This design comes from an exercise in tuning for small area and few clock cycles per item on the open sky130 flow, not from production work.
In this exercise RTL edits were held to simulation tests only and were not proved equivalent to the original.
Some runs may be left out. An edit can pass the tests and still lose a function that they never use.

Figure 1. Cell area per tile (run 1).
The die is cut into 21 by 21 equal tiles; dark blue is low, red is high, 0 to 100% covered.
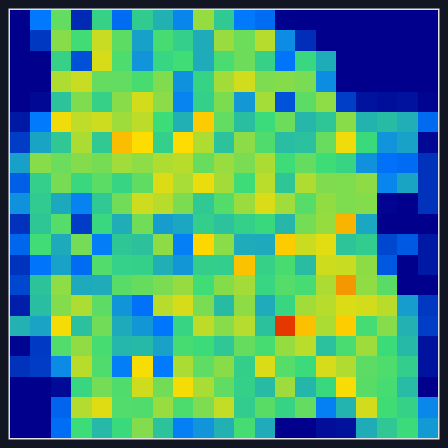
Figure 2. Cell placement (run 1).
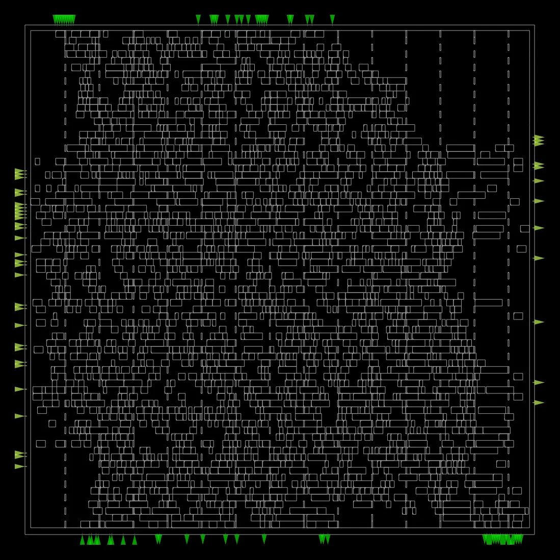
Figure 3. Wire density map (run 1).
The die is cut into 21 by 21 equal tiles; dark blue is low, red is high, scaled to the fullest tile. Values are wire area over tile area, all layers added.
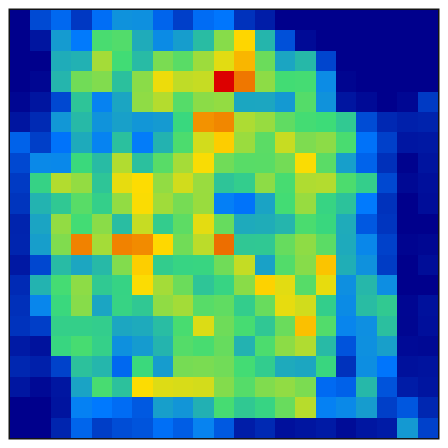
### design.v
module joinC #(parameter N = 2)(
	input [N - 1 : 0] valid_in,
	output [N - 1 : 0] ready_in,
	output valid_out,
	input ready_out
);
	assign valid_out = &valid_in;
	genvar i;
	generate
		for (i = 0; i < N; i = i + 1) begin : g_ready
			wire [N - 1 : 0] others = valid_in | ({{(N-1){1'b0}}, 1'b1} << i);
			assign ready_in[i] = (&others) & ready_out;
		end
	endgenerate
endmodule
module OEHB #(parameter INPUTS = 1,
		parameter OUTPUTS = 1,
		parameter DATA_IN_SIZE = 32,
		parameter DATA_OUT_SIZE = 32)
	(
		input clk,
		input rst,
		input [INPUTS * (DATA_IN_SIZE)- 1 : 0]data_in_bus,
		input [INPUTS - 1 : 0]valid_in_bus,
		output [INPUTS - 1 : 0] ready_in_bus,
		output [OUTPUTS * (DATA_OUT_SIZE) - 1 : 0]data_out_bus,
		output reg [OUTPUTS - 1 : 0]valid_out_bus,
		input 	[OUTPUTS - 1 : 0] ready_out_bus
);
	reg [DATA_IN_SIZE - 1 : 0] data_reg;
	always@(posedge clk, posedge rst)
		if(rst)
			valid_out_bus[0] <= 0;
		else if(ready_in_bus[0])
			valid_out_bus[0] <= valid_in_bus[0];
	always@(posedge clk)
		if(ready_in_bus[0])
			data_reg <= data_in_bus[0 * DATA_IN_SIZE +: DATA_IN_SIZE];
	assign data_out_bus[0 * DATA_OUT_SIZE +: DATA_OUT_SIZE] = data_reg;
	assign ready_in_bus[0] = ~valid_out_bus[0] | ready_out_bus[0];
endmodule
module mul_comb (
  input [31:0] a,
  input [31:0] b,
  output [31:0] p
);
  wire [15:0] one, two, neg;
  wire [31:0] x, y;
  wire pp0_0, pn0, pp0_1, pp0_2, pp0_3, pp0_4, pp0_5, pp0_6, pp0_7, pp0_8, pp0_9, pp0_10;
  wire pp0_11, pp0_12, pp0_13, pp0_14, pp0_15, pp0_16, pp0_17, pp0_18, pp0_19, pp0_20, pp0_21, pp0_22;
  wire pp0_23, pp0_24, pp0_25, pp0_26, pp0_27, pp0_28, pp0_29, pp0_30, pp0_31, pp1_0, pn1, pp1_1;
  wire pp1_2, pp1_3, pp1_4, pp1_5, pp1_6, pp1_7, pp1_8, pp1_9, pp1_10, pp1_11, pp1_12, pp1_13;
  wire pp1_14, pp1_15, pp1_16, pp1_17, pp1_18, pp1_19, pp1_20, pp1_21, pp1_22, pp1_23, pp1_24, pp1_25;
  wire pp1_26, pp1_27, pp1_28, pp1_29, pp2_0, pn2, pp2_1, pp2_2, pp2_3, pp2_4, pp2_5, pp2_6;
  wire pp2_7, pp2_8, pp2_9, pp2_10, pp2_11, pp2_12, pp2_13, pp2_14, pp2_15, pp2_16, pp2_17, pp2_18;
  wire pp2_19, pp2_20, pp2_21, pp2_22, pp2_23, pp2_24, pp2_25, pp2_26, pp2_27, pp3_0, pn3, pp3_1;
  wire pp3_2, pp3_3, pp3_4, pp3_5, pp3_6, pp3_7, pp3_8, pp3_9, pp3_10, pp3_11, pp3_12, pp3_13;
  wire pp3_14, pp3_15, pp3_16, pp3_17, pp3_18, pp3_19, pp3_20, pp3_21, pp3_22, pp3_23, pp3_24, pp3_25;
  wire pp4_0, pn4, pp4_1, pp4_2, pp4_3, pp4_4, pp4_5, pp4_6, pp4_7, pp4_8, pp4_9, pp4_10;
  wire pp4_11, pp4_12, pp4_13, pp4_14, pp4_15, pp4_16, pp4_17, pp4_18, pp4_19, pp4_20, pp4_21, pp4_22;
  wire pp4_23, pp5_0, pn5, pp5_1, pp5_2, pp5_3, pp5_4, pp5_5, pp5_6, pp5_7, pp5_8, pp5_9;
  wire pp5_10, pp5_11, pp5_12, pp5_13, pp5_14, pp5_15, pp5_16, pp5_17, pp5_18, pp5_19, pp5_20, pp5_21;
  wire pp6_0, pn6, pp6_1, pp6_2, pp6_3, pp6_4, pp6_5, pp6_6, pp6_7, pp6_8, pp6_9, pp6_10;
  wire pp6_11, pp6_12, pp6_13, pp6_14, pp6_15, pp6_16, pp6_17, pp6_18, pp6_19, pp7_0, pn7, pp7_1;
  wire pp7_2, pp7_3, pp7_4, pp7_5, pp7_6, pp7_7, pp7_8, pp7_9, pp7_10, pp7_11, pp7_12, pp7_13;
  wire pp7_14, pp7_15, pp7_16, pp7_17, pp8_0, pn8, pp8_1, pp8_2, pp8_3, pp8_4, pp8_5, pp8_6;
  wire pp8_7, pp8_8, pp8_9, pp8_10, pp8_11, pp8_12, pp8_13, pp8_14, pp8_15, pp9_0, pn9, pp9_1;
  wire pp9_2, pp9_3, pp9_4, pp9_5, pp9_6, pp9_7, pp9_8, pp9_9, pp9_10, pp9_11, pp9_12, pp9_13;
  wire pp10_0, pn10, pp10_1, pp10_2, pp10_3, pp10_4, pp10_5, pp10_6, pp10_7, pp10_8, pp10_9, pp10_10;
  wire pp10_11, pp11_0, pn11, pp11_1, pp11_2, pp11_3, pp11_4, pp11_5, pp11_6, pp11_7, pp11_8, pp11_9;
  wire pp12_0, pn12, pp12_1, pp12_2, pp12_3, pp12_4, pp12_5, pp12_6, pp12_7, pp13_0, pn13, pp13_1;
  wire pp13_2, pp13_3, pp13_4, pp13_5, pp14_0, pn14, pp14_1, pp14_2, pp14_3, pp15_0, pn15, pp15_1;
  wire s1, c2, s3, c4, s5, c6, s7, c8, s9, c10, s11, c12;
  wire s13, c14, s15, c16, s17, c18, s19, c20, s21, c22, s23, c24;
  wire s25, s26, s27, s28, s29, c30, s31, c32, s33, c34, s35, c36;
  wire s37, c38, s39, c40, s41, c42, s43, c44, s45, c46, s47, c48;
  wire s49, c50, s51, c52, s53, c54, s55, c56, s57, c58, s59, c60;
  wire s61, c62, s63, c64, s65, c66, s67, c68, s69, c70, s71, c72;
  wire s73, c74, s75, c76, s77, c78, s79, c80, s81, c82, s83, c84;
  wire s85, c86, s87, c88, s89, c90, s91, c92, s93, c94, s95, c96;
  wire s97, c98, s99, c100, s101, c102, s103, c104, s105, c106, s107, c108;
  wire s109, c110, s111, c112, s113, c114, s115, c116, s117, s118, s119, s120;
  wire s121, c122, s123, c124, s125, c126, s127, c128, s129, c130, s131, c132;
  wire s133, c134, s135, c136, s137, c138, s139, c140, s141, c142, s143, c144;
  wire s145, c146, s147, c148, s149, c150, s151, c152, s153, c154, s155, c156;
  wire s157, c158, s159, c160, s161, c162, s163, c164, s165, c166, s167, c168;
  wire s169, c170, s171, c172, s173, c174, s175, c176, s177, c178, s179, c180;
  wire s181, c182, s183, c184, s185, c186, s187, c188, s189, c190, s191, c192;
  wire s193, c194, s195, c196, s197, c198, s199, c200, s201, c202, s203, c204;
  wire s205, c206, s207, c208, s209, c210, s211, c212, s213, c214, s215, c216;
  wire s217, c218, s219, c220, s221, c222, s223, c224, s225, c226, s227, c228;
  wire s229, s230, s231, s232, c233, s234, c235, s236, c237, s238, c239, s240;
  wire c241, s242, c243, s244, c245, s246, c247, s248, c249, s250, c251, s252;
  wire c253, s254, c255, s256, c257, s258, c259, s260, c261, s262, c263, s264;
  wire c265, s266, c267, s268, c269, s270, c271, s272, c273, s274, c275, s276;
  wire c277, s278, c279, s280, c281, s282, c283, s284, c285, s286, c287, s288;
  wire c289, s290, c291, s292, c293, s294, c295, s296, c297, s298, c299, s300;
  wire c301, s302, c303, s304, c305, s306, c307, s308, c309, s310, c311, s312;
  wire c313, s314, c315, s316, c317, s318, c319, s320, c321, s322, c323, s324;
  wire s325, s326, c327, s328, c329, s330, c331, s332, c333, s334, c335, s336;
  wire c337, s338, c339, s340, c341, s342, c343, s344, c345, s346, c347, s348;
  wire c349, s350, c351, s352, c353, s354, c355, s356, c357, s358, c359, s360;
  wire c361, s362, c363, s364, c365, s366, c367, s368, c369, s370, c371, s372;
  wire c373, s374, c375, s376, c377, s378, s379, c380, s381, c382, s383, c384;
  wire s385, c386, s387, c388, s389, c390, s391, c392, s393, c394, s395, c396;
  wire s397, c398, s399, c400, s401, c402, s403, c404, s405, c406, s407, c408;
  wire s409, c410, s411, c412, s413, c414, s415, c416, s417, c418, s419, c420;
  wire s421, c422, s423, c424, s425, c426, s427, c428, s429, c430, s431, c432;
  wire s433, c434, s435;
  assign one[0] = b[0] ^ 1'b0;
  assign two[0] = (b[1] & ~b[0] & ~1'b0) | (~b[1] & b[0] & 1'b0);
  assign neg[0] = b[1];
  assign one[1] = b[2] ^ b[1];
  assign two[1] = (b[3] & ~b[2] & ~b[1]) | (~b[3] & b[2] & b[1]);
  assign neg[1] = b[3];
  assign one[2] = b[4] ^ b[3];
  assign two[2] = (b[5] & ~b[4] & ~b[3]) | (~b[5] & b[4] & b[3]);
  assign neg[2] = b[5];
  assign one[3] = b[6] ^ b[5];
  assign two[3] = (b[7] & ~b[6] & ~b[5]) | (~b[7] & b[6] & b[5]);
  assign neg[3] = b[7];
  assign one[4] = b[8] ^ b[7];
  assign two[4] = (b[9] & ~b[8] & ~b[7]) | (~b[9] & b[8] & b[7]);
  assign neg[4] = b[9];
  assign one[5] = b[10] ^ b[9];
  assign two[5] = (b[11] & ~b[10] & ~b[9]) | (~b[11] & b[10] & b[9]);
  assign neg[5] = b[11];
  assign one[6] = b[12] ^ b[11];
  assign two[6] = (b[13] & ~b[12] & ~b[11]) | (~b[13] & b[12] & b[11]);
  assign neg[6] = b[13];
  assign one[7] = b[14] ^ b[13];
  assign two[7] = (b[15] & ~b[14] & ~b[13]) | (~b[15] & b[14] & b[13]);
  assign neg[7] = b[15];
  assign one[8] = b[16] ^ b[15];
  assign two[8] = (b[17] & ~b[16] & ~b[15]) | (~b[17] & b[16] & b[15]);
  assign neg[8] = b[17];
  assign one[9] = b[18] ^ b[17];
  assign two[9] = (b[19] & ~b[18] & ~b[17]) | (~b[19] & b[18] & b[17]);
  assign neg[9] = b[19];
  assign one[10] = b[20] ^ b[19];
  assign two[10] = (b[21] & ~b[20] & ~b[19]) | (~b[21] & b[20] & b[19]);
  assign neg[10] = b[21];
  assign one[11] = b[22] ^ b[21];
  assign two[11] = (b[23] & ~b[22] & ~b[21]) | (~b[23] & b[22] & b[21]);
  assign neg[11] = b[23];
  assign one[12] = b[24] ^ b[23];
  assign two[12] = (b[25] & ~b[24] & ~b[23]) | (~b[25] & b[24] & b[23]);
  assign neg[12] = b[25];
  assign one[13] = b[26] ^ b[25];
  assign two[13] = (b[27] & ~b[26] & ~b[25]) | (~b[27] & b[26] & b[25]);
  assign neg[13] = b[27];
  assign one[14] = b[28] ^ b[27];
  assign two[14] = (b[29] & ~b[28] & ~b[27]) | (~b[29] & b[28] & b[27]);
  assign neg[14] = b[29];
  assign one[15] = b[30] ^ b[29];
  assign two[15] = (b[31] & ~b[30] & ~b[29]) | (~b[31] & b[30] & b[29]);
  assign neg[15] = b[31];
  assign pp0_0 = one[0] & a[0];
  assign pn0 = neg[0] & ~(one[0] & a[0]);
  assign pp0_1 = ((one[0] & a[1]) | (two[0] & a[0])) ^ neg[0];
  assign pp0_2 = ((one[0] & a[2]) | (two[0] & a[1])) ^ neg[0];
  assign pp0_3 = ((one[0] & a[3]) | (two[0] & a[2])) ^ neg[0];
  assign pp0_4 = ((one[0] & a[4]) | (two[0] & a[3])) ^ neg[0];
  assign pp0_5 = ((one[0] & a[5]) | (two[0] & a[4])) ^ neg[0];
  assign pp0_6 = ((one[0] & a[6]) | (two[0] & a[5])) ^ neg[0];
  assign pp0_7 = ((one[0] & a[7]) | (two[0] & a[6])) ^ neg[0];
  assign pp0_8 = ((one[0] & a[8]) | (two[0] & a[7])) ^ neg[0];
  assign pp0_9 = ((one[0] & a[9]) | (two[0] & a[8])) ^ neg[0];
  assign pp0_10 = ((one[0] & a[10]) | (two[0] & a[9])) ^ neg[0];
  assign pp0_11 = ((one[0] & a[11]) | (two[0] & a[10])) ^ neg[0];
  assign pp0_12 = ((one[0] & a[12]) | (two[0] & a[11])) ^ neg[0];
  assign pp0_13 = ((one[0] & a[13]) | (two[0] & a[12])) ^ neg[0];
  assign pp0_14 = ((one[0] & a[14]) | (two[0] & a[13])) ^ neg[0];
  assign pp0_15 = ((one[0] & a[15]) | (two[0] & a[14])) ^ neg[0];
  assign pp0_16 = ((one[0] & a[16]) | (two[0] & a[15])) ^ neg[0];
  assign pp0_17 = ((one[0] & a[17]) | (two[0] & a[16])) ^ neg[0];
  assign pp0_18 = ((one[0] & a[18]) | (two[0] & a[17])) ^ neg[0];
  assign pp0_19 = ((one[0] & a[19]) | (two[0] & a[18])) ^ neg[0];
  assign pp0_20 = ((one[0] & a[20]) | (two[0] & a[19])) ^ neg[0];
  assign pp0_21 = ((one[0] & a[21]) | (two[0] & a[20])) ^ neg[0];
  assign pp0_22 = ((one[0] & a[22]) | (two[0] & a[21])) ^ neg[0];
  assign pp0_23 = ((one[0] & a[23]) | (two[0] & a[22])) ^ neg[0];
  assign pp0_24 = ((one[0] & a[24]) | (two[0] & a[23])) ^ neg[0];
  assign pp0_25 = ((one[0] & a[25]) | (two[0] & a[24])) ^ neg[0];
  assign pp0_26 = ((one[0] & a[26]) | (two[0] & a[25])) ^ neg[0];
  assign pp0_27 = ((one[0] & a[27]) | (two[0] & a[26])) ^ neg[0];
  assign pp0_28 = ((one[0] & a[28]) | (two[0] & a[27])) ^ neg[0];
  assign pp0_29 = ((one[0] & a[29]) | (two[0] & a[28])) ^ neg[0];
  assign pp0_30 = ((one[0] & a[30]) | (two[0] & a[29])) ^ neg[0];
  assign pp0_31 = ((one[0] & a[31]) | (two[0] & a[30])) ^ neg[0];
  assign pp1_0 = one[1] & a[0];
  assign pn1 = neg[1] & ~(one[1] & a[0]);
  assign pp1_1 = ((one[1] & a[1]) | (two[1] & a[0])) ^ neg[1];
  assign pp1_2 = ((one[1] & a[2]) | (two[1] & a[1])) ^ neg[1];
  assign pp1_3 = ((one[1] & a[3]) | (two[1] & a[2])) ^ neg[1];
  assign pp1_4 = ((one[1] & a[4]) | (two[1] & a[3])) ^ neg[1];
  assign pp1_5 = ((one[1] & a[5]) | (two[1] & a[4])) ^ neg[1];
  assign pp1_6 = ((one[1] & a[6]) | (two[1] & a[5])) ^ neg[1];
  assign pp1_7 = ((one[1] & a[7]) | (two[1] & a[6])) ^ neg[1];
  assign pp1_8 = ((one[1] & a[8]) | (two[1] & a[7])) ^ neg[1];
  assign pp1_9 = ((one[1] & a[9]) | (two[1] & a[8])) ^ neg[1];
  assign pp1_10 = ((one[1] & a[10]) | (two[1] & a[9])) ^ neg[1];
  assign pp1_11 = ((one[1] & a[11]) | (two[1] & a[10])) ^ neg[1];
  assign pp1_12 = ((one[1] & a[12]) | (two[1] & a[11])) ^ neg[1];
  assign pp1_13 = ((one[1] & a[13]) | (two[1] & a[12])) ^ neg[1];
  assign pp1_14 = ((one[1] & a[14]) | (two[1] & a[13])) ^ neg[1];
  assign pp1_15 = ((one[1] & a[15]) | (two[1] & a[14])) ^ neg[1];
  assign pp1_16 = ((one[1] & a[16]) | (two[1] & a[15])) ^ neg[1];
  assign pp1_17 = ((one[1] & a[17]) | (two[1] & a[16])) ^ neg[1];
  assign pp1_18 = ((one[1] & a[18]) | (two[1] & a[17])) ^ neg[1];
  assign pp1_19 = ((one[1] & a[19]) | (two[1] & a[18])) ^ neg[1];
  assign pp1_20 = ((one[1] & a[20]) | (two[1] & a[19])) ^ neg[1];
  assign pp1_21 = ((one[1] & a[21]) | (two[1] & a[20])) ^ neg[1];
  assign pp1_22 = ((one[1] & a[22]) | (two[1] & a[21])) ^ neg[1];
  assign pp1_23 = ((one[1] & a[23]) | (two[1] & a[22])) ^ neg[1];
  assign pp1_24 = ((one[1] & a[24]) | (two[1] & a[23])) ^ neg[1];
  assign pp1_25 = ((one[1] & a[25]) | (two[1] & a[24])) ^ neg[1];
  assign pp1_26 = ((one[1] & a[26]) | (two[1] & a[25])) ^ neg[1];
  assign pp1_27 = ((one[1] & a[27]) | (two[1] & a[26])) ^ neg[1];
  assign pp1_28 = ((one[1] & a[28]) | (two[1] & a[27])) ^ neg[1];
  assign pp1_29 = ((one[1] & a[29]) | (two[1] & a[28])) ^ neg[1];
  assign pp2_0 = one[2] & a[0];
  assign pn2 = neg[2] & ~(one[2] & a[0]);
  assign pp2_1 = ((one[2] & a[1]) | (two[2] & a[0])) ^ neg[2];
  assign pp2_2 = ((one[2] & a[2]) | (two[2] & a[1])) ^ neg[2];
  assign pp2_3 = ((one[2] & a[3]) | (two[2] & a[2])) ^ neg[2];
  assign pp2_4 = ((one[2] & a[4]) | (two[2] & a[3])) ^ neg[2];
  assign pp2_5 = ((one[2] & a[5]) | (two[2] & a[4])) ^ neg[2];
  assign pp2_6 = ((one[2] & a[6]) | (two[2] & a[5])) ^ neg[2];
  assign pp2_7 = ((one[2] & a[7]) | (two[2] & a[6])) ^ neg[2];
  assign pp2_8 = ((one[2] & a[8]) | (two[2] & a[7])) ^ neg[2];
  assign pp2_9 = ((one[2] & a[9]) | (two[2] & a[8])) ^ neg[2];
  assign pp2_10 = ((one[2] & a[10]) | (two[2] & a[9])) ^ neg[2];
  assign pp2_11 = ((one[2] & a[11]) | (two[2] & a[10])) ^ neg[2];
  assign pp2_12 = ((one[2] & a[12]) | (two[2] & a[11])) ^ neg[2];
  assign pp2_13 = ((one[2] & a[13]) | (two[2] & a[12])) ^ neg[2];
  assign pp2_14 = ((one[2] & a[14]) | (two[2] & a[13])) ^ neg[2];
  assign pp2_15 = ((one[2] & a[15]) | (two[2] & a[14])) ^ neg[2];
  assign pp2_16 = ((one[2] & a[16]) | (two[2] & a[15])) ^ neg[2];
  assign pp2_17 = ((one[2] & a[17]) | (two[2] & a[16])) ^ neg[2];
  assign pp2_18 = ((one[2] & a[18]) | (two[2] & a[17])) ^ neg[2];
  assign pp2_19 = ((one[2] & a[19]) | (two[2] & a[18])) ^ neg[2];
  assign pp2_20 = ((one[2] & a[20]) | (two[2] & a[19])) ^ neg[2];
  assign pp2_21 = ((one[2] & a[21]) | (two[2] & a[20])) ^ neg[2];
  assign pp2_22 = ((one[2] & a[22]) | (two[2] & a[21])) ^ neg[2];
  assign pp2_23 = ((one[2] & a[23]) | (two[2] & a[22])) ^ neg[2];
  assign pp2_24 = ((one[2] & a[24]) | (two[2] & a[23])) ^ neg[2];
  assign pp2_25 = ((one[2] & a[25]) | (two[2] & a[24])) ^ neg[2];
  assign pp2_26 = ((one[2] & a[26]) | (two[2] & a[25])) ^ neg[2];
  assign pp2_27 = ((one[2] & a[27]) | (two[2] & a[26])) ^ neg[2];
  assign pp3_0 = one[3] & a[0];
  assign pn3 = neg[3] & ~(one[3] & a[0]);
  assign pp3_1 = ((one[3] & a[1]) | (two[3] & a[0])) ^ neg[3];
  assign pp3_2 = ((one[3] & a[2]) | (two[3] & a[1])) ^ neg[3];
  assign pp3_3 = ((one[3] & a[3]) | (two[3] & a[2])) ^ neg[3];
  assign pp3_4 = ((one[3] & a[4]) | (two[3] & a[3])) ^ neg[3];
  assign pp3_5 = ((one[3] & a[5]) | (two[3] & a[4])) ^ neg[3];
  assign pp3_6 = ((one[3] & a[6]) | (two[3] & a[5])) ^ neg[3];
  assign pp3_7 = ((one[3] & a[7]) | (two[3] & a[6])) ^ neg[3];
  assign pp3_8 = ((one[3] & a[8]) | (two[3] & a[7])) ^ neg[3];
  assign pp3_9 = ((one[3] & a[9]) | (two[3] & a[8])) ^ neg[3];
  assign pp3_10 = ((one[3] & a[10]) | (two[3] & a[9])) ^ neg[3];
  assign pp3_11 = ((one[3] & a[11]) | (two[3] & a[10])) ^ neg[3];
  assign pp3_12 = ((one[3] & a[12]) | (two[3] & a[11])) ^ neg[3];
  assign pp3_13 = ((one[3] & a[13]) | (two[3] & a[12])) ^ neg[3];
  assign pp3_14 = ((one[3] & a[14]) | (two[3] & a[13])) ^ neg[3];
  assign pp3_15 = ((one[3] & a[15]) | (two[3] & a[14])) ^ neg[3];
  assign pp3_16 = ((one[3] & a[16]) | (two[3] & a[15])) ^ neg[3];
  assign pp3_17 = ((one[3] & a[17]) | (two[3] & a[16])) ^ neg[3];
  assign pp3_18 = ((one[3] & a[18]) | (two[3] & a[17])) ^ neg[3];
  assign pp3_19 = ((one[3] & a[19]) | (two[3] & a[18])) ^ neg[3];
  assign pp3_20 = ((one[3] & a[20]) | (two[3] & a[19])) ^ neg[3];
  assign pp3_21 = ((one[3] & a[21]) | (two[3] & a[20])) ^ neg[3];
  assign pp3_22 = ((one[3] & a[22]) | (two[3] & a[21])) ^ neg[3];
  assign pp3_23 = ((one[3] & a[23]) | (two[3] & a[22])) ^ neg[3];
  assign pp3_24 = ((one[3] & a[24]) | (two[3] & a[23])) ^ neg[3];
  assign pp3_25 = ((one[3] & a[25]) | (two[3] & a[24])) ^ neg[3];
  assign pp4_0 = one[4] & a[0];
  assign pn4 = neg[4] & ~(one[4] & a[0]);
  assign pp4_1 = ((one[4] & a[1]) | (two[4] & a[0])) ^ neg[4];
  assign pp4_2 = ((one[4] & a[2]) | (two[4] & a[1])) ^ neg[4];
  assign pp4_3 = ((one[4] & a[3]) | (two[4] & a[2])) ^ neg[4];
  assign pp4_4 = ((one[4] & a[4]) | (two[4] & a[3])) ^ neg[4];
  assign pp4_5 = ((one[4] & a[5]) | (two[4] & a[4])) ^ neg[4];
  assign pp4_6 = ((one[4] & a[6]) | (two[4] & a[5])) ^ neg[4];
  assign pp4_7 = ((one[4] & a[7]) | (two[4] & a[6])) ^ neg[4];
  assign pp4_8 = ((one[4] & a[8]) | (two[4] & a[7])) ^ neg[4];
  assign pp4_9 = ((one[4] & a[9]) | (two[4] & a[8])) ^ neg[4];
  assign pp4_10 = ((one[4] & a[10]) | (two[4] & a[9])) ^ neg[4];
  assign pp4_11 = ((one[4] & a[11]) | (two[4] & a[10])) ^ neg[4];
  assign pp4_12 = ((one[4] & a[12]) | (two[4] & a[11])) ^ neg[4];
  assign pp4_13 = ((one[4] & a[13]) | (two[4] & a[12])) ^ neg[4];
  assign pp4_14 = ((one[4] & a[14]) | (two[4] & a[13])) ^ neg[4];
  assign pp4_15 = ((one[4] & a[15]) | (two[4] & a[14])) ^ neg[4];
  assign pp4_16 = ((one[4] & a[16]) | (two[4] & a[15])) ^ neg[4];
  assign pp4_17 = ((one[4] & a[17]) | (two[4] & a[16])) ^ neg[4];
  assign pp4_18 = ((one[4] & a[18]) | (two[4] & a[17])) ^ neg[4];
  assign pp4_19 = ((one[4] & a[19]) | (two[4] & a[18])) ^ neg[4];
  assign pp4_20 = ((one[4] & a[20]) | (two[4] & a[19])) ^ neg[4];
  assign pp4_21 = ((one[4] & a[21]) | (two[4] & a[20])) ^ neg[4];
  assign pp4_22 = ((one[4] & a[22]) | (two[4] & a[21])) ^ neg[4];
  assign pp4_23 = ((one[4] & a[23]) | (two[4] & a[22])) ^ neg[4];
  assign pp5_0 = one[5] & a[0];
  assign pn5 = neg[5] & ~(one[5] & a[0]);
  assign pp5_1 = ((one[5] & a[1]) | (two[5] & a[0])) ^ neg[5];
  assign pp5_2 = ((one[5] & a[2]) | (two[5] & a[1])) ^ neg[5];
  assign pp5_3 = ((one[5] & a[3]) | (two[5] & a[2])) ^ neg[5];
  assign pp5_4 = ((one[5] & a[4]) | (two[5] & a[3])) ^ neg[5];
  assign pp5_5 = ((one[5] & a[5]) | (two[5] & a[4])) ^ neg[5];
  assign pp5_6 = ((one[5] & a[6]) | (two[5] & a[5])) ^ neg[5];
  assign pp5_7 = ((one[5] & a[7]) | (two[5] & a[6])) ^ neg[5];
  assign pp5_8 = ((one[5] & a[8]) | (two[5] & a[7])) ^ neg[5];
  assign pp5_9 = ((one[5] & a[9]) | (two[5] & a[8])) ^ neg[5];
  assign pp5_10 = ((one[5] & a[10]) | (two[5] & a[9])) ^ neg[5];
  assign pp5_11 = ((one[5] & a[11]) | (two[5] & a[10])) ^ neg[5];
  assign pp5_12 = ((one[5] & a[12]) | (two[5] & a[11])) ^ neg[5];
  assign pp5_13 = ((one[5] & a[13]) | (two[5] & a[12])) ^ neg[5];
  assign pp5_14 = ((one[5] & a[14]) | (two[5] & a[13])) ^ neg[5];
  assign pp5_15 = ((one[5] & a[15]) | (two[5] & a[14])) ^ neg[5];
  assign pp5_16 = ((one[5] & a[16]) | (two[5] & a[15])) ^ neg[5];
  assign pp5_17 = ((one[5] & a[17]) | (two[5] & a[16])) ^ neg[5];
  assign pp5_18 = ((one[5] & a[18]) | (two[5] & a[17])) ^ neg[5];
  assign pp5_19 = ((one[5] & a[19]) | (two[5] & a[18])) ^ neg[5];
  assign pp5_20 = ((one[5] & a[20]) | (two[5] & a[19])) ^ neg[5];
  assign pp5_21 = ((one[5] & a[21]) | (two[5] & a[20])) ^ neg[5];
  assign pp6_0 = one[6] & a[0];
  assign pn6 = neg[6] & ~(one[6] & a[0]);
  assign pp6_1 = ((one[6] & a[1]) | (two[6] & a[0])) ^ neg[6];
  assign pp6_2 = ((one[6] & a[2]) | (two[6] & a[1])) ^ neg[6];
  assign pp6_3 = ((one[6] & a[3]) | (two[6] & a[2])) ^ neg[6];
  assign pp6_4 = ((one[6] & a[4]) | (two[6] & a[3])) ^ neg[6];
  assign pp6_5 = ((one[6] & a[5]) | (two[6] & a[4])) ^ neg[6];
  assign pp6_6 = ((one[6] & a[6]) | (two[6] & a[5])) ^ neg[6];
  assign pp6_7 = ((one[6] & a[7]) | (two[6] & a[6])) ^ neg[6];
  assign pp6_8 = ((one[6] & a[8]) | (two[6] & a[7])) ^ neg[6];
  assign pp6_9 = ((one[6] & a[9]) | (two[6] & a[8])) ^ neg[6];
  assign pp6_10 = ((one[6] & a[10]) | (two[6] & a[9])) ^ neg[6];
  assign pp6_11 = ((one[6] & a[11]) | (two[6] & a[10])) ^ neg[6];
  assign pp6_12 = ((one[6] & a[12]) | (two[6] & a[11])) ^ neg[6];
  assign pp6_13 = ((one[6] & a[13]) | (two[6] & a[12])) ^ neg[6];
  assign pp6_14 = ((one[6] & a[14]) | (two[6] & a[13])) ^ neg[6];
  assign pp6_15 = ((one[6] & a[15]) | (two[6] & a[14])) ^ neg[6];
  assign pp6_16 = ((one[6] & a[16]) | (two[6] & a[15])) ^ neg[6];
  assign pp6_17 = ((one[6] & a[17]) | (two[6] & a[16])) ^ neg[6];
  assign pp6_18 = ((one[6] & a[18]) | (two[6] & a[17])) ^ neg[6];
  assign pp6_19 = ((one[6] & a[19]) | (two[6] & a[18])) ^ neg[6];
  assign pp7_0 = one[7] & a[0];
  assign pn7 = neg[7] & ~(one[7] & a[0]);
  assign pp7_1 = ((one[7] & a[1]) | (two[7] & a[0])) ^ neg[7];
  assign pp7_2 = ((one[7] & a[2]) | (two[7] & a[1])) ^ neg[7];
  assign pp7_3 = ((one[7] & a[3]) | (two[7] & a[2])) ^ neg[7];
  assign pp7_4 = ((one[7] & a[4]) | (two[7] & a[3])) ^ neg[7];
  assign pp7_5 = ((one[7] & a[5]) | (two[7] & a[4])) ^ neg[7];
  assign pp7_6 = ((one[7] & a[6]) | (two[7] & a[5])) ^ neg[7];
  assign pp7_7 = ((one[7] & a[7]) | (two[7] & a[6])) ^ neg[7];
  assign pp7_8 = ((one[7] & a[8]) | (two[7] & a[7])) ^ neg[7];
  assign pp7_9 = ((one[7] & a[9]) | (two[7] & a[8])) ^ neg[7];
  assign pp7_10 = ((one[7] & a[10]) | (two[7] & a[9])) ^ neg[7];
  assign pp7_11 = ((one[7] & a[11]) | (two[7] & a[10])) ^ neg[7];
  assign pp7_12 = ((one[7] & a[12]) | (two[7] & a[11])) ^ neg[7];
  assign pp7_13 = ((one[7] & a[13]) | (two[7] & a[12])) ^ neg[7];
  assign pp7_14 = ((one[7] & a[14]) | (two[7] & a[13])) ^ neg[7];
  assign pp7_15 = ((one[7] & a[15]) | (two[7] & a[14])) ^ neg[7];
  assign pp7_16 = ((one[7] & a[16]) | (two[7] & a[15])) ^ neg[7];
  assign pp7_17 = ((one[7] & a[17]) | (two[7] & a[16])) ^ neg[7];
  assign pp8_0 = one[8] & a[0];
  assign pn8 = neg[8] & ~(one[8] & a[0]);
  assign pp8_1 = ((one[8] & a[1]) | (two[8] & a[0])) ^ neg[8];
  assign pp8_2 = ((one[8] & a[2]) | (two[8] & a[1])) ^ neg[8];
  assign pp8_3 = ((one[8] & a[3]) | (two[8] & a[2])) ^ neg[8];
  assign pp8_4 = ((one[8] & a[4]) | (two[8] & a[3])) ^ neg[8];
  assign pp8_5 = ((one[8] & a[5]) | (two[8] & a[4])) ^ neg[8];
  assign pp8_6 = ((one[8] & a[6]) | (two[8] & a[5])) ^ neg[8];
  assign pp8_7 = ((one[8] & a[7]) | (two[8] & a[6])) ^ neg[8];
  assign pp8_8 = ((one[8] & a[8]) | (two[8] & a[7])) ^ neg[8];
  assign pp8_9 = ((one[8] & a[9]) | (two[8] & a[8])) ^ neg[8];
  assign pp8_10 = ((one[8] & a[10]) | (two[8] & a[9])) ^ neg[8];
  assign pp8_11 = ((one[8] & a[11]) | (two[8] & a[10])) ^ neg[8];
  assign pp8_12 = ((one[8] & a[12]) | (two[8] & a[11])) ^ neg[8];
  assign pp8_13 = ((one[8] & a[13]) | (two[8] & a[12])) ^ neg[8];
  assign pp8_14 = ((one[8] & a[14]) | (two[8] & a[13])) ^ neg[8];
  assign pp8_15 = ((one[8] & a[15]) | (two[8] & a[14])) ^ neg[8];
  assign pp9_0 = one[9] & a[0];
  assign pn9 = neg[9] & ~(one[9] & a[0]);
  assign pp9_1 = ((one[9] & a[1]) | (two[9] & a[0])) ^ neg[9];
  assign pp9_2 = ((one[9] & a[2]) | (two[9] & a[1])) ^ neg[9];
  assign pp9_3 = ((one[9] & a[3]) | (two[9] & a[2])) ^ neg[9];
  assign pp9_4 = ((one[9] & a[4]) | (two[9] & a[3])) ^ neg[9];
  assign pp9_5 = ((one[9] & a[5]) | (two[9] & a[4])) ^ neg[9];
  assign pp9_6 = ((one[9] & a[6]) | (two[9] & a[5])) ^ neg[9];
  assign pp9_7 = ((one[9] & a[7]) | (two[9] & a[6])) ^ neg[9];
  assign pp9_8 = ((one[9] & a[8]) | (two[9] & a[7])) ^ neg[9];
  assign pp9_9 = ((one[9] & a[9]) | (two[9] & a[8])) ^ neg[9];
  assign pp9_10 = ((one[9] & a[10]) | (two[9] & a[9])) ^ neg[9];
  assign pp9_11 = ((one[9] & a[11]) | (two[9] & a[10])) ^ neg[9];
  assign pp9_12 = ((one[9] & a[12]) | (two[9] & a[11])) ^ neg[9];
  assign pp9_13 = ((one[9] & a[13]) | (two[9] & a[12])) ^ neg[9];
  assign pp10_0 = one[10] & a[0];
  assign pn10 = neg[10] & ~(one[10] & a[0]);
  assign pp10_1 = ((one[10] & a[1]) | (two[10] & a[0])) ^ neg[10];
  assign pp10_2 = ((one[10] & a[2]) | (two[10] & a[1])) ^ neg[10];
  assign pp10_3 = ((one[10] & a[3]) | (two[10] & a[2])) ^ neg[10];
  assign pp10_4 = ((one[10] & a[4]) | (two[10] & a[3])) ^ neg[10];
  assign pp10_5 = ((one[10] & a[5]) | (two[10] & a[4])) ^ neg[10];
  assign pp10_6 = ((one[10] & a[6]) | (two[10] & a[5])) ^ neg[10];
  assign pp10_7 = ((one[10] & a[7]) | (two[10] & a[6])) ^ neg[10];
  assign pp10_8 = ((one[10] & a[8]) | (two[10] & a[7])) ^ neg[10];
  assign pp10_9 = ((one[10] & a[9]) | (two[10] & a[8])) ^ neg[10];
  assign pp10_10 = ((one[10] & a[10]) | (two[10] & a[9])) ^ neg[10];
  assign pp10_11 = ((one[10] & a[11]) | (two[10] & a[10])) ^ neg[10];
  assign pp11_0 = one[11] & a[0];
  assign pn11 = neg[11] & ~(one[11] & a[0]);
  assign pp11_1 = ((one[11] & a[1]) | (two[11] & a[0])) ^ neg[11];
  assign pp11_2 = ((one[11] & a[2]) | (two[11] & a[1])) ^ neg[11];
  assign pp11_3 = ((one[11] & a[3]) | (two[11] & a[2])) ^ neg[11];
  assign pp11_4 = ((one[11] & a[4]) | (two[11] & a[3])) ^ neg[11];
  assign pp11_5 = ((one[11] & a[5]) | (two[11] & a[4])) ^ neg[11];
  assign pp11_6 = ((one[11] & a[6]) | (two[11] & a[5])) ^ neg[11];
  assign pp11_7 = ((one[11] & a[7]) | (two[11] & a[6])) ^ neg[11];
  assign pp11_8 = ((one[11] & a[8]) | (two[11] & a[7])) ^ neg[11];
  assign pp11_9 = ((one[11] & a[9]) | (two[11] & a[8])) ^ neg[11];
  assign pp12_0 = one[12] & a[0];
  assign pn12 = neg[12] & ~(one[12] & a[0]);
  assign pp12_1 = ((one[12] & a[1]) | (two[12] & a[0])) ^ neg[12];
  assign pp12_2 = ((one[12] & a[2]) | (two[12] & a[1])) ^ neg[12];
  assign pp12_3 = ((one[12] & a[3]) | (two[12] & a[2])) ^ neg[12];
  assign pp12_4 = ((one[12] & a[4]) | (two[12] & a[3])) ^ neg[12];
  assign pp12_5 = ((one[12] & a[5]) | (two[12] & a[4])) ^ neg[12];
  assign pp12_6 = ((one[12] & a[6]) | (two[12] & a[5])) ^ neg[12];
  assign pp12_7 = ((one[12] & a[7]) | (two[12] & a[6])) ^ neg[12];
  assign pp13_0 = one[13] & a[0];
  assign pn13 = neg[13] & ~(one[13] & a[0]);
  assign pp13_1 = ((one[13] & a[1]) | (two[13] & a[0])) ^ neg[13];
  assign pp13_2 = ((one[13] & a[2]) | (two[13] & a[1])) ^ neg[13];
  assign pp13_3 = ((one[13] & a[3]) | (two[13] & a[2])) ^ neg[13];
  assign pp13_4 = ((one[13] & a[4]) | (two[13] & a[3])) ^ neg[13];
  assign pp13_5 = ((one[13] & a[5]) | (two[13] & a[4])) ^ neg[13];
  assign pp14_0 = one[14] & a[0];
  assign pn14 = neg[14] & ~(one[14] & a[0]);
  assign pp14_1 = ((one[14] & a[1]) | (two[14] & a[0])) ^ neg[14];
  assign pp14_2 = ((one[14] & a[2]) | (two[14] & a[1])) ^ neg[14];
  assign pp14_3 = ((one[14] & a[3]) | (two[14] & a[2])) ^ neg[14];
  assign pp15_0 = one[15] & a[0];
  assign pn15 = neg[15] & ~(one[15] & a[0]);
  assign pp15_1 = ((one[15] & a[1]) | (two[15] & a[0])) ^ neg[15];
  assign s1 = pp0_25 ^ pp1_23;
  assign c2 = pp0_25 & pp1_23;
  assign s3 = pp0_26 ^ pp1_24 ^ pp2_22;
  assign c4 = (pp0_26 & pp1_24) | (pp0_26 & pp2_22) | (pp1_24 & pp2_22);
  assign s5 = pp0_27 ^ pp1_25 ^ pp2_23;
  assign c6 = (pp0_27 & pp1_25) | (pp0_27 & pp2_23) | (pp1_25 & pp2_23);
  assign s7 = pp3_21 ^ pp4_19;
  assign c8 = pp3_21 & pp4_19;
  assign s9 = pp0_28 ^ pp1_26 ^ pp2_24;
  assign c10 = (pp0_28 & pp1_26) | (pp0_28 & pp2_24) | (pp1_26 & pp2_24);
  assign s11 = pp3_22 ^ pp4_20 ^ pp5_18;
  assign c12 = (pp3_22 & pp4_20) | (pp3_22 & pp5_18) | (pp4_20 & pp5_18);
  assign s13 = pp0_29 ^ pp1_27 ^ pp2_25;
  assign c14 = (pp0_29 & pp1_27) | (pp0_29 & pp2_25) | (pp1_27 & pp2_25);
  assign s15 = pp3_23 ^ pp4_21 ^ pp5_19;
  assign c16 = (pp3_23 & pp4_21) | (pp3_23 & pp5_19) | (pp4_21 & pp5_19);
  assign s17 = pp6_17 ^ pp7_15;
  assign c18 = pp6_17 & pp7_15;
  assign s19 = pp0_30 ^ pp1_28 ^ pp2_26;
  assign c20 = (pp0_30 & pp1_28) | (pp0_30 & pp2_26) | (pp1_28 & pp2_26);
  assign s21 = pp3_24 ^ pp4_22 ^ pp5_20;
  assign c22 = (pp3_24 & pp4_22) | (pp3_24 & pp5_20) | (pp4_22 & pp5_20);
  assign s23 = pp6_18 ^ pp7_16 ^ pp8_14;
  assign c24 = (pp6_18 & pp7_16) | (pp6_18 & pp8_14) | (pp7_16 & pp8_14);
  assign s25 = pp0_31 ^ pp1_29 ^ pp2_27;
  assign s26 = pp3_25 ^ pp4_23 ^ pp5_21;
  assign s27 = pp6_19 ^ pp7_17 ^ pp8_15;
  assign s28 = pp9_13 ^ pp10_11;
  assign s29 = pp0_17 ^ pp1_15;
  assign c30 = pp0_17 & pp1_15;
  assign s31 = pp0_18 ^ pp1_16 ^ pp2_14;
  assign c32 = (pp0_18 & pp1_16) | (pp0_18 & pp2_14) | (pp1_16 & pp2_14);
  assign s33 = pp0_19 ^ pp1_17 ^ pp2_15;
  assign c34 = (pp0_19 & pp1_17) | (pp0_19 & pp2_15) | (pp1_17 & pp2_15);
  assign s35 = pp3_13 ^ pp4_11;
  assign c36 = pp3_13 & pp4_11;
  assign s37 = pp0_20 ^ pp1_18 ^ pp2_16;
  assign c38 = (pp0_20 & pp1_18) | (pp0_20 & pp2_16) | (pp1_18 & pp2_16);
  assign s39 = pp3_14 ^ pp4_12 ^ pp5_10;
  assign c40 = (pp3_14 & pp4_12) | (pp3_14 & pp5_10) | (pp4_12 & pp5_10);
  assign s41 = pp0_21 ^ pp1_19 ^ pp2_17;
  assign c42 = (pp0_21 & pp1_19) | (pp0_21 & pp2_17) | (pp1_19 & pp2_17);
  assign s43 = pp3_15 ^ pp4_13 ^ pp5_11;
  assign c44 = (pp3_15 & pp4_13) | (pp3_15 & pp5_11) | (pp4_13 & pp5_11);
  assign s45 = pp6_9 ^ pp7_7;
  assign c46 = pp6_9 & pp7_7;
  assign s47 = pp0_22 ^ pp1_20 ^ pp2_18;
  assign c48 = (pp0_22 & pp1_20) | (pp0_22 & pp2_18) | (pp1_20 & pp2_18);
  assign s49 = pp3_16 ^ pp4_14 ^ pp5_12;
  assign c50 = (pp3_16 & pp4_14) | (pp3_16 & pp5_12) | (pp4_14 & pp5_12);
  assign s51 = pp6_10 ^ pp7_8 ^ pp8_6;
  assign c52 = (pp6_10 & pp7_8) | (pp6_10 & pp8_6) | (pp7_8 & pp8_6);
  assign s53 = pp0_23 ^ pp1_21 ^ pp2_19;
  assign c54 = (pp0_23 & pp1_21) | (pp0_23 & pp2_19) | (pp1_21 & pp2_19);
  assign s55 = pp3_17 ^ pp4_15 ^ pp5_13;
  assign c56 = (pp3_17 & pp4_15) | (pp3_17 & pp5_13) | (pp4_15 & pp5_13);
  assign s57 = pp6_11 ^ pp7_9 ^ pp8_7;
  assign c58 = (pp6_11 & pp7_9) | (pp6_11 & pp8_7) | (pp7_9 & pp8_7);
  assign s59 = pp9_5 ^ pp10_3;
  assign c60 = pp9_5 & pp10_3;
  assign s61 = pp0_24 ^ pp1_22 ^ pp2_20;
  assign c62 = (pp0_24 & pp1_22) | (pp0_24 & pp2_20) | (pp1_22 & pp2_20);
  assign s63 = pp3_18 ^ pp4_16 ^ pp5_14;
  assign c64 = (pp3_18 & pp4_16) | (pp3_18 & pp5_14) | (pp4_16 & pp5_14);
  assign s65 = pp6_12 ^ pp7_10 ^ pp8_8;
  assign c66 = (pp6_12 & pp7_10) | (pp6_12 & pp8_8) | (pp7_10 & pp8_8);
  assign s67 = pp9_6 ^ pp10_4 ^ pp11_2;
  assign c68 = (pp9_6 & pp10_4) | (pp9_6 & pp11_2) | (pp10_4 & pp11_2);
  assign s69 = s1 ^ pp2_21 ^ pp3_19;
  assign c70 = (s1 & pp2_21) | (s1 & pp3_19) | (pp2_21 & pp3_19);
  assign s71 = pp4_17 ^ pp5_15 ^ pp6_13;
  assign c72 = (pp4_17 & pp5_15) | (pp4_17 & pp6_13) | (pp5_15 & pp6_13);
  assign s73 = pp7_11 ^ pp8_9 ^ pp9_7;
  assign c74 = (pp7_11 & pp8_9) | (pp7_11 & pp9_7) | (pp8_9 & pp9_7);
  assign s75 = pp10_5 ^ pp11_3 ^ pn12;
  assign c76 = (pp10_5 & pp11_3) | (pp10_5 & pn12) | (pp11_3 & pn12);
  assign s77 = c2 ^ s3 ^ pp3_20;
  assign c78 = (c2 & s3) | (c2 & pp3_20) | (s3 & pp3_20);
  assign s79 = pp4_18 ^ pp5_16 ^ pp6_14;
  assign c80 = (pp4_18 & pp5_16) | (pp4_18 & pp6_14) | (pp5_16 & pp6_14);
  assign s81 = pp7_12 ^ pp8_10 ^ pp9_8;
  assign c82 = (pp7_12 & pp8_10) | (pp7_12 & pp9_8) | (pp8_10 & pp9_8);
  assign s83 = pp10_6 ^ pp11_4 ^ pp12_2;
  assign c84 = (pp10_6 & pp11_4) | (pp10_6 & pp12_2) | (pp11_4 & pp12_2);
  assign s85 = c4 ^ s5 ^ s7;
  assign c86 = (c4 & s5) | (c4 & s7) | (s5 & s7);
  assign s87 = pp5_17 ^ pp6_15 ^ pp7_13;
  assign c88 = (pp5_17 & pp6_15) | (pp5_17 & pp7_13) | (pp6_15 & pp7_13);
  assign s89 = pp8_11 ^ pp9_9 ^ pp10_7;
  assign c90 = (pp8_11 & pp9_9) | (pp8_11 & pp10_7) | (pp9_9 & pp10_7);
  assign s91 = pp11_5 ^ pp12_3 ^ pn13;
  assign c92 = (pp11_5 & pp12_3) | (pp11_5 & pn13) | (pp12_3 & pn13);
  assign s93 = c6 ^ c8 ^ s9;
  assign c94 = (c6 & c8) | (c6 & s9) | (c8 & s9);
  assign s95 = s11 ^ pp6_16 ^ pp7_14;
  assign c96 = (s11 & pp6_16) | (s11 & pp7_14) | (pp6_16 & pp7_14);
  assign s97 = pp8_12 ^ pp9_10 ^ pp10_8;
  assign c98 = (pp8_12 & pp9_10) | (pp8_12 & pp10_8) | (pp9_10 & pp10_8);
  assign s99 = pp11_6 ^ pp12_4 ^ pp13_2;
  assign c100 = (pp11_6 & pp12_4) | (pp11_6 & pp13_2) | (pp12_4 & pp13_2);
  assign s101 = c10 ^ c12 ^ s13;
  assign c102 = (c10 & c12) | (c10 & s13) | (c12 & s13);
  assign s103 = s15 ^ s17 ^ pp8_13;
  assign c104 = (s15 & s17) | (s15 & pp8_13) | (s17 & pp8_13);
  assign s105 = pp9_11 ^ pp10_9 ^ pp11_7;
  assign c106 = (pp9_11 & pp10_9) | (pp9_11 & pp11_7) | (pp10_9 & pp11_7);
  assign s107 = pp12_5 ^ pp13_3 ^ pn14;
  assign c108 = (pp12_5 & pp13_3) | (pp12_5 & pn14) | (pp13_3 & pn14);
  assign s109 = c14 ^ c16 ^ c18;
  assign c110 = (c14 & c16) | (c14 & c18) | (c16 & c18);
  assign s111 = s19 ^ s21 ^ s23;
  assign c112 = (s19 & s21) | (s19 & s23) | (s21 & s23);
  assign s113 = pp9_12 ^ pp10_10 ^ pp11_8;
  assign c114 = (pp9_12 & pp10_10) | (pp9_12 & pp11_8) | (pp10_10 & pp11_8);
  assign s115 = pp12_6 ^ pp13_4 ^ pp14_2;
  assign c116 = (pp12_6 & pp13_4) | (pp12_6 & pp14_2) | (pp13_4 & pp14_2);
  assign s117 = c20 ^ c22 ^ c24;
  assign s118 = s25 ^ s26 ^ s27;
  assign s119 = s28 ^ pp11_9 ^ pp12_7;
  assign s120 = pp13_5 ^ pp14_3 ^ pn15;
  assign s121 = pp0_11 ^ pp1_9;
  assign c122 = pp0_11 & pp1_9;
  assign s123 = pp0_12 ^ pp1_10 ^ pp2_8;
  assign c124 = (pp0_12 & pp1_10) | (pp0_12 & pp2_8) | (pp1_10 & pp2_8);
  assign s125 = pp0_13 ^ pp1_11 ^ pp2_9;
  assign c126 = (pp0_13 & pp1_11) | (pp0_13 & pp2_9) | (pp1_11 & pp2_9);
  assign s127 = pp3_7 ^ pp4_5;
  assign c128 = pp3_7 & pp4_5;
  assign s129 = pp0_14 ^ pp1_12 ^ pp2_10;
  assign c130 = (pp0_14 & pp1_12) | (pp0_14 & pp2_10) | (pp1_12 & pp2_10);
  assign s131 = pp3_8 ^ pp4_6 ^ pp5_4;
  assign c132 = (pp3_8 & pp4_6) | (pp3_8 & pp5_4) | (pp4_6 & pp5_4);
  assign s133 = pp0_15 ^ pp1_13 ^ pp2_11;
  assign c134 = (pp0_15 & pp1_13) | (pp0_15 & pp2_11) | (pp1_13 & pp2_11);
  assign s135 = pp3_9 ^ pp4_7 ^ pp5_5;
  assign c136 = (pp3_9 & pp4_7) | (pp3_9 & pp5_5) | (pp4_7 & pp5_5);
  assign s137 = pp6_3 ^ pn7;
  assign c138 = pp6_3 & pn7;
  assign s139 = pp0_16 ^ pp1_14 ^ pp2_12;
  assign c140 = (pp0_16 & pp1_14) | (pp0_16 & pp2_12) | (pp1_14 & pp2_12);
  assign s141 = pp3_10 ^ pp4_8 ^ pp5_6;
  assign c142 = (pp3_10 & pp4_8) | (pp3_10 & pp5_6) | (pp4_8 & pp5_6);
  assign s143 = pp6_4 ^ pp7_2 ^ pp8_0;
  assign c144 = (pp6_4 & pp7_2) | (pp6_4 & pp8_0) | (pp7_2 & pp8_0);
  assign s145 = s29 ^ pp2_13 ^ pp3_11;
  assign c146 = (s29 & pp2_13) | (s29 & pp3_11) | (pp2_13 & pp3_11);
  assign s147 = pp4_9 ^ pp5_7 ^ pp6_5;
  assign c148 = (pp4_9 & pp5_7) | (pp4_9 & pp6_5) | (pp5_7 & pp6_5);
  assign s149 = pp7_3 ^ pn8 ^ pp8_1;
  assign c150 = (pp7_3 & pn8) | (pp7_3 & pp8_1) | (pn8 & pp8_1);
  assign s151 = c30 ^ s31 ^ pp3_12;
  assign c152 = (c30 & s31) | (c30 & pp3_12) | (s31 & pp3_12);
  assign s153 = pp4_10 ^ pp5_8 ^ pp6_6;
  assign c154 = (pp4_10 & pp5_8) | (pp4_10 & pp6_6) | (pp5_8 & pp6_6);
  assign s155 = pp7_4 ^ pp8_2 ^ pp9_0;
  assign c156 = (pp7_4 & pp8_2) | (pp7_4 & pp9_0) | (pp8_2 & pp9_0);
  assign s157 = c32 ^ s33 ^ s35;
  assign c158 = (c32 & s33) | (c32 & s35) | (s33 & s35);
  assign s159 = pp5_9 ^ pp6_7 ^ pp7_5;
  assign c160 = (pp5_9 & pp6_7) | (pp5_9 & pp7_5) | (pp6_7 & pp7_5);
  assign s161 = pp8_3 ^ pn9 ^ pp9_1;
  assign c162 = (pp8_3 & pn9) | (pp8_3 & pp9_1) | (pn9 & pp9_1);
  assign s163 = c34 ^ c36 ^ s37;
  assign c164 = (c34 & c36) | (c34 & s37) | (c36 & s37);
  assign s165 = s39 ^ pp6_8 ^ pp7_6;
  assign c166 = (s39 & pp6_8) | (s39 & pp7_6) | (pp6_8 & pp7_6);
  assign s167 = pp8_4 ^ pp9_2 ^ pp10_0;
  assign c168 = (pp8_4 & pp9_2) | (pp8_4 & pp10_0) | (pp9_2 & pp10_0);
  assign s169 = c38 ^ c40 ^ s41;
  assign c170 = (c38 & c40) | (c38 & s41) | (c40 & s41);
  assign s171 = s43 ^ s45 ^ pp8_5;
  assign c172 = (s43 & s45) | (s43 & pp8_5) | (s45 & pp8_5);
  assign s173 = pp9_3 ^ pn10 ^ pp10_1;
  assign c174 = (pp9_3 & pn10) | (pp9_3 & pp10_1) | (pn10 & pp10_1);
  assign s175 = c42 ^ c44 ^ c46;
  assign c176 = (c42 & c44) | (c42 & c46) | (c44 & c46);
  assign s177 = s47 ^ s49 ^ s51;
  assign c178 = (s47 & s49) | (s47 & s51) | (s49 & s51);
  assign s179 = pp9_4 ^ pp10_2 ^ pp11_0;
  assign c180 = (pp9_4 & pp10_2) | (pp9_4 & pp11_0) | (pp10_2 & pp11_0);
  assign s181 = c48 ^ c50 ^ c52;
  assign c182 = (c48 & c50) | (c48 & c52) | (c50 & c52);
  assign s183 = s53 ^ s55 ^ s57;
  assign c184 = (s53 & s55) | (s53 & s57) | (s55 & s57);
  assign s185 = s59 ^ pn11 ^ pp11_1;
  assign c186 = (s59 & pn11) | (s59 & pp11_1) | (pn11 & pp11_1);
  assign s187 = c54 ^ c56 ^ c58;
  assign c188 = (c54 & c56) | (c54 & c58) | (c56 & c58);
  assign s189 = c60 ^ s61 ^ s63;
  assign c190 = (c60 & s61) | (c60 & s63) | (s61 & s63);
  assign s191 = s65 ^ s67 ^ pp12_0;
  assign c192 = (s65 & s67) | (s65 & pp12_0) | (s67 & pp12_0);
  assign s193 = c62 ^ c64 ^ c66;
  assign c194 = (c62 & c64) | (c62 & c66) | (c64 & c66);
  assign s195 = c68 ^ s69 ^ s71;
  assign c196 = (c68 & s69) | (c68 & s71) | (s69 & s71);
  assign s197 = s73 ^ s75 ^ pp12_1;
  assign c198 = (s73 & s75) | (s73 & pp12_1) | (s75 & pp12_1);
  assign s199 = c70 ^ c72 ^ c74;
  assign c200 = (c70 & c72) | (c70 & c74) | (c72 & c74);
  assign s201 = c76 ^ s77 ^ s79;
  assign c202 = (c76 & s77) | (c76 & s79) | (s77 & s79);
  assign s203 = s81 ^ s83 ^ pp13_0;
  assign c204 = (s81 & s83) | (s81 & pp13_0) | (s83 & pp13_0);
  assign s205 = c78 ^ c80 ^ c82;
  assign c206 = (c78 & c80) | (c78 & c82) | (c80 & c82);
  assign s207 = c84 ^ s85 ^ s87;
  assign c208 = (c84 & s85) | (c84 & s87) | (s85 & s87);
  assign s209 = s89 ^ s91 ^ pp13_1;
  assign c210 = (s89 & s91) | (s89 & pp13_1) | (s91 & pp13_1);
  assign s211 = c86 ^ c88 ^ c90;
  assign c212 = (c86 & c88) | (c86 & c90) | (c88 & c90);
  assign s213 = c92 ^ s93 ^ s95;
  assign c214 = (c92 & s93) | (c92 & s95) | (s93 & s95);
  assign s215 = s97 ^ s99 ^ pp14_0;
  assign c216 = (s97 & s99) | (s97 & pp14_0) | (s99 & pp14_0);
  assign s217 = c94 ^ c96 ^ c98;
  assign c218 = (c94 & c96) | (c94 & c98) | (c96 & c98);
  assign s219 = c100 ^ s101 ^ s103;
  assign c220 = (c100 & s101) | (c100 & s103) | (s101 & s103);
  assign s221 = s105 ^ s107 ^ pp14_1;
  assign c222 = (s105 & s107) | (s105 & pp14_1) | (s107 & pp14_1);
  assign s223 = c102 ^ c104 ^ c106;
  assign c224 = (c102 & c104) | (c102 & c106) | (c104 & c106);
  assign s225 = c108 ^ s109 ^ s111;
  assign c226 = (c108 & s109) | (c108 & s111) | (s109 & s111);
  assign s227 = s113 ^ s115 ^ pp15_0;
  assign c228 = (s113 & s115) | (s113 & pp15_0) | (s115 & pp15_0);
  assign s229 = c110 ^ c112 ^ c114;
  assign s230 = c116 ^ s117 ^ s118;
  assign s231 = s119 ^ s120 ^ pp15_1;
  assign s232 = pp0_7 ^ pp1_5;
  assign c233 = pp0_7 & pp1_5;
  assign s234 = pp0_8 ^ pp1_6 ^ pp2_4;
  assign c235 = (pp0_8 & pp1_6) | (pp0_8 & pp2_4) | (pp1_6 & pp2_4);
  assign s236 = pp0_9 ^ pp1_7 ^ pp2_5;
  assign c237 = (pp0_9 & pp1_7) | (pp0_9 & pp2_5) | (pp1_7 & pp2_5);
  assign s238 = pp3_3 ^ pn4;
  assign c239 = pp3_3 & pn4;
  assign s240 = pp0_10 ^ pp1_8 ^ pp2_6;
  assign c241 = (pp0_10 & pp1_8) | (pp0_10 & pp2_6) | (pp1_8 & pp2_6);
  assign s242 = pp3_4 ^ pp4_2 ^ pp5_0;
  assign c243 = (pp3_4 & pp4_2) | (pp3_4 & pp5_0) | (pp4_2 & pp5_0);
  assign s244 = s121 ^ pp2_7 ^ pp3_5;
  assign c245 = (s121 & pp2_7) | (s121 & pp3_5) | (pp2_7 & pp3_5);
  assign s246 = pp4_3 ^ pn5 ^ pp5_1;
  assign c247 = (pp4_3 & pn5) | (pp4_3 & pp5_1) | (pn5 & pp5_1);
  assign s248 = c122 ^ s123 ^ pp3_6;
  assign c249 = (c122 & s123) | (c122 & pp3_6) | (s123 & pp3_6);
  assign s250 = pp4_4 ^ pp5_2 ^ pp6_0;
  assign c251 = (pp4_4 & pp5_2) | (pp4_4 & pp6_0) | (pp5_2 & pp6_0);
  assign s252 = c124 ^ s125 ^ s127;
  assign c253 = (c124 & s125) | (c124 & s127) | (s125 & s127);
  assign s254 = pp5_3 ^ pn6 ^ pp6_1;
  assign c255 = (pp5_3 & pn6) | (pp5_3 & pp6_1) | (pn6 & pp6_1);
  assign s256 = c126 ^ c128 ^ s129;
  assign c257 = (c126 & c128) | (c126 & s129) | (c128 & s129);
  assign s258 = s131 ^ pp6_2 ^ pp7_0;
  assign c259 = (s131 & pp6_2) | (s131 & pp7_0) | (pp6_2 & pp7_0);
  assign s260 = c130 ^ c132 ^ s133;
  assign c261 = (c130 & c132) | (c130 & s133) | (c132 & s133);
  assign s262 = s135 ^ s137 ^ pp7_1;
  assign c263 = (s135 & s137) | (s135 & pp7_1) | (s137 & pp7_1);
  assign s264 = c134 ^ c136 ^ c138;
  assign c265 = (c134 & c136) | (c134 & c138) | (c136 & c138);
  assign s266 = s139 ^ s141 ^ s143;
  assign c267 = (s139 & s141) | (s139 & s143) | (s141 & s143);
  assign s268 = c140 ^ c142 ^ c144;
  assign c269 = (c140 & c142) | (c140 & c144) | (c142 & c144);
  assign s270 = s145 ^ s147 ^ s149;
  assign c271 = (s145 & s147) | (s145 & s149) | (s147 & s149);
  assign s272 = c146 ^ c148 ^ c150;
  assign c273 = (c146 & c148) | (c146 & c150) | (c148 & c150);
  assign s274 = s151 ^ s153 ^ s155;
  assign c275 = (s151 & s153) | (s151 & s155) | (s153 & s155);
  assign s276 = c152 ^ c154 ^ c156;
  assign c277 = (c152 & c154) | (c152 & c156) | (c154 & c156);
  assign s278 = s157 ^ s159 ^ s161;
  assign c279 = (s157 & s159) | (s157 & s161) | (s159 & s161);
  assign s280 = c158 ^ c160 ^ c162;
  assign c281 = (c158 & c160) | (c158 & c162) | (c160 & c162);
  assign s282 = s163 ^ s165 ^ s167;
  assign c283 = (s163 & s165) | (s163 & s167) | (s165 & s167);
  assign s284 = c164 ^ c166 ^ c168;
  assign c285 = (c164 & c166) | (c164 & c168) | (c166 & c168);
  assign s286 = s169 ^ s171 ^ s173;
  assign c287 = (s169 & s171) | (s169 & s173) | (s171 & s173);
  assign s288 = c170 ^ c172 ^ c174;
  assign c289 = (c170 & c172) | (c170 & c174) | (c172 & c174);
  assign s290 = s175 ^ s177 ^ s179;
  assign c291 = (s175 & s177) | (s175 & s179) | (s177 & s179);
  assign s292 = c176 ^ c178 ^ c180;
  assign c293 = (c176 & c178) | (c176 & c180) | (c178 & c180);
  assign s294 = s181 ^ s183 ^ s185;
  assign c295 = (s181 & s183) | (s181 & s185) | (s183 & s185);
  assign s296 = c182 ^ c184 ^ c186;
  assign c297 = (c182 & c184) | (c182 & c186) | (c184 & c186);
  assign s298 = s187 ^ s189 ^ s191;
  assign c299 = (s187 & s189) | (s187 & s191) | (s189 & s191);
  assign s300 = c188 ^ c190 ^ c192;
  assign c301 = (c188 & c190) | (c188 & c192) | (c190 & c192);
  assign s302 = s193 ^ s195 ^ s197;
  assign c303 = (s193 & s195) | (s193 & s197) | (s195 & s197);
  assign s304 = c194 ^ c196 ^ c198;
  assign c305 = (c194 & c196) | (c194 & c198) | (c196 & c198);
  assign s306 = s199 ^ s201 ^ s203;
  assign c307 = (s199 & s201) | (s199 & s203) | (s201 & s203);
  assign s308 = c200 ^ c202 ^ c204;
  assign c309 = (c200 & c202) | (c200 & c204) | (c202 & c204);
  assign s310 = s205 ^ s207 ^ s209;
  assign c311 = (s205 & s207) | (s205 & s209) | (s207 & s209);
  assign s312 = c206 ^ c208 ^ c210;
  assign c313 = (c206 & c208) | (c206 & c210) | (c208 & c210);
  assign s314 = s211 ^ s213 ^ s215;
  assign c315 = (s211 & s213) | (s211 & s215) | (s213 & s215);
  assign s316 = c212 ^ c214 ^ c216;
  assign c317 = (c212 & c214) | (c212 & c216) | (c214 & c216);
  assign s318 = s217 ^ s219 ^ s221;
  assign c319 = (s217 & s219) | (s217 & s221) | (s219 & s221);
  assign s320 = c218 ^ c220 ^ c222;
  assign c321 = (c218 & c220) | (c218 & c222) | (c220 & c222);
  assign s322 = s223 ^ s225 ^ s227;
  assign c323 = (s223 & s225) | (s223 & s227) | (s225 & s227);
  assign s324 = c224 ^ c226 ^ c228;
  assign s325 = s229 ^ s230 ^ s231;
  assign s326 = pp0_5 ^ pp1_3;
  assign c327 = pp0_5 & pp1_3;
  assign s328 = pp0_6 ^ pp1_4 ^ pp2_2;
  assign c329 = (pp0_6 & pp1_4) | (pp0_6 & pp2_2) | (pp1_4 & pp2_2);
  assign s330 = s232 ^ pp2_3 ^ pn3;
  assign c331 = (s232 & pp2_3) | (s232 & pn3) | (pp2_3 & pn3);
  assign s332 = c233 ^ s234 ^ pp3_2;
  assign c333 = (c233 & s234) | (c233 & pp3_2) | (s234 & pp3_2);
  assign s334 = c235 ^ s236 ^ s238;
  assign c335 = (c235 & s236) | (c235 & s238) | (s236 & s238);
  assign s336 = c237 ^ c239 ^ s240;
  assign c337 = (c237 & c239) | (c237 & s240) | (c239 & s240);
  assign s338 = c241 ^ c243 ^ s244;
  assign c339 = (c241 & c243) | (c241 & s244) | (c243 & s244);
  assign s340 = c245 ^ c247 ^ s248;
  assign c341 = (c245 & c247) | (c245 & s248) | (c247 & s248);
  assign s342 = c249 ^ c251 ^ s252;
  assign c343 = (c249 & c251) | (c249 & s252) | (c251 & s252);
  assign s344 = c253 ^ c255 ^ s256;
  assign c345 = (c253 & c255) | (c253 & s256) | (c255 & s256);
  assign s346 = c257 ^ c259 ^ s260;
  assign c347 = (c257 & c259) | (c257 & s260) | (c259 & s260);
  assign s348 = c261 ^ c263 ^ s264;
  assign c349 = (c261 & c263) | (c261 & s264) | (c263 & s264);
  assign s350 = c265 ^ c267 ^ s268;
  assign c351 = (c265 & c267) | (c265 & s268) | (c267 & s268);
  assign s352 = c269 ^ c271 ^ s272;
  assign c353 = (c269 & c271) | (c269 & s272) | (c271 & s272);
  assign s354 = c273 ^ c275 ^ s276;
  assign c355 = (c273 & c275) | (c273 & s276) | (c275 & s276);
  assign s356 = c277 ^ c279 ^ s280;
  assign c357 = (c277 & c279) | (c277 & s280) | (c279 & s280);
  assign s358 = c281 ^ c283 ^ s284;
  assign c359 = (c281 & c283) | (c281 & s284) | (c283 & s284);
  assign s360 = c285 ^ c287 ^ s288;
  assign c361 = (c285 & c287) | (c285 & s288) | (c287 & s288);
  assign s362 = c289 ^ c291 ^ s292;
  assign c363 = (c289 & c291) | (c289 & s292) | (c291 & s292);
  assign s364 = c293 ^ c295 ^ s296;
  assign c365 = (c293 & c295) | (c293 & s296) | (c295 & s296);
  assign s366 = c297 ^ c299 ^ s300;
  assign c367 = (c297 & c299) | (c297 & s300) | (c299 & s300);
  assign s368 = c301 ^ c303 ^ s304;
  assign c369 = (c301 & c303) | (c301 & s304) | (c303 & s304);
  assign s370 = c305 ^ c307 ^ s308;
  assign c371 = (c305 & c307) | (c305 & s308) | (c307 & s308);
  assign s372 = c309 ^ c311 ^ s312;
  assign c373 = (c309 & c311) | (c309 & s312) | (c311 & s312);
  assign s374 = c313 ^ c315 ^ s316;
  assign c375 = (c313 & c315) | (c313 & s316) | (c315 & s316);
  assign s376 = c317 ^ c319 ^ s320;
  assign c377 = (c317 & c319) | (c317 & s320) | (c319 & s320);
  assign s378 = c321 ^ c323 ^ s324;
  assign s379 = pp0_3 ^ pn1;
  assign c380 = pp0_3 & pn1;
  assign s381 = pp0_4 ^ pp1_2 ^ pp2_0;
  assign c382 = (pp0_4 & pp1_2) | (pp0_4 & pp2_0) | (pp1_2 & pp2_0);
  assign s383 = s326 ^ pn2 ^ pp2_1;
  assign c384 = (s326 & pn2) | (s326 & pp2_1) | (pn2 & pp2_1);
  assign s385 = c327 ^ s328 ^ pp3_0;
  assign c386 = (c327 & s328) | (c327 & pp3_0) | (s328 & pp3_0);
  assign s387 = c329 ^ s330 ^ pp3_1;
  assign c388 = (c329 & s330) | (c329 & pp3_1) | (s330 & pp3_1);
  assign s389 = c331 ^ s332 ^ pp4_0;
  assign c390 = (c331 & s332) | (c331 & pp4_0) | (s332 & pp4_0);
  assign s391 = c333 ^ s334 ^ pp4_1;
  assign c392 = (c333 & s334) | (c333 & pp4_1) | (s334 & pp4_1);
  assign s393 = c335 ^ s336 ^ s242;
  assign c394 = (c335 & s336) | (c335 & s242) | (s336 & s242);
  assign s395 = c337 ^ s338 ^ s246;
  assign c396 = (c337 & s338) | (c337 & s246) | (s338 & s246);
  assign s397 = c339 ^ s340 ^ s250;
  assign c398 = (c339 & s340) | (c339 & s250) | (s340 & s250);
  assign s399 = c341 ^ s342 ^ s254;
  assign c400 = (c341 & s342) | (c341 & s254) | (s342 & s254);
  assign s401 = c343 ^ s344 ^ s258;
  assign c402 = (c343 & s344) | (c343 & s258) | (s344 & s258);
  assign s403 = c345 ^ s346 ^ s262;
  assign c404 = (c345 & s346) | (c345 & s262) | (s346 & s262);
  assign s405 = c347 ^ s348 ^ s266;
  assign c406 = (c347 & s348) | (c347 & s266) | (s348 & s266);
  assign s407 = c349 ^ s350 ^ s270;
  assign c408 = (c349 & s350) | (c349 & s270) | (s350 & s270);
  assign s409 = c351 ^ s352 ^ s274;
  assign c410 = (c351 & s352) | (c351 & s274) | (s352 & s274);
  assign s411 = c353 ^ s354 ^ s278;
  assign c412 = (c353 & s354) | (c353 & s278) | (s354 & s278);
  assign s413 = c355 ^ s356 ^ s282;
  assign c414 = (c355 & s356) | (c355 & s282) | (s356 & s282);
  assign s415 = c357 ^ s358 ^ s286;
  assign c416 = (c357 & s358) | (c357 & s286) | (s358 & s286);
  assign s417 = c359 ^ s360 ^ s290;
  assign c418 = (c359 & s360) | (c359 & s290) | (s360 & s290);
  assign s419 = c361 ^ s362 ^ s294;
  assign c420 = (c361 & s362) | (c361 & s294) | (s362 & s294);
  assign s421 = c363 ^ s364 ^ s298;
  assign c422 = (c363 & s364) | (c363 & s298) | (s364 & s298);
  assign s423 = c365 ^ s366 ^ s302;
  assign c424 = (c365 & s366) | (c365 & s302) | (s366 & s302);
  assign s425 = c367 ^ s368 ^ s306;
  assign c426 = (c367 & s368) | (c367 & s306) | (s368 & s306);
  assign s427 = c369 ^ s370 ^ s310;
  assign c428 = (c369 & s370) | (c369 & s310) | (s370 & s310);
  assign s429 = c371 ^ s372 ^ s314;
  assign c430 = (c371 & s372) | (c371 & s314) | (s372 & s314);
  assign s431 = c373 ^ s374 ^ s318;
  assign c432 = (c373 & s374) | (c373 & s318) | (s374 & s318);
  assign s433 = c375 ^ s376 ^ s322;
  assign c434 = (c375 & s376) | (c375 & s322) | (s376 & s322);
  assign s435 = c377 ^ s378 ^ s325;
  assign x = {c434, c432, c430, c428, c426, c424, c422, c420, c418, c416, c414, c412, c410, c408, c406, c404, c402, c400, c398, c396, c394, c392, c390, c388, c386, c384, c382, c380, s379, pp0_2, pn0, pp0_0};
  assign y = {s435, s433, s431, s429, s427, s425, s423, s421, s419, s417, s415, s413, s411, s409, s407, s405, s403, s401, s399, s397, s395, s393, s391, s389, s387, s385, s383, s381, pp1_1, pp1_0, pp0_1, 1'b0};
  assign p = x + y;
endmodule
module mul_op #(parameter INPUTS = 2,
		parameter OUTPUTS = 1,
		parameter DATA_IN_SIZE = 32,
		parameter DATA_OUT_SIZE = 32)
		(
		input clk,
		input rst,
		input [INPUTS * (DATA_IN_SIZE)- 1 : 0]data_in_bus,
		input [INPUTS - 1 : 0]valid_in_bus,
		output [INPUTS - 1 : 0] ready_in_bus,
		output [OUTPUTS * (DATA_OUT_SIZE) - 1 : 0]data_out_bus,
		output [OUTPUTS - 1 : 0]valid_out_bus,
		input 	[OUTPUTS - 1 : 0] ready_out_bus
);
	wire join_valid, oehb_ready;
	wire [DATA_OUT_SIZE - 1 : 0] product;
	joinC #(.N(INPUTS)) add_fork(.valid_in(valid_in_bus), .ready_in(ready_in_bus), .valid_out(join_valid), .ready_out(oehb_ready));
	mul_comb multiply_unit (.a(data_in_bus[0 * DATA_IN_SIZE +: DATA_IN_SIZE]), .b(data_in_bus[1 * DATA_IN_SIZE +: DATA_IN_SIZE]), .p(product));
	OEHB #(.INPUTS(1), .OUTPUTS(1), .DATA_IN_SIZE(DATA_OUT_SIZE), .DATA_OUT_SIZE(DATA_OUT_SIZE)) oehb_buffer (.clk(clk), .rst(rst),
										 .data_in_bus(product), .valid_in_bus(join_valid), .ready_in_bus(oehb_ready),
										 .data_out_bus(data_out_bus), .valid_out_bus(valid_out_bus[0]), .ready_out_bus(ready_out_bus[0]));
endmodule
### run.sh
#!/bin/bash
# synth_recipe.tcl (not shown) runs the flow's synth.tcl, then flattens the netlist and writes it again
# the make line also repeats each setting of config.mk as NAME=value (left out here)
make -C /OpenROAD-flow-scripts/flow DESIGN_CONFIG=/design/flow/config.mk WORK_HOME=/design/flow/orfs CLKGATE_MAP_FILE= SYNTH_SCRIPT=/design/flow/synth_recipe.tcl finish
### config.mk
export PLATFORM = sky130hd
export DESIGN_NAME = mul_op
export DESIGN_NICKNAME = mul_op
export VERILOG_FILES = /design/flow/design.v
export SDC_FILE = /design/flow/constraint.sdc
export NUM_CORES = 4
export LEC_CHECK = 0
export CAP_MARGIN = 20
export CORE_MARGIN = 2
export CORE_UTILIZATION = 40
export SLEW_MARGIN = 20
### constraint.sdc
create_clock -name core_clock -period 8.0 [get_ports {clk}]
set_input_delay 1.6000 -clock core_clock [delete_from_list [all_inputs] [get_ports {clk}]]
set_output_delay 1.6000 -clock core_clock [all_outputs]
set_load 0.01 [all_outputs]
==> run summary, run 1 <==
* Status: timing/DRC/antenna clean
* Most frequent cell after synthesis: nor2_1
* Pre-CTS setup slack at around 14 ps
* Largest net degree at the start of global routing at 46
* Met3 WL at between 4 and 5 mm
* Tmin final at 7625 ps
* Initial Util at 0.4025
* Port Buffer Count at between 100 and 150
* CP required at 8040 ps
* Height of the die at 206.3 um
* Final Hold Viols at 0
* I/O pin total at 104
* Antenna violations before repair at 0
* Clock skew after layout at ~6.6 ps
* Routed WL at approximately 61 mm
* FF+latch count, synth at 33
* Syn Nets at 2546
* Slew margin rel. at 0.4015
* Worst Tran Pin Value at about 900 ps
* Drt first pass iters at 6
* Worst-path clk slew at approximately 60 ps
* Worst setup EP type: flip-flop
* Most common cell after layout, fill and taps aside: nor2_1
* Sequential share of the synthesized area at 0.06026
* DIE WIDTH at about 210 um
* Library cells used by synthesis at between 60 and 70
* Fin area at 18510 um2
* Mapped cell area at roughly 16000 um2
* Startpoint types: input pin
* Final HPWL DP at around 48 mm
* First-pass GRT wire length at between 90 and 100 mm
* Initial DRC count at around 2000
* TritonCTS clock tree: built
* Post-synth EDFFs at 32
* Final period util at 0.9531
* Metal2 WL at 27.75 mm
* Layout cells sized above 1 at 0.09290
* Routed vias/inst at 6.069
* Clock sinks at 33
* Die ar. at ~43000 um2
* Post-place instance area at between 15000 and 20000 um2
* Ant diodes at 0
* CTS H-tree depth at 2
* DRT antenna net count at 0
* Fmax at 131.1 MHz
* Number of cells produced by synthesis at ~2200
* RSZ-0062 raised after global routing: false
* Crit Path Class: in -> reg
* Core ar. at about 40000 um2
* Post-CTS setup buffers at 0
* Leading area contributor after synthesis: fa_1
* Final setup margin at between 300 and 400 ps
* Synth top area share at 0.2410
* Total grt overflow at 0
* Setup TNS at 0 ps
* Nets at roughly 2500
* MaxCap Viol Count at 0
* CTS buffer count at 5
* Highest routed layer: met4
* Finish-stage setup viols at 0
* Worst-path fanout max at 5
* Total track usage at 0.2873
* Most frequent cells in the layout: nor2_1, inv_1, fa_1
* Most used DFF post-synth: edfxtp_1
* DRC violations left at 0
* Worst Path Arrival at approximately 7700 ps
* Hold/Removal Path Class: reg -> reg
* Hold_ws at 1090 ps
* Post-synth ARST share at 0.03030
* Flop2flop setup slack at around 6600 ps
* Synth area leaders: fa_1, edfxtp_1, nor2_1, a21oi_1, a211oi_1
* Routability cong. at between 0.9 and 1
* Max reg flops at 32
* Metal1 wirelength at roughly 26 mm
* Final Max Slew Viols at 0
* Clk buf depth at 2
* Layout area overhead at 13.14%
* Top post-synthesis cells by count: nor2_1, inv_1, clkbuf_1
* Yosys warning total at 1
* Routed len/inst at between 20 and 25 um
* Vias in the first global route at ~16000
* Avg Cell Area, Syn at 7.318 um2
* Vias after detailed routing at 16816
* Clock Tree Root: clkbuf_16
* Clk latency of the worst-skew pair at a little under 300 ps
* Num rows at 74
Testbench counts for the RTL of run 1, summed over its fixed seeds: cycles 12,008, items 12,000.
About Figure 1:
The fullest tile reaches 94%. 12% of the tiles are nearly empty. 2.3% of the tiles are over 75% full. The emptiest ninth of the die: upper right.

About Figure 2:
Seq cells: 33
Post-Layout Cell Count: 2771

About Figure 3:
The fullest tile reaches 0.65. The mean over all tiles is 0.23. The emptiest ninth of the die: upper right. 12% of the tiles are nearly empty.

==> run 1: final cells by class <==
class / instances / area, um2
clock buffer: 6 / 128.9
multi-input combinational: 1699 / 13490
fill: 4112 / 22140
tap: 532 / 665.6
timing repair buffer: 274 / 2365
clock inverter: 2 / 33.78
inverter: 225 / 844.6
sequential: 33 / 985.9
==> run 1: worst max-delay path: stages <==
cell             delay (ps)
clkdlybuf4s50_1         570
xor2_1                  250
and2_1                  210
buf_4                   150
a221oi_1                300
fa_1                    540
fa_1                    430
fa_1                    540
inv_1                    60
fa_1                    430
inv_1                    90
fa_1                    440
fa_1                    410
xnor2_1                 190
xnor2_1                 160
xnor2_1                 100
xnor2_1                 160
xnor2_1                 240
xnor2_2                 160
xnor3_1                 450
xnor2_1                 170
==> run 1: final timing paths <==
| check | startpoint | endpoint | depth (start not counted) |
|---|---|---|---|
| max | data_in_bus[35] | oehb_buffer.data_reg[31] | 21 |
| min | oehb_buffer.valid_out_bus | oehb_buffer.valid_out_bus | 2 |
| max reg2reg | oehb_buffer.valid_out_bus | oehb_buffer.data_reg[27] | 1 |
| min reg2reg | oehb_buffer.valid_out_bus | oehb_buffer.valid_out_bus | 2 |
| max in group asynchronous | rst | oehb_buffer.valid_out_bus | 2 |
| min in group asynchronous | rst | oehb_buffer.valid_out_bus | 2 |
==> run 1: routing by layer <==
layer,up-vias,GRT usage
met5,-,0
met4,0,0.06888
met3,78,0.03532
met2,808,0.4582
met1,8185,0.4131
li1,7745,-
==> run 1: logic make-up after synthesis <==
family,after synthesis,synth area share
flops,33,0.06026
xor+xnor,114,0.06316
simple gates,525,0.1410
compound gates,764,0.3090
mux,11,0.007112
buf+inv,504,0.1178
fa+ha+maj,285,0.3016
==> run 1: through the flow <==
step,std cells,utilization
after global placement,2763,0.4511
after global routing,2771,0.4554
final,2771,0.4554
after floorplan,2236,-
after CTS,2771,0.4551
after detailed placement,2763,0.4511
==> run 1: what timing repair did <==
item                                    4_1_cts  5_1_grt
hold buffers                                  0        0
endpoints found under the setup margin        0        3
gates resized for setup                       0        5
--- run 2 (diff from run 1) ---
--- a/config.mk
+++ b/config.mk
@@ -6,4 +6,5 @@
 export NUM_CORES = 4
 export LEC_CHECK = 0
+export ABC_AREA = 1
 export CAP_MARGIN = 20
 export CORE_MARGIN = 2
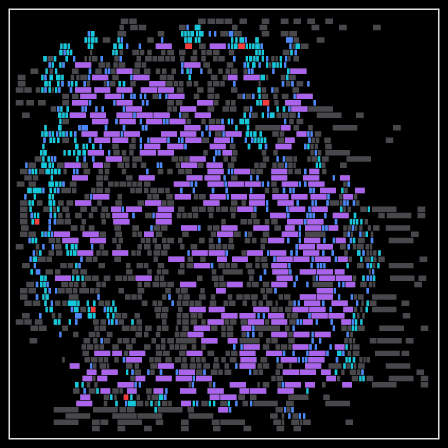
Figure 4: run 2, selected gate families.
Key: inverters = blue [cells 349, most used inv_1, where widely spread]; NAND gates = cyan [cells 273, most used nand2_1, where widely spread]; AND and OR gates = red [cells 6, most used and2_4]; adder and majority cells = purple [cells 241, most used fa_1]

==> run summary, run 2 <==
* Startpoint types: input pin (unchanged)
* Leading area contributor after synthesis: fa_1 (unchanged)
* Most used DFF post-synth: edfxtp_1 (unchanged)
* Final period util at 0.9264 (was 0.9531)
* Yosys warning total at 1 (unchanged)
* Nets at 2050 (was 2548)
* Worst path top cell family by delay: adder cells (unchanged)
* Final Max Slew Viols at 0 (unchanged)
* Total track usage at 0.2349 (was 0.2873)
* Post-place instance area at 14810 um2 (was 18340 um2)
* Routed len/inst at 18.26 um (was 21.92 um)
* Dpl cells at 2175 (was 2763)
* I/O pin total at 104 (unchanged)
* TritonCTS clock tree: built (unchanged)
* DRC violations left at 0 (unchanged)
* Vias after detailed routing at 11480 (was 16816)
* Layout cells sized above 1 at 0.07524 (was 0.09290)
* # hold bufs at CTS at 0 (unchanged)
* Initial Util at 0.4060 (was 0.4025)
* Synth area leaders: fa_1, xor2_1, o22ai_1, inv_1, edfxtp_1 (was fa_1, edfxtp_1, nor2_1, a21oi_1, a211oi_1)
* Clk buf depth at 2 (unchanged)
* Hold/Removal Path Class: reg -> reg (unchanged)
* Vias in the first global route at 11336 (was 15563)
* Post-synth EDFFs at 32 (unchanged)
* Most frequent cell after synthesis: inv_1 (was nor2_1)
* Critical path's largest stage delay at 550 ps (was 570 ps)
* DIE WIDTH at 185.7 um (was 206.3 um)
* Clock skew after layout at 4.847 ps (was 6.595 ps)
* Final Hold Viols at 0 (unchanged)
* Ant diodes at 0 (unchanged)
* Fin util at 0.4600 (was 0.4554)
* Slew margin rel. at 0.6152 (was 0.4015)
* Die ar. at 34490 um2 (was 42540 um2)
* Number of cells produced by synthesis at 1668 (was 2236)
* Antenna violations before repair at 0 (unchanged)
* Fin area at 14970 um2 (was 18510 um2)
* Largest net degree at the start of global routing at 33 (was 46)
* Routed vias/inst at 5.259 (was 6.069)
* CTS buffer count at 5 (unchanged)
* Most frequent CP cell: fa_1
* Pre-CTS setup slack at 325.7 ps (was 14.00 ps)
* Routability cong. at 0.9377 (was 0.9626)
* Fmax at 134.9 MHz (was 131.1 MHz)
* Post-synth ARST share at 0.03030 (unchanged)
* Clk latency of the worst-skew pair at 290 ps (about the same)
* Routed WL at 39.86 mm (was 60.73 mm)
* Core ar. at 32540 um2 (was 40650 um2)
* First-pass GRT wire length at 62.57 mm (was 94.71 mm)
* Worst path slowest cell: fa_1 (was clkdlybuf4s50_1)
* Worst Tran Pin Value at 576.6 ps (was 897.7 ps)
* Avg Cell Area, Syn at 7.919 um2 (was 7.318 um2)
* CTS H-tree depth at 2 (unchanged)
* Final setup margin at 589.0 ps (was 374.9 ps)
* Port Buffer Count at 103 (unchanged)
* Library cells used by synthesis at 48 (was 61)
* Sequential share of the synthesized area at 0.07464 (was 0.06026)
* Clock Tree Root: clkbuf_16 (unchanged)
* Worst Path Arrival at 7460 ps (was 7660 ps)
* Syn Nets at 1978 (was 2546)
* Tmin final at 7411 ps (was 7625 ps)
* Most common cell after layout, fill and taps aside: inv_1 (was nor2_1)
* CP required at 8050 ps (was 8040 ps)
* Crit Path Class: in -> reg (unchanged)
* Top post-synthesis cells by count: inv_1, xor2_1, o22ai_1 (was nor2_1, inv_1, clkbuf_1)
* Hold_ws at 655.0 ps (was 1090 ps)
* Final HPWL DP at 33.12 mm (was 47.70 mm)
* Crit-path cells: clkdlybuf4s50_1, or2_1, nand2_1, o22ai_1, xor2_1, fa_1, inv_1, fa_1, fa_1, fa_1, fa_1, inv_1, fa_1, ha_1, inv_1, o21bai_1, a31oi_1, o21ai_0, a21oi_1, inv_1, nand2_1, nand2_1 (was clkdlybuf4s50_1, xor2_1, and2_1, buf_4, a221oi_1, fa_1, fa_1, fa_1, inv_1, fa_1, inv_1, fa_1, fa_1, xnor2_1, xnor2_1, xnor2_1, xnor2_1, xnor2_1, xnor2_2, xnor3_1, xnor2_1)
* Finish-stage setup viols at 0 (unchanged)
* Height of the die at 185.7 um (was 206.3 um)
* DRT antenna net count at 0 (unchanged)
* Total grt overflow at 0 (unchanged)
* Max reg flops at 32 (unchanged)
* Most frequent cells in the layout: inv_1, xor2_1, o22ai_1 (was nor2_1, inv_1, fa_1)
* Crit path buffers/inverters at 5 (was 4)
* Mapped cell area at 13210 um2 (was 16360 um2)
* Layout area overhead at 13.32% (was 13.14%)
* Drt first pass iters at 7 (was 6)
* Initial DRC count at 827 (was 2006)
* Post-cts resize count at 0 (unchanged)
* Synth top area share at 0.2986 (was 0.2410)
* Status: timing/DRC/antenna clean (unchanged)
* FF+latch count, synth at 33 (unchanged)
* MaxCap Viol Count at 0 (unchanged)
* Setup TNS at 0 ps (unchanged)
* RSZ-0062 raised after global routing: false (unchanged)
* Clock sinks at 33 (unchanged)
* Worst setup EP type: flip-flop (unchanged)
* Worst-path fanout max at 13 (was 5)
* Worst-path clk slew at 60 ps (about the same)
* Post-CTS setup buffers at 0 (unchanged)
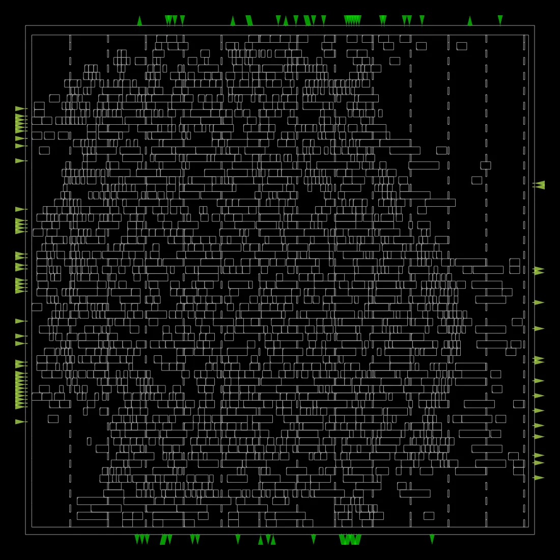
Figure 5: run 2, cell placement.
Post-Layout Cell Count: 2183
num rows: 66

==> run 2: worst paths after layout <==
path | slack, ps | cells after the start | startpoint | to
max in group asynchronous | 6470 | 2 | rst | oehb_buffer.valid_out_bus
setup / recovery | 590 | 22 | data_in_bus[35] | oehb_buffer.data_reg[31]
hold reg to reg | 660 | 4 | oehb_buffer.valid_out_bus | oehb_buffer.valid_out_bus
setup reg to reg | 6710 | 4 | oehb_buffer.valid_out_bus | oehb_buffer.data_reg[27]
hold / removal | 660 | 4 | oehb_buffer.valid_out_bus | oehb_buffer.valid_out_bus
min in group asynchronous | 1440 | 2 | rst | oehb_buffer.valid_out_bus
==> run 2: per-layer routing <==
metal,global-route usage,wire (um)
met1,0.3334,18340
met4,0.05732,873
met2,0.3770,18000
met5,0,0
met3,0.03365,2643
==> run 2: area by class of cell <==
class	instances	area [um2]
fillers	3229	17570
multi-input cells	1182	10410
repair buffers	169	1526
inverters	349	1330
flip-flops and latches	33	985.9
well taps	442	553.0
clock buffers	6	128.9
clock inverters	2	33.78
==> run 2: cell families (layout without fill, tap and decap cells) <==
logic type,count (synthesis),after routing,share of synthesized area
buffers and inverters,453,526,0.1373
AND/OR/NAND/NOR,332,332,0.1068
AO/OA/AOI/OAI,327,327,0.1540
XOR/XNOR,282,282,0.1870
adder cells (fa/ha/maj),241,241,0.3402
flip-flops,33,33,0.07464
==> run 2: tightest hold or removal path, delay by kind of cell (launching register included) <==
kind                   cells  cell delay, ps
AO/OA/AOI/OAI              1              70
buffers and inverters      2             110
AND/OR/NAND/NOR            1              50
flip-flops                 1             380
==> run 3: a larger rewrite; changed files in full <==
==> design.v <==
module joinC #(parameter N = 2)(
	input [N - 1 : 0] valid_in,
	output [N - 1 : 0] ready_in,
	output valid_out,
	input ready_out
);
	assign valid_out = &valid_in;
	genvar i;
	generate
		for (i = 0; i < N; i = i + 1) begin : g_ready
			wire [N - 1 : 0] others = valid_in | ({{(N-1){1'b0}}, 1'b1} << i);
			assign ready_in[i] = (&others) & ready_out;
		end
	endgenerate
endmodule
module OEHB #(parameter INPUTS = 1,
		parameter OUTPUTS = 1,
		parameter DATA_IN_SIZE = 32,
		parameter DATA_OUT_SIZE = 32)
	(
		input clk,
		input rst,
		input [INPUTS * (DATA_IN_SIZE)- 1 : 0]data_in_bus,
		input [INPUTS - 1 : 0]valid_in_bus,
		output [INPUTS - 1 : 0] ready_in_bus,
		output [OUTPUTS * (DATA_OUT_SIZE) - 1 : 0]data_out_bus,
		output reg [OUTPUTS - 1 : 0]valid_out_bus,
		input 	[OUTPUTS - 1 : 0] ready_out_bus
);
	reg [DATA_IN_SIZE - 1 : 0] data_reg;
	always@(posedge clk, posedge rst)
		if(rst)
			valid_out_bus[0] <= 0;
		else if(ready_in_bus[0])
			valid_out_bus[0] <= valid_in_bus[0];
	always@(posedge clk)
		if(ready_in_bus[0])
			data_reg <= data_in_bus[0 * DATA_IN_SIZE +: DATA_IN_SIZE];
	assign data_out_bus[0 * DATA_OUT_SIZE +: DATA_OUT_SIZE] = data_reg;
	assign ready_in_bus[0] = ~valid_out_bus[0] | ready_out_bus[0];
endmodule
module mul_comb (
  input [31:0] a,
  input [31:0] b,
  output [31:0] p
);
  wire [15:0] one, two, neg;
  wire [31:0] x, y;
  wire pp0_0, pn0, pp0_1, pp0_2, pp0_3, pp0_4, pp0_5, pp0_6, pp0_7, pp0_8, pp0_9, pp0_10;
  wire pp0_11, pp0_12, pp0_13, pp0_14, pp0_15, pp0_16, pp0_17, pp0_18, pp0_19, pp0_20, pp0_21, pp0_22;
  wire pp0_23, pp0_24, pp0_25, pp0_26, pp0_27, pp0_28, pp0_29, pp0_30, pp0_31, pp1_0, pn1, pp1_1;
  wire pp1_2, pp1_3, pp1_4, pp1_5, pp1_6, pp1_7, pp1_8, pp1_9, pp1_10, pp1_11, pp1_12, pp1_13;
  wire pp1_14, pp1_15, pp1_16, pp1_17, pp1_18, pp1_19, pp1_20, pp1_21, pp1_22, pp1_23, pp1_24, pp1_25;
  wire pp1_26, pp1_27, pp1_28, pp1_29, pp2_0, pn2, pp2_1, pp2_2, pp2_3, pp2_4, pp2_5, pp2_6;
  wire pp2_7, pp2_8, pp2_9, pp2_10, pp2_11, pp2_12, pp2_13, pp2_14, pp2_15, pp2_16, pp2_17, pp2_18;
  wire pp2_19, pp2_20, pp2_21, pp2_22, pp2_23, pp2_24, pp2_25, pp2_26, pp2_27, pp3_0, pn3, pp3_1;
  wire pp3_2, pp3_3, pp3_4, pp3_5, pp3_6, pp3_7, pp3_8, pp3_9, pp3_10, pp3_11, pp3_12, pp3_13;
  wire pp3_14, pp3_15, pp3_16, pp3_17, pp3_18, pp3_19, pp3_20, pp3_21, pp3_22, pp3_23, pp3_24, pp3_25;
  wire pp4_0, pn4, pp4_1, pp4_2, pp4_3, pp4_4, pp4_5, pp4_6, pp4_7, pp4_8, pp4_9, pp4_10;
  wire pp4_11, pp4_12, pp4_13, pp4_14, pp4_15, pp4_16, pp4_17, pp4_18, pp4_19, pp4_20, pp4_21, pp4_22;
  wire pp4_23, pp5_0, pn5, pp5_1, pp5_2, pp5_3, pp5_4, pp5_5, pp5_6, pp5_7, pp5_8, pp5_9;
  wire pp5_10, pp5_11, pp5_12, pp5_13, pp5_14, pp5_15, pp5_16, pp5_17, pp5_18, pp5_19, pp5_20, pp5_21;
  wire pp6_0, pn6, pp6_1, pp6_2, pp6_3, pp6_4, pp6_5, pp6_6, pp6_7, pp6_8, pp6_9, pp6_10;
  wire pp6_11, pp6_12, pp6_13, pp6_14, pp6_15, pp6_16, pp6_17, pp6_18, pp6_19, pp7_0, pn7, pp7_1;
  wire pp7_2, pp7_3, pp7_4, pp7_5, pp7_6, pp7_7, pp7_8, pp7_9, pp7_10, pp7_11, pp7_12, pp7_13;
  wire pp7_14, pp7_15, pp7_16, pp7_17, pp8_0, pn8, pp8_1, pp8_2, pp8_3, pp8_4, pp8_5, pp8_6;
  wire pp8_7, pp8_8, pp8_9, pp8_10, pp8_11, pp8_12, pp8_13, pp8_14, pp8_15, pp9_0, pn9, pp9_1;
  wire pp9_2, pp9_3, pp9_4, pp9_5, pp9_6, pp9_7, pp9_8, pp9_9, pp9_10, pp9_11, pp9_12, pp9_13;
  wire pp10_0, pn10, pp10_1, pp10_2, pp10_3, pp10_4, pp10_5, pp10_6, pp10_7, pp10_8, pp10_9, pp10_10;
  wire pp10_11, pp11_0, pn11, pp11_1, pp11_2, pp11_3, pp11_4, pp11_5, pp11_6, pp11_7, pp11_8, pp11_9;
  wire pp12_0, pn12, pp12_1, pp12_2, pp12_3, pp12_4, pp12_5, pp12_6, pp12_7, pp13_0, pn13, pp13_1;
  wire pp13_2, pp13_3, pp13_4, pp13_5, pp14_0, pn14, pp14_1, pp14_2, pp14_3, pp15_0, pn15, pp15_1;
  wire s1, c2, s3, c4, s5, c6, s7, c8, s9, c10, s11, c12;
  wire s13, c14, s15, c16, s17, c18, s19, c20, s21, c22, s23, c24;
  wire s25, s26, s27, s28, s29, c30, s31, c32, s33, c34, s35, c36;
  wire s37, c38, s39, c40, s41, c42, s43, c44, s45, c46, s47, c48;
  wire s49, c50, s51, c52, s53, c54, s55, c56, s57, c58, s59, c60;
  wire s61, c62, s63, c64, s65, c66, s67, c68, s69, c70, s71, c72;
  wire s73, c74, s75, c76, s77, c78, s79, c80, s81, c82, s83, c84;
  wire s85, c86, s87, c88, s89, c90, s91, c92, s93, c94, s95, c96;
  wire s97, c98, s99, c100, s101, c102, s103, c104, s105, c106, s107, c108;
  wire s109, c110, s111, c112, s113, c114, s115, c116, s117, s118, s119, s120;
  wire s121, c122, s123, c124, s125, c126, s127, c128, s129, c130, s131, c132;
  wire s133, c134, s135, c136, s137, c138, s139, c140, s141, c142, s143, c144;
  wire s145, c146, s147, c148, s149, c150, s151, c152, s153, c154, s155, c156;
  wire s157, c158, s159, c160, s161, c162, s163, c164, s165, c166, s167, c168;
  wire s169, c170, s171, c172, s173, c174, s175, c176, s177, c178, s179, c180;
  wire s181, c182, s183, c184, s185, c186, s187, c188, s189, c190, s191, c192;
  wire s193, c194, s195, c196, s197, c198, s199, c200, s201, c202, s203, c204;
  wire s205, c206, s207, c208, s209, c210, s211, c212, s213, c214, s215, c216;
  wire s217, c218, s219, c220, s221, c222, s223, c224, s225, c226, s227, c228;
  wire s229, s230, s231, s232, c233, s234, c235, s236, c237, s238, c239, s240;
  wire c241, s242, c243, s244, c245, s246, c247, s248, c249, s250, c251, s252;
  wire c253, s254, c255, s256, c257, s258, c259, s260, c261, s262, c263, s264;
  wire c265, s266, c267, s268, c269, s270, c271, s272, c273, s274, c275, s276;
  wire c277, s278, c279, s280, c281, s282, c283, s284, c285, s286, c287, s288;
  wire c289, s290, c291, s292, c293, s294, c295, s296, c297, s298, c299, s300;
  wire c301, s302, c303, s304, c305, s306, c307, s308, c309, s310, c311, s312;
  wire c313, s314, c315, s316, c317, s318, c319, s320, c321, s322, c323, s324;
  wire s325, s326, c327, s328, c329, s330, c331, s332, c333, s334, c335, s336;
  wire c337, s338, c339, s340, c341, s342, c343, s344, c345, s346, c347, s348;
  wire c349, s350, c351, s352, c353, s354, c355, s356, c357, s358, c359, s360;
  wire c361, s362, c363, s364, c365, s366, c367, s368, c369, s370, c371, s372;
  wire c373, s374, c375, s376, c377, s378, s379, c380, s381, c382, s383, c384;
  wire s385, c386, s387, c388, s389, c390, s391, c392, s393, c394, s395, c396;
  wire s397, c398, s399, c400, s401, c402, s403, c404, s405, c406, s407, c408;
  wire s409, c410, s411, c412, s413, c414, s415, c416, s417, c418, s419, c420;
  wire s421, c422, s423, c424, s425, c426, s427, c428, s429, c430, s431, c432;
  wire s433, c434, s435;
  assign one[0] = b[0] ^ 1'b0;
  assign two[0] = (b[1] & ~b[0] & ~1'b0) | (~b[1] & b[0] & 1'b0);
  assign neg[0] = b[1];
  assign one[1] = b[2] ^ b[1];
  assign two[1] = (b[3] & ~b[2] & ~b[1]) | (~b[3] & b[2] & b[1]);
  assign neg[1] = b[3];
  assign one[2] = b[4] ^ b[3];
  assign two[2] = (b[5] & ~b[4] & ~b[3]) | (~b[5] & b[4] & b[3]);
  assign neg[2] = b[5];
  assign one[3] = b[6] ^ b[5];
  assign two[3] = (b[7] & ~b[6] & ~b[5]) | (~b[7] & b[6] & b[5]);
  assign neg[3] = b[7];
  assign one[4] = b[8] ^ b[7];
  assign two[4] = (b[9] & ~b[8] & ~b[7]) | (~b[9] & b[8] & b[7]);
  assign neg[4] = b[9];
  assign one[5] = b[10] ^ b[9];
  assign two[5] = (b[11] & ~b[10] & ~b[9]) | (~b[11] & b[10] & b[9]);
  assign neg[5] = b[11];
  assign one[6] = b[12] ^ b[11];
  assign two[6] = (b[13] & ~b[12] & ~b[11]) | (~b[13] & b[12] & b[11]);
  assign neg[6] = b[13];
  assign one[7] = b[14] ^ b[13];
  assign two[7] = (b[15] & ~b[14] & ~b[13]) | (~b[15] & b[14] & b[13]);
  assign neg[7] = b[15];
  assign one[8] = b[16] ^ b[15];
  assign two[8] = (b[17] & ~b[16] & ~b[15]) | (~b[17] & b[16] & b[15]);
  assign neg[8] = b[17];
  assign one[9] = b[18] ^ b[17];
  assign two[9] = (b[19] & ~b[18] & ~b[17]) | (~b[19] & b[18] & b[17]);
  assign neg[9] = b[19];
  assign one[10] = b[20] ^ b[19];
  assign two[10] = (b[21] & ~b[20] & ~b[19]) | (~b[21] & b[20] & b[19]);
  assign neg[10] = b[21];
  assign one[11] = b[22] ^ b[21];
  assign two[11] = (b[23] & ~b[22] & ~b[21]) | (~b[23] & b[22] & b[21]);
  assign neg[11] = b[23];
  assign one[12] = b[24] ^ b[23];
  assign two[12] = (b[25] & ~b[24] & ~b[23]) | (~b[25] & b[24] & b[23]);
  assign neg[12] = b[25];
  assign one[13] = b[26] ^ b[25];
  assign two[13] = (b[27] & ~b[26] & ~b[25]) | (~b[27] & b[26] & b[25]);
  assign neg[13] = b[27];
  assign one[14] = b[28] ^ b[27];
  assign two[14] = (b[29] & ~b[28] & ~b[27]) | (~b[29] & b[28] & b[27]);
  assign neg[14] = b[29];
  assign one[15] = b[30] ^ b[29];
  assign two[15] = (b[31] & ~b[30] & ~b[29]) | (~b[31] & b[30] & b[29]);
  assign neg[15] = b[31];
  assign pp0_0 = one[0] & a[0];
  assign pn0 = neg[0] & ~(one[0] & a[0]);
  assign pp0_1 = ((one[0] & a[1]) | (two[0] & a[0])) ^ neg[0];
  assign pp0_2 = ((one[0] & a[2]) | (two[0] & a[1])) ^ neg[0];
  assign pp0_3 = ((one[0] & a[3]) | (two[0] & a[2])) ^ neg[0];
  assign pp0_4 = ((one[0] & a[4]) | (two[0] & a[3])) ^ neg[0];
  assign pp0_5 = ((one[0] & a[5]) | (two[0] & a[4])) ^ neg[0];
  assign pp0_6 = ((one[0] & a[6]) | (two[0] & a[5])) ^ neg[0];
  assign pp0_7 = ((one[0] & a[7]) | (two[0] & a[6])) ^ neg[0];
  assign pp0_8 = ((one[0] & a[8]) | (two[0] & a[7])) ^ neg[0];
  assign pp0_9 = ((one[0] & a[9]) | (two[0] & a[8])) ^ neg[0];
  assign pp0_10 = ((one[0] & a[10]) | (two[0] & a[9])) ^ neg[0];
  assign pp0_11 = ((one[0] & a[11]) | (two[0] & a[10])) ^ neg[0];
  assign pp0_12 = ((one[0] & a[12]) | (two[0] & a[11])) ^ neg[0];
  assign pp0_13 = ((one[0] & a[13]) | (two[0] & a[12])) ^ neg[0];
  assign pp0_14 = ((one[0] & a[14]) | (two[0] & a[13])) ^ neg[0];
  assign pp0_15 = ((one[0] & a[15]) | (two[0] & a[14])) ^ neg[0];
  assign pp0_16 = ((one[0] & a[16]) | (two[0] & a[15])) ^ neg[0];
  assign pp0_17 = ((one[0] & a[17]) | (two[0] & a[16])) ^ neg[0];
  assign pp0_18 = ((one[0] & a[18]) | (two[0] & a[17])) ^ neg[0];
  assign pp0_19 = ((one[0] & a[19]) | (two[0] & a[18])) ^ neg[0];
  assign pp0_20 = ((one[0] & a[20]) | (two[0] & a[19])) ^ neg[0];
  assign pp0_21 = ((one[0] & a[21]) | (two[0] & a[20])) ^ neg[0];
  assign pp0_22 = ((one[0] & a[22]) | (two[0] & a[21])) ^ neg[0];
  assign pp0_23 = ((one[0] & a[23]) | (two[0] & a[22])) ^ neg[0];
  assign pp0_24 = ((one[0] & a[24]) | (two[0] & a[23])) ^ neg[0];
  assign pp0_25 = ((one[0] & a[25]) | (two[0] & a[24])) ^ neg[0];
  assign pp0_26 = ((one[0] & a[26]) | (two[0] & a[25])) ^ neg[0];
  assign pp0_27 = ((one[0] & a[27]) | (two[0] & a[26])) ^ neg[0];
  assign pp0_28 = ((one[0] & a[28]) | (two[0] & a[27])) ^ neg[0];
  assign pp0_29 = ((one[0] & a[29]) | (two[0] & a[28])) ^ neg[0];
  assign pp0_30 = ((one[0] & a[30]) | (two[0] & a[29])) ^ neg[0];
  assign pp0_31 = ((one[0] & a[31]) | (two[0] & a[30])) ^ neg[0];
  assign pp1_0 = one[1] & a[0];
  assign pn1 = neg[1] & ~(one[1] & a[0]);
  assign pp1_1 = ((one[1] & a[1]) | (two[1] & a[0])) ^ neg[1];
  assign pp1_2 = ((one[1] & a[2]) | (two[1] & a[1])) ^ neg[1];
  assign pp1_3 = ((one[1] & a[3]) | (two[1] & a[2])) ^ neg[1];
  assign pp1_4 = ((one[1] & a[4]) | (two[1] & a[3])) ^ neg[1];
  assign pp1_5 = ((one[1] & a[5]) | (two[1] & a[4])) ^ neg[1];
  assign pp1_6 = ((one[1] & a[6]) | (two[1] & a[5])) ^ neg[1];
  assign pp1_7 = ((one[1] & a[7]) | (two[1] & a[6])) ^ neg[1];
  assign pp1_8 = ((one[1] & a[8]) | (two[1] & a[7])) ^ neg[1];
  assign pp1_9 = ((one[1] & a[9]) | (two[1] & a[8])) ^ neg[1];
  assign pp1_10 = ((one[1] & a[10]) | (two[1] & a[9])) ^ neg[1];
  assign pp1_11 = ((one[1] & a[11]) | (two[1] & a[10])) ^ neg[1];
  assign pp1_12 = ((one[1] & a[12]) | (two[1] & a[11])) ^ neg[1];
  assign pp1_13 = ((one[1] & a[13]) | (two[1] & a[12])) ^ neg[1];
  assign pp1_14 = ((one[1] & a[14]) | (two[1] & a[13])) ^ neg[1];
  assign pp1_15 = ((one[1] & a[15]) | (two[1] & a[14])) ^ neg[1];
  assign pp1_16 = ((one[1] & a[16]) | (two[1] & a[15])) ^ neg[1];
  assign pp1_17 = ((one[1] & a[17]) | (two[1] & a[16])) ^ neg[1];
  assign pp1_18 = ((one[1] & a[18]) | (two[1] & a[17])) ^ neg[1];
  assign pp1_19 = ((one[1] & a[19]) | (two[1] & a[18])) ^ neg[1];
  assign pp1_20 = ((one[1] & a[20]) | (two[1] & a[19])) ^ neg[1];
  assign pp1_21 = ((one[1] & a[21]) | (two[1] & a[20])) ^ neg[1];
  assign pp1_22 = ((one[1] & a[22]) | (two[1] & a[21])) ^ neg[1];
  assign pp1_23 = ((one[1] & a[23]) | (two[1] & a[22])) ^ neg[1];
  assign pp1_24 = ((one[1] & a[24]) | (two[1] & a[23])) ^ neg[1];
  assign pp1_25 = ((one[1] & a[25]) | (two[1] & a[24])) ^ neg[1];
  assign pp1_26 = ((one[1] & a[26]) | (two[1] & a[25])) ^ neg[1];
  assign pp1_27 = ((one[1] & a[27]) | (two[1] & a[26])) ^ neg[1];
  assign pp1_28 = ((one[1] & a[28]) | (two[1] & a[27])) ^ neg[1];
  assign pp1_29 = ((one[1] & a[29]) | (two[1] & a[28])) ^ neg[1];
  assign pp2_0 = one[2] & a[0];
  assign pn2 = neg[2] & ~(one[2] & a[0]);
  assign pp2_1 = ((one[2] & a[1]) | (two[2] & a[0])) ^ neg[2];
  assign pp2_2 = ((one[2] & a[2]) | (two[2] & a[1])) ^ neg[2];
  assign pp2_3 = ((one[2] & a[3]) | (two[2] & a[2])) ^ neg[2];
  assign pp2_4 = ((one[2] & a[4]) | (two[2] & a[3])) ^ neg[2];
  assign pp2_5 = ((one[2] & a[5]) | (two[2] & a[4])) ^ neg[2];
  assign pp2_6 = ((one[2] & a[6]) | (two[2] & a[5])) ^ neg[2];
  assign pp2_7 = ((one[2] & a[7]) | (two[2] & a[6])) ^ neg[2];
  assign pp2_8 = ((one[2] & a[8]) | (two[2] & a[7])) ^ neg[2];
  assign pp2_9 = ((one[2] & a[9]) | (two[2] & a[8])) ^ neg[2];
  assign pp2_10 = ((one[2] & a[10]) | (two[2] & a[9])) ^ neg[2];
  assign pp2_11 = ((one[2] & a[11]) | (two[2] & a[10])) ^ neg[2];
  assign pp2_12 = ((one[2] & a[12]) | (two[2] & a[11])) ^ neg[2];
  assign pp2_13 = ((one[2] & a[13]) | (two[2] & a[12])) ^ neg[2];
  assign pp2_14 = ((one[2] & a[14]) | (two[2] & a[13])) ^ neg[2];
  assign pp2_15 = ((one[2] & a[15]) | (two[2] & a[14])) ^ neg[2];
  assign pp2_16 = ((one[2] & a[16]) | (two[2] & a[15])) ^ neg[2];
  assign pp2_17 = ((one[2] & a[17]) | (two[2] & a[16])) ^ neg[2];
  assign pp2_18 = ((one[2] & a[18]) | (two[2] & a[17])) ^ neg[2];
  assign pp2_19 = ((one[2] & a[19]) | (two[2] & a[18])) ^ neg[2];
  assign pp2_20 = ((one[2] & a[20]) | (two[2] & a[19])) ^ neg[2];
  assign pp2_21 = ((one[2] & a[21]) | (two[2] & a[20])) ^ neg[2];
  assign pp2_22 = ((one[2] & a[22]) | (two[2] & a[21])) ^ neg[2];
  assign pp2_23 = ((one[2] & a[23]) | (two[2] & a[22])) ^ neg[2];
  assign pp2_24 = ((one[2] & a[24]) | (two[2] & a[23])) ^ neg[2];
  assign pp2_25 = ((one[2] & a[25]) | (two[2] & a[24])) ^ neg[2];
  assign pp2_26 = ((one[2] & a[26]) | (two[2] & a[25])) ^ neg[2];
  assign pp2_27 = ((one[2] & a[27]) | (two[2] & a[26])) ^ neg[2];
  assign pp3_0 = one[3] & a[0];
  assign pn3 = neg[3] & ~(one[3] & a[0]);
  assign pp3_1 = ((one[3] & a[1]) | (two[3] & a[0])) ^ neg[3];
  assign pp3_2 = ((one[3] & a[2]) | (two[3] & a[1])) ^ neg[3];
  assign pp3_3 = ((one[3] & a[3]) | (two[3] & a[2])) ^ neg[3];
  assign pp3_4 = ((one[3] & a[4]) | (two[3] & a[3])) ^ neg[3];
  assign pp3_5 = ((one[3] & a[5]) | (two[3] & a[4])) ^ neg[3];
  assign pp3_6 = ((one[3] & a[6]) | (two[3] & a[5])) ^ neg[3];
  assign pp3_7 = ((one[3] & a[7]) | (two[3] & a[6])) ^ neg[3];
  assign pp3_8 = ((one[3] & a[8]) | (two[3] & a[7])) ^ neg[3];
  assign pp3_9 = ((one[3] & a[9]) | (two[3] & a[8])) ^ neg[3];
  assign pp3_10 = ((one[3] & a[10]) | (two[3] & a[9])) ^ neg[3];
  assign pp3_11 = ((one[3] & a[11]) | (two[3] & a[10])) ^ neg[3];
  assign pp3_12 = ((one[3] & a[12]) | (two[3] & a[11])) ^ neg[3];
  assign pp3_13 = ((one[3] & a[13]) | (two[3] & a[12])) ^ neg[3];
  assign pp3_14 = ((one[3] & a[14]) | (two[3] & a[13])) ^ neg[3];
  assign pp3_15 = ((one[3] & a[15]) | (two[3] & a[14])) ^ neg[3];
  assign pp3_16 = ((one[3] & a[16]) | (two[3] & a[15])) ^ neg[3];
  assign pp3_17 = ((one[3] & a[17]) | (two[3] & a[16])) ^ neg[3];
  assign pp3_18 = ((one[3] & a[18]) | (two[3] & a[17])) ^ neg[3];
  assign pp3_19 = ((one[3] & a[19]) | (two[3] & a[18])) ^ neg[3];
  assign pp3_20 = ((one[3] & a[20]) | (two[3] & a[19])) ^ neg[3];
  assign pp3_21 = ((one[3] & a[21]) | (two[3] & a[20])) ^ neg[3];
  assign pp3_22 = ((one[3] & a[22]) | (two[3] & a[21])) ^ neg[3];
  assign pp3_23 = ((one[3] & a[23]) | (two[3] & a[22])) ^ neg[3];
  assign pp3_24 = ((one[3] & a[24]) | (two[3] & a[23])) ^ neg[3];
  assign pp3_25 = ((one[3] & a[25]) | (two[3] & a[24])) ^ neg[3];
  assign pp4_0 = one[4] & a[0];
  assign pn4 = neg[4] & ~(one[4] & a[0]);
  assign pp4_1 = ((one[4] & a[1]) | (two[4] & a[0])) ^ neg[4];
  assign pp4_2 = ((one[4] & a[2]) | (two[4] & a[1])) ^ neg[4];
  assign pp4_3 = ((one[4] & a[3]) | (two[4] & a[2])) ^ neg[4];
  assign pp4_4 = ((one[4] & a[4]) | (two[4] & a[3])) ^ neg[4];
  assign pp4_5 = ((one[4] & a[5]) | (two[4] & a[4])) ^ neg[4];
  assign pp4_6 = ((one[4] & a[6]) | (two[4] & a[5])) ^ neg[4];
  assign pp4_7 = ((one[4] & a[7]) | (two[4] & a[6])) ^ neg[4];
  assign pp4_8 = ((one[4] & a[8]) | (two[4] & a[7])) ^ neg[4];
  assign pp4_9 = ((one[4] & a[9]) | (two[4] & a[8])) ^ neg[4];
  assign pp4_10 = ((one[4] & a[10]) | (two[4] & a[9])) ^ neg[4];
  assign pp4_11 = ((one[4] & a[11]) | (two[4] & a[10])) ^ neg[4];
  assign pp4_12 = ((one[4] & a[12]) | (two[4] & a[11])) ^ neg[4];
  assign pp4_13 = ((one[4] & a[13]) | (two[4] & a[12])) ^ neg[4];
  assign pp4_14 = ((one[4] & a[14]) | (two[4] & a[13])) ^ neg[4];
  assign pp4_15 = ((one[4] & a[15]) | (two[4] & a[14])) ^ neg[4];
  assign pp4_16 = ((one[4] & a[16]) | (two[4] & a[15])) ^ neg[4];
  assign pp4_17 = ((one[4] & a[17]) | (two[4] & a[16])) ^ neg[4];
  assign pp4_18 = ((one[4] & a[18]) | (two[4] & a[17])) ^ neg[4];
  assign pp4_19 = ((one[4] & a[19]) | (two[4] & a[18])) ^ neg[4];
  assign pp4_20 = ((one[4] & a[20]) | (two[4] & a[19])) ^ neg[4];
  assign pp4_21 = ((one[4] & a[21]) | (two[4] & a[20])) ^ neg[4];
  assign pp4_22 = ((one[4] & a[22]) | (two[4] & a[21])) ^ neg[4];
  assign pp4_23 = ((one[4] & a[23]) | (two[4] & a[22])) ^ neg[4];
  assign pp5_0 = one[5] & a[0];
  assign pn5 = neg[5] & ~(one[5] & a[0]);
  assign pp5_1 = ((one[5] & a[1]) | (two[5] & a[0])) ^ neg[5];
  assign pp5_2 = ((one[5] & a[2]) | (two[5] & a[1])) ^ neg[5];
  assign pp5_3 = ((one[5] & a[3]) | (two[5] & a[2])) ^ neg[5];
  assign pp5_4 = ((one[5] & a[4]) | (two[5] & a[3])) ^ neg[5];
  assign pp5_5 = ((one[5] & a[5]) | (two[5] & a[4])) ^ neg[5];
  assign pp5_6 = ((one[5] & a[6]) | (two[5] & a[5])) ^ neg[5];
  assign pp5_7 = ((one[5] & a[7]) | (two[5] & a[6])) ^ neg[5];
  assign pp5_8 = ((one[5] & a[8]) | (two[5] & a[7])) ^ neg[5];
  assign pp5_9 = ((one[5] & a[9]) | (two[5] & a[8])) ^ neg[5];
  assign pp5_10 = ((one[5] & a[10]) | (two[5] & a[9])) ^ neg[5];
  assign pp5_11 = ((one[5] & a[11]) | (two[5] & a[10])) ^ neg[5];
  assign pp5_12 = ((one[5] & a[12]) | (two[5] & a[11])) ^ neg[5];
  assign pp5_13 = ((one[5] & a[13]) | (two[5] & a[12])) ^ neg[5];
  assign pp5_14 = ((one[5] & a[14]) | (two[5] & a[13])) ^ neg[5];
  assign pp5_15 = ((one[5] & a[15]) | (two[5] & a[14])) ^ neg[5];
  assign pp5_16 = ((one[5] & a[16]) | (two[5] & a[15])) ^ neg[5];
  assign pp5_17 = ((one[5] & a[17]) | (two[5] & a[16])) ^ neg[5];
  assign pp5_18 = ((one[5] & a[18]) | (two[5] & a[17])) ^ neg[5];
  assign pp5_19 = ((one[5] & a[19]) | (two[5] & a[18])) ^ neg[5];
  assign pp5_20 = ((one[5] & a[20]) | (two[5] & a[19])) ^ neg[5];
  assign pp5_21 = ((one[5] & a[21]) | (two[5] & a[20])) ^ neg[5];
  assign pp6_0 = one[6] & a[0];
  assign pn6 = neg[6] & ~(one[6] & a[0]);
  assign pp6_1 = ((one[6] & a[1]) | (two[6] & a[0])) ^ neg[6];
  assign pp6_2 = ((one[6] & a[2]) | (two[6] & a[1])) ^ neg[6];
  assign pp6_3 = ((one[6] & a[3]) | (two[6] & a[2])) ^ neg[6];
  assign pp6_4 = ((one[6] & a[4]) | (two[6] & a[3])) ^ neg[6];
  assign pp6_5 = ((one[6] & a[5]) | (two[6] & a[4])) ^ neg[6];
  assign pp6_6 = ((one[6] & a[6]) | (two[6] & a[5])) ^ neg[6];
  assign pp6_7 = ((one[6] & a[7]) | (two[6] & a[6])) ^ neg[6];
  assign pp6_8 = ((one[6] & a[8]) | (two[6] & a[7])) ^ neg[6];
  assign pp6_9 = ((one[6] & a[9]) | (two[6] & a[8])) ^ neg[6];
  assign pp6_10 = ((one[6] & a[10]) | (two[6] & a[9])) ^ neg[6];
  assign pp6_11 = ((one[6] & a[11]) | (two[6] & a[10])) ^ neg[6];
  assign pp6_12 = ((one[6] & a[12]) | (two[6] & a[11])) ^ neg[6];
  assign pp6_13 = ((one[6] & a[13]) | (two[6] & a[12])) ^ neg[6];
  assign pp6_14 = ((one[6] & a[14]) | (two[6] & a[13])) ^ neg[6];
  assign pp6_15 = ((one[6] & a[15]) | (two[6] & a[14])) ^ neg[6];
  assign pp6_16 = ((one[6] & a[16]) | (two[6] & a[15])) ^ neg[6];
  assign pp6_17 = ((one[6] & a[17]) | (two[6] & a[16])) ^ neg[6];
  assign pp6_18 = ((one[6] & a[18]) | (two[6] & a[17])) ^ neg[6];
  assign pp6_19 = ((one[6] & a[19]) | (two[6] & a[18])) ^ neg[6];
  assign pp7_0 = one[7] & a[0];
  assign pn7 = neg[7] & ~(one[7] & a[0]);
  assign pp7_1 = ((one[7] & a[1]) | (two[7] & a[0])) ^ neg[7];
  assign pp7_2 = ((one[7] & a[2]) | (two[7] & a[1])) ^ neg[7];
  assign pp7_3 = ((one[7] & a[3]) | (two[7] & a[2])) ^ neg[7];
  assign pp7_4 = ((one[7] & a[4]) | (two[7] & a[3])) ^ neg[7];
  assign pp7_5 = ((one[7] & a[5]) | (two[7] & a[4])) ^ neg[7];
  assign pp7_6 = ((one[7] & a[6]) | (two[7] & a[5])) ^ neg[7];
  assign pp7_7 = ((one[7] & a[7]) | (two[7] & a[6])) ^ neg[7];
  assign pp7_8 = ((one[7] & a[8]) | (two[7] & a[7])) ^ neg[7];
  assign pp7_9 = ((one[7] & a[9]) | (two[7] & a[8])) ^ neg[7];
  assign pp7_10 = ((one[7] & a[10]) | (two[7] & a[9])) ^ neg[7];
  assign pp7_11 = ((one[7] & a[11]) | (two[7] & a[10])) ^ neg[7];
  assign pp7_12 = ((one[7] & a[12]) | (two[7] & a[11])) ^ neg[7];
  assign pp7_13 = ((one[7] & a[13]) | (two[7] & a[12])) ^ neg[7];
  assign pp7_14 = ((one[7] & a[14]) | (two[7] & a[13])) ^ neg[7];
  assign pp7_15 = ((one[7] & a[15]) | (two[7] & a[14])) ^ neg[7];
  assign pp7_16 = ((one[7] & a[16]) | (two[7] & a[15])) ^ neg[7];
  assign pp7_17 = ((one[7] & a[17]) | (two[7] & a[16])) ^ neg[7];
  assign pp8_0 = one[8] & a[0];
  assign pn8 = neg[8] & ~(one[8] & a[0]);
  assign pp8_1 = ((one[8] & a[1]) | (two[8] & a[0])) ^ neg[8];
  assign pp8_2 = ((one[8] & a[2]) | (two[8] & a[1])) ^ neg[8];
  assign pp8_3 = ((one[8] & a[3]) | (two[8] & a[2])) ^ neg[8];
  assign pp8_4 = ((one[8] & a[4]) | (two[8] & a[3])) ^ neg[8];
  assign pp8_5 = ((one[8] & a[5]) | (two[8] & a[4])) ^ neg[8];
  assign pp8_6 = ((one[8] & a[6]) | (two[8] & a[5])) ^ neg[8];
  assign pp8_7 = ((one[8] & a[7]) | (two[8] & a[6])) ^ neg[8];
  assign pp8_8 = ((one[8] & a[8]) | (two[8] & a[7])) ^ neg[8];
  assign pp8_9 = ((one[8] & a[9]) | (two[8] & a[8])) ^ neg[8];
  assign pp8_10 = ((one[8] & a[10]) | (two[8] & a[9])) ^ neg[8];
  assign pp8_11 = ((one[8] & a[11]) | (two[8] & a[10])) ^ neg[8];
  assign pp8_12 = ((one[8] & a[12]) | (two[8] & a[11])) ^ neg[8];
  assign pp8_13 = ((one[8] & a[13]) | (two[8] & a[12])) ^ neg[8];
  assign pp8_14 = ((one[8] & a[14]) | (two[8] & a[13])) ^ neg[8];
  assign pp8_15 = ((one[8] & a[15]) | (two[8] & a[14])) ^ neg[8];
  assign pp9_0 = one[9] & a[0];
  assign pn9 = neg[9] & ~(one[9] & a[0]);
  assign pp9_1 = ((one[9] & a[1]) | (two[9] & a[0])) ^ neg[9];
  assign pp9_2 = ((one[9] & a[2]) | (two[9] & a[1])) ^ neg[9];
  assign pp9_3 = ((one[9] & a[3]) | (two[9] & a[2])) ^ neg[9];
  assign pp9_4 = ((one[9] & a[4]) | (two[9] & a[3])) ^ neg[9];
  assign pp9_5 = ((one[9] & a[5]) | (two[9] & a[4])) ^ neg[9];
  assign pp9_6 = ((one[9] & a[6]) | (two[9] & a[5])) ^ neg[9];
  assign pp9_7 = ((one[9] & a[7]) | (two[9] & a[6])) ^ neg[9];
  assign pp9_8 = ((one[9] & a[8]) | (two[9] & a[7])) ^ neg[9];
  assign pp9_9 = ((one[9] & a[9]) | (two[9] & a[8])) ^ neg[9];
  assign pp9_10 = ((one[9] & a[10]) | (two[9] & a[9])) ^ neg[9];
  assign pp9_11 = ((one[9] & a[11]) | (two[9] & a[10])) ^ neg[9];
  assign pp9_12 = ((one[9] & a[12]) | (two[9] & a[11])) ^ neg[9];
  assign pp9_13 = ((one[9] & a[13]) | (two[9] & a[12])) ^ neg[9];
  assign pp10_0 = one[10] & a[0];
  assign pn10 = neg[10] & ~(one[10] & a[0]);
  assign pp10_1 = ((one[10] & a[1]) | (two[10] & a[0])) ^ neg[10];
  assign pp10_2 = ((one[10] & a[2]) | (two[10] & a[1])) ^ neg[10];
  assign pp10_3 = ((one[10] & a[3]) | (two[10] & a[2])) ^ neg[10];
  assign pp10_4 = ((one[10] & a[4]) | (two[10] & a[3])) ^ neg[10];
  assign pp10_5 = ((one[10] & a[5]) | (two[10] & a[4])) ^ neg[10];
  assign pp10_6 = ((one[10] & a[6]) | (two[10] & a[5])) ^ neg[10];
  assign pp10_7 = ((one[10] & a[7]) | (two[10] & a[6])) ^ neg[10];
  assign pp10_8 = ((one[10] & a[8]) | (two[10] & a[7])) ^ neg[10];
  assign pp10_9 = ((one[10] & a[9]) | (two[10] & a[8])) ^ neg[10];
  assign pp10_10 = ((one[10] & a[10]) | (two[10] & a[9])) ^ neg[10];
  assign pp10_11 = ((one[10] & a[11]) | (two[10] & a[10])) ^ neg[10];
  assign pp11_0 = one[11] & a[0];
  assign pn11 = neg[11] & ~(one[11] & a[0]);
  assign pp11_1 = ((one[11] & a[1]) | (two[11] & a[0])) ^ neg[11];
  assign pp11_2 = ((one[11] & a[2]) | (two[11] & a[1])) ^ neg[11];
  assign pp11_3 = ((one[11] & a[3]) | (two[11] & a[2])) ^ neg[11];
  assign pp11_4 = ((one[11] & a[4]) | (two[11] & a[3])) ^ neg[11];
  assign pp11_5 = ((one[11] & a[5]) | (two[11] & a[4])) ^ neg[11];
  assign pp11_6 = ((one[11] & a[6]) | (two[11] & a[5])) ^ neg[11];
  assign pp11_7 = ((one[11] & a[7]) | (two[11] & a[6])) ^ neg[11];
  assign pp11_8 = ((one[11] & a[8]) | (two[11] & a[7])) ^ neg[11];
  assign pp11_9 = ((one[11] & a[9]) | (two[11] & a[8])) ^ neg[11];
  assign pp12_0 = one[12] & a[0];
  assign pn12 = neg[12] & ~(one[12] & a[0]);
  assign pp12_1 = ((one[12] & a[1]) | (two[12] & a[0])) ^ neg[12];
  assign pp12_2 = ((one[12] & a[2]) | (two[12] & a[1])) ^ neg[12];
  assign pp12_3 = ((one[12] & a[3]) | (two[12] & a[2])) ^ neg[12];
  assign pp12_4 = ((one[12] & a[4]) | (two[12] & a[3])) ^ neg[12];
  assign pp12_5 = ((one[12] & a[5]) | (two[12] & a[4])) ^ neg[12];
  assign pp12_6 = ((one[12] & a[6]) | (two[12] & a[5])) ^ neg[12];
  assign pp12_7 = ((one[12] & a[7]) | (two[12] & a[6])) ^ neg[12];
  assign pp13_0 = one[13] & a[0];
  assign pn13 = neg[13] & ~(one[13] & a[0]);
  assign pp13_1 = ((one[13] & a[1]) | (two[13] & a[0])) ^ neg[13];
  assign pp13_2 = ((one[13] & a[2]) | (two[13] & a[1])) ^ neg[13];
  assign pp13_3 = ((one[13] & a[3]) | (two[13] & a[2])) ^ neg[13];
  assign pp13_4 = ((one[13] & a[4]) | (two[13] & a[3])) ^ neg[13];
  assign pp13_5 = ((one[13] & a[5]) | (two[13] & a[4])) ^ neg[13];
  assign pp14_0 = one[14] & a[0];
  assign pn14 = neg[14] & ~(one[14] & a[0]);
  assign pp14_1 = ((one[14] & a[1]) | (two[14] & a[0])) ^ neg[14];
  assign pp14_2 = ((one[14] & a[2]) | (two[14] & a[1])) ^ neg[14];
  assign pp14_3 = ((one[14] & a[3]) | (two[14] & a[2])) ^ neg[14];
  assign pp15_0 = one[15] & a[0];
  assign pn15 = neg[15] & ~(one[15] & a[0]);
  assign pp15_1 = ((one[15] & a[1]) | (two[15] & a[0])) ^ neg[15];
  ha_cell us1 (.a(pp0_25), .b(pp1_23), .s(s1), .co(c2));
  fa_cell us3 (.a(pp0_26), .b(pp1_24), .ci(pp2_22), .s(s3), .co(c4));
  fa_cell us5 (.a(pp0_27), .b(pp1_25), .ci(pp2_23), .s(s5), .co(c6));
  ha_cell us7 (.a(pp3_21), .b(pp4_19), .s(s7), .co(c8));
  fa_cell us9 (.a(pp0_28), .b(pp1_26), .ci(pp2_24), .s(s9), .co(c10));
  fa_cell us11 (.a(pp3_22), .b(pp4_20), .ci(pp5_18), .s(s11), .co(c12));
  fa_cell us13 (.a(pp0_29), .b(pp1_27), .ci(pp2_25), .s(s13), .co(c14));
  fa_cell us15 (.a(pp3_23), .b(pp4_21), .ci(pp5_19), .s(s15), .co(c16));
  ha_cell us17 (.a(pp6_17), .b(pp7_15), .s(s17), .co(c18));
  fa_cell us19 (.a(pp0_30), .b(pp1_28), .ci(pp2_26), .s(s19), .co(c20));
  fa_cell us21 (.a(pp3_24), .b(pp4_22), .ci(pp5_20), .s(s21), .co(c22));
  fa_cell us23 (.a(pp6_18), .b(pp7_16), .ci(pp8_14), .s(s23), .co(c24));
  assign s25 = pp0_31 ^ pp1_29 ^ pp2_27;
  assign s26 = pp3_25 ^ pp4_23 ^ pp5_21;
  assign s27 = pp6_19 ^ pp7_17 ^ pp8_15;
  assign s28 = pp9_13 ^ pp10_11;
  ha_cell us29 (.a(pp0_17), .b(pp1_15), .s(s29), .co(c30));
  fa_cell us31 (.a(pp0_18), .b(pp1_16), .ci(pp2_14), .s(s31), .co(c32));
  fa_cell us33 (.a(pp0_19), .b(pp1_17), .ci(pp2_15), .s(s33), .co(c34));
  ha_cell us35 (.a(pp3_13), .b(pp4_11), .s(s35), .co(c36));
  fa_cell us37 (.a(pp0_20), .b(pp1_18), .ci(pp2_16), .s(s37), .co(c38));
  fa_cell us39 (.a(pp3_14), .b(pp4_12), .ci(pp5_10), .s(s39), .co(c40));
  fa_cell us41 (.a(pp0_21), .b(pp1_19), .ci(pp2_17), .s(s41), .co(c42));
  fa_cell us43 (.a(pp3_15), .b(pp4_13), .ci(pp5_11), .s(s43), .co(c44));
  ha_cell us45 (.a(pp6_9), .b(pp7_7), .s(s45), .co(c46));
  fa_cell us47 (.a(pp0_22), .b(pp1_20), .ci(pp2_18), .s(s47), .co(c48));
  fa_cell us49 (.a(pp3_16), .b(pp4_14), .ci(pp5_12), .s(s49), .co(c50));
  fa_cell us51 (.a(pp6_10), .b(pp7_8), .ci(pp8_6), .s(s51), .co(c52));
  fa_cell us53 (.a(pp0_23), .b(pp1_21), .ci(pp2_19), .s(s53), .co(c54));
  fa_cell us55 (.a(pp3_17), .b(pp4_15), .ci(pp5_13), .s(s55), .co(c56));
  fa_cell us57 (.a(pp6_11), .b(pp7_9), .ci(pp8_7), .s(s57), .co(c58));
  ha_cell us59 (.a(pp9_5), .b(pp10_3), .s(s59), .co(c60));
  fa_cell us61 (.a(pp0_24), .b(pp1_22), .ci(pp2_20), .s(s61), .co(c62));
  fa_cell us63 (.a(pp3_18), .b(pp4_16), .ci(pp5_14), .s(s63), .co(c64));
  fa_cell us65 (.a(pp6_12), .b(pp7_10), .ci(pp8_8), .s(s65), .co(c66));
  fa_cell us67 (.a(pp9_6), .b(pp10_4), .ci(pp11_2), .s(s67), .co(c68));
  fa_cell us69 (.a(s1), .b(pp2_21), .ci(pp3_19), .s(s69), .co(c70));
  fa_cell us71 (.a(pp4_17), .b(pp5_15), .ci(pp6_13), .s(s71), .co(c72));
  fa_cell us73 (.a(pp7_11), .b(pp8_9), .ci(pp9_7), .s(s73), .co(c74));
  fa_cell us75 (.a(pp10_5), .b(pp11_3), .ci(pn12), .s(s75), .co(c76));
  fa_cell us77 (.a(c2), .b(s3), .ci(pp3_20), .s(s77), .co(c78));
  fa_cell us79 (.a(pp4_18), .b(pp5_16), .ci(pp6_14), .s(s79), .co(c80));
  fa_cell us81 (.a(pp7_12), .b(pp8_10), .ci(pp9_8), .s(s81), .co(c82));
  fa_cell us83 (.a(pp10_6), .b(pp11_4), .ci(pp12_2), .s(s83), .co(c84));
  fa_cell us85 (.a(c4), .b(s5), .ci(s7), .s(s85), .co(c86));
  fa_cell us87 (.a(pp5_17), .b(pp6_15), .ci(pp7_13), .s(s87), .co(c88));
  fa_cell us89 (.a(pp8_11), .b(pp9_9), .ci(pp10_7), .s(s89), .co(c90));
  fa_cell us91 (.a(pp11_5), .b(pp12_3), .ci(pn13), .s(s91), .co(c92));
  fa_cell us93 (.a(c6), .b(c8), .ci(s9), .s(s93), .co(c94));
  fa_cell us95 (.a(s11), .b(pp6_16), .ci(pp7_14), .s(s95), .co(c96));
  fa_cell us97 (.a(pp8_12), .b(pp9_10), .ci(pp10_8), .s(s97), .co(c98));
  fa_cell us99 (.a(pp11_6), .b(pp12_4), .ci(pp13_2), .s(s99), .co(c100));
  fa_cell us101 (.a(c10), .b(c12), .ci(s13), .s(s101), .co(c102));
  fa_cell us103 (.a(s15), .b(s17), .ci(pp8_13), .s(s103), .co(c104));
  fa_cell us105 (.a(pp9_11), .b(pp10_9), .ci(pp11_7), .s(s105), .co(c106));
  fa_cell us107 (.a(pp12_5), .b(pp13_3), .ci(pn14), .s(s107), .co(c108));
  fa_cell us109 (.a(c14), .b(c16), .ci(c18), .s(s109), .co(c110));
  fa_cell us111 (.a(s19), .b(s21), .ci(s23), .s(s111), .co(c112));
  fa_cell us113 (.a(pp9_12), .b(pp10_10), .ci(pp11_8), .s(s113), .co(c114));
  fa_cell us115 (.a(pp12_6), .b(pp13_4), .ci(pp14_2), .s(s115), .co(c116));
  assign s117 = c20 ^ c22 ^ c24;
  assign s118 = s25 ^ s26 ^ s27;
  assign s119 = s28 ^ pp11_9 ^ pp12_7;
  assign s120 = pp13_5 ^ pp14_3 ^ pn15;
  ha_cell us121 (.a(pp0_11), .b(pp1_9), .s(s121), .co(c122));
  fa_cell us123 (.a(pp0_12), .b(pp1_10), .ci(pp2_8), .s(s123), .co(c124));
  fa_cell us125 (.a(pp0_13), .b(pp1_11), .ci(pp2_9), .s(s125), .co(c126));
  ha_cell us127 (.a(pp3_7), .b(pp4_5), .s(s127), .co(c128));
  fa_cell us129 (.a(pp0_14), .b(pp1_12), .ci(pp2_10), .s(s129), .co(c130));
  fa_cell us131 (.a(pp3_8), .b(pp4_6), .ci(pp5_4), .s(s131), .co(c132));
  fa_cell us133 (.a(pp0_15), .b(pp1_13), .ci(pp2_11), .s(s133), .co(c134));
  fa_cell us135 (.a(pp3_9), .b(pp4_7), .ci(pp5_5), .s(s135), .co(c136));
  ha_cell us137 (.a(pp6_3), .b(pn7), .s(s137), .co(c138));
  fa_cell us139 (.a(pp0_16), .b(pp1_14), .ci(pp2_12), .s(s139), .co(c140));
  fa_cell us141 (.a(pp3_10), .b(pp4_8), .ci(pp5_6), .s(s141), .co(c142));
  fa_cell us143 (.a(pp6_4), .b(pp7_2), .ci(pp8_0), .s(s143), .co(c144));
  fa_cell us145 (.a(s29), .b(pp2_13), .ci(pp3_11), .s(s145), .co(c146));
  fa_cell us147 (.a(pp4_9), .b(pp5_7), .ci(pp6_5), .s(s147), .co(c148));
  fa_cell us149 (.a(pp7_3), .b(pn8), .ci(pp8_1), .s(s149), .co(c150));
  fa_cell us151 (.a(c30), .b(s31), .ci(pp3_12), .s(s151), .co(c152));
  fa_cell us153 (.a(pp4_10), .b(pp5_8), .ci(pp6_6), .s(s153), .co(c154));
  fa_cell us155 (.a(pp7_4), .b(pp8_2), .ci(pp9_0), .s(s155), .co(c156));
  fa_cell us157 (.a(c32), .b(s33), .ci(s35), .s(s157), .co(c158));
  fa_cell us159 (.a(pp5_9), .b(pp6_7), .ci(pp7_5), .s(s159), .co(c160));
  fa_cell us161 (.a(pp8_3), .b(pn9), .ci(pp9_1), .s(s161), .co(c162));
  fa_cell us163 (.a(c34), .b(c36), .ci(s37), .s(s163), .co(c164));
  fa_cell us165 (.a(s39), .b(pp6_8), .ci(pp7_6), .s(s165), .co(c166));
  fa_cell us167 (.a(pp8_4), .b(pp9_2), .ci(pp10_0), .s(s167), .co(c168));
  fa_cell us169 (.a(c38), .b(c40), .ci(s41), .s(s169), .co(c170));
  fa_cell us171 (.a(s43), .b(s45), .ci(pp8_5), .s(s171), .co(c172));
  fa_cell us173 (.a(pp9_3), .b(pn10), .ci(pp10_1), .s(s173), .co(c174));
  fa_cell us175 (.a(c42), .b(c44), .ci(c46), .s(s175), .co(c176));
  fa_cell us177 (.a(s47), .b(s49), .ci(s51), .s(s177), .co(c178));
  fa_cell us179 (.a(pp9_4), .b(pp10_2), .ci(pp11_0), .s(s179), .co(c180));
  fa_cell us181 (.a(c48), .b(c50), .ci(c52), .s(s181), .co(c182));
  fa_cell us183 (.a(s53), .b(s55), .ci(s57), .s(s183), .co(c184));
  fa_cell us185 (.a(s59), .b(pn11), .ci(pp11_1), .s(s185), .co(c186));
  fa_cell us187 (.a(c54), .b(c56), .ci(c58), .s(s187), .co(c188));
  fa_cell us189 (.a(c60), .b(s61), .ci(s63), .s(s189), .co(c190));
  fa_cell us191 (.a(s65), .b(s67), .ci(pp12_0), .s(s191), .co(c192));
  fa_cell us193 (.a(c62), .b(c64), .ci(c66), .s(s193), .co(c194));
  fa_cell us195 (.a(c68), .b(s69), .ci(s71), .s(s195), .co(c196));
  fa_cell us197 (.a(s73), .b(s75), .ci(pp12_1), .s(s197), .co(c198));
  fa_cell us199 (.a(c70), .b(c72), .ci(c74), .s(s199), .co(c200));
  fa_cell us201 (.a(c76), .b(s77), .ci(s79), .s(s201), .co(c202));
  fa_cell us203 (.a(s81), .b(s83), .ci(pp13_0), .s(s203), .co(c204));
  fa_cell us205 (.a(c78), .b(c80), .ci(c82), .s(s205), .co(c206));
  fa_cell us207 (.a(c84), .b(s85), .ci(s87), .s(s207), .co(c208));
  fa_cell us209 (.a(s89), .b(s91), .ci(pp13_1), .s(s209), .co(c210));
  fa_cell us211 (.a(c86), .b(c88), .ci(c90), .s(s211), .co(c212));
  fa_cell us213 (.a(c92), .b(s93), .ci(s95), .s(s213), .co(c214));
  fa_cell us215 (.a(s97), .b(s99), .ci(pp14_0), .s(s215), .co(c216));
  fa_cell us217 (.a(c94), .b(c96), .ci(c98), .s(s217), .co(c218));
  fa_cell us219 (.a(c100), .b(s101), .ci(s103), .s(s219), .co(c220));
  fa_cell us221 (.a(s105), .b(s107), .ci(pp14_1), .s(s221), .co(c222));
  fa_cell us223 (.a(c102), .b(c104), .ci(c106), .s(s223), .co(c224));
  fa_cell us225 (.a(c108), .b(s109), .ci(s111), .s(s225), .co(c226));
  fa_cell us227 (.a(s113), .b(s115), .ci(pp15_0), .s(s227), .co(c228));
  assign s229 = c110 ^ c112 ^ c114;
  assign s230 = c116 ^ s117 ^ s118;
  assign s231 = s119 ^ s120 ^ pp15_1;
  ha_cell us232 (.a(pp0_7), .b(pp1_5), .s(s232), .co(c233));
  fa_cell us234 (.a(pp0_8), .b(pp1_6), .ci(pp2_4), .s(s234), .co(c235));
  fa_cell us236 (.a(pp0_9), .b(pp1_7), .ci(pp2_5), .s(s236), .co(c237));
  ha_cell us238 (.a(pp3_3), .b(pn4), .s(s238), .co(c239));
  fa_cell us240 (.a(pp0_10), .b(pp1_8), .ci(pp2_6), .s(s240), .co(c241));
  fa_cell us242 (.a(pp3_4), .b(pp4_2), .ci(pp5_0), .s(s242), .co(c243));
  fa_cell us244 (.a(s121), .b(pp2_7), .ci(pp3_5), .s(s244), .co(c245));
  fa_cell us246 (.a(pp4_3), .b(pn5), .ci(pp5_1), .s(s246), .co(c247));
  fa_cell us248 (.a(c122), .b(s123), .ci(pp3_6), .s(s248), .co(c249));
  fa_cell us250 (.a(pp4_4), .b(pp5_2), .ci(pp6_0), .s(s250), .co(c251));
  fa_cell us252 (.a(c124), .b(s125), .ci(s127), .s(s252), .co(c253));
  fa_cell us254 (.a(pp5_3), .b(pn6), .ci(pp6_1), .s(s254), .co(c255));
  fa_cell us256 (.a(c126), .b(c128), .ci(s129), .s(s256), .co(c257));
  fa_cell us258 (.a(s131), .b(pp6_2), .ci(pp7_0), .s(s258), .co(c259));
  fa_cell us260 (.a(c130), .b(c132), .ci(s133), .s(s260), .co(c261));
  fa_cell us262 (.a(s135), .b(s137), .ci(pp7_1), .s(s262), .co(c263));
  fa_cell us264 (.a(c134), .b(c136), .ci(c138), .s(s264), .co(c265));
  fa_cell us266 (.a(s139), .b(s141), .ci(s143), .s(s266), .co(c267));
  fa_cell us268 (.a(c140), .b(c142), .ci(c144), .s(s268), .co(c269));
  fa_cell us270 (.a(s145), .b(s147), .ci(s149), .s(s270), .co(c271));
  fa_cell us272 (.a(c146), .b(c148), .ci(c150), .s(s272), .co(c273));
  fa_cell us274 (.a(s151), .b(s153), .ci(s155), .s(s274), .co(c275));
  fa_cell us276 (.a(c152), .b(c154), .ci(c156), .s(s276), .co(c277));
  fa_cell us278 (.a(s157), .b(s159), .ci(s161), .s(s278), .co(c279));
  fa_cell us280 (.a(c158), .b(c160), .ci(c162), .s(s280), .co(c281));
  fa_cell us282 (.a(s163), .b(s165), .ci(s167), .s(s282), .co(c283));
  fa_cell us284 (.a(c164), .b(c166), .ci(c168), .s(s284), .co(c285));
  fa_cell us286 (.a(s169), .b(s171), .ci(s173), .s(s286), .co(c287));
  fa_cell us288 (.a(c170), .b(c172), .ci(c174), .s(s288), .co(c289));
  fa_cell us290 (.a(s175), .b(s177), .ci(s179), .s(s290), .co(c291));
  fa_cell us292 (.a(c176), .b(c178), .ci(c180), .s(s292), .co(c293));
  fa_cell us294 (.a(s181), .b(s183), .ci(s185), .s(s294), .co(c295));
  fa_cell us296 (.a(c182), .b(c184), .ci(c186), .s(s296), .co(c297));
  fa_cell us298 (.a(s187), .b(s189), .ci(s191), .s(s298), .co(c299));
  fa_cell us300 (.a(c188), .b(c190), .ci(c192), .s(s300), .co(c301));
  fa_cell us302 (.a(s193), .b(s195), .ci(s197), .s(s302), .co(c303));
  fa_cell us304 (.a(c194), .b(c196), .ci(c198), .s(s304), .co(c305));
  fa_cell us306 (.a(s199), .b(s201), .ci(s203), .s(s306), .co(c307));
  fa_cell us308 (.a(c200), .b(c202), .ci(c204), .s(s308), .co(c309));
  fa_cell us310 (.a(s205), .b(s207), .ci(s209), .s(s310), .co(c311));
  fa_cell us312 (.a(c206), .b(c208), .ci(c210), .s(s312), .co(c313));
  fa_cell us314 (.a(s211), .b(s213), .ci(s215), .s(s314), .co(c315));
  fa_cell us316 (.a(c212), .b(c214), .ci(c216), .s(s316), .co(c317));
  fa_cell us318 (.a(s217), .b(s219), .ci(s221), .s(s318), .co(c319));
  fa_cell us320 (.a(c218), .b(c220), .ci(c222), .s(s320), .co(c321));
  fa_cell us322 (.a(s223), .b(s225), .ci(s227), .s(s322), .co(c323));
  assign s324 = c224 ^ c226 ^ c228;
  assign s325 = s229 ^ s230 ^ s231;
  ha_cell us326 (.a(pp0_5), .b(pp1_3), .s(s326), .co(c327));
  fa_cell us328 (.a(pp0_6), .b(pp1_4), .ci(pp2_2), .s(s328), .co(c329));
  fa_cell us330 (.a(s232), .b(pp2_3), .ci(pn3), .s(s330), .co(c331));
  fa_cell us332 (.a(c233), .b(s234), .ci(pp3_2), .s(s332), .co(c333));
  fa_cell us334 (.a(c235), .b(s236), .ci(s238), .s(s334), .co(c335));
  fa_cell us336 (.a(c237), .b(c239), .ci(s240), .s(s336), .co(c337));
  fa_cell us338 (.a(c241), .b(c243), .ci(s244), .s(s338), .co(c339));
  fa_cell us340 (.a(c245), .b(c247), .ci(s248), .s(s340), .co(c341));
  fa_cell us342 (.a(c249), .b(c251), .ci(s252), .s(s342), .co(c343));
  fa_cell us344 (.a(c253), .b(c255), .ci(s256), .s(s344), .co(c345));
  fa_cell us346 (.a(c257), .b(c259), .ci(s260), .s(s346), .co(c347));
  fa_cell us348 (.a(c261), .b(c263), .ci(s264), .s(s348), .co(c349));
  fa_cell us350 (.a(c265), .b(c267), .ci(s268), .s(s350), .co(c351));
  fa_cell us352 (.a(c269), .b(c271), .ci(s272), .s(s352), .co(c353));
  fa_cell us354 (.a(c273), .b(c275), .ci(s276), .s(s354), .co(c355));
  fa_cell us356 (.a(c277), .b(c279), .ci(s280), .s(s356), .co(c357));
  fa_cell us358 (.a(c281), .b(c283), .ci(s284), .s(s358), .co(c359));
  fa_cell us360 (.a(c285), .b(c287), .ci(s288), .s(s360), .co(c361));
  fa_cell us362 (.a(c289), .b(c291), .ci(s292), .s(s362), .co(c363));
  fa_cell us364 (.a(c293), .b(c295), .ci(s296), .s(s364), .co(c365));
  fa_cell us366 (.a(c297), .b(c299), .ci(s300), .s(s366), .co(c367));
  fa_cell us368 (.a(c301), .b(c303), .ci(s304), .s(s368), .co(c369));
  fa_cell us370 (.a(c305), .b(c307), .ci(s308), .s(s370), .co(c371));
  fa_cell us372 (.a(c309), .b(c311), .ci(s312), .s(s372), .co(c373));
  fa_cell us374 (.a(c313), .b(c315), .ci(s316), .s(s374), .co(c375));
  fa_cell us376 (.a(c317), .b(c319), .ci(s320), .s(s376), .co(c377));
  assign s378 = c321 ^ c323 ^ s324;
  ha_cell us379 (.a(pp0_3), .b(pn1), .s(s379), .co(c380));
  fa_cell us381 (.a(pp0_4), .b(pp1_2), .ci(pp2_0), .s(s381), .co(c382));
  fa_cell us383 (.a(s326), .b(pn2), .ci(pp2_1), .s(s383), .co(c384));
  fa_cell us385 (.a(c327), .b(s328), .ci(pp3_0), .s(s385), .co(c386));
  fa_cell us387 (.a(c329), .b(s330), .ci(pp3_1), .s(s387), .co(c388));
  fa_cell us389 (.a(c331), .b(s332), .ci(pp4_0), .s(s389), .co(c390));
  fa_cell us391 (.a(c333), .b(s334), .ci(pp4_1), .s(s391), .co(c392));
  fa_cell us393 (.a(c335), .b(s336), .ci(s242), .s(s393), .co(c394));
  fa_cell us395 (.a(c337), .b(s338), .ci(s246), .s(s395), .co(c396));
  fa_cell us397 (.a(c339), .b(s340), .ci(s250), .s(s397), .co(c398));
  fa_cell us399 (.a(c341), .b(s342), .ci(s254), .s(s399), .co(c400));
  fa_cell us401 (.a(c343), .b(s344), .ci(s258), .s(s401), .co(c402));
  fa_cell us403 (.a(c345), .b(s346), .ci(s262), .s(s403), .co(c404));
  fa_cell us405 (.a(c347), .b(s348), .ci(s266), .s(s405), .co(c406));
  fa_cell us407 (.a(c349), .b(s350), .ci(s270), .s(s407), .co(c408));
  fa_cell us409 (.a(c351), .b(s352), .ci(s274), .s(s409), .co(c410));
  fa_cell us411 (.a(c353), .b(s354), .ci(s278), .s(s411), .co(c412));
  fa_cell us413 (.a(c355), .b(s356), .ci(s282), .s(s413), .co(c414));
  fa_cell us415 (.a(c357), .b(s358), .ci(s286), .s(s415), .co(c416));
  fa_cell us417 (.a(c359), .b(s360), .ci(s290), .s(s417), .co(c418));
  fa_cell us419 (.a(c361), .b(s362), .ci(s294), .s(s419), .co(c420));
  fa_cell us421 (.a(c363), .b(s364), .ci(s298), .s(s421), .co(c422));
  fa_cell us423 (.a(c365), .b(s366), .ci(s302), .s(s423), .co(c424));
  fa_cell us425 (.a(c367), .b(s368), .ci(s306), .s(s425), .co(c426));
  fa_cell us427 (.a(c369), .b(s370), .ci(s310), .s(s427), .co(c428));
  fa_cell us429 (.a(c371), .b(s372), .ci(s314), .s(s429), .co(c430));
  fa_cell us431 (.a(c373), .b(s374), .ci(s318), .s(s431), .co(c432));
  fa_cell us433 (.a(c375), .b(s376), .ci(s322), .s(s433), .co(c434));
  assign s435 = c377 ^ s378 ^ s325;
  assign x = {c434, c432, c430, c428, c426, c424, c422, c420, c418, c416, c414, c412, c410, c408, c406, c404, c402, c400, c398, c396, c394, c392, c390, c388, c386, c384, c382, c380, s379, pp0_2, pn0, pp0_0};
  assign y = {s435, s433, s431, s429, s427, s425, s423, s421, s419, s417, s415, s413, s411, s409, s407, s405, s403, s401, s399, s397, s395, s393, s391, s389, s387, s385, s383, s381, pp1_1, pp1_0, pp0_1, 1'b0};
  wire [31:0] g, t, cg, cp;
  assign g = x & y;
  assign t = x ^ y;
  wire pg1 = g[1] | (t[1] & g[0]);
  wire pp1 = t[1] & t[0];
  wire pg2 = g[2] | (t[2] & pg1);
  wire pp2 = t[2] & pp1;
  wire pg3 = g[3] | (t[3] & pg2);
  wire pp3 = t[3] & pp2;
  wire pg4 = g[4] | (t[4] & pg3);
  wire pp4 = t[4] & pp3;
  wire pg5 = g[5] | (t[5] & pg4);
  wire pp5 = t[5] & pp4;
  wire pg6 = g[6] | (t[6] & pg5);
  wire pp6 = t[6] & pp5;
  wire pg7 = g[7] | (t[7] & pg6);
  wire pp7 = t[7] & pp6;
  wire pg8 = g[8] | (t[8] & pg7);
  wire pp8 = t[8] & pp7;
  wire pg9 = g[10] | (t[10] & g[9]);
  wire pp9 = t[10] & t[9];
  wire pg10 = g[12] | (t[12] & g[11]);
  wire pp10 = t[12] & t[11];
  wire pg11 = g[14] | (t[14] & g[13]);
  wire pp11 = t[14] & t[13];
  wire pg12 = g[16] | (t[16] & g[15]);
  wire pp12 = t[16] & t[15];
  wire pg13 = g[18] | (t[18] & g[17]);
  wire pp13 = t[18] & t[17];
  wire pg14 = g[20] | (t[20] & g[19]);
  wire pp14 = t[20] & t[19];
  wire pg15 = g[22] | (t[22] & g[21]);
  wire pp15 = t[22] & t[21];
  wire pg16 = g[24] | (t[24] & g[23]);
  wire pp16 = t[24] & t[23];
  wire pg17 = g[26] | (t[26] & g[25]);
  wire pp17 = t[26] & t[25];
  wire pg18 = g[28] | (t[28] & g[27]);
  wire pp18 = t[28] & t[27];
  wire pg19 = g[30] | (t[30] & g[29]);
  wire pp19 = t[30] & t[29];
  wire pg20 = pg9 | (pp9 & pg8);
  wire pp20 = pp9 & pp8;
  wire pg21 = pg11 | (pp11 & pg10);
  wire pp21 = pp11 & pp10;
  wire pg22 = pg13 | (pp13 & pg12);
  wire pp22 = pp13 & pp12;
  wire pg23 = pg15 | (pp15 & pg14);
  wire pp23 = pp15 & pp14;
  wire pg24 = pg17 | (pp17 & pg16);
  wire pp24 = pp17 & pp16;
  wire pg25 = pg19 | (pp19 & pg18);
  wire pp25 = pp19 & pp18;
  wire pg26 = pg21 | (pp21 & pg20);
  wire pp26 = pp21 & pp20;
  wire pg27 = pg23 | (pp23 & pg22);
  wire pp27 = pp23 & pp22;
  wire pg28 = pg25 | (pp25 & pg24);
  wire pp28 = pp25 & pp24;
  wire pg29 = pg27 | (pp27 & pg26);
  wire pp29 = pp27 & pp26;
  wire pg30 = pg28 | (pp28 & pg29);
  wire pp30 = pp28 & pp29;
  wire pg31 = pg22 | (pp22 & pg26);
  wire pp31 = pp22 & pp26;
  wire pg32 = pg24 | (pp24 & pg29);
  wire pp32 = pp24 & pp29;
  wire pg33 = pg10 | (pp10 & pg20);
  wire pp33 = pp10 & pp20;
  wire pg34 = pg12 | (pp12 & pg26);
  wire pp34 = pp12 & pp26;
  wire pg35 = pg14 | (pp14 & pg31);
  wire pp35 = pp14 & pp31;
  wire pg36 = pg16 | (pp16 & pg29);
  wire pp36 = pp16 & pp29;
  wire pg37 = pg18 | (pp18 & pg32);
  wire pp37 = pp18 & pp32;
  wire pg38 = g[9] | (t[9] & pg8);
  wire pp38 = t[9] & pp8;
  wire pg39 = g[11] | (t[11] & pg20);
  wire pp39 = t[11] & pp20;
  wire pg40 = g[13] | (t[13] & pg33);
  wire pp40 = t[13] & pp33;
  wire pg41 = g[15] | (t[15] & pg26);
  wire pp41 = t[15] & pp26;
  wire pg42 = g[17] | (t[17] & pg34);
  wire pp42 = t[17] & pp34;
  wire pg43 = g[19] | (t[19] & pg31);
  wire pp43 = t[19] & pp31;
  wire pg44 = g[21] | (t[21] & pg35);
  wire pp44 = t[21] & pp35;
  wire pg45 = g[23] | (t[23] & pg29);
  wire pp45 = t[23] & pp29;
  wire pg46 = g[25] | (t[25] & pg36);
  wire pp46 = t[25] & pp36;
  wire pg47 = g[27] | (t[27] & pg32);
  wire pp47 = t[27] & pp32;
  wire pg48 = g[29] | (t[29] & pg37);
  wire pp48 = t[29] & pp37;
  assign p[0] = t[0];
  assign p[1] = t[1] ^ g[0];
  assign p[2] = t[2] ^ pg1;
  assign p[3] = t[3] ^ pg2;
  assign p[4] = t[4] ^ pg3;
  assign p[5] = t[5] ^ pg4;
  assign p[6] = t[6] ^ pg5;
  assign p[7] = t[7] ^ pg6;
  assign p[8] = t[8] ^ pg7;
  assign p[9] = t[9] ^ pg8;
  assign p[10] = t[10] ^ pg38;
  assign p[11] = t[11] ^ pg20;
  assign p[12] = t[12] ^ pg39;
  assign p[13] = t[13] ^ pg33;
  assign p[14] = t[14] ^ pg40;
  assign p[15] = t[15] ^ pg26;
  assign p[16] = t[16] ^ pg41;
  assign p[17] = t[17] ^ pg34;
  assign p[18] = t[18] ^ pg42;
  assign p[19] = t[19] ^ pg31;
  assign p[20] = t[20] ^ pg43;
  assign p[21] = t[21] ^ pg35;
  assign p[22] = t[22] ^ pg44;
  assign p[23] = t[23] ^ pg29;
  assign p[24] = t[24] ^ pg45;
  assign p[25] = t[25] ^ pg36;
  assign p[26] = t[26] ^ pg46;
  assign p[27] = t[27] ^ pg32;
  assign p[28] = t[28] ^ pg47;
  assign p[29] = t[29] ^ pg37;
  assign p[30] = t[30] ^ pg48;
  assign p[31] = t[31] ^ pg30;
endmodule
module fa_cell (input a, input b, input ci, output s, output co);
  assign s = a ^ b ^ ci;
  assign co = (a & b) | (a & ci) | (b & ci);
endmodule
module ha_cell (input a, input b, output s, output co);
  assign s = a ^ b;
  assign co = a & b;
endmodule
module mul_op #(parameter INPUTS = 2,
		parameter OUTPUTS = 1,
		parameter DATA_IN_SIZE = 32,
		parameter DATA_OUT_SIZE = 32)
		(
		input clk,
		input rst,
		input [INPUTS * (DATA_IN_SIZE)- 1 : 0]data_in_bus,
		input [INPUTS - 1 : 0]valid_in_bus,
		output [INPUTS - 1 : 0] ready_in_bus,
		output [OUTPUTS * (DATA_OUT_SIZE) - 1 : 0]data_out_bus,
		output [OUTPUTS - 1 : 0]valid_out_bus,
		input 	[OUTPUTS - 1 : 0] ready_out_bus
);
	wire join_valid, oehb_ready;
	wire [DATA_OUT_SIZE - 1 : 0] product;
	joinC #(.N(INPUTS)) add_fork(.valid_in(valid_in_bus), .ready_in(ready_in_bus), .valid_out(join_valid), .ready_out(oehb_ready));
	mul_comb multiply_unit (.a(data_in_bus[0 * DATA_IN_SIZE +: DATA_IN_SIZE]), .b(data_in_bus[1 * DATA_IN_SIZE +: DATA_IN_SIZE]), .p(product));
	OEHB #(.INPUTS(1), .OUTPUTS(1), .DATA_IN_SIZE(DATA_OUT_SIZE), .DATA_OUT_SIZE(DATA_OUT_SIZE)) oehb_buffer (.clk(clk), .rst(rst),
										 .data_in_bus(product), .valid_in_bus(join_valid), .ready_in_bus(oehb_ready),
										 .data_out_bus(data_out_bus), .valid_out_bus(valid_out_bus[0]), .ready_out_bus(ready_out_bus[0]));
endmodule
==> config.mk <==
export PLATFORM = sky130hd
export DESIGN_NAME = mul_op
export DESIGN_NICKNAME = mul_op
export VERILOG_FILES = /design/flow/design.v
export SDC_FILE = /design/flow/constraint.sdc
export NUM_CORES = 4
export LEC_CHECK = 0
export ABC_AREA = 1
export CAP_MARGIN = 20
export CORE_MARGIN = 2
export CORE_UTILIZATION = 40
export GPL_TIMING_DRIVEN = 0
export SLEW_MARGIN = 20
export SYNTH_HIERARCHICAL = 1
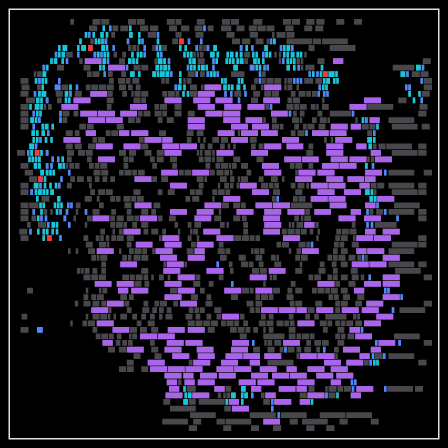
Figure 6: run 3, selected gate families.
Key: adder and majority cells = purple [cells 251, most used fa_1]; inverters = blue [cells 148, most used inv_1, where widely spread]; NAND gates = cyan [cells 233, most used nand2_1]; AND and OR gates = red [cells 6, most used and2_1]

==> run summary, run 3 <==
* DRC violations left at 0 (unchanged)
* Dpl cells at 1859 (was 2175)
* Num rows at 63 (was 66)
* Setup TNS at 0 ps (unchanged)
* Final Max Slew Viols at 0 (unchanged)
* DRT antenna net count at 0 (unchanged)
* Antenna violations before repair at 0 (unchanged)
* Startpoint types: input pin (unchanged)
* Post-Layout Cell Count at 1864 (was 2183)
* Hold/Removal Path Class: reg -> reg (unchanged)
* Layout area overhead at 13.41% (was 13.32%)
* Post-CTS setup buffers at 0 (unchanged)
* Worst Path Arrival at 7710 ps (was 7460 ps)
* R2R cell count at 1 (was 4)
* Crit path buffers/inverters at 4 (was 5)
* Most frequent cell after synthesis: xor2_1 (was inv_1)
* Crit Path Class: in -> reg (unchanged)
* Vias in the first global route at 10677 (was 11336)
* Layout cells sized above 1 at 0.05427 (was 0.07524)
* Worst setup EP type: flip-flop (unchanged)
* Top post-synthesis cells by count: xor2_1, o22ai_1, fa_1 (was inv_1, xor2_1, o22ai_1)
* Most used DFF post-synth: edfxtp_1 (unchanged)
* Die ar. at 31550 um2 (was 34490 um2)
* Library cells used by synthesis at 37 (was 48)
* Tmin final at 7692 ps (was 7411 ps)
* Ant diodes at 0 (unchanged)
* Worst path slowest cell: fa_1 (unchanged)
* Status: timing/DRC/antenna clean (unchanged)
* Drt first pass iters at 7 (unchanged)
* Clk latency of the worst-skew pair at 290 ps (about the same)
* Port Buffer Count at 95 (was 103)
* RSZ-0062 raised after global routing: false (unchanged)
* Leading area contributor after synthesis: fa_1 (unchanged)
* CTS H-tree depth at 2 (unchanged)
* Hold path startpoint: oehb_buffer.valid_out_bus (unchanged)
* Fin area at 13670 um2 (was 14970 um2)
* Syn Nets at 1694 (was 1978)
* Largest net degree at the start of global routing at 36 (was 33)
* Crit-path cells: clkdlybuf4s50_1, buf_6, o21ai_1, nand2_2, clkbuf_2, o22ai_1, xor2_1, fa_1, fa_1, fa_1, fa_1, fa_1, ha_1, nand4_1, o221a_2, nand2_2, inv_1, o21ai_1, nand3_1, nand2_1, fa_1 (was clkdlybuf4s50_1, or2_1, nand2_1, o22ai_1, xor2_1, fa_1, inv_1, fa_1, fa_1, fa_1, fa_1, inv_1, fa_1, ha_1, inv_1, o21bai_1, a31oi_1, o21ai_0, a21oi_1, inv_1, nand2_1, nand2_1)
* First-pass GRT wire length at 59.97 mm (was 62.57 mm)
* # hold bufs at CTS at 0 (unchanged)
* Critical path's largest stage delay at 580 ps (was 550 ps)
* TritonCTS clock tree: built (unchanged)
* Hold Crit Depth at 2 (was 4)
* FF+latch count, synth at 33 (unchanged)
* Final Hold Viols at 0 (unchanged)
* Post-synth EDFFs at 32 (unchanged)
* Max reg flops at 32 (unchanged)
* Most frequent CP cell: fa_1 (unchanged)
* Clk buf depth at 2 (unchanged)
* Synth top area share at 0.3553 (was 0.2986)
* Total grt overflow at 0 (unchanged)
* Avg Cell Area, Syn at 8.775 um2 (was 7.919 um2)
* Sequential share of the synthesized area at 0.08178 (was 0.07464)
* Routed WL at 39.28 mm (was 39.86 mm)
* Worst-path clk slew at 50 ps (was 60 ps)
* Number of cells produced by synthesis at 1374 (was 1668)
* Finish-stage setup viols at 0 (unchanged)
* Post-place instance area at 13500 um2 (was 14810 um2)
* CP required at 8020 ps (was 8050 ps)
* Synth area leaders: fa_1, xor2_1, o22ai_1, edfxtp_1, nand2_1 (was fa_1, xor2_1, o22ai_1, inv_1, edfxtp_1)
* Clock skew after layout at 7.265 ps (was 4.847 ps)
* Final HPWL DP at 32.27 mm (was 33.12 mm)
* Total track usage at 0.2512 (was 0.2349)
* Worst-path fanout max at 10 (was 13)
* Initial DRC count at 1042 (was 827)
* Most frequent cells in the layout: xor2_1, o22ai_1, fa_1 (was inv_1, xor2_1, o22ai_1)
* Yosys warning total at 7 (was 1)
* CTS buffer count at 5 (unchanged)
* Core ar. at 29640 um2 (was 32540 um2)
* Post-synth ARST share at 0.03030 (unchanged)
* Worst path top cell family by delay: adder cells (unchanged)
* Fmax at 130.0 MHz (was 134.9 MHz)
* Worst r2r src: oehb_buffer.valid_out_bus (unchanged)
* Slew margin rel. at 0.4304 (was 0.6152)
* Height of the die at 177.6 um (was 185.7 um)
* DIE WIDTH at 177.6 um (was 185.7 um)
* Vias after detailed routing at 10586 (was 11480)
* Routability cong. at 0.9269 (was 0.9377)
* Worst Hold End: oehb_buffer.valid_out_bus (unchanged)
* Worst Tran Pin Value at 851.3 ps (was 576.6 ps)
* Routed len/inst at 21.08 um (was 18.26 um)
* Nets at 1794 (was 2050)
* MaxCap Viol Count at 0 (unchanged)
* I/O pin total at 104 (unchanged)
* Mapped cell area at 12060 um2 (was 13210 um2)
* Flop2flop setup slack at 6600 ps (was 6710 ps)
* Worst r2r dst: oehb_buffer.data_reg[16] (was oehb_buffer.data_reg[27])
* Hold_ws at 1048 ps (was 655.0 ps)
* Initial Util at 0.4068 (was 0.4060)
* Routed vias/inst at 5.679 (was 5.259)
* Clock sinks at 33 (unchanged)
* FILL cells at 2916 (was 3229)
* Clock Tree Root: clkbuf_16 (unchanged)
* Final period util at 0.9615 (was 0.9264)
* Most common cell after layout, fill and taps aside: xor2_1 (was inv_1)
Testbench counts for the RTL of run 3, summed over its fixed seeds: cycles 12,008, items 12,000.
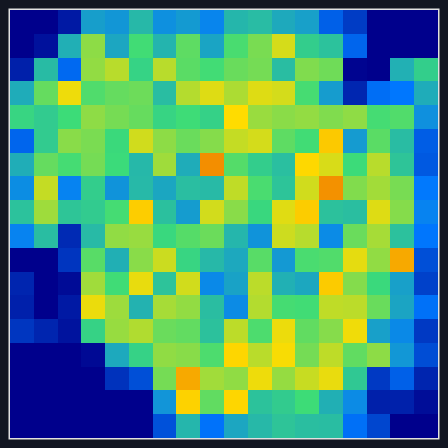
Figure 7: run 3, cell area per tile.
The die is cut into 18 by 18 equal tiles; dark blue is low, red is high, 0 to 100% covered.
4.0% of the tiles are over 75% full. The emptiest ninth of the die: lower left. The mean over all tiles is 42%. 11% of the tiles are nearly empty. The fullest tile reaches 84%.

-- run 3: worst min-delay path: stages (launching register included) --
cell     delay (ps)
dfrtp_1         350
nand2_2         480
nand2_2         180
-- run 3: repair_timing --
| action | CTS | global route |
|---|---|---|
| hold endpoints to repair | 0 | 0 |
| endpoints found under the setup margin | 6 | 5 |
| gates resized for setup | 14 | 30 |
| gates cloned | 0 | 0 |
-- run 3: how the worst max path moves through the flow --
stage / start / endpoint / slack [ps] / cells after the start
after floorplan: data_in_bus[33] / oehb_buffer.data_reg[29] / 1050 / 22
after global placement: data_in_bus[0] / oehb_buffer.data_reg[30] / -700 / 28
after detailed placement: data_in_bus[0] / oehb_buffer.data_reg[30] / -680 / 28
after CTS: data_in_bus[32] / oehb_buffer.data_reg[30] / 5 / 29
after global routing: data_in_bus[2] / oehb_buffer.data_reg[30] / 40 / 28
final: data_in_bus[39] / oehb_buffer.data_reg[29] / 310 / 21
-- run 3: routing by layer --
layer / vias to the layer above / track usage / wire length (um)
li1: 4766 / - / -
met1: 5234 / 0.3559 / 16970
met2: 516 / 0.3941 / 17900
met3: 70 / 0.04156 / 3422
met4: 0 / 0.07480 / 996
met5: - / 0 / 0
-- run 3: area by class of cell --
| class | count | area (um2) | share of cell area |
|---|---|---|---|
| inverter | 148 | 565.5 | 0.04136 |
| clock inverter | 1 | 3.754 | 0.0002745 |
| timing repair buffer | 95 | 953.4 | 0.06973 |
| tap | 390 | 488.0 | 0.03569 |
| multi-input combinational | 1081 | 10020 | 0.7331 |
| buffer | 110 | 524.3 | 0.03834 |
| clock buffer | 6 | 128.9 | 0.009425 |
| sequential | 33 | 985.9 | 0.07211 |
-- run 3: cell families after synthesis --
group	count (synthesis)	synth area share
AOI/OAI and AO/OA	289	0.1482
xor gates and xnor gates	265	0.1931
adders and majority gates	251	0.3937
buffers and inverters	260	0.08748
DFF	33	0.08178
and+or+nand+nor	276	0.09568
-- run 3: stage by stage --
stage	setup WS [ps]	util
global placement	-703.7	0.4553
CTS	4.976	0.4603
detailed placement	-677.6	0.4553
finish	307.8	0.4613
floorplan	1048	-
global route	39.50	0.4613
--- run 4 (diff from run 3) ---
==> flow/run.sh (new file) <==
#!/bin/bash
set -euo pipefail
cd "$(dirname "$0")/.."
bash standard.sh 'BUFFER_PORTS_ARGS=-buffer_cell sky130_fd_sc_hd__buf_1' finish > standard_sh.log 2>&1 || { tail -50 standard_sh.log; exit 1; }
tail -5 standard_sh.log
ls -l out/final.def
==> standard.sh (new file) <==
#!/bin/bash
# synth_recipe.tcl (not shown) runs the flow's synth.tcl, then flattens the netlist and writes it again
# the make line also repeats each setting of config.mk as NAME=value (left out here)
make -C /OpenROAD-flow-scripts/flow DESIGN_CONFIG=/design/flow/config.mk WORK_HOME=/design/flow/orfs CLKGATE_MAP_FILE= SYNTH_SCRIPT=/design/flow/synth_recipe.tcl "${@:-finish}"
removed: run.sh
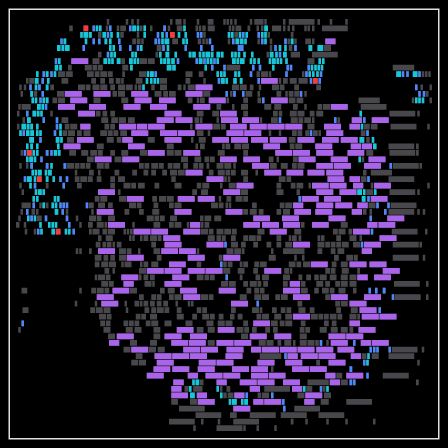
Figure 8: run 4, selected gate families.
Key: NAND gates = cyan [cells 233, most used nand2_1]; AND and OR gates = red [cells 6, most used and2_1]; inverters = blue [cells 148, most used inv_1, where widely spread]; adder and majority cells = purple [cells 251, most used fa_1]

==> run summary, run 4 <==
* Status: timing/DRC/antenna clean (unchanged)
* Total track usage at 0.2454 (was 0.2512)
* Leading area contributor after synthesis: fa_1 (unchanged)
* Post-CTS setup buffers at 0 (unchanged)
* Layout area overhead at 8.168% (was 13.41%)
* Clk buf depth at 2 (unchanged)
* Routed vias/inst at 5.707 (was 5.679)
* Clock Tree Root: clkbuf_16 (unchanged)
* Synth top area share at 0.3553 (unchanged)
* Die ar. at 31550 um2 (unchanged)
* Slew margin rel. at 0.4139 (was 0.4304)
* Fin area at 13040 um2 (was 13670 um2)
* Vias after detailed routing at 10638 (was 10586)
* Clk latency of the worst-skew pair at 290 ps (about the same)
* Finish-stage setup viols at 0 (unchanged)
* Dpl cells at 1859 (unchanged)
* TritonCTS clock tree: built (unchanged)
* Post-synth ARST share at 0.03030 (unchanged)
* Tmin final at 7738 ps (was 7692 ps)
* Fmax at 129.2 MHz (was 130.0 MHz)
* CTS H-tree depth at 2 (unchanged)
* Clock sinks at 33 (unchanged)
* Routed WL at 38.28 mm (was 39.28 mm)
* Avg Cell Area, Syn at 8.775 um2 (unchanged)
* Final period util at 0.9673 (was 0.9615)
* Largest net degree at the start of global routing at 36 (unchanged)
* Hold/Removal Path Class: reg -> reg (unchanged)
* Worst Tran Pin Value at 879.1 ps (was 851.3 ps)
* Number of cells produced by synthesis at 1374 (unchanged)
* Hold path startpoint: oehb_buffer.valid_out_bus (unchanged)
* DIE WIDTH at 177.6 um (unchanged)
* CTS buffer count at 5 (unchanged)
* # hold bufs at CTS at 0 (unchanged)
* Sequential share of the synthesized area at 0.08178 (unchanged)
* Library cells used by synthesis at 37 (unchanged)
* R2R cell count at 1 (unchanged)
* Routed len/inst at 20.54 um (was 21.08 um)
* CP startpoint: data_in_bus[39] (unchanged)
* Final HPWL DP at 31.89 mm (was 32.27 mm)
* Vias in the first global route at 10511 (was 10677)
* Final Hold Viols at 0 (unchanged)
* Most frequent cell after synthesis: xor2_1 (unchanged)
* Drt first pass iters at 7 (unchanged)
* Hold Crit Depth at 2 (unchanged)
* Mapped cell area at 12060 um2 (unchanged)
* Ant diodes at 0 (unchanged)
* Port Buffer Count at 95 (unchanged)
* Worst r2r dst: oehb_buffer.data_reg[13] (was oehb_buffer.data_reg[16])
* Yosys warning total at 7 (unchanged)
* Worst setup EP type: flip-flop (unchanged)
* Worst r2r src: oehb_buffer.valid_out_bus (unchanged)
* Most common cell after layout, fill and taps aside: xor2_1 (unchanged)
* First-pass GRT wire length at 59.23 mm (was 59.97 mm)
* Flop2flop setup slack at 6590 ps (was 6600 ps)
* Startpoint types: input pin (unchanged)
* I/O pin total at 104 (unchanged)
* Crit Path Class: in -> reg (unchanged)
* Most used DFF post-synth: edfxtp_1 (unchanged)
* Most frequent cells in the layout: xor2_1, o22ai_1, fa_1 (unchanged)
* Clock skew after layout at 5.036 ps (was 7.265 ps)
* MaxCap Viol Count at 0 (unchanged)
* Layout cells sized above 1 at 0.04206 (was 0.05427)
* Worst Path Arrival at 7770 ps (was 7710 ps)
* RSZ-0062 raised after global routing: false (unchanged)
* Hold_ws at 1050 ps (was 1048 ps)
* Max reg flops at 32 (unchanged)
* Num rows at 63 (unchanged)
* Syn Nets at 1694 (unchanged)
* Synth area leaders: fa_1, xor2_1, o22ai_1, edfxtp_1, nand2_1 (unchanged)
* Initial Util at 0.4068 (unchanged)
* Worst-path clk slew at 50 ps (about the same)
* Final Max Slew Viols at 0 (unchanged)
* Pre-CTS setup slack at -306.7 ps (was -677.6 ps)
* Height of the die at 177.6 um (unchanged)
* Post-synth EDFFs at 32 (unchanged)
* FF+latch count, synth at 33 (unchanged)
* Initial DRC count at 1072 (was 1042)
* Routability cong. at 0.9593 (was 0.9269)
* Worst-path fanout max at 10 (unchanged)
* Antenna violations before repair at 0 (unchanged)
* Post-place instance area at 12900 um2 (was 13500 um2)
* Final setup margin at 262.0 ps (was 307.8 ps)
* Top post-synthesis cells by count: xor2_1, o22ai_1, fa_1 (unchanged)
* Nets at 1793 (was 1794)
* Setup TNS at 0 ps (unchanged)
* CP required at 8030 ps (was 8020 ps)
* DRC violations left at 0 (unchanged)
* Worst Hold End: oehb_buffer.valid_out_bus (unchanged)
* DRT antenna net count at 0 (unchanged)
* Total grt overflow at 0 (unchanged)
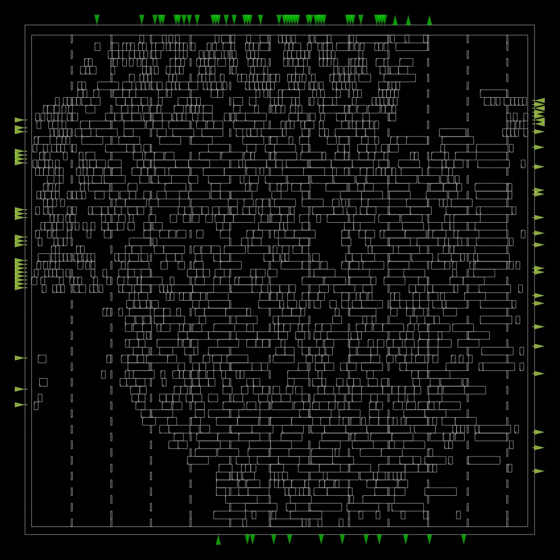
Figure 9: run 4, cell placement.
Core ar.: 29640 um2
fin util: 0.4400
Post-Layout Cell Count: 1864

[run 4: per-module statistics from Yosys (local to each module, per instance), excerpt]
module | cells | flops+latches
mul_comb | 1120 | 0
fa_cell | 1 | 0
ha_cell | 1 | 0
[run 4: final cells by class]
type | count | area (um2)
tap | 390 | 488.0
buffer | 109 | 498.0
sequential | 33 | 985.9
inverter | 148 | 559.3
timing repair buffer | 95 | 356.6
clock inverter | 1 | 5.005
fill | 3021 | 16600
multi-input combinational | 1081 | 10020
clock buffer | 7 | 132.6
[run 4: what timing repair did]
item,CTS,global route
setup endpoints to repair,1,6
gates resized for setup,0,16
hold endpoints to repair,0,0
gates cloned,0,0
[run 4: how the worst max path moves through the flow]
stage / end
final: oehb_buffer.data_reg[29]
after global routing: oehb_buffer.data_reg[30]
after CTS: oehb_buffer.data_reg[30]
after detailed placement: oehb_buffer.data_reg[30]
after global placement: oehb_buffer.data_reg[30]
after floorplan: oehb_buffer.data_reg[29]
[run 4: logic make-up (layout without fill, tap and decap cells)]
kind of cell / after synthesis / count (layout) / synth area share
flip-flops: 33 / 33 / 0.08178
adder cells (fa/ha/maj): 251 / 251 / 0.3937
XOR/XNOR: 265 / 265 / 0.1931
buffers and inverters: 260 / 360 / 0.08748
AND/OR/NAND/NOR: 276 / 276 / 0.09568
AO/OA/AOI/OAI: 289 / 289 / 0.1482
[run 4: metal layers]
metal  wire [um]  global-route usage  up-vias
li1            -                   -     4744
met1       16550              0.3543     5211
met2       17280              0.3857      602
met3        3422             0.02656       81
met4        1028             0.07684        0
met5           0                   0        -
[run 4: critical path, stage by stage]
cell,delay (ps)
buf_1,150
buf_6,190
o21ai_1,100
nand2_1,290
clkbuf_1,470
o22ai_1,150
xor2_1,190
fa_1,550
fa_1,530
fa_1,430
fa_1,600
fa_1,490
ha_1,320
nand4_1,130
o221a_2,270
nand2_1,230
inv_1,130
o21ai_0,310
nand3_1,120
nand2_1,100
fa_1,400
--- run 5 (diff from run 4) ---
--- a/config.mk
+++ b/config.mk
@@ -10,5 +10,4 @@
 export CORE_MARGIN = 2
 export CORE_UTILIZATION = 40
-export GPL_TIMING_DRIVEN = 0
 export SLEW_MARGIN = 20
 export SYNTH_HIERARCHICAL = 1
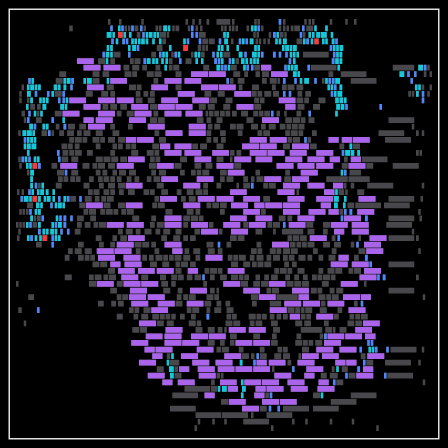
Figure 10: run 5, selected gate families.
Key: adder and majority cells = purple [cells 251, most used fa_1]; AND and OR gates = red [cells 6, most used and2_1]; NAND gates = cyan [cells 233, most used nand2_1]; inverters = blue [cells 148, most used inv_1, where widely spread]

==> run summary, run 5 <==
* Setup TNS at 0 ps (unchanged)
* Number of cells produced by synthesis at 1374 (unchanged)
* Yosys warning total at 7 (unchanged)
* DRT antenna net count at 0 (unchanged)
* Num rows at 63 (unchanged)
* Clock Tree Root: clkbuf_16 (unchanged)
* Routed vias/inst at 5.610 (was 5.707)
* Simple-gate portion of the synthesized area at 0.09568 (unchanged)
* Top post-synthesis cells by count: xor2_1, o22ai_1, fa_1 (unchanged)
* Layout area overhead at 8.831% (was 8.168%)
* Final HPWL DP at 29.74 mm (was 31.89 mm)
* Vias in the first global route at 10303 (was 10511)
* Hold path startpoint: oehb_buffer.valid_out_bus (unchanged)
* Avg Cell Area, Syn at 8.775 um2 (unchanged)
* Most common cell after layout, fill and taps aside: xor2_1 (unchanged)
* Area share of fa/ha/maj cells after synthesis at 0.3937 (unchanged)
* Worst Tran Pin Value at 861.6 ps (was 879.1 ps)
* Flop2flop setup slack at 6610 ps (was 6590 ps)
* Main combinational cell family by area after synthesis: adder cells (unchanged)
* Compound-Gate Fraction of Synth Area at 0.1482 (unchanged)
* Hold Crit Depth at 2 (unchanged)
* Fmax at 135.3 MHz (was 129.2 MHz)
* Die ar. at 31550 um2 (unchanged)
* Post-Layout Cell Count at 1833 (was 1864)
* Synth Area in XOR/XNOR at 0.1931 (unchanged)
* Mapped cell area at 12060 um2 (unchanged)
* MaxCap Viol Count at 0 (unchanged)
* Worst setup EP type: flip-flop (unchanged)
* Most frequent cell after synthesis: xor2_1 (unchanged)
* Clock skew after layout at 6.760 ps (was 5.036 ps)
* Initial Util at 0.4068 (unchanged)
* Finish-stage setup viols at 0 (unchanged)
* Worst Hold End: oehb_buffer.valid_out_bus (unchanged)
* Leading area contributor after synthesis: fa_1 (unchanged)
* Fin area at 13120 um2 (was 13040 um2)
* Final period util at 0.9238 (was 0.9673)
* CTS H-tree depth at 2 (unchanged)
* Portion of netlist area occupied by mux cells at 0 (unchanged)
* Fin util at 0.4427 (was 0.4400)
* Worst-path clk slew at 60 ps (was 50 ps)
* Final Max Slew Viols at 0 (unchanged)
* Core ar. at 29640 um2 (unchanged)
* Post-CTS setup buffers at 0 (unchanged)
* Worst r2r src: oehb_buffer.valid_out_bus (unchanged)
* Routability cong. at 0.9421 (was 0.9593)
* Dpl cells at 1825 (was 1859)
* Clk latency of the worst-skew pair at 280 ps (was 290 ps)
* Clock sinks at 33 (unchanged)
* Syn Nets at 1694 (unchanged)
* Status: timing/DRC/antenna clean (unchanged)
* Startpoint types: input pin (unchanged)
* Routed len/inst at 19.68 um (was 20.54 um)
* Final Hold Viols at 0 (unchanged)
* Post-cts resize count at 0 (unchanged)
* Tmin final at 7391 ps (was 7738 ps)
* Largest net degree at the start of global routing at 44 (was 36)
* Total track usage at 0.2294 (was 0.2454)
* Post-synth ARST share at 0.03030 (unchanged)
* Worst path top cell family by delay: adder cells (unchanged)
* Library cells used by synthesis at 37 (unchanged)
* Height of the die at 177.6 um (unchanged)
* Worst r2r dst: oehb_buffer.data_reg[20] (was oehb_buffer.data_reg[13])
* DIE WIDTH at 177.6 um (unchanged)
* Slew margin rel. at 0.4214 (was 0.4139)
* Post-place instance area at 12960 um2 (was 12900 um2)
* Worst-path fanout max at 13 (was 10)
* Max reg flops at 32 (unchanged)
* Most frequent cells in the layout: xor2_1, o22ai_1, fa_1 (unchanged)
* Crit Path Class: in -> reg (unchanged)
* FF+latch count, synth at 33 (unchanged)
* Routed WL at 36.08 mm (was 38.28 mm)
* Layout cells sized above 1 at 0.07692 (was 0.04206)
* Most frequent CP cell: fa_1 (unchanged)
* Antenna violations before repair at 0 (unchanged)
* Cell count along the critical path at 28 (was 21)
* Synth top area share at 0.3553 (unchanged)
* DRC violations left at 0 (unchanged)
* First-pass GRT wire length at 56.25 mm (was 59.23 mm)
* Crit path buffers/inverters at 9 (was 4)
* I/O pin total at 104 (unchanged)
* Post-synth EDFFs at 32 (unchanged)
* Ant diodes at 0 (unchanged)
* Sequential share of the synthesized area at 0.08178 (unchanged)
* Drt first pass iters at 7 (unchanged)
* Nets at 1762 (was 1793)
* R2R cell count at 1 (unchanged)
* Worst path slowest cell: nand2_1 (was fa_1)
* # hold bufs at CTS at 0 (unchanged)
* Hold/Removal Path Class: reg -> reg (unchanged)
* Total grt overflow at 0 (unchanged)
* CTS buffer count at 5 (unchanged)
* RSZ-0062 raised after global routing: false (unchanged)
* Port Buffer Count at 103 (was 95)
* Most used DFF post-synth: edfxtp_1 (unchanged)
* Vias after detailed routing at 10283 (was 10638)
* TritonCTS clock tree: built (unchanged)
* Critical path's largest stage delay at 490 ps (was 600 ps)
* CP required at 8030 ps (about the same)
* Synth area leaders: fa_1, xor2_1, o22ai_1, edfxtp_1, nand2_1 (unchanged)
* Worst Path Arrival at 7420 ps (was 7770 ps)
* Initial DRC count at 877 (was 1072)
* Clk buf depth at 2 (unchanged)
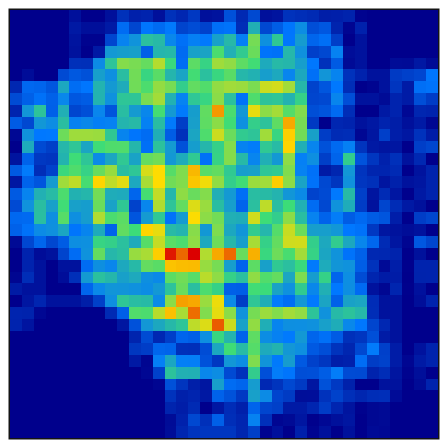
Figure 11: run 5, wire density map.
The die is cut into 36 by 36 equal tiles; dark blue is low, red is high, scaled to the fullest tile. Values are wire area over tile area, all layers added.
16% of the tiles are over half the peak. The emptiest ninth of the die: lower left. The fullest tile reaches 0.77. 20% of the tiles are nearly empty. The mean over all tiles is 0.19.

[run 5: cell counts after synthesis]
Identical to the previous run, type by type.
[run 5: logic make-up (layout without fill, tap and decap cells)]
| group | after synthesis | after routing |
|---|---|---|
| AOI/OAI and AO/OA | 289 | 289 |
| xor gates and xnor gates | 265 | 265 |
| adders and majority gates | 251 | 251 |
| buffers and inverters | 260 | 329 |
| DFF | 33 | 33 |
| and+or+nand+nor | 276 | 276 |
[run 5: routing by layer]
layer  vias up  track usage  share of wire
li1       4704            -              -
met1      5044       0.3283           0.44
met2       484       0.3656           0.46
met3        51      0.03385          0.083
met4         0      0.05430          0.018
met5         -            0              0
[run 5: Yosys stat by module, one instance, submodules excluded, excerpt]
module	copies in the design	flip-flops and latches
mul_comb	1	0
fa_cell	196	0
ha_cell	14	0
[run 5: worst max-delay path by stage]
stage	start	endpoint	slack (ps)
final	data_in_bus[33]	oehb_buffer.data_reg[30]	610
after CTS	data_in_bus[32]	oehb_buffer.data_reg[30]	620
after detailed placement	data_in_bus[32]	oehb_buffer.data_reg[30]	310
after global placement	data_in_bus[32]	oehb_buffer.data_reg[30]	390
after floorplan	data_in_bus[33]	oehb_buffer.data_reg[29]	1050
after global routing	data_in_bus[32]	oehb_buffer.data_reg[30]	200
[run 5: layout make-up]
type / instances / area, um2
Fill cell: 3001 / 16520
Multi-Input combinational cell: 1081 / 10020
Sequential cell: 33 / 985.9
Timing Repair Buffer: 173 / 918.4
Inverter: 148 / 555.5
Tap cell: 390 / 488.0
Clock buffer: 7 / 152.6
Clock inverter: 1 / 5.005
[run 5: per-stage QoR]
stage | setup WS (ps) | hold WS [ps]
after global placement | 386.6 | 1074
after CTS | 615.2 | 1104
after detailed placement | 310.6 | 1088
final | 609.4 | 1036
after floorplan | 1048 | 921.6
after global routing | 198.1 | 1120
--- run 6 (diff from run 5) ---
==> flow/run.sh (replaced) <==
#!/bin/bash
# The standard layout (standard.sh) with two changes to how it is made:
#  - ABC's area script for the synthesis's technology mapping is flow/abc_area.script
#    (run from a copy of ORFS's scripts folder that differs only in that file);
#  - the port buffers are made from the smallest buffer cell, buf_1.
# The synthesis is otherwise the standard one (synth_recipe.tcl), so the registers
# and their names are the standard synthesis's.
set -euo pipefail
cd "$(dirname "$0")/.."
W=$PWD
rm -rf "$W/scripts_abc"
cp -r "$FLOW_HOME/scripts" "$W/scripts_abc"
cp "$W/flow/abc_area.script" "$W/scripts_abc/abc_area.script"
diff -r "$FLOW_HOME/scripts" "$W/scripts_abc" > scripts_diff.log 2>&1 || true
bash standard.sh "SCRIPTS_DIR=$W/scripts_abc" 'BUFFER_PORTS_ARGS=-buffer_cell sky130_fd_sc_hd__buf_1' finish > standard_sh.log 2>&1 || { tail -50 standard_sh.log; exit 1; }
tail -5 standard_sh.log
ls -l out/final.def
==> flow/abc_area.script (new file) <==
strash
dch
amap
topo
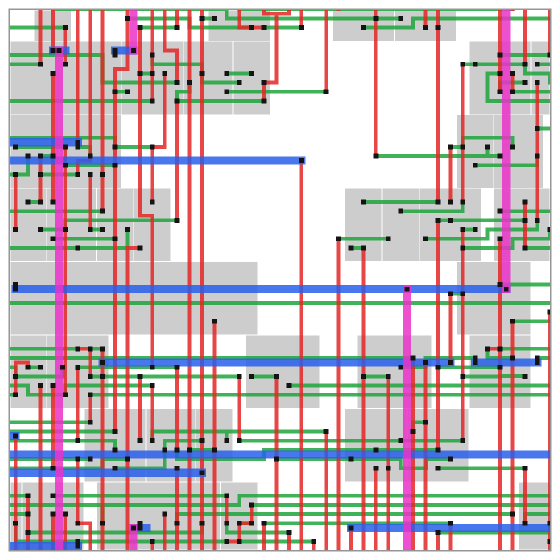
Figure 12: run 6, layout detail.
Window x 75 to 95, y 41 to 61 um. Cells in gray, sequential cells in the stronger gray; small squares are vias.
Key: met4 = magenta; met2 = red; met1 = green; met3 = blue
Sequential cells in the window: 0. 33 logic cells have their middle in the window. Most frequent: o22ai_1 (11), nand2_1 (5), o21ai_0 (5).

==> run summary, run 6 <==
* Status: timing/DRC/antenna clean (unchanged)
* Hold/Removal Path Class: reg -> reg (unchanged)
* Post-Layout Cell Count at 1890 (was 1833)
* CTS buffer count at 5 (unchanged)
* Port Buffer Count at 103 (unchanged)
* Crit Path Class: in -> reg (unchanged)
* Fin util at 0.4810 (was 0.4427)
* Routed len/inst at 18.85 um (was 19.68 um)
* Worst path slowest cell: fa_1 (was nand2_1)
* FF+latch count, synth at 33 (unchanged)
* FILL cells at 2666 (was 3001)
* Clock skew after layout at 4.369 ps (was 6.760 ps)
* Worst Tran Pin Value at 893.0 ps (was 861.6 ps)
* DRC violations left at 0 (unchanged)
* Top post-synthesis cells by count: nor2_1, o22ai_1, a21oi_1 (was xor2_1, o22ai_1, fa_1)
* Layout area overhead at 18.37% (was 8.831%)
* DIE WIDTH at 169.2 um (was 177.6 um)
* Synth Area in XOR/XNOR at 0.005614 (was 0.1931)
* Die ar. at 28640 um2 (was 31550 um2)
* Main combinational cell family by area after synthesis: adder cells (unchanged)
* Final period util at 0.9461 (was 0.9238)
* Num rows at 60 (was 63)
* Drt first pass iters at 7 (unchanged)
* CTS H-tree depth at 2 (unchanged)
* Most frequent cell after synthesis: nor2_1 (was xor2_1)
* Synth top area share at 0.3923 (was 0.3553)
* Crit path buffers/inverters at 6 (was 9)
* Area of the multi-input gates at 9833 um2 (was 10020 um2)
* Largest net degree at the start of global routing at 53 (was 44)
* Finish-stage setup viols at 0 (unchanged)
* Compound-Gate Fraction of Synth Area at 0.3008 (was 0.1482)
* # hold bufs at CTS at 0 (unchanged)
* Total grt overflow at 0 (unchanged)
* Most frequent cells in the layout: nor2_1, o22ai_1, a21oi_1 (was xor2_1, o22ai_1, fa_1)
* Setup TNS at 0 ps (unchanged)
* Clock Tree Root: clkbuf_16 (unchanged)
* Nets at 1868 (was 1762)
* Library cells used by synthesis at 24 (was 37)
* Most frequent CP cell: buf_4 (was fa_1)
* Final setup margin at 431.1 ps (was 609.4 ps)
* Core ar. at 26880 um2 (was 29640 um2)
* Fin area at 12930 um2 (was 13120 um2)
* Leading area contributor after synthesis: fa_1 (unchanged)
* Clock sinks at 33 (unchanged)
* Tmin final at 7569 ps (was 7391 ps)
* Vias after detailed routing at 10884 (was 10283)
* Mapped cell area at 10920 um2 (was 12060 um2)
* First-pass GRT wire length at 57.21 mm (was 56.25 mm)
* Post-place instance area at 12590 um2 (was 12960 um2)
* Startpoint types: input pin (unchanged)
* Antenna violations before repair at 0 (unchanged)
* Portion of netlist area occupied by mux cells at 0 (unchanged)
* Dpl cells at 1880 (was 1825)
* Routed WL at 35.63 mm (was 36.08 mm)
* Worst-path fanout max at 11 (was 13)
* Worst path top cell family by delay: adder cells (unchanged)
* Pre-CTS setup slack at -508.8 ps (was 310.6 ps)
* Worst r2r src: oehb_buffer.valid_out_bus (unchanged)
* Worst-path clk slew at 60 ps (about the same)
* Worst setup EP type: flip-flop (unchanged)
* Height of the die at 169.2 um (was 177.6 um)
* Ant diodes at 0 (unchanged)
* Flop2flop setup slack at 6660 ps (was 6610 ps)
* Sequential share of the synthesized area at 0.09028 (was 0.08178)
* Area share of fa/ha/maj cells after synthesis at 0.4347 (was 0.3937)
* Syn Nets at 1654 (was 1694)
* Worst r2r dst: oehb_buffer.data_reg[0] (was oehb_buffer.data_reg[20])
* TritonCTS clock tree: built (unchanged)
* Simple-gate portion of the synthesized area at 0.1422 (was 0.09568)
* Layout cells sized above 1 at 0.1020 (was 0.07692)
* Worst Path Arrival at 7620 ps (was 7420 ps)
* DRT antenna net count at 0 (unchanged)
* Initial Util at 0.4063 (was 0.4068)
* Fmax at 132.1 MHz (was 135.3 MHz)
* Max reg flops at 32 (unchanged)
* CP required at 8050 ps (was 8030 ps)
* Most used DFF post-synth: edfxtp_1 (unchanged)
* Avg Cell Area, Syn at 8.186 um2 (was 8.775 um2)
* Critical path's largest stage delay at 540 ps (was 490 ps)
* Final HPWL DP at 28.48 mm (was 29.74 mm)
* MaxCap Viol Count at 0 (unchanged)
* R2R cell count at 3 (was 1)
* Most common cell after layout, fill and taps aside: nor2_1 (was xor2_1)
* Yosys warning total at 7 (unchanged)
* Hold path startpoint: oehb_buffer.valid_out_bus (unchanged)
* Routed vias/inst at 5.759 (was 5.610)
* Reg area at 985.9 um2 (unchanged)
* Worst Hold End: oehb_buffer.valid_out_bus (unchanged)
* Post-synth ARST share at 0.03030 (unchanged)
* Vias in the first global route at 10460 (was 10303)
* Hold_ws at 669.1 ps (was 1036 ps)
* Synth area leaders: fa_1, o22ai_1, a21oi_1, nor2_1, edfxtp_1 (was fa_1, xor2_1, o22ai_1, edfxtp_1, nand2_1)
* I/O pin total at 104 (unchanged)
* Total track usage at 0.2546 (was 0.2294)
* Post-synth EDFFs at 32 (unchanged)
* Initial DRC count at 863 (was 877)
* Routability cong. at 0.8841 (was 0.9421)
* Hold Crit Depth at 2 (unchanged)
* Final Max Slew Viols at 0 (unchanged)
* Clk buf depth at 2 (unchanged)
* Slew margin rel. at 0.4046 (was 0.4214)
* Clk latency of the worst-skew pair at 300 ps (was 280 ps)
* Final Hold Viols at 0 (unchanged)
* Number of cells produced by synthesis at 1334 (was 1374)
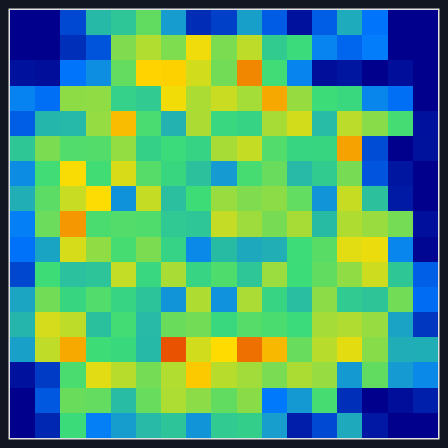
Figure 13: run 6, cell area per tile.
The die is cut into 17 by 17 equal tiles; dark blue is low, red is high, 0 to 100% covered.
The emptiest ninth of the die: upper right. The mean over all tiles is 44%. The fullest tile reaches 91%. 6.9% of the tiles are nearly empty. 4.5% of the tiles are over 75% full.

run 6: changes by cell type after synthesis, sizes merged, moves of 63 or more:
cell / before / now
xor2: 253 / 7
clkbuf: 77 / 0
nand2: 184 / 49
clkinv: 12 / 75
a21oi: 8 / 251
nor2: 37 / 298
inv: 136 / 0
run 6: worst max path at each step:
stage	from	end	slack, ps	cells past startpoint
final	data_in_bus[33]	oehb_buffer.data_reg[30]	430	29
after global routing	data_in_bus[35]	oehb_buffer.data_reg[30]	-20	25
after CTS	data_in_bus[32]	oehb_buffer.data_reg[30]	50	34
after detailed placement	data_in_bus[33]	oehb_buffer.data_reg[30]	-510	35
after global placement	data_in_bus[33]	oehb_buffer.data_reg[30]	-380	35
after floorplan	data_in_bus[32]	oehb_buffer.data_reg[30]	6	34
run 6: logic make-up (layout without fill, tap and decap cells):
kind of cell,after synthesis,after routing
XOR/XNOR,7,7
adder cells (fa/ha/maj),251,251
flip-flops,33,33
AO/OA/AOI/OAI,579,579
AND/OR/NAND/NOR,388,388
buffers and inverters,76,291
run 6: layer usage:
layer	global-route usage	vias to the layer above	part of all wire
met1	0.3585	5087	0.45
met2	0.4115	365	0.46
met3	0.02985	52	0.055
met5	0	-	0
met4	0.08213	0	0.031
li1	-	5380	-
run 6: cell type report:
type | count | area share
repair buffers | 208 | 0.09496
flip-flops and latches | 33 | 0.07628
multi-input cells | 1225 | 0.7607
clock buffers | 6 | 0.009970
well taps | 341 | 0.03301
clock inverters | 2 | 0.002614
inverters | 75 | 0.02246
run 6: per-module statistics from Yosys, one instance, submodules excluded, a selection:
module / cells / flip-flops and latches / copies in the design / area (um2)
mul_comb: 1081 / 0 / 1 / 5793
fa_cell: 1 / 0 / 196 / 20.02
ha_cell: 1 / 0 / 14 / 12.51
run 6: worst min-delay path: cells and delay by family, from the launching register on:
kind,cells,cell delay [ps]
and+or+nand+nor,2,290
DFF,1,340
run 6: timing repair:
| item | 4_1_cts | 5_1_grt |
|---|---|---|
| buffers inserted | 0 | 1 |
| gates resized for setup | 3 | 35 |
| setup endpoints to repair | 6 | 7 |
| pin swaps | 0 | 19 |
| cloned | 0 | 0 |
--- run 7 (diff from run 6) ---
==> flow/abc_area.script (replaced) <==
strash
dch
map -a
topo
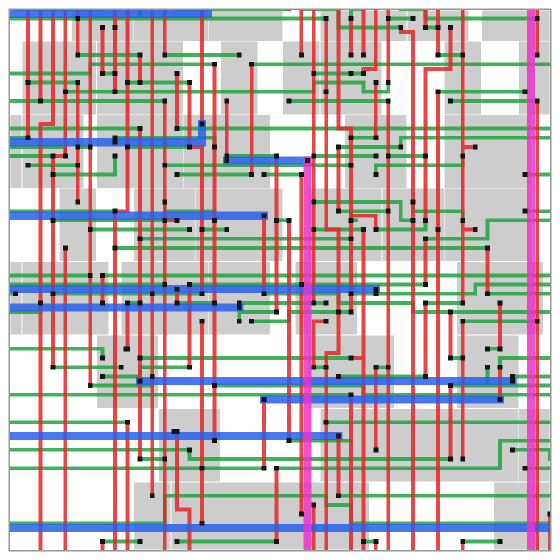
Figure 14: run 7, layout detail.
Window x 75 to 95, y 41 to 61 um. Cells in gray, sequential cells in the stronger gray; small squares are vias.
Key: met1 = green; met2 = red; met4 = magenta; met3 = blue
30 logic cells have their middle in the window. Most frequent: o22ai_1 (10), xor2_1 (10), clkinv_1 (6). Sequential cells in the window: 0.

==> run summary, run 7 <==
* Status: timing/DRC/antenna clean (unchanged)
* Crit-path cells: buf_1, clkinv_1, o21ai_1, buf_4, o22ai_1, xor2_1, fa_1, fa_1, fa_1, fa_1, fa_1, ha_1, nand2_1, nor2_1, a211oi_1, o21ai_1, nand3_1, o21ai_0, buf_4, buf_4, fa_1, xor2_1
* Fmax at 132.6 MHz (was 132.1 MHz)
* Worst Tran Pin Value at 966.5 ps (was 893.0 ps)
* Slew margin rel. at 0.3514 (was 0.4046)
* Post-cts resize count at 0 (was 3)
* Clock skew after layout at 4.921 ps (was 4.369 ps)
* CP required at 8060 ps (was 8050 ps)
* Worst setup EP type: flip-flop (unchanged)
* Ant diodes at 0 (unchanged)
* DIE WIDTH at 169.8 um (was 169.2 um)
* Pre-CTS setup slack at -163.2 ps (was -508.8 ps)
* Hold/Removal Path Class: in -> async (was reg -> reg)
* Total track usage at 0.2441 (was 0.2546)
* Worst Path Arrival at 7600 ps (was 7620 ps)
* Mapped cell area at 11000 um2 (was 10920 um2)
* Top post-synthesis cells by count: xor2_1, o22ai_1, fa_1 (was nor2_1, o22ai_1, a21oi_1)
* Vias in the first global route at 9894 (was 10460)
* Library cells used by synthesis at 19 (was 24)
* Initial Util at 0.4082 (was 0.4063)
* M3 GR Usage at 0.03070 (was 0.02985)
* Crit path buffers/inverters at 5 (was 6)
* Leading area contributor after synthesis: fa_1 (unchanged)
* Syn Nets at 1419 (was 1654)
* Post-CTS setup buffers at 0 (unchanged)
* Final Hold Viols at 0 (unchanged)
* CTS buffer count at 5 (unchanged)
* Antenna violations before repair at 0 (unchanged)
* DRT antenna net count at 0 (unchanged)
* Final setup margin at 459.3 ps (was 431.1 ps)
* Post-synth ARST share at 0.03030 (unchanged)
* Clock sinks at 33 (unchanged)
* Flop2flop setup slack at 6520 ps (was 6660 ps)
* Die ar. at 28840 um2 (was 28640 um2)
* Most frequent cell after synthesis: xor2_1 (was nor2_1)
* First-pass GRT wire length at 54.47 mm (was 57.21 mm)
* Worst path slowest cell: o21ai_1 (was fa_1)
* # hold bufs at CTS at 0 (unchanged)
* Most common cell after layout, fill and taps aside: xor2_1 (was nor2_1)
* FF+latch count, synth at 33 (unchanged)
* Most used DFF post-synth: edfxtp_1 (unchanged)
* TritonCTS clock tree: built (unchanged)
* Post-synth EDFFs at 32 (unchanged)
* Worst r2r src: oehb_buffer.valid_out_bus (unchanged)
* Max reg flops at 32 (unchanged)
* Startpoint types: input pin (unchanged)
* Drt first pass iters at 5 (was 7)
* Global route hottest layer: met2 (unchanged)
* I/O pin total at 104 (unchanged)
* Final Max Slew Viols at 0 (unchanged)
* Initial DRC count at 724 (was 863)
* Final period util at 0.9426 (was 0.9461)
* Nets at 1626 (was 1868)
* Clk buf depth at 2 (unchanged)
* Num rows at 60 (unchanged)
* Synth top area share at 0.3894 (was 0.3923)
* MaxCap Viol Count at 0 (unchanged)
* Worst path top cell family by delay: adder cells (unchanged)
* Layout cells sized above 1 at 0.08646 (was 0.1020)
* Routed vias/inst at 5.738 (was 5.759)
* Total grt overflow at 0 (unchanged)
* Critical path's largest stage delay at 810 ps (was 540 ps)
* Number of cells produced by synthesis at 1099 (was 1334)
* Final HPWL DP at 26.62 mm (was 28.48 mm)
* Yosys warning total at 7 (unchanged)
* Largest net degree at the start of global routing at 35 (was 53)
* Most frequent CP cell: fa_1 (was buf_4)
* Most frequent cells in the layout: xor2_1, o22ai_1, fa_1 (was nor2_1, o22ai_1, a21oi_1)
* Clock Tree Root: clkbuf_16 (unchanged)
* Tmin final at 7541 ps (was 7569 ps)
* Finish-stage setup viols at 0 (unchanged)
* Core ar. at 26950 um2 (was 26880 um2)
* CTS H-tree depth at 2 (unchanged)
* Vias after detailed routing at 9457 (was 10884)
* RSZ-0062 raised after global routing: false
* R2R cell count at 1 (was 3)
* Clk latency of the worst-skew pair at 310 ps (was 300 ps)
* Port Buffer Count at 103 (unchanged)
* Met2 Use GR at 0.4050 (was 0.4115)
* DRC violations left at 0 (unchanged)
* Routed len/inst at 20.56 um (was 18.85 um)
* Global-route met1 utilization at 0.3304 (was 0.3585)
* Height of the die at 169.8 um (was 169.2 um)
* Avg Cell Area, Syn at 10.01 um2 (was 8.186 um2)
* Worst r2r dst: oehb_buffer.data_reg[26] (was oehb_buffer.data_reg[0])
* Routability cong. at 0.9406 (was 0.8841)
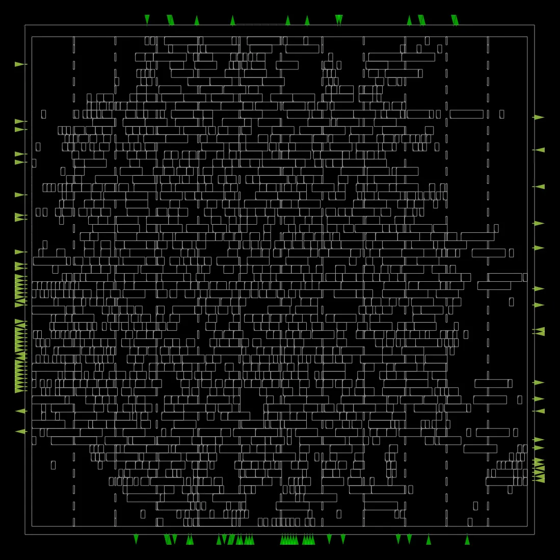
Figure 15: run 7, cell placement.
fin util: 0.4726
Post-Layout Cell Count: 1648
FILL cells: 2589

==> run 7: layer usage <==
| metal | wire, um | share of wire |
|---|---|---|
| met1 | 14420 | 0.43 |
| met2 | 16080 | 0.47 |
| met3 | 2220 | 0.066 |
| met4 | 1151 | 0.034 |
| met5 | 0 | 0 |
==> run 7: worst max path at each step <==
stage                         start                  endpoint  slack [ps]  cells after the start
floorplan           data_in_bus[35]  oehb_buffer.data_reg[29]          50                     23
global placement    data_in_bus[35]  oehb_buffer.data_reg[29]         -70                     26
detailed placement  data_in_bus[35]  oehb_buffer.data_reg[29]        -160                     26
CTS                 data_in_bus[35]  oehb_buffer.data_reg[29]         180                     26
global route        data_in_bus[33]  oehb_buffer.data_reg[30]          70                     34
finish              data_in_bus[43]  oehb_buffer.data_reg[28]         460                     22
==> run 7: kinds of logic (layout without fill, tap and decap cells) <==
logic type	Yosys count	count (layout)	synth area share
AO/OA/AOI/OAI	300	300	0.1671
buffers and inverters	107	315	0.03685
flip-flops	33	33	0.08963
adder cells (fa/ha/maj)	251	251	0.4315
XOR/XNOR	296	296	0.2357
AND/OR/NAND/NOR	112	112	0.03924
==> run 7: per-stage QoR <==
step | area (um2) | utilization | TNS, ps | cells
6_report | 12740 | 0.4726 | 0 | 1648
3_3_place_gp | 12570 | 0.4663 | -88.63 | 1640
2_1_floorplan | 11000 | - | 0 | 1099
3_5_place_dp | 12570 | 0.4663 | -299.5 | 1640
4_1_cts | 12730 | 0.4724 | 0 | 1648
5_1_grt | 12740 | 0.4726 | 0 | 1648
==> run 7: area by class of cell <==
class	instances	area (um2)	area share
tap	341	426.7	0.03350
inverter	106	397.9	0.03124
timing repair buffer	201	1140	0.08950
multi-input combinational	959	9623	0.7556
clock buffer	6	128.9	0.01012
sequential	33	985.9	0.07741
clock inverter	2	33.78	0.002653
==> run 7: modules after synthesis (local to each module, per instance), excerpt <==
module    flops+latches  area (um2)  times used  cells inside
mul_comb              0        5874           1           845
fa_cell               0       20.02         196             1
ha_cell               0       12.51          14             1
--- run 8 (diff from run 7) ---
--- a/config.mk
+++ b/config.mk
@@ -10,4 +10,6 @@
 export CORE_MARGIN = 2
 export CORE_UTILIZATION = 40
+export CTS_BUF_LIST = sky130_fd_sc_hd__clkbuf_8
+export GPL_TIMING_DRIVEN = 0
 export SLEW_MARGIN = 20
 export SYNTH_HIERARCHICAL = 1
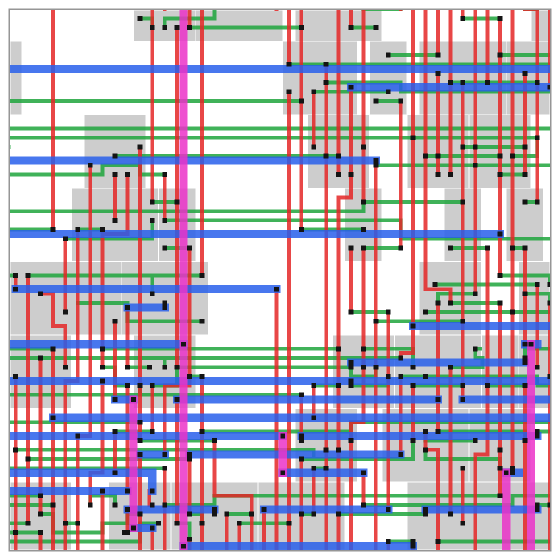
Figure 16: run 8, layout detail.
Window x 75 to 95, y 41 to 61 um. Cells in gray, sequential cells in the stronger gray; small squares are vias.
Key: met3 = blue; met4 = magenta; met1 = green; met2 = red
Most frequent: o22ai_1 (11), xor2_1 (9), clkinv_1 (7). Sequential cells in the window: 0. 30 logic cells have their middle in the window.

==> run summary, run 8 <==
* Syn Nets at 1419 (unchanged)
* Leading area contributor after synthesis: fa_1 (unchanged)
* RSZ-0062 raised after global routing: false (unchanged)
* Dpl cells at 1559 (was 1640)
* First-pass GRT wire length at 53.79 mm (was 54.47 mm)
* DIE WIDTH at 169.8 um (unchanged)
* CTS buffer count at 5 (unchanged)
* Final setup margin at 314.1 ps (was 459.3 ps)
* Crit Path Class: in -> reg (unchanged)
* Portion of netlist area occupied by mux cells at 0 (unchanged)
* Startpoint types: input pin (unchanged)
* CTS H-tree depth at 2 (unchanged)
* Vias after detailed routing at 9374 (was 9457)
* Synth Area in XOR/XNOR at 0.2357 (unchanged)
* Mapped cell area at 11000 um2 (unchanged)
* Status: timing/DRC/antenna clean (unchanged)
* Routed len/inst at 21.56 um (was 20.56 um)
* Pre-CTS setup slack at -1867 ps (was -163.2 ps)
* Hold path startpoint: oehb_buffer.valid_out_bus
* Clk latency of the worst-skew pair at 330 ps (was 310 ps)
* Layout cells sized above 1 at 0.06347 (was 0.08646)
* R2R cell count at 2 (was 1)
* Clock skew after layout at 13.20 ps (was 4.921 ps)
* Top post-synthesis cells by count: xor2_1, o22ai_1, fa_1 (unchanged)
* Hold_ws at 889.6 ps (was 1090 ps)
* Sequential share of the synthesized area at 0.08963 (unchanged)
* Fin area at 12510 um2 (was 12740 um2)
* Synth area leaders: fa_1, xor2_1, o22ai_1, edfxtp_1, ha_1 (unchanged)
* Vias in the first global route at 9623 (was 9894)
* Initial Util at 0.4082 (unchanged)
* Worst-path clk slew at 90 ps (was 70 ps)
* Post-synth ARST share at 0.03030 (unchanged)
* # hold bufs at CTS at 0 (unchanged)
* Setup TNS at 0 ps (unchanged)
* Routability cong. at 0.8528 (was 0.9406)
* Most frequent cells in the layout: xor2_1, o22ai_1, fa_1 (unchanged)
* Area of the multi-input gates at 9744 um2 (was 9623 um2)
* FILL cells at 2543 (was 2589)
* Worst path slowest cell: fa_1 (was o21ai_1)
* Total track usage at 0.2404 (was 0.2441)
* TritonCTS clock tree: built (unchanged)
* Worst setup EP type: flip-flop (unchanged)
* I/O pin total at 104 (unchanged)
* Max reg flops at 32 (unchanged)
* Tmin final at 7686 ps (was 7541 ps)
* Simple-gate portion of the synthesized area at 0.03924 (unchanged)
* DRC violations left at 0 (unchanged)
* Drt first pass iters at 5 (unchanged)
* Num rows at 60 (unchanged)
* Post-synth EDFFs at 32 (unchanged)
* Post-place instance area at 12210 um2 (was 12570 um2)
* Worst-path fanout max at 14 (was 12)
* Most used DFF post-synth: edfxtp_1 (unchanged)
* Layout area overhead at 13.68% (was 15.78%)
* Most frequent CP cell: fa_1 (unchanged)
* Final HPWL DP at 24.90 mm (was 26.62 mm)
* Routed WL at 33.85 mm (was 33.88 mm)
* CP required at 8070 ps (was 8060 ps)
* Flop2flop setup slack at 6620 ps (was 6520 ps)
* Area share of fa/ha/maj cells after synthesis at 0.4315 (unchanged)
* Total grt overflow at 0 (unchanged)
* Final period util at 0.9607 (was 0.9426)
* Number of cells produced by synthesis at 1099 (unchanged)
* Fin util at 0.4640 (was 0.4726)
* Library cells used by synthesis at 19 (unchanged)
* Antenna violations before repair at 0 (unchanged)
* Worst r2r src: oehb_buffer.valid_out_bus (unchanged)
* Finish-stage setup viols at 0 (unchanged)
* Most frequent cell after synthesis: xor2_1 (unchanged)
* Compound-Gate Fraction of Synth Area at 0.1671 (unchanged)
* Critical path's largest stage delay at 550 ps (was 810 ps)
* DRT antenna net count at 0 (unchanged)
* Nets at 1548 (was 1626)
* Hold Crit Depth at 2
* Largest net degree at the start of global routing at 33 (was 35)
* Ant diodes at 0 (unchanged)
* Post-Layout Cell Count at 1570 (was 1648)
* Avg Cell Area, Syn at 10.01 um2 (unchanged)
* Slew margin rel. at 0.4423 (was 0.3514)
* Worst Tran Pin Value at 836.5 ps (was 966.5 ps)
* Clk buf depth at 2 (unchanged)
* Clock sinks at 33 (unchanged)
* Routed vias/inst at 5.971 (was 5.738)
* Worst Path Arrival at 7760 ps (was 7600 ps)
* Yosys warning total at 7 (unchanged)
* Most common cell after layout, fill and taps aside: xor2_1 (unchanged)
* Initial DRC count at 871 (was 724)
* Final Max Slew Viols at 0 (unchanged)
* Hold/Removal Path Class: reg -> reg (was in -> async)
* Die ar. at 28840 um2 (unchanged)
* FF+latch count, synth at 33 (unchanged)
* Fmax at 130.1 MHz (was 132.6 MHz)
* Port Buffer Count at 103 (unchanged)
* Reg area at 985.9 um2 (unchanged)
* Worst r2r dst: oehb_buffer.data_reg[30] (was oehb_buffer.data_reg[26])
* Clock Tree Root: clkbuf_8 (was clkbuf_16)
* Height of the die at 169.8 um (unchanged)
* Worst Hold End: oehb_buffer.valid_out_bus
* Synth top area share at 0.3894 (unchanged)
* MaxCap Viol Count at 0 (unchanged)
* Final Hold Viols at 0 (unchanged)
* Main combinational cell family by area after synthesis: adder cells (unchanged)
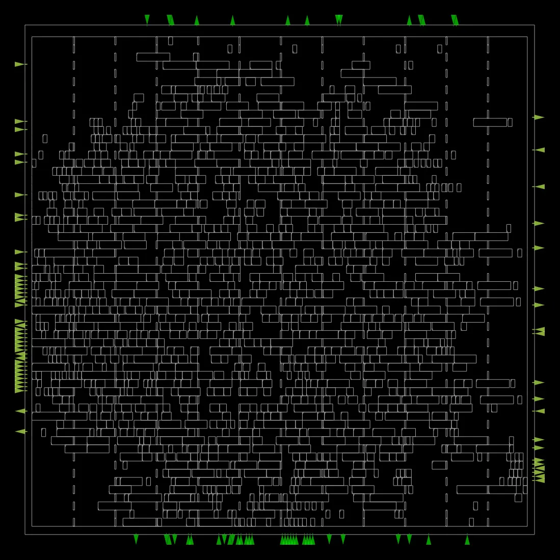
Figure 17: run 8, cell placement.
Core ar.: 26950 um2
# Taps: 341

run 8: cell counts after synthesis:
No cell type changed its count.
run 8: routing by layer:
layer	global-route usage	wire length (um)	part of all wire	vias to the layer above
met1	0.3307	14310	0.42	4711
met2	0.3959	16180	0.48	478
met3	0.03116	2446	0.072	54
li1	-	-	-	4131
met4	0.07618	913	0.027	0
met5	0	0	0	-
run 8: repair_timing:
item                       4_1_cts  5_1_grt
setup buffers                    0        2
gates resized for setup         23       30
hold endpoints to repair         0        0
gates cloned                     0        1
pin swaps                        0        1
setup endpoints to repair       17        7
run 8: layout make-up:
type / instances / share of cell area
plain buffers: 1 / 0.0006003
clock buffers: 5 / 0.005503
clock inverters: 3 / 0.003302
inverters: 106 / 0.03682
multi-input cells: 959 / 0.7792
flip-flops and latches: 33 / 0.07884
well taps: 341 / 0.03412
repair buffers: 121 / 0.06103
repair inverters: 1 / 0.0006003
run 8: worst max-delay path, delay by kind of cell:
family | cells | cell delay (ps)
buffers and inverters | 5 | 980
and+or+nand+nor | 7 | 1010
adders and majority gates | 7 | 3130
AOI/OAI and AO/OA | 4 | 610
xor gates and xnor gates | 2 | 410
run 8: kinds of logic (layout without fill, tap and decap cells):
group | count (synthesis) | count (layout)
compound gates | 300 | 300
xor+xnor | 296 | 296
simple gates | 112 | 112
buf+inv | 107 | 237
flops | 33 | 33
fa+ha+maj | 251 | 251
run 8: worst max path at each step:
stage / startpoint / endpoint / slack, ps / cells past startpoint
global route: data_in_bus[33] / oehb_buffer.data_reg[30] / 20 / 30
global placement: data_in_bus[35] / oehb_buffer.data_reg[29] / -4100 / 24
finish: data_in_bus[41] / oehb_buffer.data_reg[30] / 310 / 25
floorplan: data_in_bus[35] / oehb_buffer.data_reg[29] / 50 / 23
detailed placement: data_in_bus[32] / oehb_buffer.data_reg[29] / -1870 / 24
CTS: data_in_bus[37] / oehb_buffer.data_reg[29] / 3 / 27
run 8: Yosys stat by module (local to each module, per instance), excerpt:
module    copies in the design  cells inside
mul_comb                     1           845
fa_cell                    196             1
ha_cell                     14             1
--- run 9 (diff from run 8) ---
--- a/config.mk
+++ b/config.mk
@@ -9,7 +9,8 @@
 export CAP_MARGIN = 20
 export CORE_MARGIN = 2
-export CORE_UTILIZATION = 40
+export CORE_UTILIZATION = 60
 export CTS_BUF_LIST = sky130_fd_sc_hd__clkbuf_8
 export GPL_TIMING_DRIVEN = 0
+export PLACE_DENSITY = 0.75
 export SLEW_MARGIN = 20
 export SYNTH_HIERARCHICAL = 1
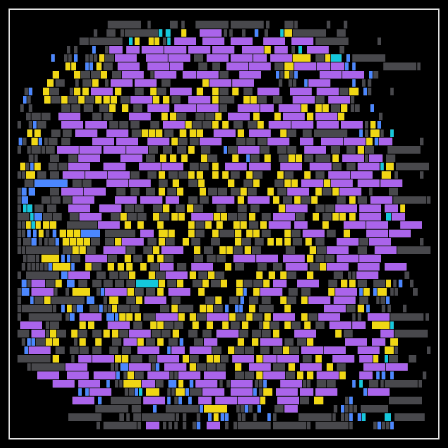
Figure 18: run 9, selected gate families.
Key: NAND gates = cyan [cells 21, most used nand2_1, where widely spread]; adder and majority cells = purple [cells 251, most used fa_1, where widely spread]; inverting AOI/OAI gates = yellow [cells 300, most used o22ai_1]; inverters = blue [cells 106, most used clkinv_1, where widely spread]

==> run summary, run 9 <==
* Status: timing/DRC/antenna clean (unchanged)
* Final HPWL DP at 22.59 mm (was 24.90 mm)
* Clk buf depth at 2 (unchanged)
* Compound-Gate Fraction of Synth Area at 0.1671 (unchanged)
* Area share of fa/ha/maj cells after synthesis at 0.4315 (unchanged)
* DRC violations left at 0 (unchanged)
* Max reg flops at 32 (unchanged)
* Top post-synthesis cells by count: xor2_1, o22ai_1, fa_1 (unchanged)
* Met2 Use GR at 0.5317 (was 0.3959)
* I/O pin total at 104 (unchanged)
* Most used DFF post-synth: edfxtp_1 (unchanged)
* CP startpoint: data_in_bus[33] (was data_in_bus[41])
* Library cells used by synthesis at 19 (unchanged)
* Die ar. at 19430 um2 (was 28840 um2)
* FILL cells at 1457 (was 2543)
* Most frequent cell after synthesis: xor2_1 (unchanged)
* CTS buffer count at 5 (unchanged)
* Portion of netlist area occupied by mux cells at 0 (unchanged)
* Metal2 WL at 14.85 mm (was 16.18 mm)
* Worst r2r src: oehb_buffer.valid_out_bus (unchanged)
* Startpoint types: input pin (unchanged)
* Ant diodes at 0 (unchanged)
* Clk latency of the worst-skew pair at 320 ps (was 330 ps)
* Num rows at 49 (was 60)
* Slew margin rel. at 0.4605 (was 0.4423)
* Routability cong. at 0.8921 (was 0.8528)
* Global-route met1 utilization at 0.4496 (was 0.3307)
* Synth Area in XOR/XNOR at 0.2357 (unchanged)
* Leading area contributor after synthesis: fa_1 (unchanged)
* Synth area leaders: fa_1, xor2_1, o22ai_1, edfxtp_1, ha_1 (unchanged)
* CP required at 8060 ps (was 8070 ps)
* Clock skew after layout at 7.935 ps (was 13.20 ps)
* Port Buffer Count at 103 (unchanged)
* R2R cell count at 2 (unchanged)
* Synth top area share at 0.3894 (unchanged)
* Vias after detailed routing at 9496 (was 9374)
* Initial Util at 0.6124 (was 0.4082)
* Finish-stage setup viols at 0 (unchanged)
* TritonCTS clock tree: built (unchanged)
* Core ar. at 17960 um2 (was 26950 um2)
* Setup TNS at 0 ps (unchanged)
* Main combinational cell family by area after synthesis: adder cells (unchanged)
* Syn Nets at 1419 (unchanged)
* Routed len/inst at 21.44 um (was 21.56 um)
* DIE WIDTH at 139.4 um (was 169.8 um)
* Nets at 1545 (was 1548)
* Post-cts resize count at 27 (was 23)
* Met3 WL at 2.987 mm (was 2.446 mm)
* Mapped cell area at 11000 um2 (unchanged)
* Largest net degree at the start of global routing at 33 (unchanged)
* Total grt overflow at 0 (unchanged)
* Flop2flop setup slack at 6670 ps (was 6620 ps)
* Clock Tree Root: clkbuf_8 (unchanged)
* Most frequent cells in the layout: xor2_1, o22ai_1, fa_1 (unchanged)
* Post-synth ARST share at 0.03030 (unchanged)
* Avg Cell Area, Syn at 10.01 um2 (unchanged)
* Most common cell after layout, fill and taps aside: xor2_1 (unchanged)
* # hold bufs at CTS at 0 (unchanged)
* Global route hottest layer: met2 (unchanged)
* Post-synth EDFFs at 32 (unchanged)
* MaxCap Viol Count at 0 (unchanged)
* Height of the die at 139.4 um (was 169.8 um)
* Worst-path clk slew at 90 ps (about the same)
* Highest routed layer: met4 (unchanged)
* Worst Path Arrival at 7770 ps (was 7760 ps)
* Final period util at 0.9628 (was 0.9607)
* Post-CTS setup buffers at 0 (unchanged)
* Vias in the first global route at 9411 (was 9623)
* Routed vias/inst at 6.526 (was 5.971)
* Worst Tran Pin Value at 804.2 ps (was 836.5 ps)
* RSZ-0062 raised after global routing: false (unchanged)
* Tmin final at 7703 ps (was 7686 ps)
* DRT antenna net count at 0 (unchanged)
* FF+latch count, synth at 33 (unchanged)
* Simple-gate portion of the synthesized area at 0.03924 (unchanged)
* M3 GR Usage at 0.06228 (was 0.03116)
* Clock sinks at 33 (unchanged)
* Crit Path Class: in -> reg (unchanged)
* Layout cells sized above 1 at 0.06117 (was 0.06347)
* Worst-path fanout max at 19 (was 14)
* Layout area overhead at 11.77% (was 13.68%)
* Worst r2r dst: oehb_buffer.data_reg[30] (unchanged)
* Worst setup EP type: flip-flop (unchanged)
* Total track usage at 0.3279 (was 0.2404)
* Hold/Removal Path Class: reg -> reg (unchanged)
* Fmax at 129.8 MHz (was 130.1 MHz)
* Number of cells produced by synthesis at 1099 (unchanged)
* Initial DRC count at 1193 (was 871)
* Final Max Slew Viols at 0 (unchanged)
* Antenna violations before repair at 0 (unchanged)
* First-pass GRT wire length at 50.55 mm (was 53.79 mm)
* Routed WL at 31.19 mm (was 33.85 mm)
* Sequential share of the synthesized area at 0.08963 (unchanged)
* Yosys warning total at 7 (unchanged)
* CP endpoint: oehb_buffer.data_reg[29] (was oehb_buffer.data_reg[30])
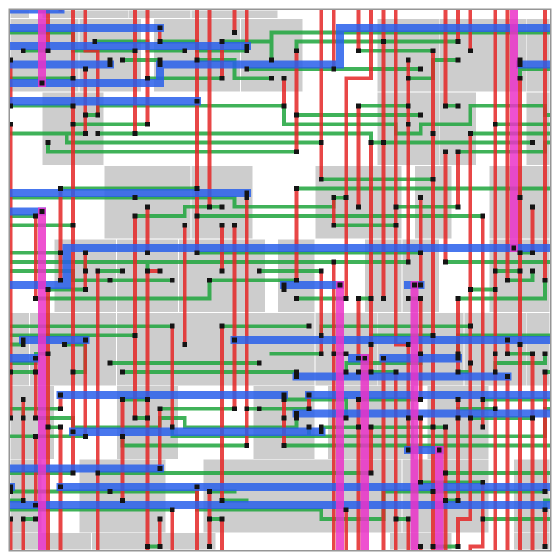
Figure 19: run 9, layout detail.
Window x 60 to 80, y 32 to 52 um. Cells in gray, sequential cells in the stronger gray; small squares are vias.
Key: met4 = magenta; met3 = blue; met2 = red; met1 = green
Sequential cells in the window: 0. 34 logic cells have their middle in the window. Most frequent: o22ai_1 (15), xor2_1 (11), clkinv_1 (5).

[run 9: cell counts after synthesis]
No cell type changed its count.
[run 9: worst min path at each step]
stage,from,endpoint,slack [ps],depth (start not counted)
3_5_place_dp,oehb_buffer.valid_out_bus,oehb_buffer.valid_out_bus,840,2
2_1_floorplan,oehb_buffer.valid_out_bus,oehb_buffer.valid_out_bus,1200,2
5_1_grt,oehb_buffer.valid_out_bus,oehb_buffer.valid_out_bus,960,2
3_3_place_gp,rst,oehb_buffer.valid_out_bus,1410,2
6_report,oehb_buffer.valid_out_bus,oehb_buffer.valid_out_bus,850,2
4_1_cts,oehb_buffer.valid_out_bus,oehb_buffer.valid_out_bus,870,2
[run 9: cell type report]
type | count | area, um2 | share of cell area
Multi-Input combinational cell | 960 | 9768 | 0.7944
Sequential cell | 33 | 985.9 | 0.08019
Timing Repair Buffer | 118 | 658.1 | 0.05353
Inverter | 106 | 479.2 | 0.03897
Tap cell | 229 | 286.5 | 0.02330
Clock buffer | 5 | 68.82 | 0.005597
Clock inverter | 3 | 41.29 | 0.003358
Buffer | 1 | 7.507 | 0.0006106
[run 9: cells by family after synthesis]
family                     Yosys count
and+or+nand+nor                    112
adders and majority gates          251
AOI/OAI and AO/OA                  300
xor gates and xnor gates           296
DFF                                 33
buffers and inverters              107
[run 9: critical path, stage by stage]
cell        delay [ps]
buf_6              240
clkinvlp_4         200
o21ai_4            250
o21ai_4            190
o22ai_1            240
xor2_1             270
fa_1               480
fa_1               500
fa_1               550
clkinv_1           100
fa_1               460
nor2_1             180
a211oi_2            60
buf_4              150
o31ai_4            210
a21o_2             180
a21oi_2             70
nor2_1              90
clkinv_1            90
o21ai_2            210
nand3_1            180
o21ai_2            280
nand3_2            140
o21ai_4            220
nand3_1             90
nand2_1             90
fa_1               410
[run 9: metrics by stage]
stage                     setup WS (ps)  std cells  instance area [um2]    util  hold WS, ps
final                             297.2       1455                12300  0.6845        850.5
after floorplan                   46.20       1099                11000       -         1195
after global placement            -3831       1431                11680  0.6500         1406
after global routing              7.160       1455                12300  0.6845        962.1
after detailed placement          -1662       1442                11930  0.6643        843.3
after CTS                         38.94       1451                12120  0.6746        871.8
--- run 10 (diff from run 9) ---
==> flow/run.sh (replaced) <==
#!/bin/bash
# The standard layout (standard.sh) with two changes to how it is made:
#  - ABC's area script for the synthesis's technology mapping is flow/abc_area.script
#    (run from a copy of ORFS's scripts folder that differs only in that file);
#  - the port buffers are made from the smallest buffer cell, buf_1;
#  - clock tree synthesis uses clkbuf_8 for its root and tree buffers and adds no dummy loads.
# The synthesis is otherwise the standard one (synth_recipe.tcl), so the registers
# and their names are the standard synthesis's.
set -euo pipefail
cd "$(dirname "$0")/.."
W=$PWD
rm -rf "$W/scripts_abc"
cp -r "$FLOW_HOME/scripts" "$W/scripts_abc"
cp "$W/flow/abc_area.script" "$W/scripts_abc/abc_area.script"
diff -r "$FLOW_HOME/scripts" "$W/scripts_abc" > scripts_diff.log 2>&1 || true
bash standard.sh "SCRIPTS_DIR=$W/scripts_abc" 'BUFFER_PORTS_ARGS=-buffer_cell sky130_fd_sc_hd__buf_1' \
  'CTS_ARGS=-sink_clustering_enable -repair_clock_nets -root_buf sky130_fd_sc_hd__clkbuf_8 -buf_list sky130_fd_sc_hd__clkbuf_8 -dont_use_dummy_load' finish > standard_sh.log 2>&1 || { tail -50 standard_sh.log; exit 1; }
tail -5 standard_sh.log
ls -l out/final.def
--- a/config.mk
+++ b/config.mk
@@ -9,8 +9,7 @@
 export CAP_MARGIN = 20
 export CORE_MARGIN = 2
-export CORE_UTILIZATION = 60
+export CORE_UTILIZATION = 40
 export CTS_BUF_LIST = sky130_fd_sc_hd__clkbuf_8
 export GPL_TIMING_DRIVEN = 0
-export PLACE_DENSITY = 0.75
 export SLEW_MARGIN = 20
 export SYNTH_HIERARCHICAL = 1
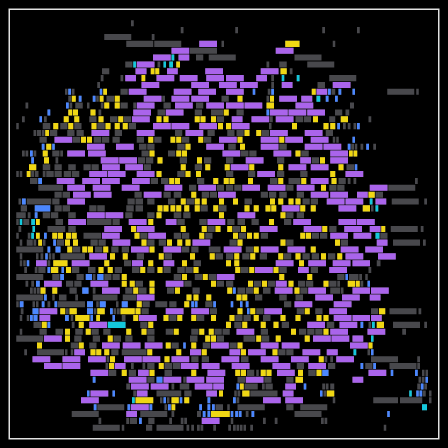
Figure 20: run 10, selected gate families.
Key: NAND gates = cyan [cells 21, most used nand2_1, where widely spread]; adder and majority cells = purple [cells 251, most used fa_1]; inverting AOI/OAI gates = yellow [cells 299, most used o22ai_1]; inverters = blue [cells 106, most used clkinv_1, where widely spread]

==> run summary, run 10 <==
* Status: timing/DRC/antenna clean (unchanged)
* R2R cell count at 2 (unchanged)
* Main combinational cell family by area after synthesis: adder cells (unchanged)
* Clk buf depth at 2 (unchanged)
* Hold/Removal Path Class: reg -> reg (unchanged)
* Avg Cell Area, Syn at 10.01 um2 (unchanged)
* Most frequent CP cell: fa_1 (unchanged)
* Worst-path clk slew at 90 ps (about the same)
* Dpl cells at 1559 (was 1442)
* Worst Tran Pin Value at 803.0 ps (was 804.2 ps)
* Post-Layout Cell Count at 1564 (was 1455)
* Initial Util at 0.4082 (was 0.6124)
* Routed len/inst at 21.42 um (was 21.44 um)
* Antenna violations before repair at 0 (unchanged)
* FF+latch count, synth at 33 (unchanged)
* Num rows at 60 (was 49)
* Final period util at 0.9567 (was 0.9628)
* Clock sinks at 33 (unchanged)
* Mapped cell area at 11000 um2 (unchanged)
* Total track usage at 0.2396 (was 0.3279)
* CTS H-tree depth at 2 (unchanged)
* Pre-CTS setup slack at -1867 ps (was -1662 ps)
* Height of the die at 169.8 um (was 139.4 um)
* Final Hold Viols at 0 (unchanged)
* Nets at 1545 (unchanged)
* Worst r2r dst: oehb_buffer.data_reg[30] (unchanged)
* Library cells used by synthesis at 19 (unchanged)
* Post-synth ARST share at 0.03030 (unchanged)
* Layout area overhead at 13.10% (was 11.77%)
* Flop2flop setup slack at 6620 ps (was 6670 ps)
* Worst path top cell family by delay: adder cells (unchanged)
* Clock Tree Root: clkbuf_8 (unchanged)
* DRC violations left at 0 (unchanged)
* Most common cell after layout, fill and taps aside: xor2_1 (unchanged)
* Most frequent cell after synthesis: xor2_1 (unchanged)
* Routed vias/inst at 5.948 (was 6.526)
* Post-CTS setup buffers at 0 (unchanged)
* Final HPWL DP at 24.90 mm (was 22.59 mm)
* Top post-synthesis cells by count: xor2_1, o22ai_1, fa_1 (unchanged)
* Slew margin rel. at 0.4647 (was 0.4605)
* Ant diodes at 0 (unchanged)
* Routability cong. at 0.8528 (was 0.8921)
* Compound-Gate Fraction of Synth Area at 0.1671 (unchanged)
* Finish-stage setup viols at 0 (unchanged)
* Most used DFF post-synth: edfxtp_1 (unchanged)
* Total grt overflow at 0 (unchanged)
* Clock skew after layout at 19.82 ps (was 7.935 ps)
* MaxCap Viol Count at 0 (unchanged)
* Crit path buffers/inverters at 6 (was 5)
* Worst-path fanout max at 29 (was 19)
* CTS buffer count at 5 (unchanged)
* Worst Path Arrival at 7710 ps (was 7770 ps)
* Synth area leaders: fa_1, xor2_1, o22ai_1, edfxtp_1, ha_1 (unchanged)
* Critical path's largest stage delay at 420 ps (was 550 ps)
* Sequential share of the synthesized area at 0.08963 (unchanged)
* TritonCTS clock tree: built (unchanged)
* Final setup margin at 346.1 ps (was 297.2 ps)
* Number of cells produced by synthesis at 1099 (unchanged)
* Setup TNS at 0 ps (unchanged)
* Worst r2r src: oehb_buffer.valid_out_bus (unchanged)
* Die ar. at 28840 um2 (was 19430 um2)
* Portion of netlist area occupied by mux cells at 0 (unchanged)
* Routed WL at 33.50 mm (was 31.19 mm)
* Startpoint types: input pin (unchanged)
* Clk latency of the worst-skew pair at 330 ps (was 320 ps)
* Drt first pass iters at 5 (unchanged)
* Worst path slowest cell: fa_1 (unchanged)
* Simple-gate portion of the synthesized area at 0.03924 (unchanged)
* I/O pin total at 104 (unchanged)
* Max reg flops at 32 (unchanged)
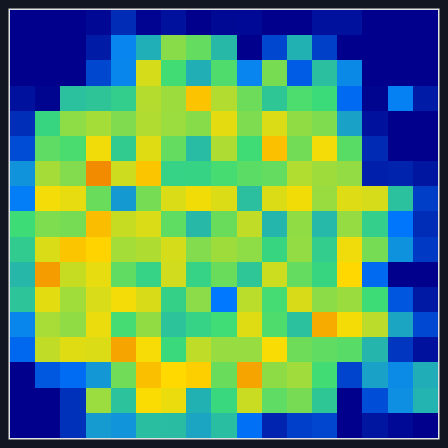
Figure 21: run 10, cell area per tile.
The die is cut into 17 by 17 equal tiles; dark blue is low, red is high, 0 to 100% covered.
The mean over all tiles is 42%. 15% of the tiles are nearly empty. The fullest tile reaches 84%. The emptiest ninth of the die: upper right. 5.2% of the tiles are over 75% full.

[run 10: cell counts after synthesis]
No cell type changed its count.
[run 10: cell type report]
class / count / area (um2)
plain buffers: 1 / 7.507
fillers: 2548 / 14510
flip-flops and latches: 33 / 985.9
well taps: 341 / 426.7
inverters: 106 / 460.4
repair buffers: 119 / 748.2
clock buffers: 5 / 68.82
multi-input cells: 959 / 9744
[run 10: routing by layer]
metal	GRT usage	routed length, um
met3	0.03140	2303
met5	0	0
met1	0.3304	14270
met4	0.07581	896
met2	0.3936	16030
[run 10: what timing repair did]
item	4_1_cts	5_1_grt
pin swaps	0	1
gates resized for setup	23	29
hold buffers	0	0
endpoints found under the setup margin	17	8
hold endpoints to repair	0	0
[run 10: how the worst min path moves through the flow]
stage / from / end / slack [ps] / cells past startpoint
floorplan: oehb_buffer.valid_out_bus / oehb_buffer.valid_out_bus / 1200 / 2
global placement: rst / oehb_buffer.valid_out_bus / 1410 / 2
detailed placement: oehb_buffer.valid_out_bus / oehb_buffer.valid_out_bus / 910 / 2
CTS: oehb_buffer.valid_out_bus / oehb_buffer.valid_out_bus / 930 / 2
global route: oehb_buffer.valid_out_bus / oehb_buffer.valid_out_bus / 980 / 2
finish: oehb_buffer.valid_out_bus / oehb_buffer.valid_out_bus / 890 / 2
[run 10: tightest hold or removal path, cell delays in order (launching register included)]
cell and delay, ps:
dfrtp_1 370, nand2_2 330, nand2_1 160
[run 10: per-module statistics from Yosys, one instance, submodules excluded, excerpt]
module,cells,cell area (um2)
mul_comb,845,5874
fa_cell,1,20.02
ha_cell,1,12.51
[run 10: metrics by stage]
stage                     area (um2)  hold WS [ps]  utilization
final                          12440         888.2       0.4617
after CTS                      12340         925.8       0.4577
after floorplan                11000          1195            -
after detailed placement       12210         910.8       0.4532
after global placement         11820          1411       0.4384
after global routing           12440         984.8       0.4617
--- run 11 (diff from run 10) ---
--- a/flow/run.sh
+++ b/flow/run.sh
@@ -1,4 +1,4 @@
 #!/bin/bash
-# The standard layout (standard.sh) with two changes to how it is made:
+# The standard layout (standard.sh) with three changes to how it is made:
 #  - ABC's area script for the synthesis's technology mapping is flow/abc_area.script
 #    (run from a copy of ORFS's scripts folder that differs only in that file);
--- a/config.mk
+++ b/config.mk
@@ -9,7 +9,7 @@
 export CAP_MARGIN = 20
 export CORE_MARGIN = 2
-export CORE_UTILIZATION = 40
-export CTS_BUF_LIST = sky130_fd_sc_hd__clkbuf_8
+export CORE_UTILIZATION = 75
 export GPL_TIMING_DRIVEN = 0
+export PLACE_DENSITY = 0.85
 export SLEW_MARGIN = 20
 export SYNTH_HIERARCHICAL = 1
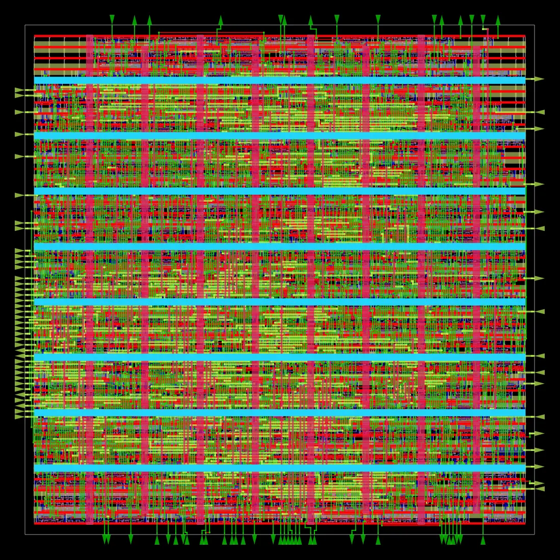
Figure 22: run 11, full-chip view from the flow's report step.
fin util: 0.8458
I/O pin total: 104
fin area: 12200 um2

==> run summary, run 11 <==
* Synth area leaders: fa_1, xor2_1, o22ai_1, edfxtp_1, ha_1 (unchanged)
* Clock skew after layout at 11.63 ps (was 19.82 ps)
* M3 GR Usage at 0.08002 (was 0.03140)
* Total track usage at 0.4198 (was 0.2396)
* Vias after detailed routing at 10142 (was 9302)
* Yosys warning total at 7 (unchanged)
* Most frequent cell after synthesis: xor2_1 (unchanged)
* Layout cells sized above 1 at 0.06041 (was 0.05969)
* DRC violations left at 0 (unchanged)
* Global route hottest layer: met2 (unchanged)
* Area of the multi-input gates at 9784 um2 (was 9744 um2)
* Leading area contributor after synthesis: fa_1 (unchanged)
* Max reg flops at 32 (unchanged)
* MaxCap Viol Count at 0 (unchanged)
* Metal2 WL at 15.73 mm (was 16.03 mm)
* Most frequent cells in the layout: xor2_1, o22ai_1, fa_1 (unchanged)
* Routed WL at 33.15 mm (was 33.50 mm)
* Total grt overflow at 0 (unchanged)
* Crit Path Class: in -> reg (unchanged)
* Tmin final at 7811 ps (was 7654 ps)
* Routed len/inst at 23.53 um (was 21.42 um)
* Antenna violations before repair at 0 (unchanged)
* Worst setup EP type: flip-flop (unchanged)
* Global-route met1 utilization at 0.5561 (was 0.3304)
* FILL cells at 821 (was 2548)
* Final HPWL DP at 22.88 mm (was 24.90 mm)
* Worst-path fanout max at 25 (was 29)
* Hold_ws at 905.8 ps (was 888.2 ps)
* Drt first pass iters at 8 (was 5)
* Worst Path Arrival at 7880 ps (was 7710 ps)
* Dpl cells at 1398 (was 1559)
* Flop2flop setup slack at 6620 ps (about the same)
* Ant diodes at 0 (unchanged)
* Clk latency of the worst-skew pair at 330 ps (about the same)
* Worst Hold End: oehb_buffer.valid_out_bus (unchanged)
* Vias in the first global route at 10248 (was 9602)
* DRT antenna net count at 0 (unchanged)
* CP endpoint: oehb_buffer.data_reg[30] (unchanged)
* Number of cells produced by synthesis at 1099 (unchanged)
* Syn Nets at 1419 (unchanged)
* Layout area overhead at 10.90% (was 13.10%)
* Final period util at 0.9763 (was 0.9567)
* Finish-stage setup viols at 0 (unchanged)
* Worst r2r src: oehb_buffer.valid_out_bus (unchanged)
* Most used DFF post-synth: edfxtp_1 (unchanged)
* Met2 Use GR at 0.6672 (was 0.3936)
* Post-synth ARST share at 0.03030 (unchanged)
* Synth top area share at 0.3894 (unchanged)
* Slew margin rel. at 0.3545 (was 0.4647)
* Mapped cell area at 11000 um2 (unchanged)
* Port Buffer Count at 103 (unchanged)
* Metal1 wirelength at 11.56 mm (was 14.27 mm)
* DIE WIDTH at 125.1 um (was 169.8 um)
* Clk buf depth at 2 (unchanged)
* Reg area at 985.9 um2 (unchanged)
* Hold path startpoint: oehb_buffer.valid_out_bus (unchanged)
* CTS buffer count at 5 (unchanged)
* Most common cell after layout, fill and taps aside: xor2_1 (unchanged)
* Status: timing/DRC/antenna clean (unchanged)
* Largest net degree at the start of global routing at 33 (unchanged)
* Worst-path clk slew at 80 ps (was 90 ps)
* Worst Tran Pin Value at 962.3 ps (was 803.0 ps)
* CP startpoint: data_in_bus[41] (was data_in_bus[33])
* Clock Tree Root: clkbuf_8 (unchanged)
* R2R cell count at 2 (unchanged)
* Library cells used by synthesis at 19 (unchanged)
* Hold Crit Depth at 2 (unchanged)
* Top post-synthesis cells by count: xor2_1, o22ai_1, fa_1 (unchanged)
* First-pass GRT wire length at 52.13 mm (was 53.63 mm)
* Height of the die at 125.1 um (was 169.8 um)
* Nets at 1547 (was 1545)
* TritonCTS clock tree: built (unchanged)
* Clock sinks at 33 (unchanged)
* Die ar. at 15650 um2 (was 28840 um2)
* Routed vias/inst at 7.198 (was 5.948)
* Final Max Slew Viols at 0 (unchanged)
* FF+latch count, synth at 33 (unchanged)
* Highest routed layer: met4 (unchanged)
* Post-Layout Cell Count at 1409 (was 1564)
* CP required at 8070 ps (was 8060 ps)
* CTS H-tree depth at 2 (unchanged)
* Avg Cell Area, Syn at 10.01 um2 (unchanged)
* Final Hold Viols at 0 (unchanged)
* Post-synth EDFFs at 32 (unchanged)
* Sequential share of the synthesized area at 0.08963 (unchanged)
* Routability cong. at 0.8970 (was 0.8528)
* Initial DRC count at 1388 (was 854)
* Fmax at 128.0 MHz (was 130.7 MHz)
* Startpoint types: input pin (unchanged)
* Worst r2r dst: oehb_buffer.data_reg[28] (was oehb_buffer.data_reg[30])
* Core ar. at 14420 um2 (was 26950 um2)
* Hold/Removal Path Class: reg -> reg (unchanged)
* # hold bufs at CTS at 0 (unchanged)
* Initial Util at 0.7627 (was 0.4082)
* Met3 WL at 4.072 mm (was 2.303 mm)
* Num rows at 44 (was 60)
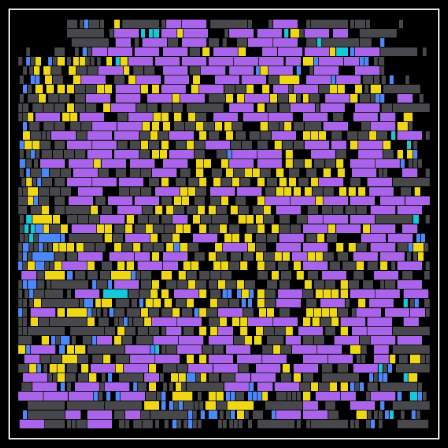
Figure 23: run 11, selected gate families.
Key: adder and majority cells = purple [cells 251, most used fa_1, where widely spread]; inverters = blue [cells 107, most used clkinv_1, where widely spread]; inverting AOI/OAI gates = yellow [cells 300, most used o22ai_1, where widely spread]; NAND gates = cyan [cells 21, most used nand2_1, where widely spread]

==> run 11: cell count changes in the layout (fill, tap and decap cells not counted), sizes merged <==
cell / delta
clkdlybuf4s15: +1
bufinv: +1
clkinvlp: -4
inv: +1
clkbuf: -1
clkinv: +3
o21ai: +1
==> run 11: through the flow <==
stage	instance area, um2	TNS (ps)	setup slack (ps)
floorplan	11000	0	46.20
global placement	11620	-58000	-3698
CTS	12000	0	6.107
detailed placement	11870	-17890	-1724
finish	12200	0	189.3
global route	12200	-83.94	-57.95
==> run 11: modules after synthesis, one instance, submodules excluded, a selection <==
module | flops+latches | cell area, um2
mul_comb | 0 | 5874
ha_cell | 0 | 12.51
fa_cell | 0 | 20.02
==> run 11: layout make-up <==
cell class,count,share of cell area
tap,184,0.01887
sequential,33,0.08082
clock buffer,5,0.005641
timing repair inverter,1,0.0004103
multi-input combinational,960,0.8021
inverter,106,0.03754
timing repair buffer,119,0.05405
buffer,1,0.0006154
==> run 11: worst max-delay path, stage by stage <==
cell and delay [ps]:
clkbuf_4 420, clkinv_1 370, o21ai_0 380, o21ai_4 200
buf_6 200, o22ai_1 200, xor2_1 210, fa_1 470
fa_1 530, fa_1 430, fa_1 540, fa_1 430
ha_1 340, a21oi_1 220, nor2_1 60, a211oi_1 360
o21ai_4 150, nand3_1 100, nand2_1 60, fa_1 380
xor2_1 180
==> run 11: timing repair <==
item                                    CTS  global route
endpoints found under the setup margin   16             9
resized for setup                        23            35
endpoints found under the hold margin     0             0
buffers inserted                          0             3
pin swaps                                 1             3
gates cloned                              1             1
==> run 11: cell families after synthesis <==
group / after synthesis / synth area share
AO/OA/AOI/OAI: 300 / 0.1671
XOR/XNOR: 296 / 0.2357
adder cells (fa/ha/maj): 251 / 0.4315
AND/OR/NAND/NOR: 112 / 0.03924
buffers and inverters: 107 / 0.03685
flip-flops: 33 / 0.08963
--- run 12 (diff from run 11) ---
--- a/config.mk
+++ b/config.mk
@@ -7,9 +7,9 @@
 export LEC_CHECK = 0
 export ABC_AREA = 1
-export CAP_MARGIN = 20
+export CAP_MARGIN = 10
 export CORE_MARGIN = 2
-export CORE_UTILIZATION = 75
+export CORE_UTILIZATION = 60
 export GPL_TIMING_DRIVEN = 0
-export PLACE_DENSITY = 0.85
-export SLEW_MARGIN = 20
+export PLACE_DENSITY = 0.75
+export SLEW_MARGIN = 10
 export SYNTH_HIERARCHICAL = 1
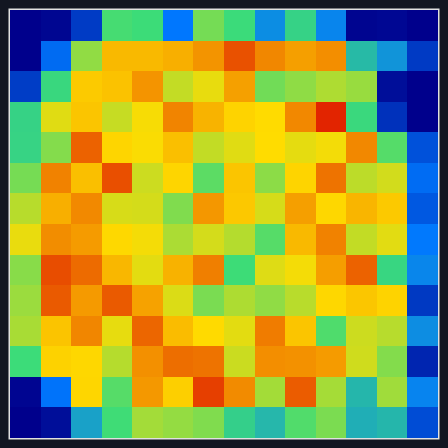
Figure 24: run 12, cell area per tile.
The die is cut into 14 by 14 equal tiles; dark blue is low, red is high, 0 to 100% covered.
5.1% of the tiles are nearly empty. The mean over all tiles is 62%. The fullest tile reaches 96%. The emptiest ninth of the die: upper right.

==> run summary, run 12 <==
* Status: timing/DRC/antenna clean (unchanged)
* Final period util at 0.9620 (was 0.9763)
* CTS H-tree depth at 2 (unchanged)
* CTS buffer count at 5 (unchanged)
* Port Buffer Count at 103 (unchanged)
* Dpl cells at 1441 (was 1398)
* First-pass GRT wire length at 50.31 mm (was 52.13 mm)
* Clock skew after layout at 14.49 ps (was 11.63 ps)
* Final Hold Viols at 0 (unchanged)
* Most frequent CP cell: fa_1 (unchanged)
* I/O pin total at 104 (unchanged)
* Worst-path clk slew at 80 ps (about the same)
* Routed len/inst at 21.37 um (was 23.53 um)
* Yosys warning total at 7 (unchanged)
* DRT antenna net count at 0 (unchanged)
* Fin area at 12230 um2 (was 12200 um2)
* Crit-path cells: buf_2, clkinv_1, o21ai_0, o21ai_4, o22ai_1, xor2_1, fa_1, fa_1, fa_1, fa_1, fa_1, ha_1, a21oi_1, nor2_1, a211oi_1, o21ai_4, nand3_1, nand2_1, fa_1, xor2_1 (was clkbuf_4, clkinv_1, o21ai_0, o21ai_4, buf_6, o22ai_1, xor2_1, fa_1, fa_1, fa_1, fa_1, fa_1, ha_1, a21oi_1, nor2_1, a211oi_1, o21ai_4, nand3_1, nand2_1, fa_1, xor2_1)
* Largest net degree at the start of global routing at 33 (unchanged)
* Routability cong. at 0.8921 (was 0.8970)
* Routed vias/inst at 6.506 (was 7.198)
* Nets at 1547 (unchanged)
* Main combinational cell family by area after synthesis: adder cells (unchanged)
* Vias in the first global route at 9544 (was 10248)
* FILL cells at 1446 (was 821)
* Pre-CTS setup slack at -1676 ps (was -1724 ps)
* Routed WL at 31.07 mm (was 33.15 mm)
* CP endpoint: oehb_buffer.data_reg[30] (unchanged)
* Library cells used by synthesis at 19 (unchanged)
* Top post-synthesis cells by count: xor2_1, o22ai_1, fa_1 (unchanged)
* Core ar. at 17960 um2 (was 14420 um2)
* Post-place instance area at 11880 um2 (was 11870 um2)
* Hold Crit Depth at 2 (unchanged)
* Final HPWL DP at 22.51 mm (was 22.88 mm)
* Finish-stage setup viols at 0 (unchanged)
* Drt first pass iters at 7 (was 8)
* Mapped cell area at 11000 um2 (unchanged)
* Num rows at 49 (was 44)
* Flop2flop setup slack at 6650 ps (was 6620 ps)
* Clk buf depth at 2 (unchanged)
* Fmax at 129.9 MHz (was 128.0 MHz)
* Initial DRC count at 1196 (was 1388)
* Height of the die at 139.4 um (was 125.1 um)
* Synth top area share at 0.3894 (unchanged)
* MaxCap Viol Count at 0 (unchanged)
* Critical path's largest stage delay at 500 ps (was 540 ps)
* Clk latency of the worst-skew pair at 320 ps (was 330 ps)
* Hold path startpoint: oehb_buffer.valid_out_bus (unchanged)
* Tmin final at 7696 ps (was 7811 ps)
* Worst Hold End: oehb_buffer.valid_out_bus (unchanged)
* Hold_ws at 852.5 ps (was 905.8 ps)
* Hold/Removal Path Class: reg -> reg (unchanged)
* Synth Area in XOR/XNOR at 0.2357 (unchanged)
* Total track usage at 0.3247 (was 0.4198)
* Worst r2r dst: oehb_buffer.data_reg[30] (was oehb_buffer.data_reg[28])
* Antenna violations before repair at 0 (unchanged)
* DIE WIDTH at 139.4 um (was 125.1 um)
* Worst Tran Pin Value at 812.3 ps (was 962.3 ps)
* Worst Path Arrival at 7760 ps (was 7880 ps)
* Max reg flops at 32 (unchanged)
* FF+latch count, synth at 33 (unchanged)
* Area share of fa/ha/maj cells after synthesis at 0.4315 (unchanged)
* Final setup margin at 303.9 ps (was 189.3 ps)
* Startpoint types: input pin (unchanged)
* Slew margin rel. at 0.4585 (was 0.3545)
* Layout area overhead at 11.21% (was 10.90%)
* Most frequent cells in the layout: xor2_1, o22ai_1, fa_1 (unchanged)
* Sequential share of the synthesized area at 0.08963 (unchanged)
* Most used DFF post-synth: edfxtp_1 (unchanged)
* DRC violations left at 0 (unchanged)
* Simple-gate portion of the synthesized area at 0.03924 (unchanged)
* CP required at 8060 ps (was 8070 ps)
* Total grt overflow at 0 (unchanged)
* Die ar. at 19430 um2 (was 15650 um2)
* Synth area leaders: fa_1, xor2_1, o22ai_1, edfxtp_1, ha_1 (unchanged)
* Ant diodes at 0 (unchanged)
* Number of cells produced by synthesis at 1099 (unchanged)
* Post-synth ARST share at 0.03030 (unchanged)
* Final Max Slew Viols at 0 (unchanged)
* Post-Layout Cell Count at 1454 (was 1409)
* Portion of netlist area occupied by mux cells at 0 (unchanged)
* Worst-path fanout max at 19 (was 25)
* Crit Path Class: in -> reg (unchanged)
* TritonCTS clock tree: built (unchanged)
* Most common cell after layout, fill and taps aside: xor2_1 (unchanged)
* Syn Nets at 1419 (unchanged)
* Initial Util at 0.6124 (was 0.7627)
* R2R cell count at 2 (unchanged)
* Clock sinks at 33 (unchanged)
* Worst setup EP type: flip-flop (unchanged)
* Leading area contributor after synthesis: fa_1 (unchanged)
* Worst path slowest cell: buf_2 (was fa_1)
* Compound-Gate Fraction of Synth Area at 0.1671 (unchanged)
* Most frequent cell after synthesis: xor2_1 (unchanged)
* Clock Tree Root: clkbuf_8 (unchanged)
* Worst r2r src: oehb_buffer.valid_out_bus (unchanged)
* Avg Cell Area, Syn at 10.01 um2 (unchanged)
* Vias after detailed routing at 9460 (was 10142)
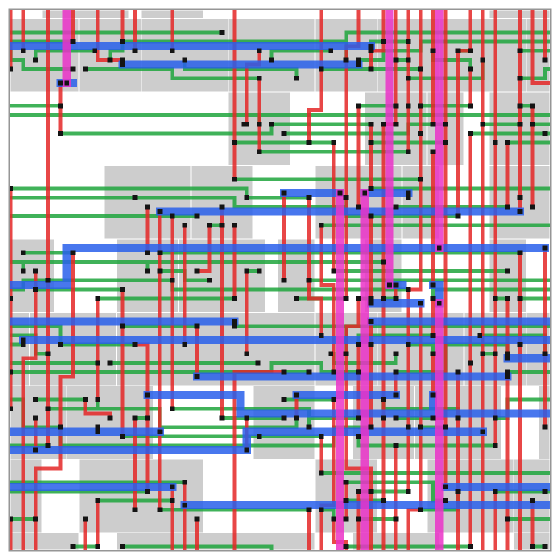
Figure 25: run 12, layout detail.
Window x 60 to 80, y 32 to 52 um. Cells in gray, sequential cells in the stronger gray; small squares are vias.
Key: met4 = magenta; met1 = green; met3 = blue; met2 = red
Most frequent: o22ai_1 (15), xor2_1 (11), clkinv_1 (5). Sequential cells in the window: 0. 35 logic cells have their middle in the window.

run 12: cell counts after synthesis:
No cell type changed its count.
run 12: metrics by stage:
| stage | util | TNS [ps] |
|---|---|---|
| 2_1_floorplan | - | 0 |
| 3_3_place_gp | 0.6500 | -59730 |
| 3_5_place_dp | 0.6614 | -16650 |
| 4_1_cts | 0.6692 | 0 |
| 5_1_grt | 0.6811 | -50.28 |
| 6_report | 0.6811 | 0 |
run 12: layout make-up:
cell class                      instances  area (um2)  share of cell area
Timing Repair Buffer                  121       643.1             0.05257
Tap cell                              229       286.5             0.02342
Inverter                              106       474.2             0.03876
Sequential cell                        33       985.9             0.08059
Buffer                                  1       7.507           0.0006136
Multi-Input combinational cell        959        9768              0.7984
Clock buffer                            5       68.82            0.005625
run 12: cells by family after synthesis:
kind of cell / Yosys count
compound gates: 300
xor+xnor: 296
fa+ha+maj: 251
buf+inv: 107
flops: 33
simple gates: 112
run 12: worst max-delay path: cells and delay by family:
| family | cells | cell delay [ps] |
|---|---|---|
| fa+ha+maj | 7 | 3030 |
| buf+inv | 2 | 870 |
| compound gates | 6 | 1620 |
| simple gates | 3 | 220 |
| xor+xnor | 2 | 410 |
run 12: repair_timing:
item,in CTS,in global routing
pin swaps,0,6
setup endpoints to repair,15,8
gates resized for setup,27,38
hold buffers,0,0
setup buffers,0,8
run 12: metal layers:
layer  part of all wire  routed length, um  vias to the layer above  GRT usage
met5                  0                  0                        -          0
met1               0.40              12480                     4690     0.4501
met4              0.029                903                        0     0.1010
li1                   -                  -                     4128          -
met2               0.48              15070                      564     0.5310
met3              0.084               2620                       78    0.05093
run 12: Yosys stat by module, one instance, submodules excluded, excerpt:
module	copies in the design	flops+latches
ha_cell	14	0
fa_cell	196	0
mul_comb	1	0
--- run 13 (diff from run 12) ---
--- a/config.mk
+++ b/config.mk
@@ -7,9 +7,9 @@
 export LEC_CHECK = 0
 export ABC_AREA = 1
-export CAP_MARGIN = 10
+export CAP_MARGIN = 0
 export CORE_MARGIN = 2
 export CORE_UTILIZATION = 60
 export GPL_TIMING_DRIVEN = 0
 export PLACE_DENSITY = 0.75
-export SLEW_MARGIN = 10
+export SLEW_MARGIN = 0
 export SYNTH_HIERARCHICAL = 1
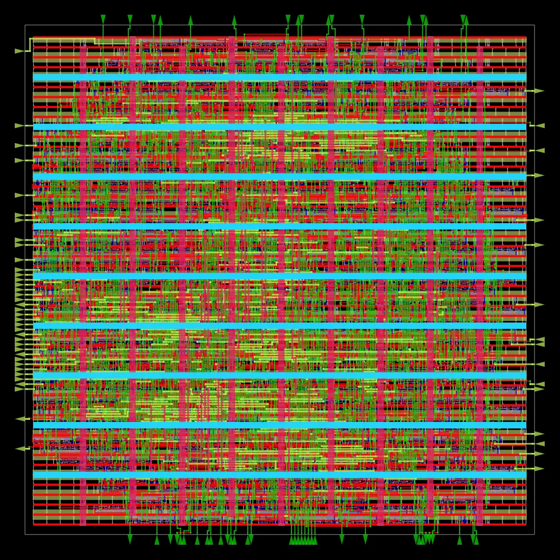
Figure 26: run 13, full-chip view from the flow's report step.
Routed WL: 31.52 mm
height of the die: 139.4 um
fin util: 0.6815

==> run summary, run 13 <==
* Sequential share of the synthesized area at 0.08963 (unchanged)
* Clk latency of the worst-skew pair at 320 ps (about the same)
* Clk buf depth at 2 (unchanged)
* Crit-path cells: buf_2, clkinv_1, o21ai_1, buf_6, o22ai_1, xor2_1, fa_1, fa_1, fa_1, fa_1, fa_1, ha_1, a21oi_1, nor2_1, a211oi_1, o21ai_4, nand3_1, nand2_1, fa_1, xor2_1 (was buf_2, clkinv_1, o21ai_0, o21ai_4, o22ai_1, xor2_1, fa_1, fa_1, fa_1, fa_1, fa_1, ha_1, a21oi_1, nor2_1, a211oi_1, o21ai_4, nand3_1, nand2_1, fa_1, xor2_1)
* Worst-path fanout max at 17 (was 19)
* CP required at 8060 ps (about the same)
* Leading area contributor after synthesis: fa_1 (unchanged)
* Routed len/inst at 21.65 um (was 21.37 um)
* Worst path slowest cell: o21ai_1 (was buf_2)
* Fmax at 130.2 MHz (was 129.9 MHz)
* Most frequent cells in the layout: xor2_1, o22ai_1, fa_1 (unchanged)
* Most frequent cell after synthesis: xor2_1 (unchanged)
* Flop2flop setup slack at 6530 ps (was 6650 ps)
* Library cells used by synthesis at 19 (unchanged)
* Worst r2r dst: oehb_buffer.data_reg[30] (unchanged)
* Total track usage at 0.3249 (was 0.3247)
* Syn Nets at 1419 (unchanged)
* Slew margin rel. at 0.3863 (was 0.4585)
* Worst setup EP type: flip-flop (unchanged)
* Cell count along the critical path at 20 (unchanged)
* FF+latch count, synth at 33 (unchanged)
* Number of cells produced by synthesis at 1099 (unchanged)
* Nets at 1549 (was 1547)
* Setup TNS at 0 ps (unchanged)
* Worst path top cell family by delay: adder cells (unchanged)
* Yosys warning total at 7 (unchanged)
* Finish-stage setup viols at 0 (unchanged)
* Tmin final at 7678 ps (was 7696 ps)
* CP startpoint: data_in_bus[49] (was data_in_bus[47])
* CTS buffer count at 5 (unchanged)
* Worst Path Arrival at 7730 ps (was 7760 ps)
* TritonCTS clock tree: built (unchanged)
* Worst-path clk slew at 80 ps (about the same)
* Final Max Slew Viols at 0 (unchanged)
* Worst Tran Pin Value at 917.3 ps (was 812.3 ps)
* MaxCap Viol Count at 0 (unchanged)
* Routed vias/inst at 6.508 (was 6.506)
* R2R cell count at 1 (was 2)
* # hold bufs at CTS at 0 (unchanged)
* CTS H-tree depth at 2 (unchanged)
* Mapped cell area at 11000 um2 (unchanged)
* Avg Cell Area, Syn at 10.01 um2 (unchanged)
* Clock skew after layout at 17.10 ps (was 14.49 ps)
* Critical path's largest stage delay at 600 ps (was 500 ps)
* Final HPWL DP at 22.26 mm (was 22.51 mm)
* Most used DFF post-synth: edfxtp_1 (unchanged)
* Largest net degree at the start of global routing at 36 (was 33)
* Total grt overflow at 0 (unchanged)
* Clock Tree Root: clkbuf_8 (unchanged)
* Initial Util at 0.6124 (unchanged)
* Synth area leaders: fa_1, xor2_1, o22ai_1, edfxtp_1, ha_1 (unchanged)
* First-pass GRT wire length at 50.08 mm (was 50.31 mm)
* Vias in the first global route at 9509 (was 9544)
* Hold/Removal Path Class: in -> async (was reg -> reg)
* Clock sinks at 33 (unchanged)
* Die ar. at 19430 um2 (unchanged)
* Synth top area share at 0.3894 (unchanged)
* Top post-synthesis cells by count: xor2_1, o22ai_1, fa_1 (unchanged)
* Ant diodes at 0 (unchanged)
* Layout area overhead at 11.28% (was 11.21%)
* DRC violations left at 0 (unchanged)
* Drt first pass iters at 6 (was 7)
* Final period util at 0.9598 (was 0.9620)
* Crit Path Class: in -> reg (unchanged)
* Post-place instance area at 11800 um2 (was 11880 um2)
* I/O pin total at 104 (unchanged)
* Port Buffer Count at 103 (unchanged)
* Final Hold Viols at 0 (unchanged)
* Max reg flops at 32 (unchanged)
* Most common cell after layout, fill and taps aside: xor2_1 (unchanged)
* Fin area at 12240 um2 (was 12230 um2)
* Post-synth ARST share at 0.03030 (unchanged)
* Crit path buffers/inverters at 3 (was 2)
* Most frequent CP cell: fa_1 (unchanged)
* Startpoint types: input pin (unchanged)
* Worst r2r src: oehb_buffer.valid_out_bus (unchanged)
* Post-synth EDFFs at 32 (unchanged)
* DIE WIDTH at 139.4 um (unchanged)
* DRT antenna net count at 0 (unchanged)
* Layout cells sized above 1 at 0.06275 (was 0.06122)
* Initial DRC count at 1300 (was 1196)
* Antenna violations before repair at 0 (unchanged)
* Status: timing/DRC/antenna clean (unchanged)
* Routability cong. at 0.8921 (unchanged)
* CP endpoint: oehb_buffer.data_reg[30] (unchanged)
* Vias after detailed routing at 9475 (was 9460)
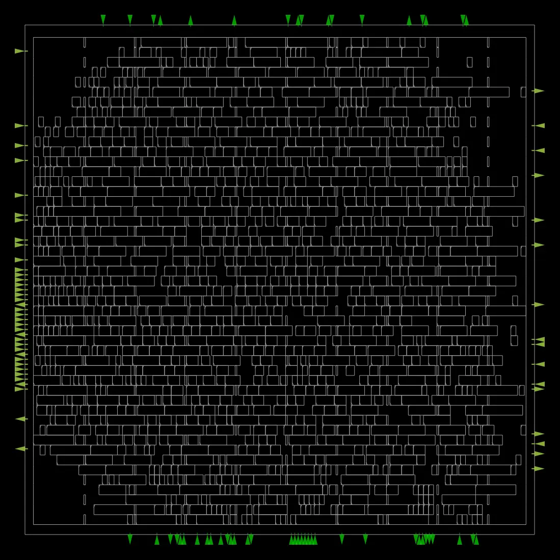
Figure 27: run 13, cell placement.
sequential cell area share: 0.08054
FILL cells: 1485
# Taps: 229
num rows: 49
Core ar.: 17960 um2

[run 13: cell count changes in the layout (fill, tap and decap cells not counted), sizes merged]
cell      delta
clkinvlp     +3
buf          -2
inv          -2
bufinv       +1
clkinv       +1
nand2        +1
[run 13: how the worst min path moves through the flow]
stage,from,end,slack (ps),cells after the start
3_5_place_dp,oehb_buffer.valid_out_bus,oehb_buffer.valid_out_bus,1130,2
6_report,rst,oehb_buffer.valid_out_bus,1060,2
4_1_cts,rst,oehb_buffer.valid_out_bus,1060,2
5_1_grt,rst,oehb_buffer.valid_out_bus,1060,2
2_1_floorplan,oehb_buffer.valid_out_bus,oehb_buffer.valid_out_bus,1200,2
3_3_place_gp,rst,oehb_buffer.valid_out_bus,1410,2
[run 13: per-module statistics from Yosys (local to each module, per instance), a selection]
module | flip-flops and latches | area (um2)
mul_comb | 0 | 5874
fa_cell | 0 | 20.02
ha_cell | 0 | 12.51
[run 13: cell families after synthesis]
kind of cell    share of synthesized area
compound gates                     0.1671
xor+xnor                           0.2357
fa+ha+maj                          0.4315
simple gates                      0.03924
buf+inv                           0.03685
flops                             0.08963
[run 13: area by class of cell]
class,count,area [um2],area share
Timing Repair inverter,3,17.52,0.001431
Multi-Input combinational cell,960,9769,0.7980
Tap cell,229,286.5,0.02341
Buffer,1,7.507,0.0006132
Sequential cell,33,985.9,0.08054
Timing Repair Buffer,119,618.1,0.05049
Clock buffer,5,68.82,0.005621
Inverter,106,488.0,0.03986
[run 13: what timing repair did]
| action | CTS | global route |
|---|---|---|
| endpoints found under the setup margin | 15 | 9 |
| pin swaps | 0 | 4 |
| cloned | 0 | 4 |
| resized for setup | 37 | 51 |
| buffers inserted | 0 | 9 |
[run 13: metal layers]
layer / vias to the layer above / global-route usage / routed length (um)
met5: - / 0 / 0
met4: 0 / 0.1233 / 1295
met3: 105 / 0.06091 / 3096
met2: 600 / 0.5201 / 14930
met1: 4629 / 0.4442 / 12200
li1: 4141 / - / -
[run 13: metrics by stage]
step,cells,hold WS (ps),worst slack (ps)
2_1_floorplan,1099,1195,46.20
3_3_place_gp,1431,1406,-3831
3_5_place_dp,1438,1128,-1930
4_1_cts,1443,1057,17.01
5_1_grt,1456,1064,-10.81
6_report,1456,1065,321.6

==> screenshots <==
Cell placement.
panel A
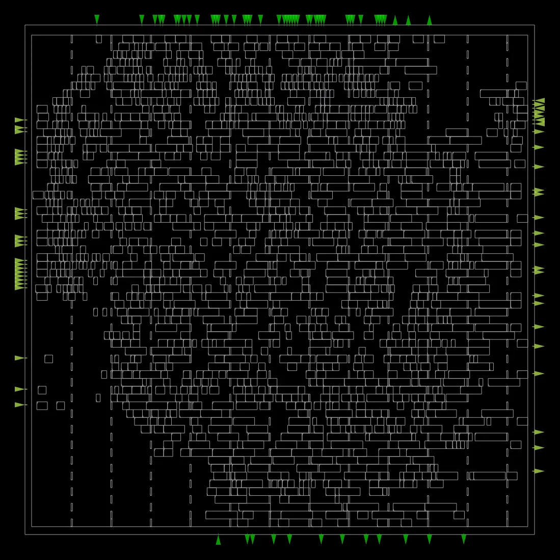
panel B
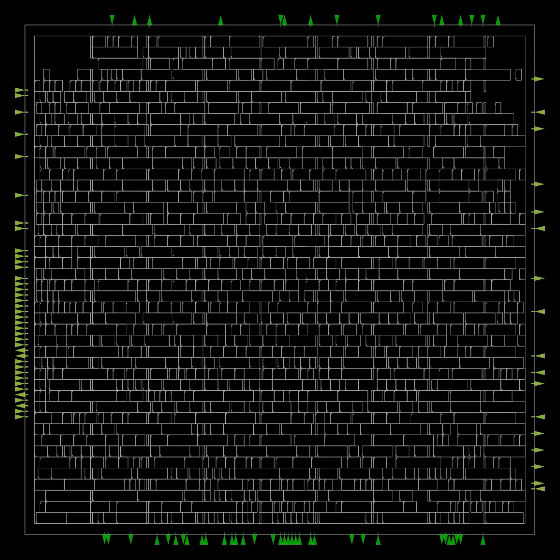
panel C
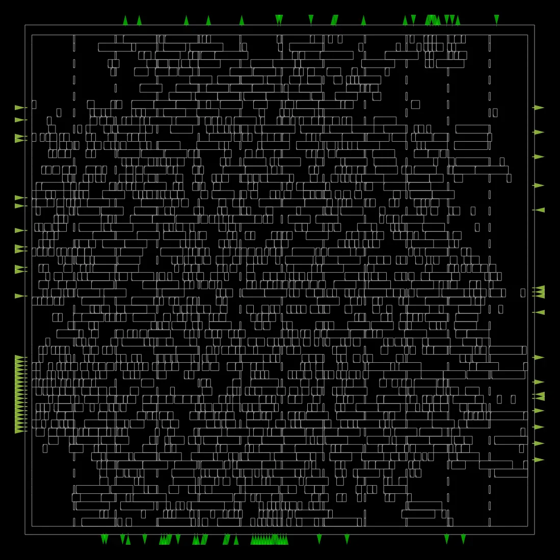
- panel C = run 6
- panel B = run 11
- panel A = run 3


## Gallery

Cell area per tile.
Plate I
The die is cut into 17 by 17 equal tiles; dark blue is low, red is high, 0 to 100% covered.
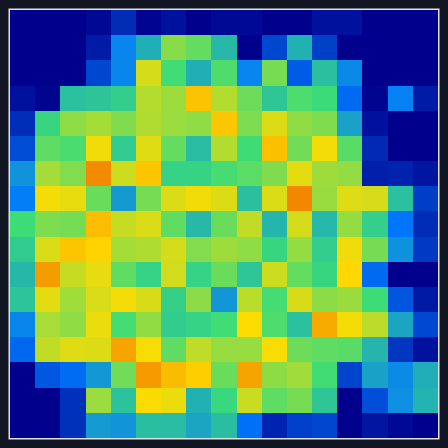
Plate II
The die is cut into 18 by 18 equal tiles; dark blue is low, red is high, 0 to 100% covered.
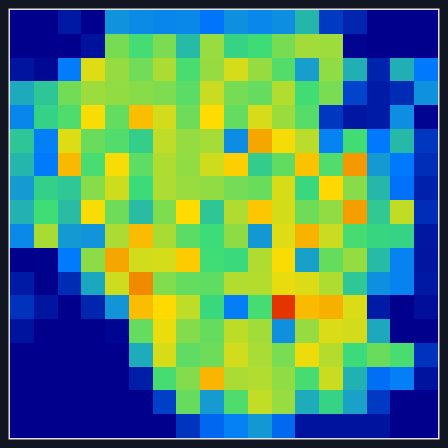
Plate III
The die is cut into 14 by 14 equal tiles; dark blue is low, red is high, 0 to 100% covered.
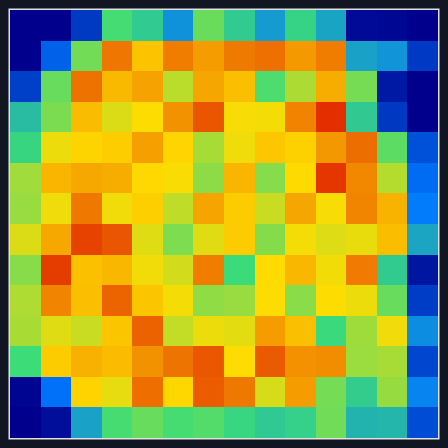
Plate IV
The die is cut into 17 by 17 equal tiles; dark blue is low, red is high, 0 to 100% covered.
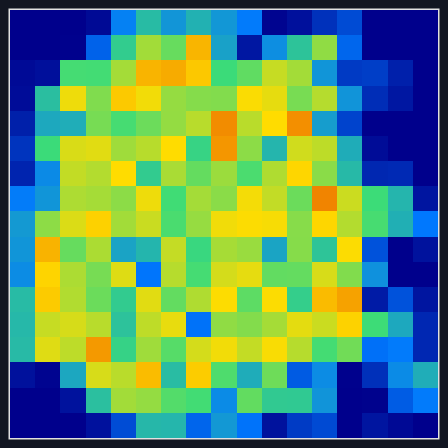
Plate V
The die is cut into 13 by 13 equal tiles; dark blue is low, red is high, 0 to 100% covered.
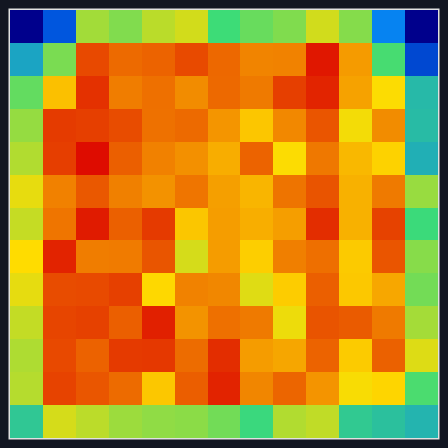
Plate VI
The die is cut into 18 by 18 equal tiles; dark blue is low, red is high, 0 to 100% covered.
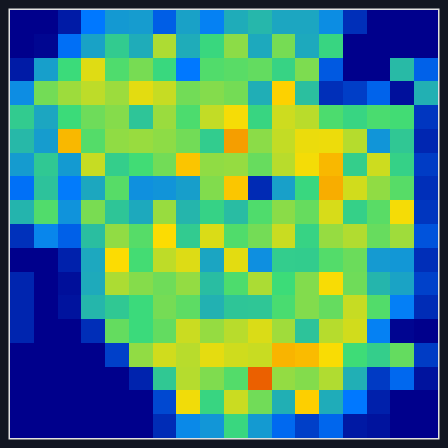
For run 8, see Plate I.
For run 7, see Plate IV.
For run 11, see Plate V.
For run 5, see Plate II.
For run 9, see Plate III.
For run 4, see Plate VI.
- highest utilization: Plate V

==> separate check: timing with driven ports <==
The flow's constraints put no driver on any port. The routed layouts listed below were extracted and timed again, unchanged, in two steps. Step 1 assumes that a clkbuf_16 drives the clock port and a buf_2 every other input. Step 2 adds t to the input delays and takes it off the output delays; t is the mean of the earliest and latest rising clock arrival at the registers after step 1. Input paths then give back, and output paths get back, about the clock's delay inside the block. Three values: no drivers, after step 1, after step 2; two values: the first two.
| run | shift t [ns] | setup slack, ns | worst slew at a driven data input, ns | pins driven straight from the clock port |
|---|---|---|---|---|
| run 1 | 0.341 | 0.375 / 0.399 / 0.059 | 0.04 | 1 |
| run 2 | 0.339 | 0.589 / 0.618 / 0.280 | 0.06 | 1 |
| run 3 | 0.336 | 0.308 / 0.332 / -0.004 | 0.04 | 1 |
| run 4 | 0.330 | 0.262 / 0.282 / -0.048 | 0.04 | 1 |
| run 5 | 0.325 | 0.609 / 0.630 / 0.306 | 0.03 | 1 |
| run 6 | 0.344 | 0.431 / 0.456 / 0.113 | 0.05 | 1 |
| run 7 | 0.351 | 0.459 / 0.485 / 0.134 | 0.05 | 1 |
| run 8 | 0.374 | 0.314 / 0.343 / -0.032 | 0.05 | 1 |
| run 9 | 0.367 | 0.297 / 0.302 / -0.065 | 0.04 | 1 |
| run 10 | 0.370 | 0.346 / 0.371 / 0.000 | 0.05 | 1 |
| run 11 | 0.364 | 0.189 / 0.199 / -0.165 | 0.05 | 1 |
| run 12 | 0.363 | 0.304 / 0.322 / -0.042 | 0.05 | 1 |
| run 13 | 0.363 | 0.322 / 0.343 / -0.020 | 0.06 | 1 |
With both steps, setup timing fails in 7 of these runs, where it was met with ideal ports. For run 9, which loses most, drivers alone change the setup slack by +0.005 ns; drivers and shift together by -0.362 ns.
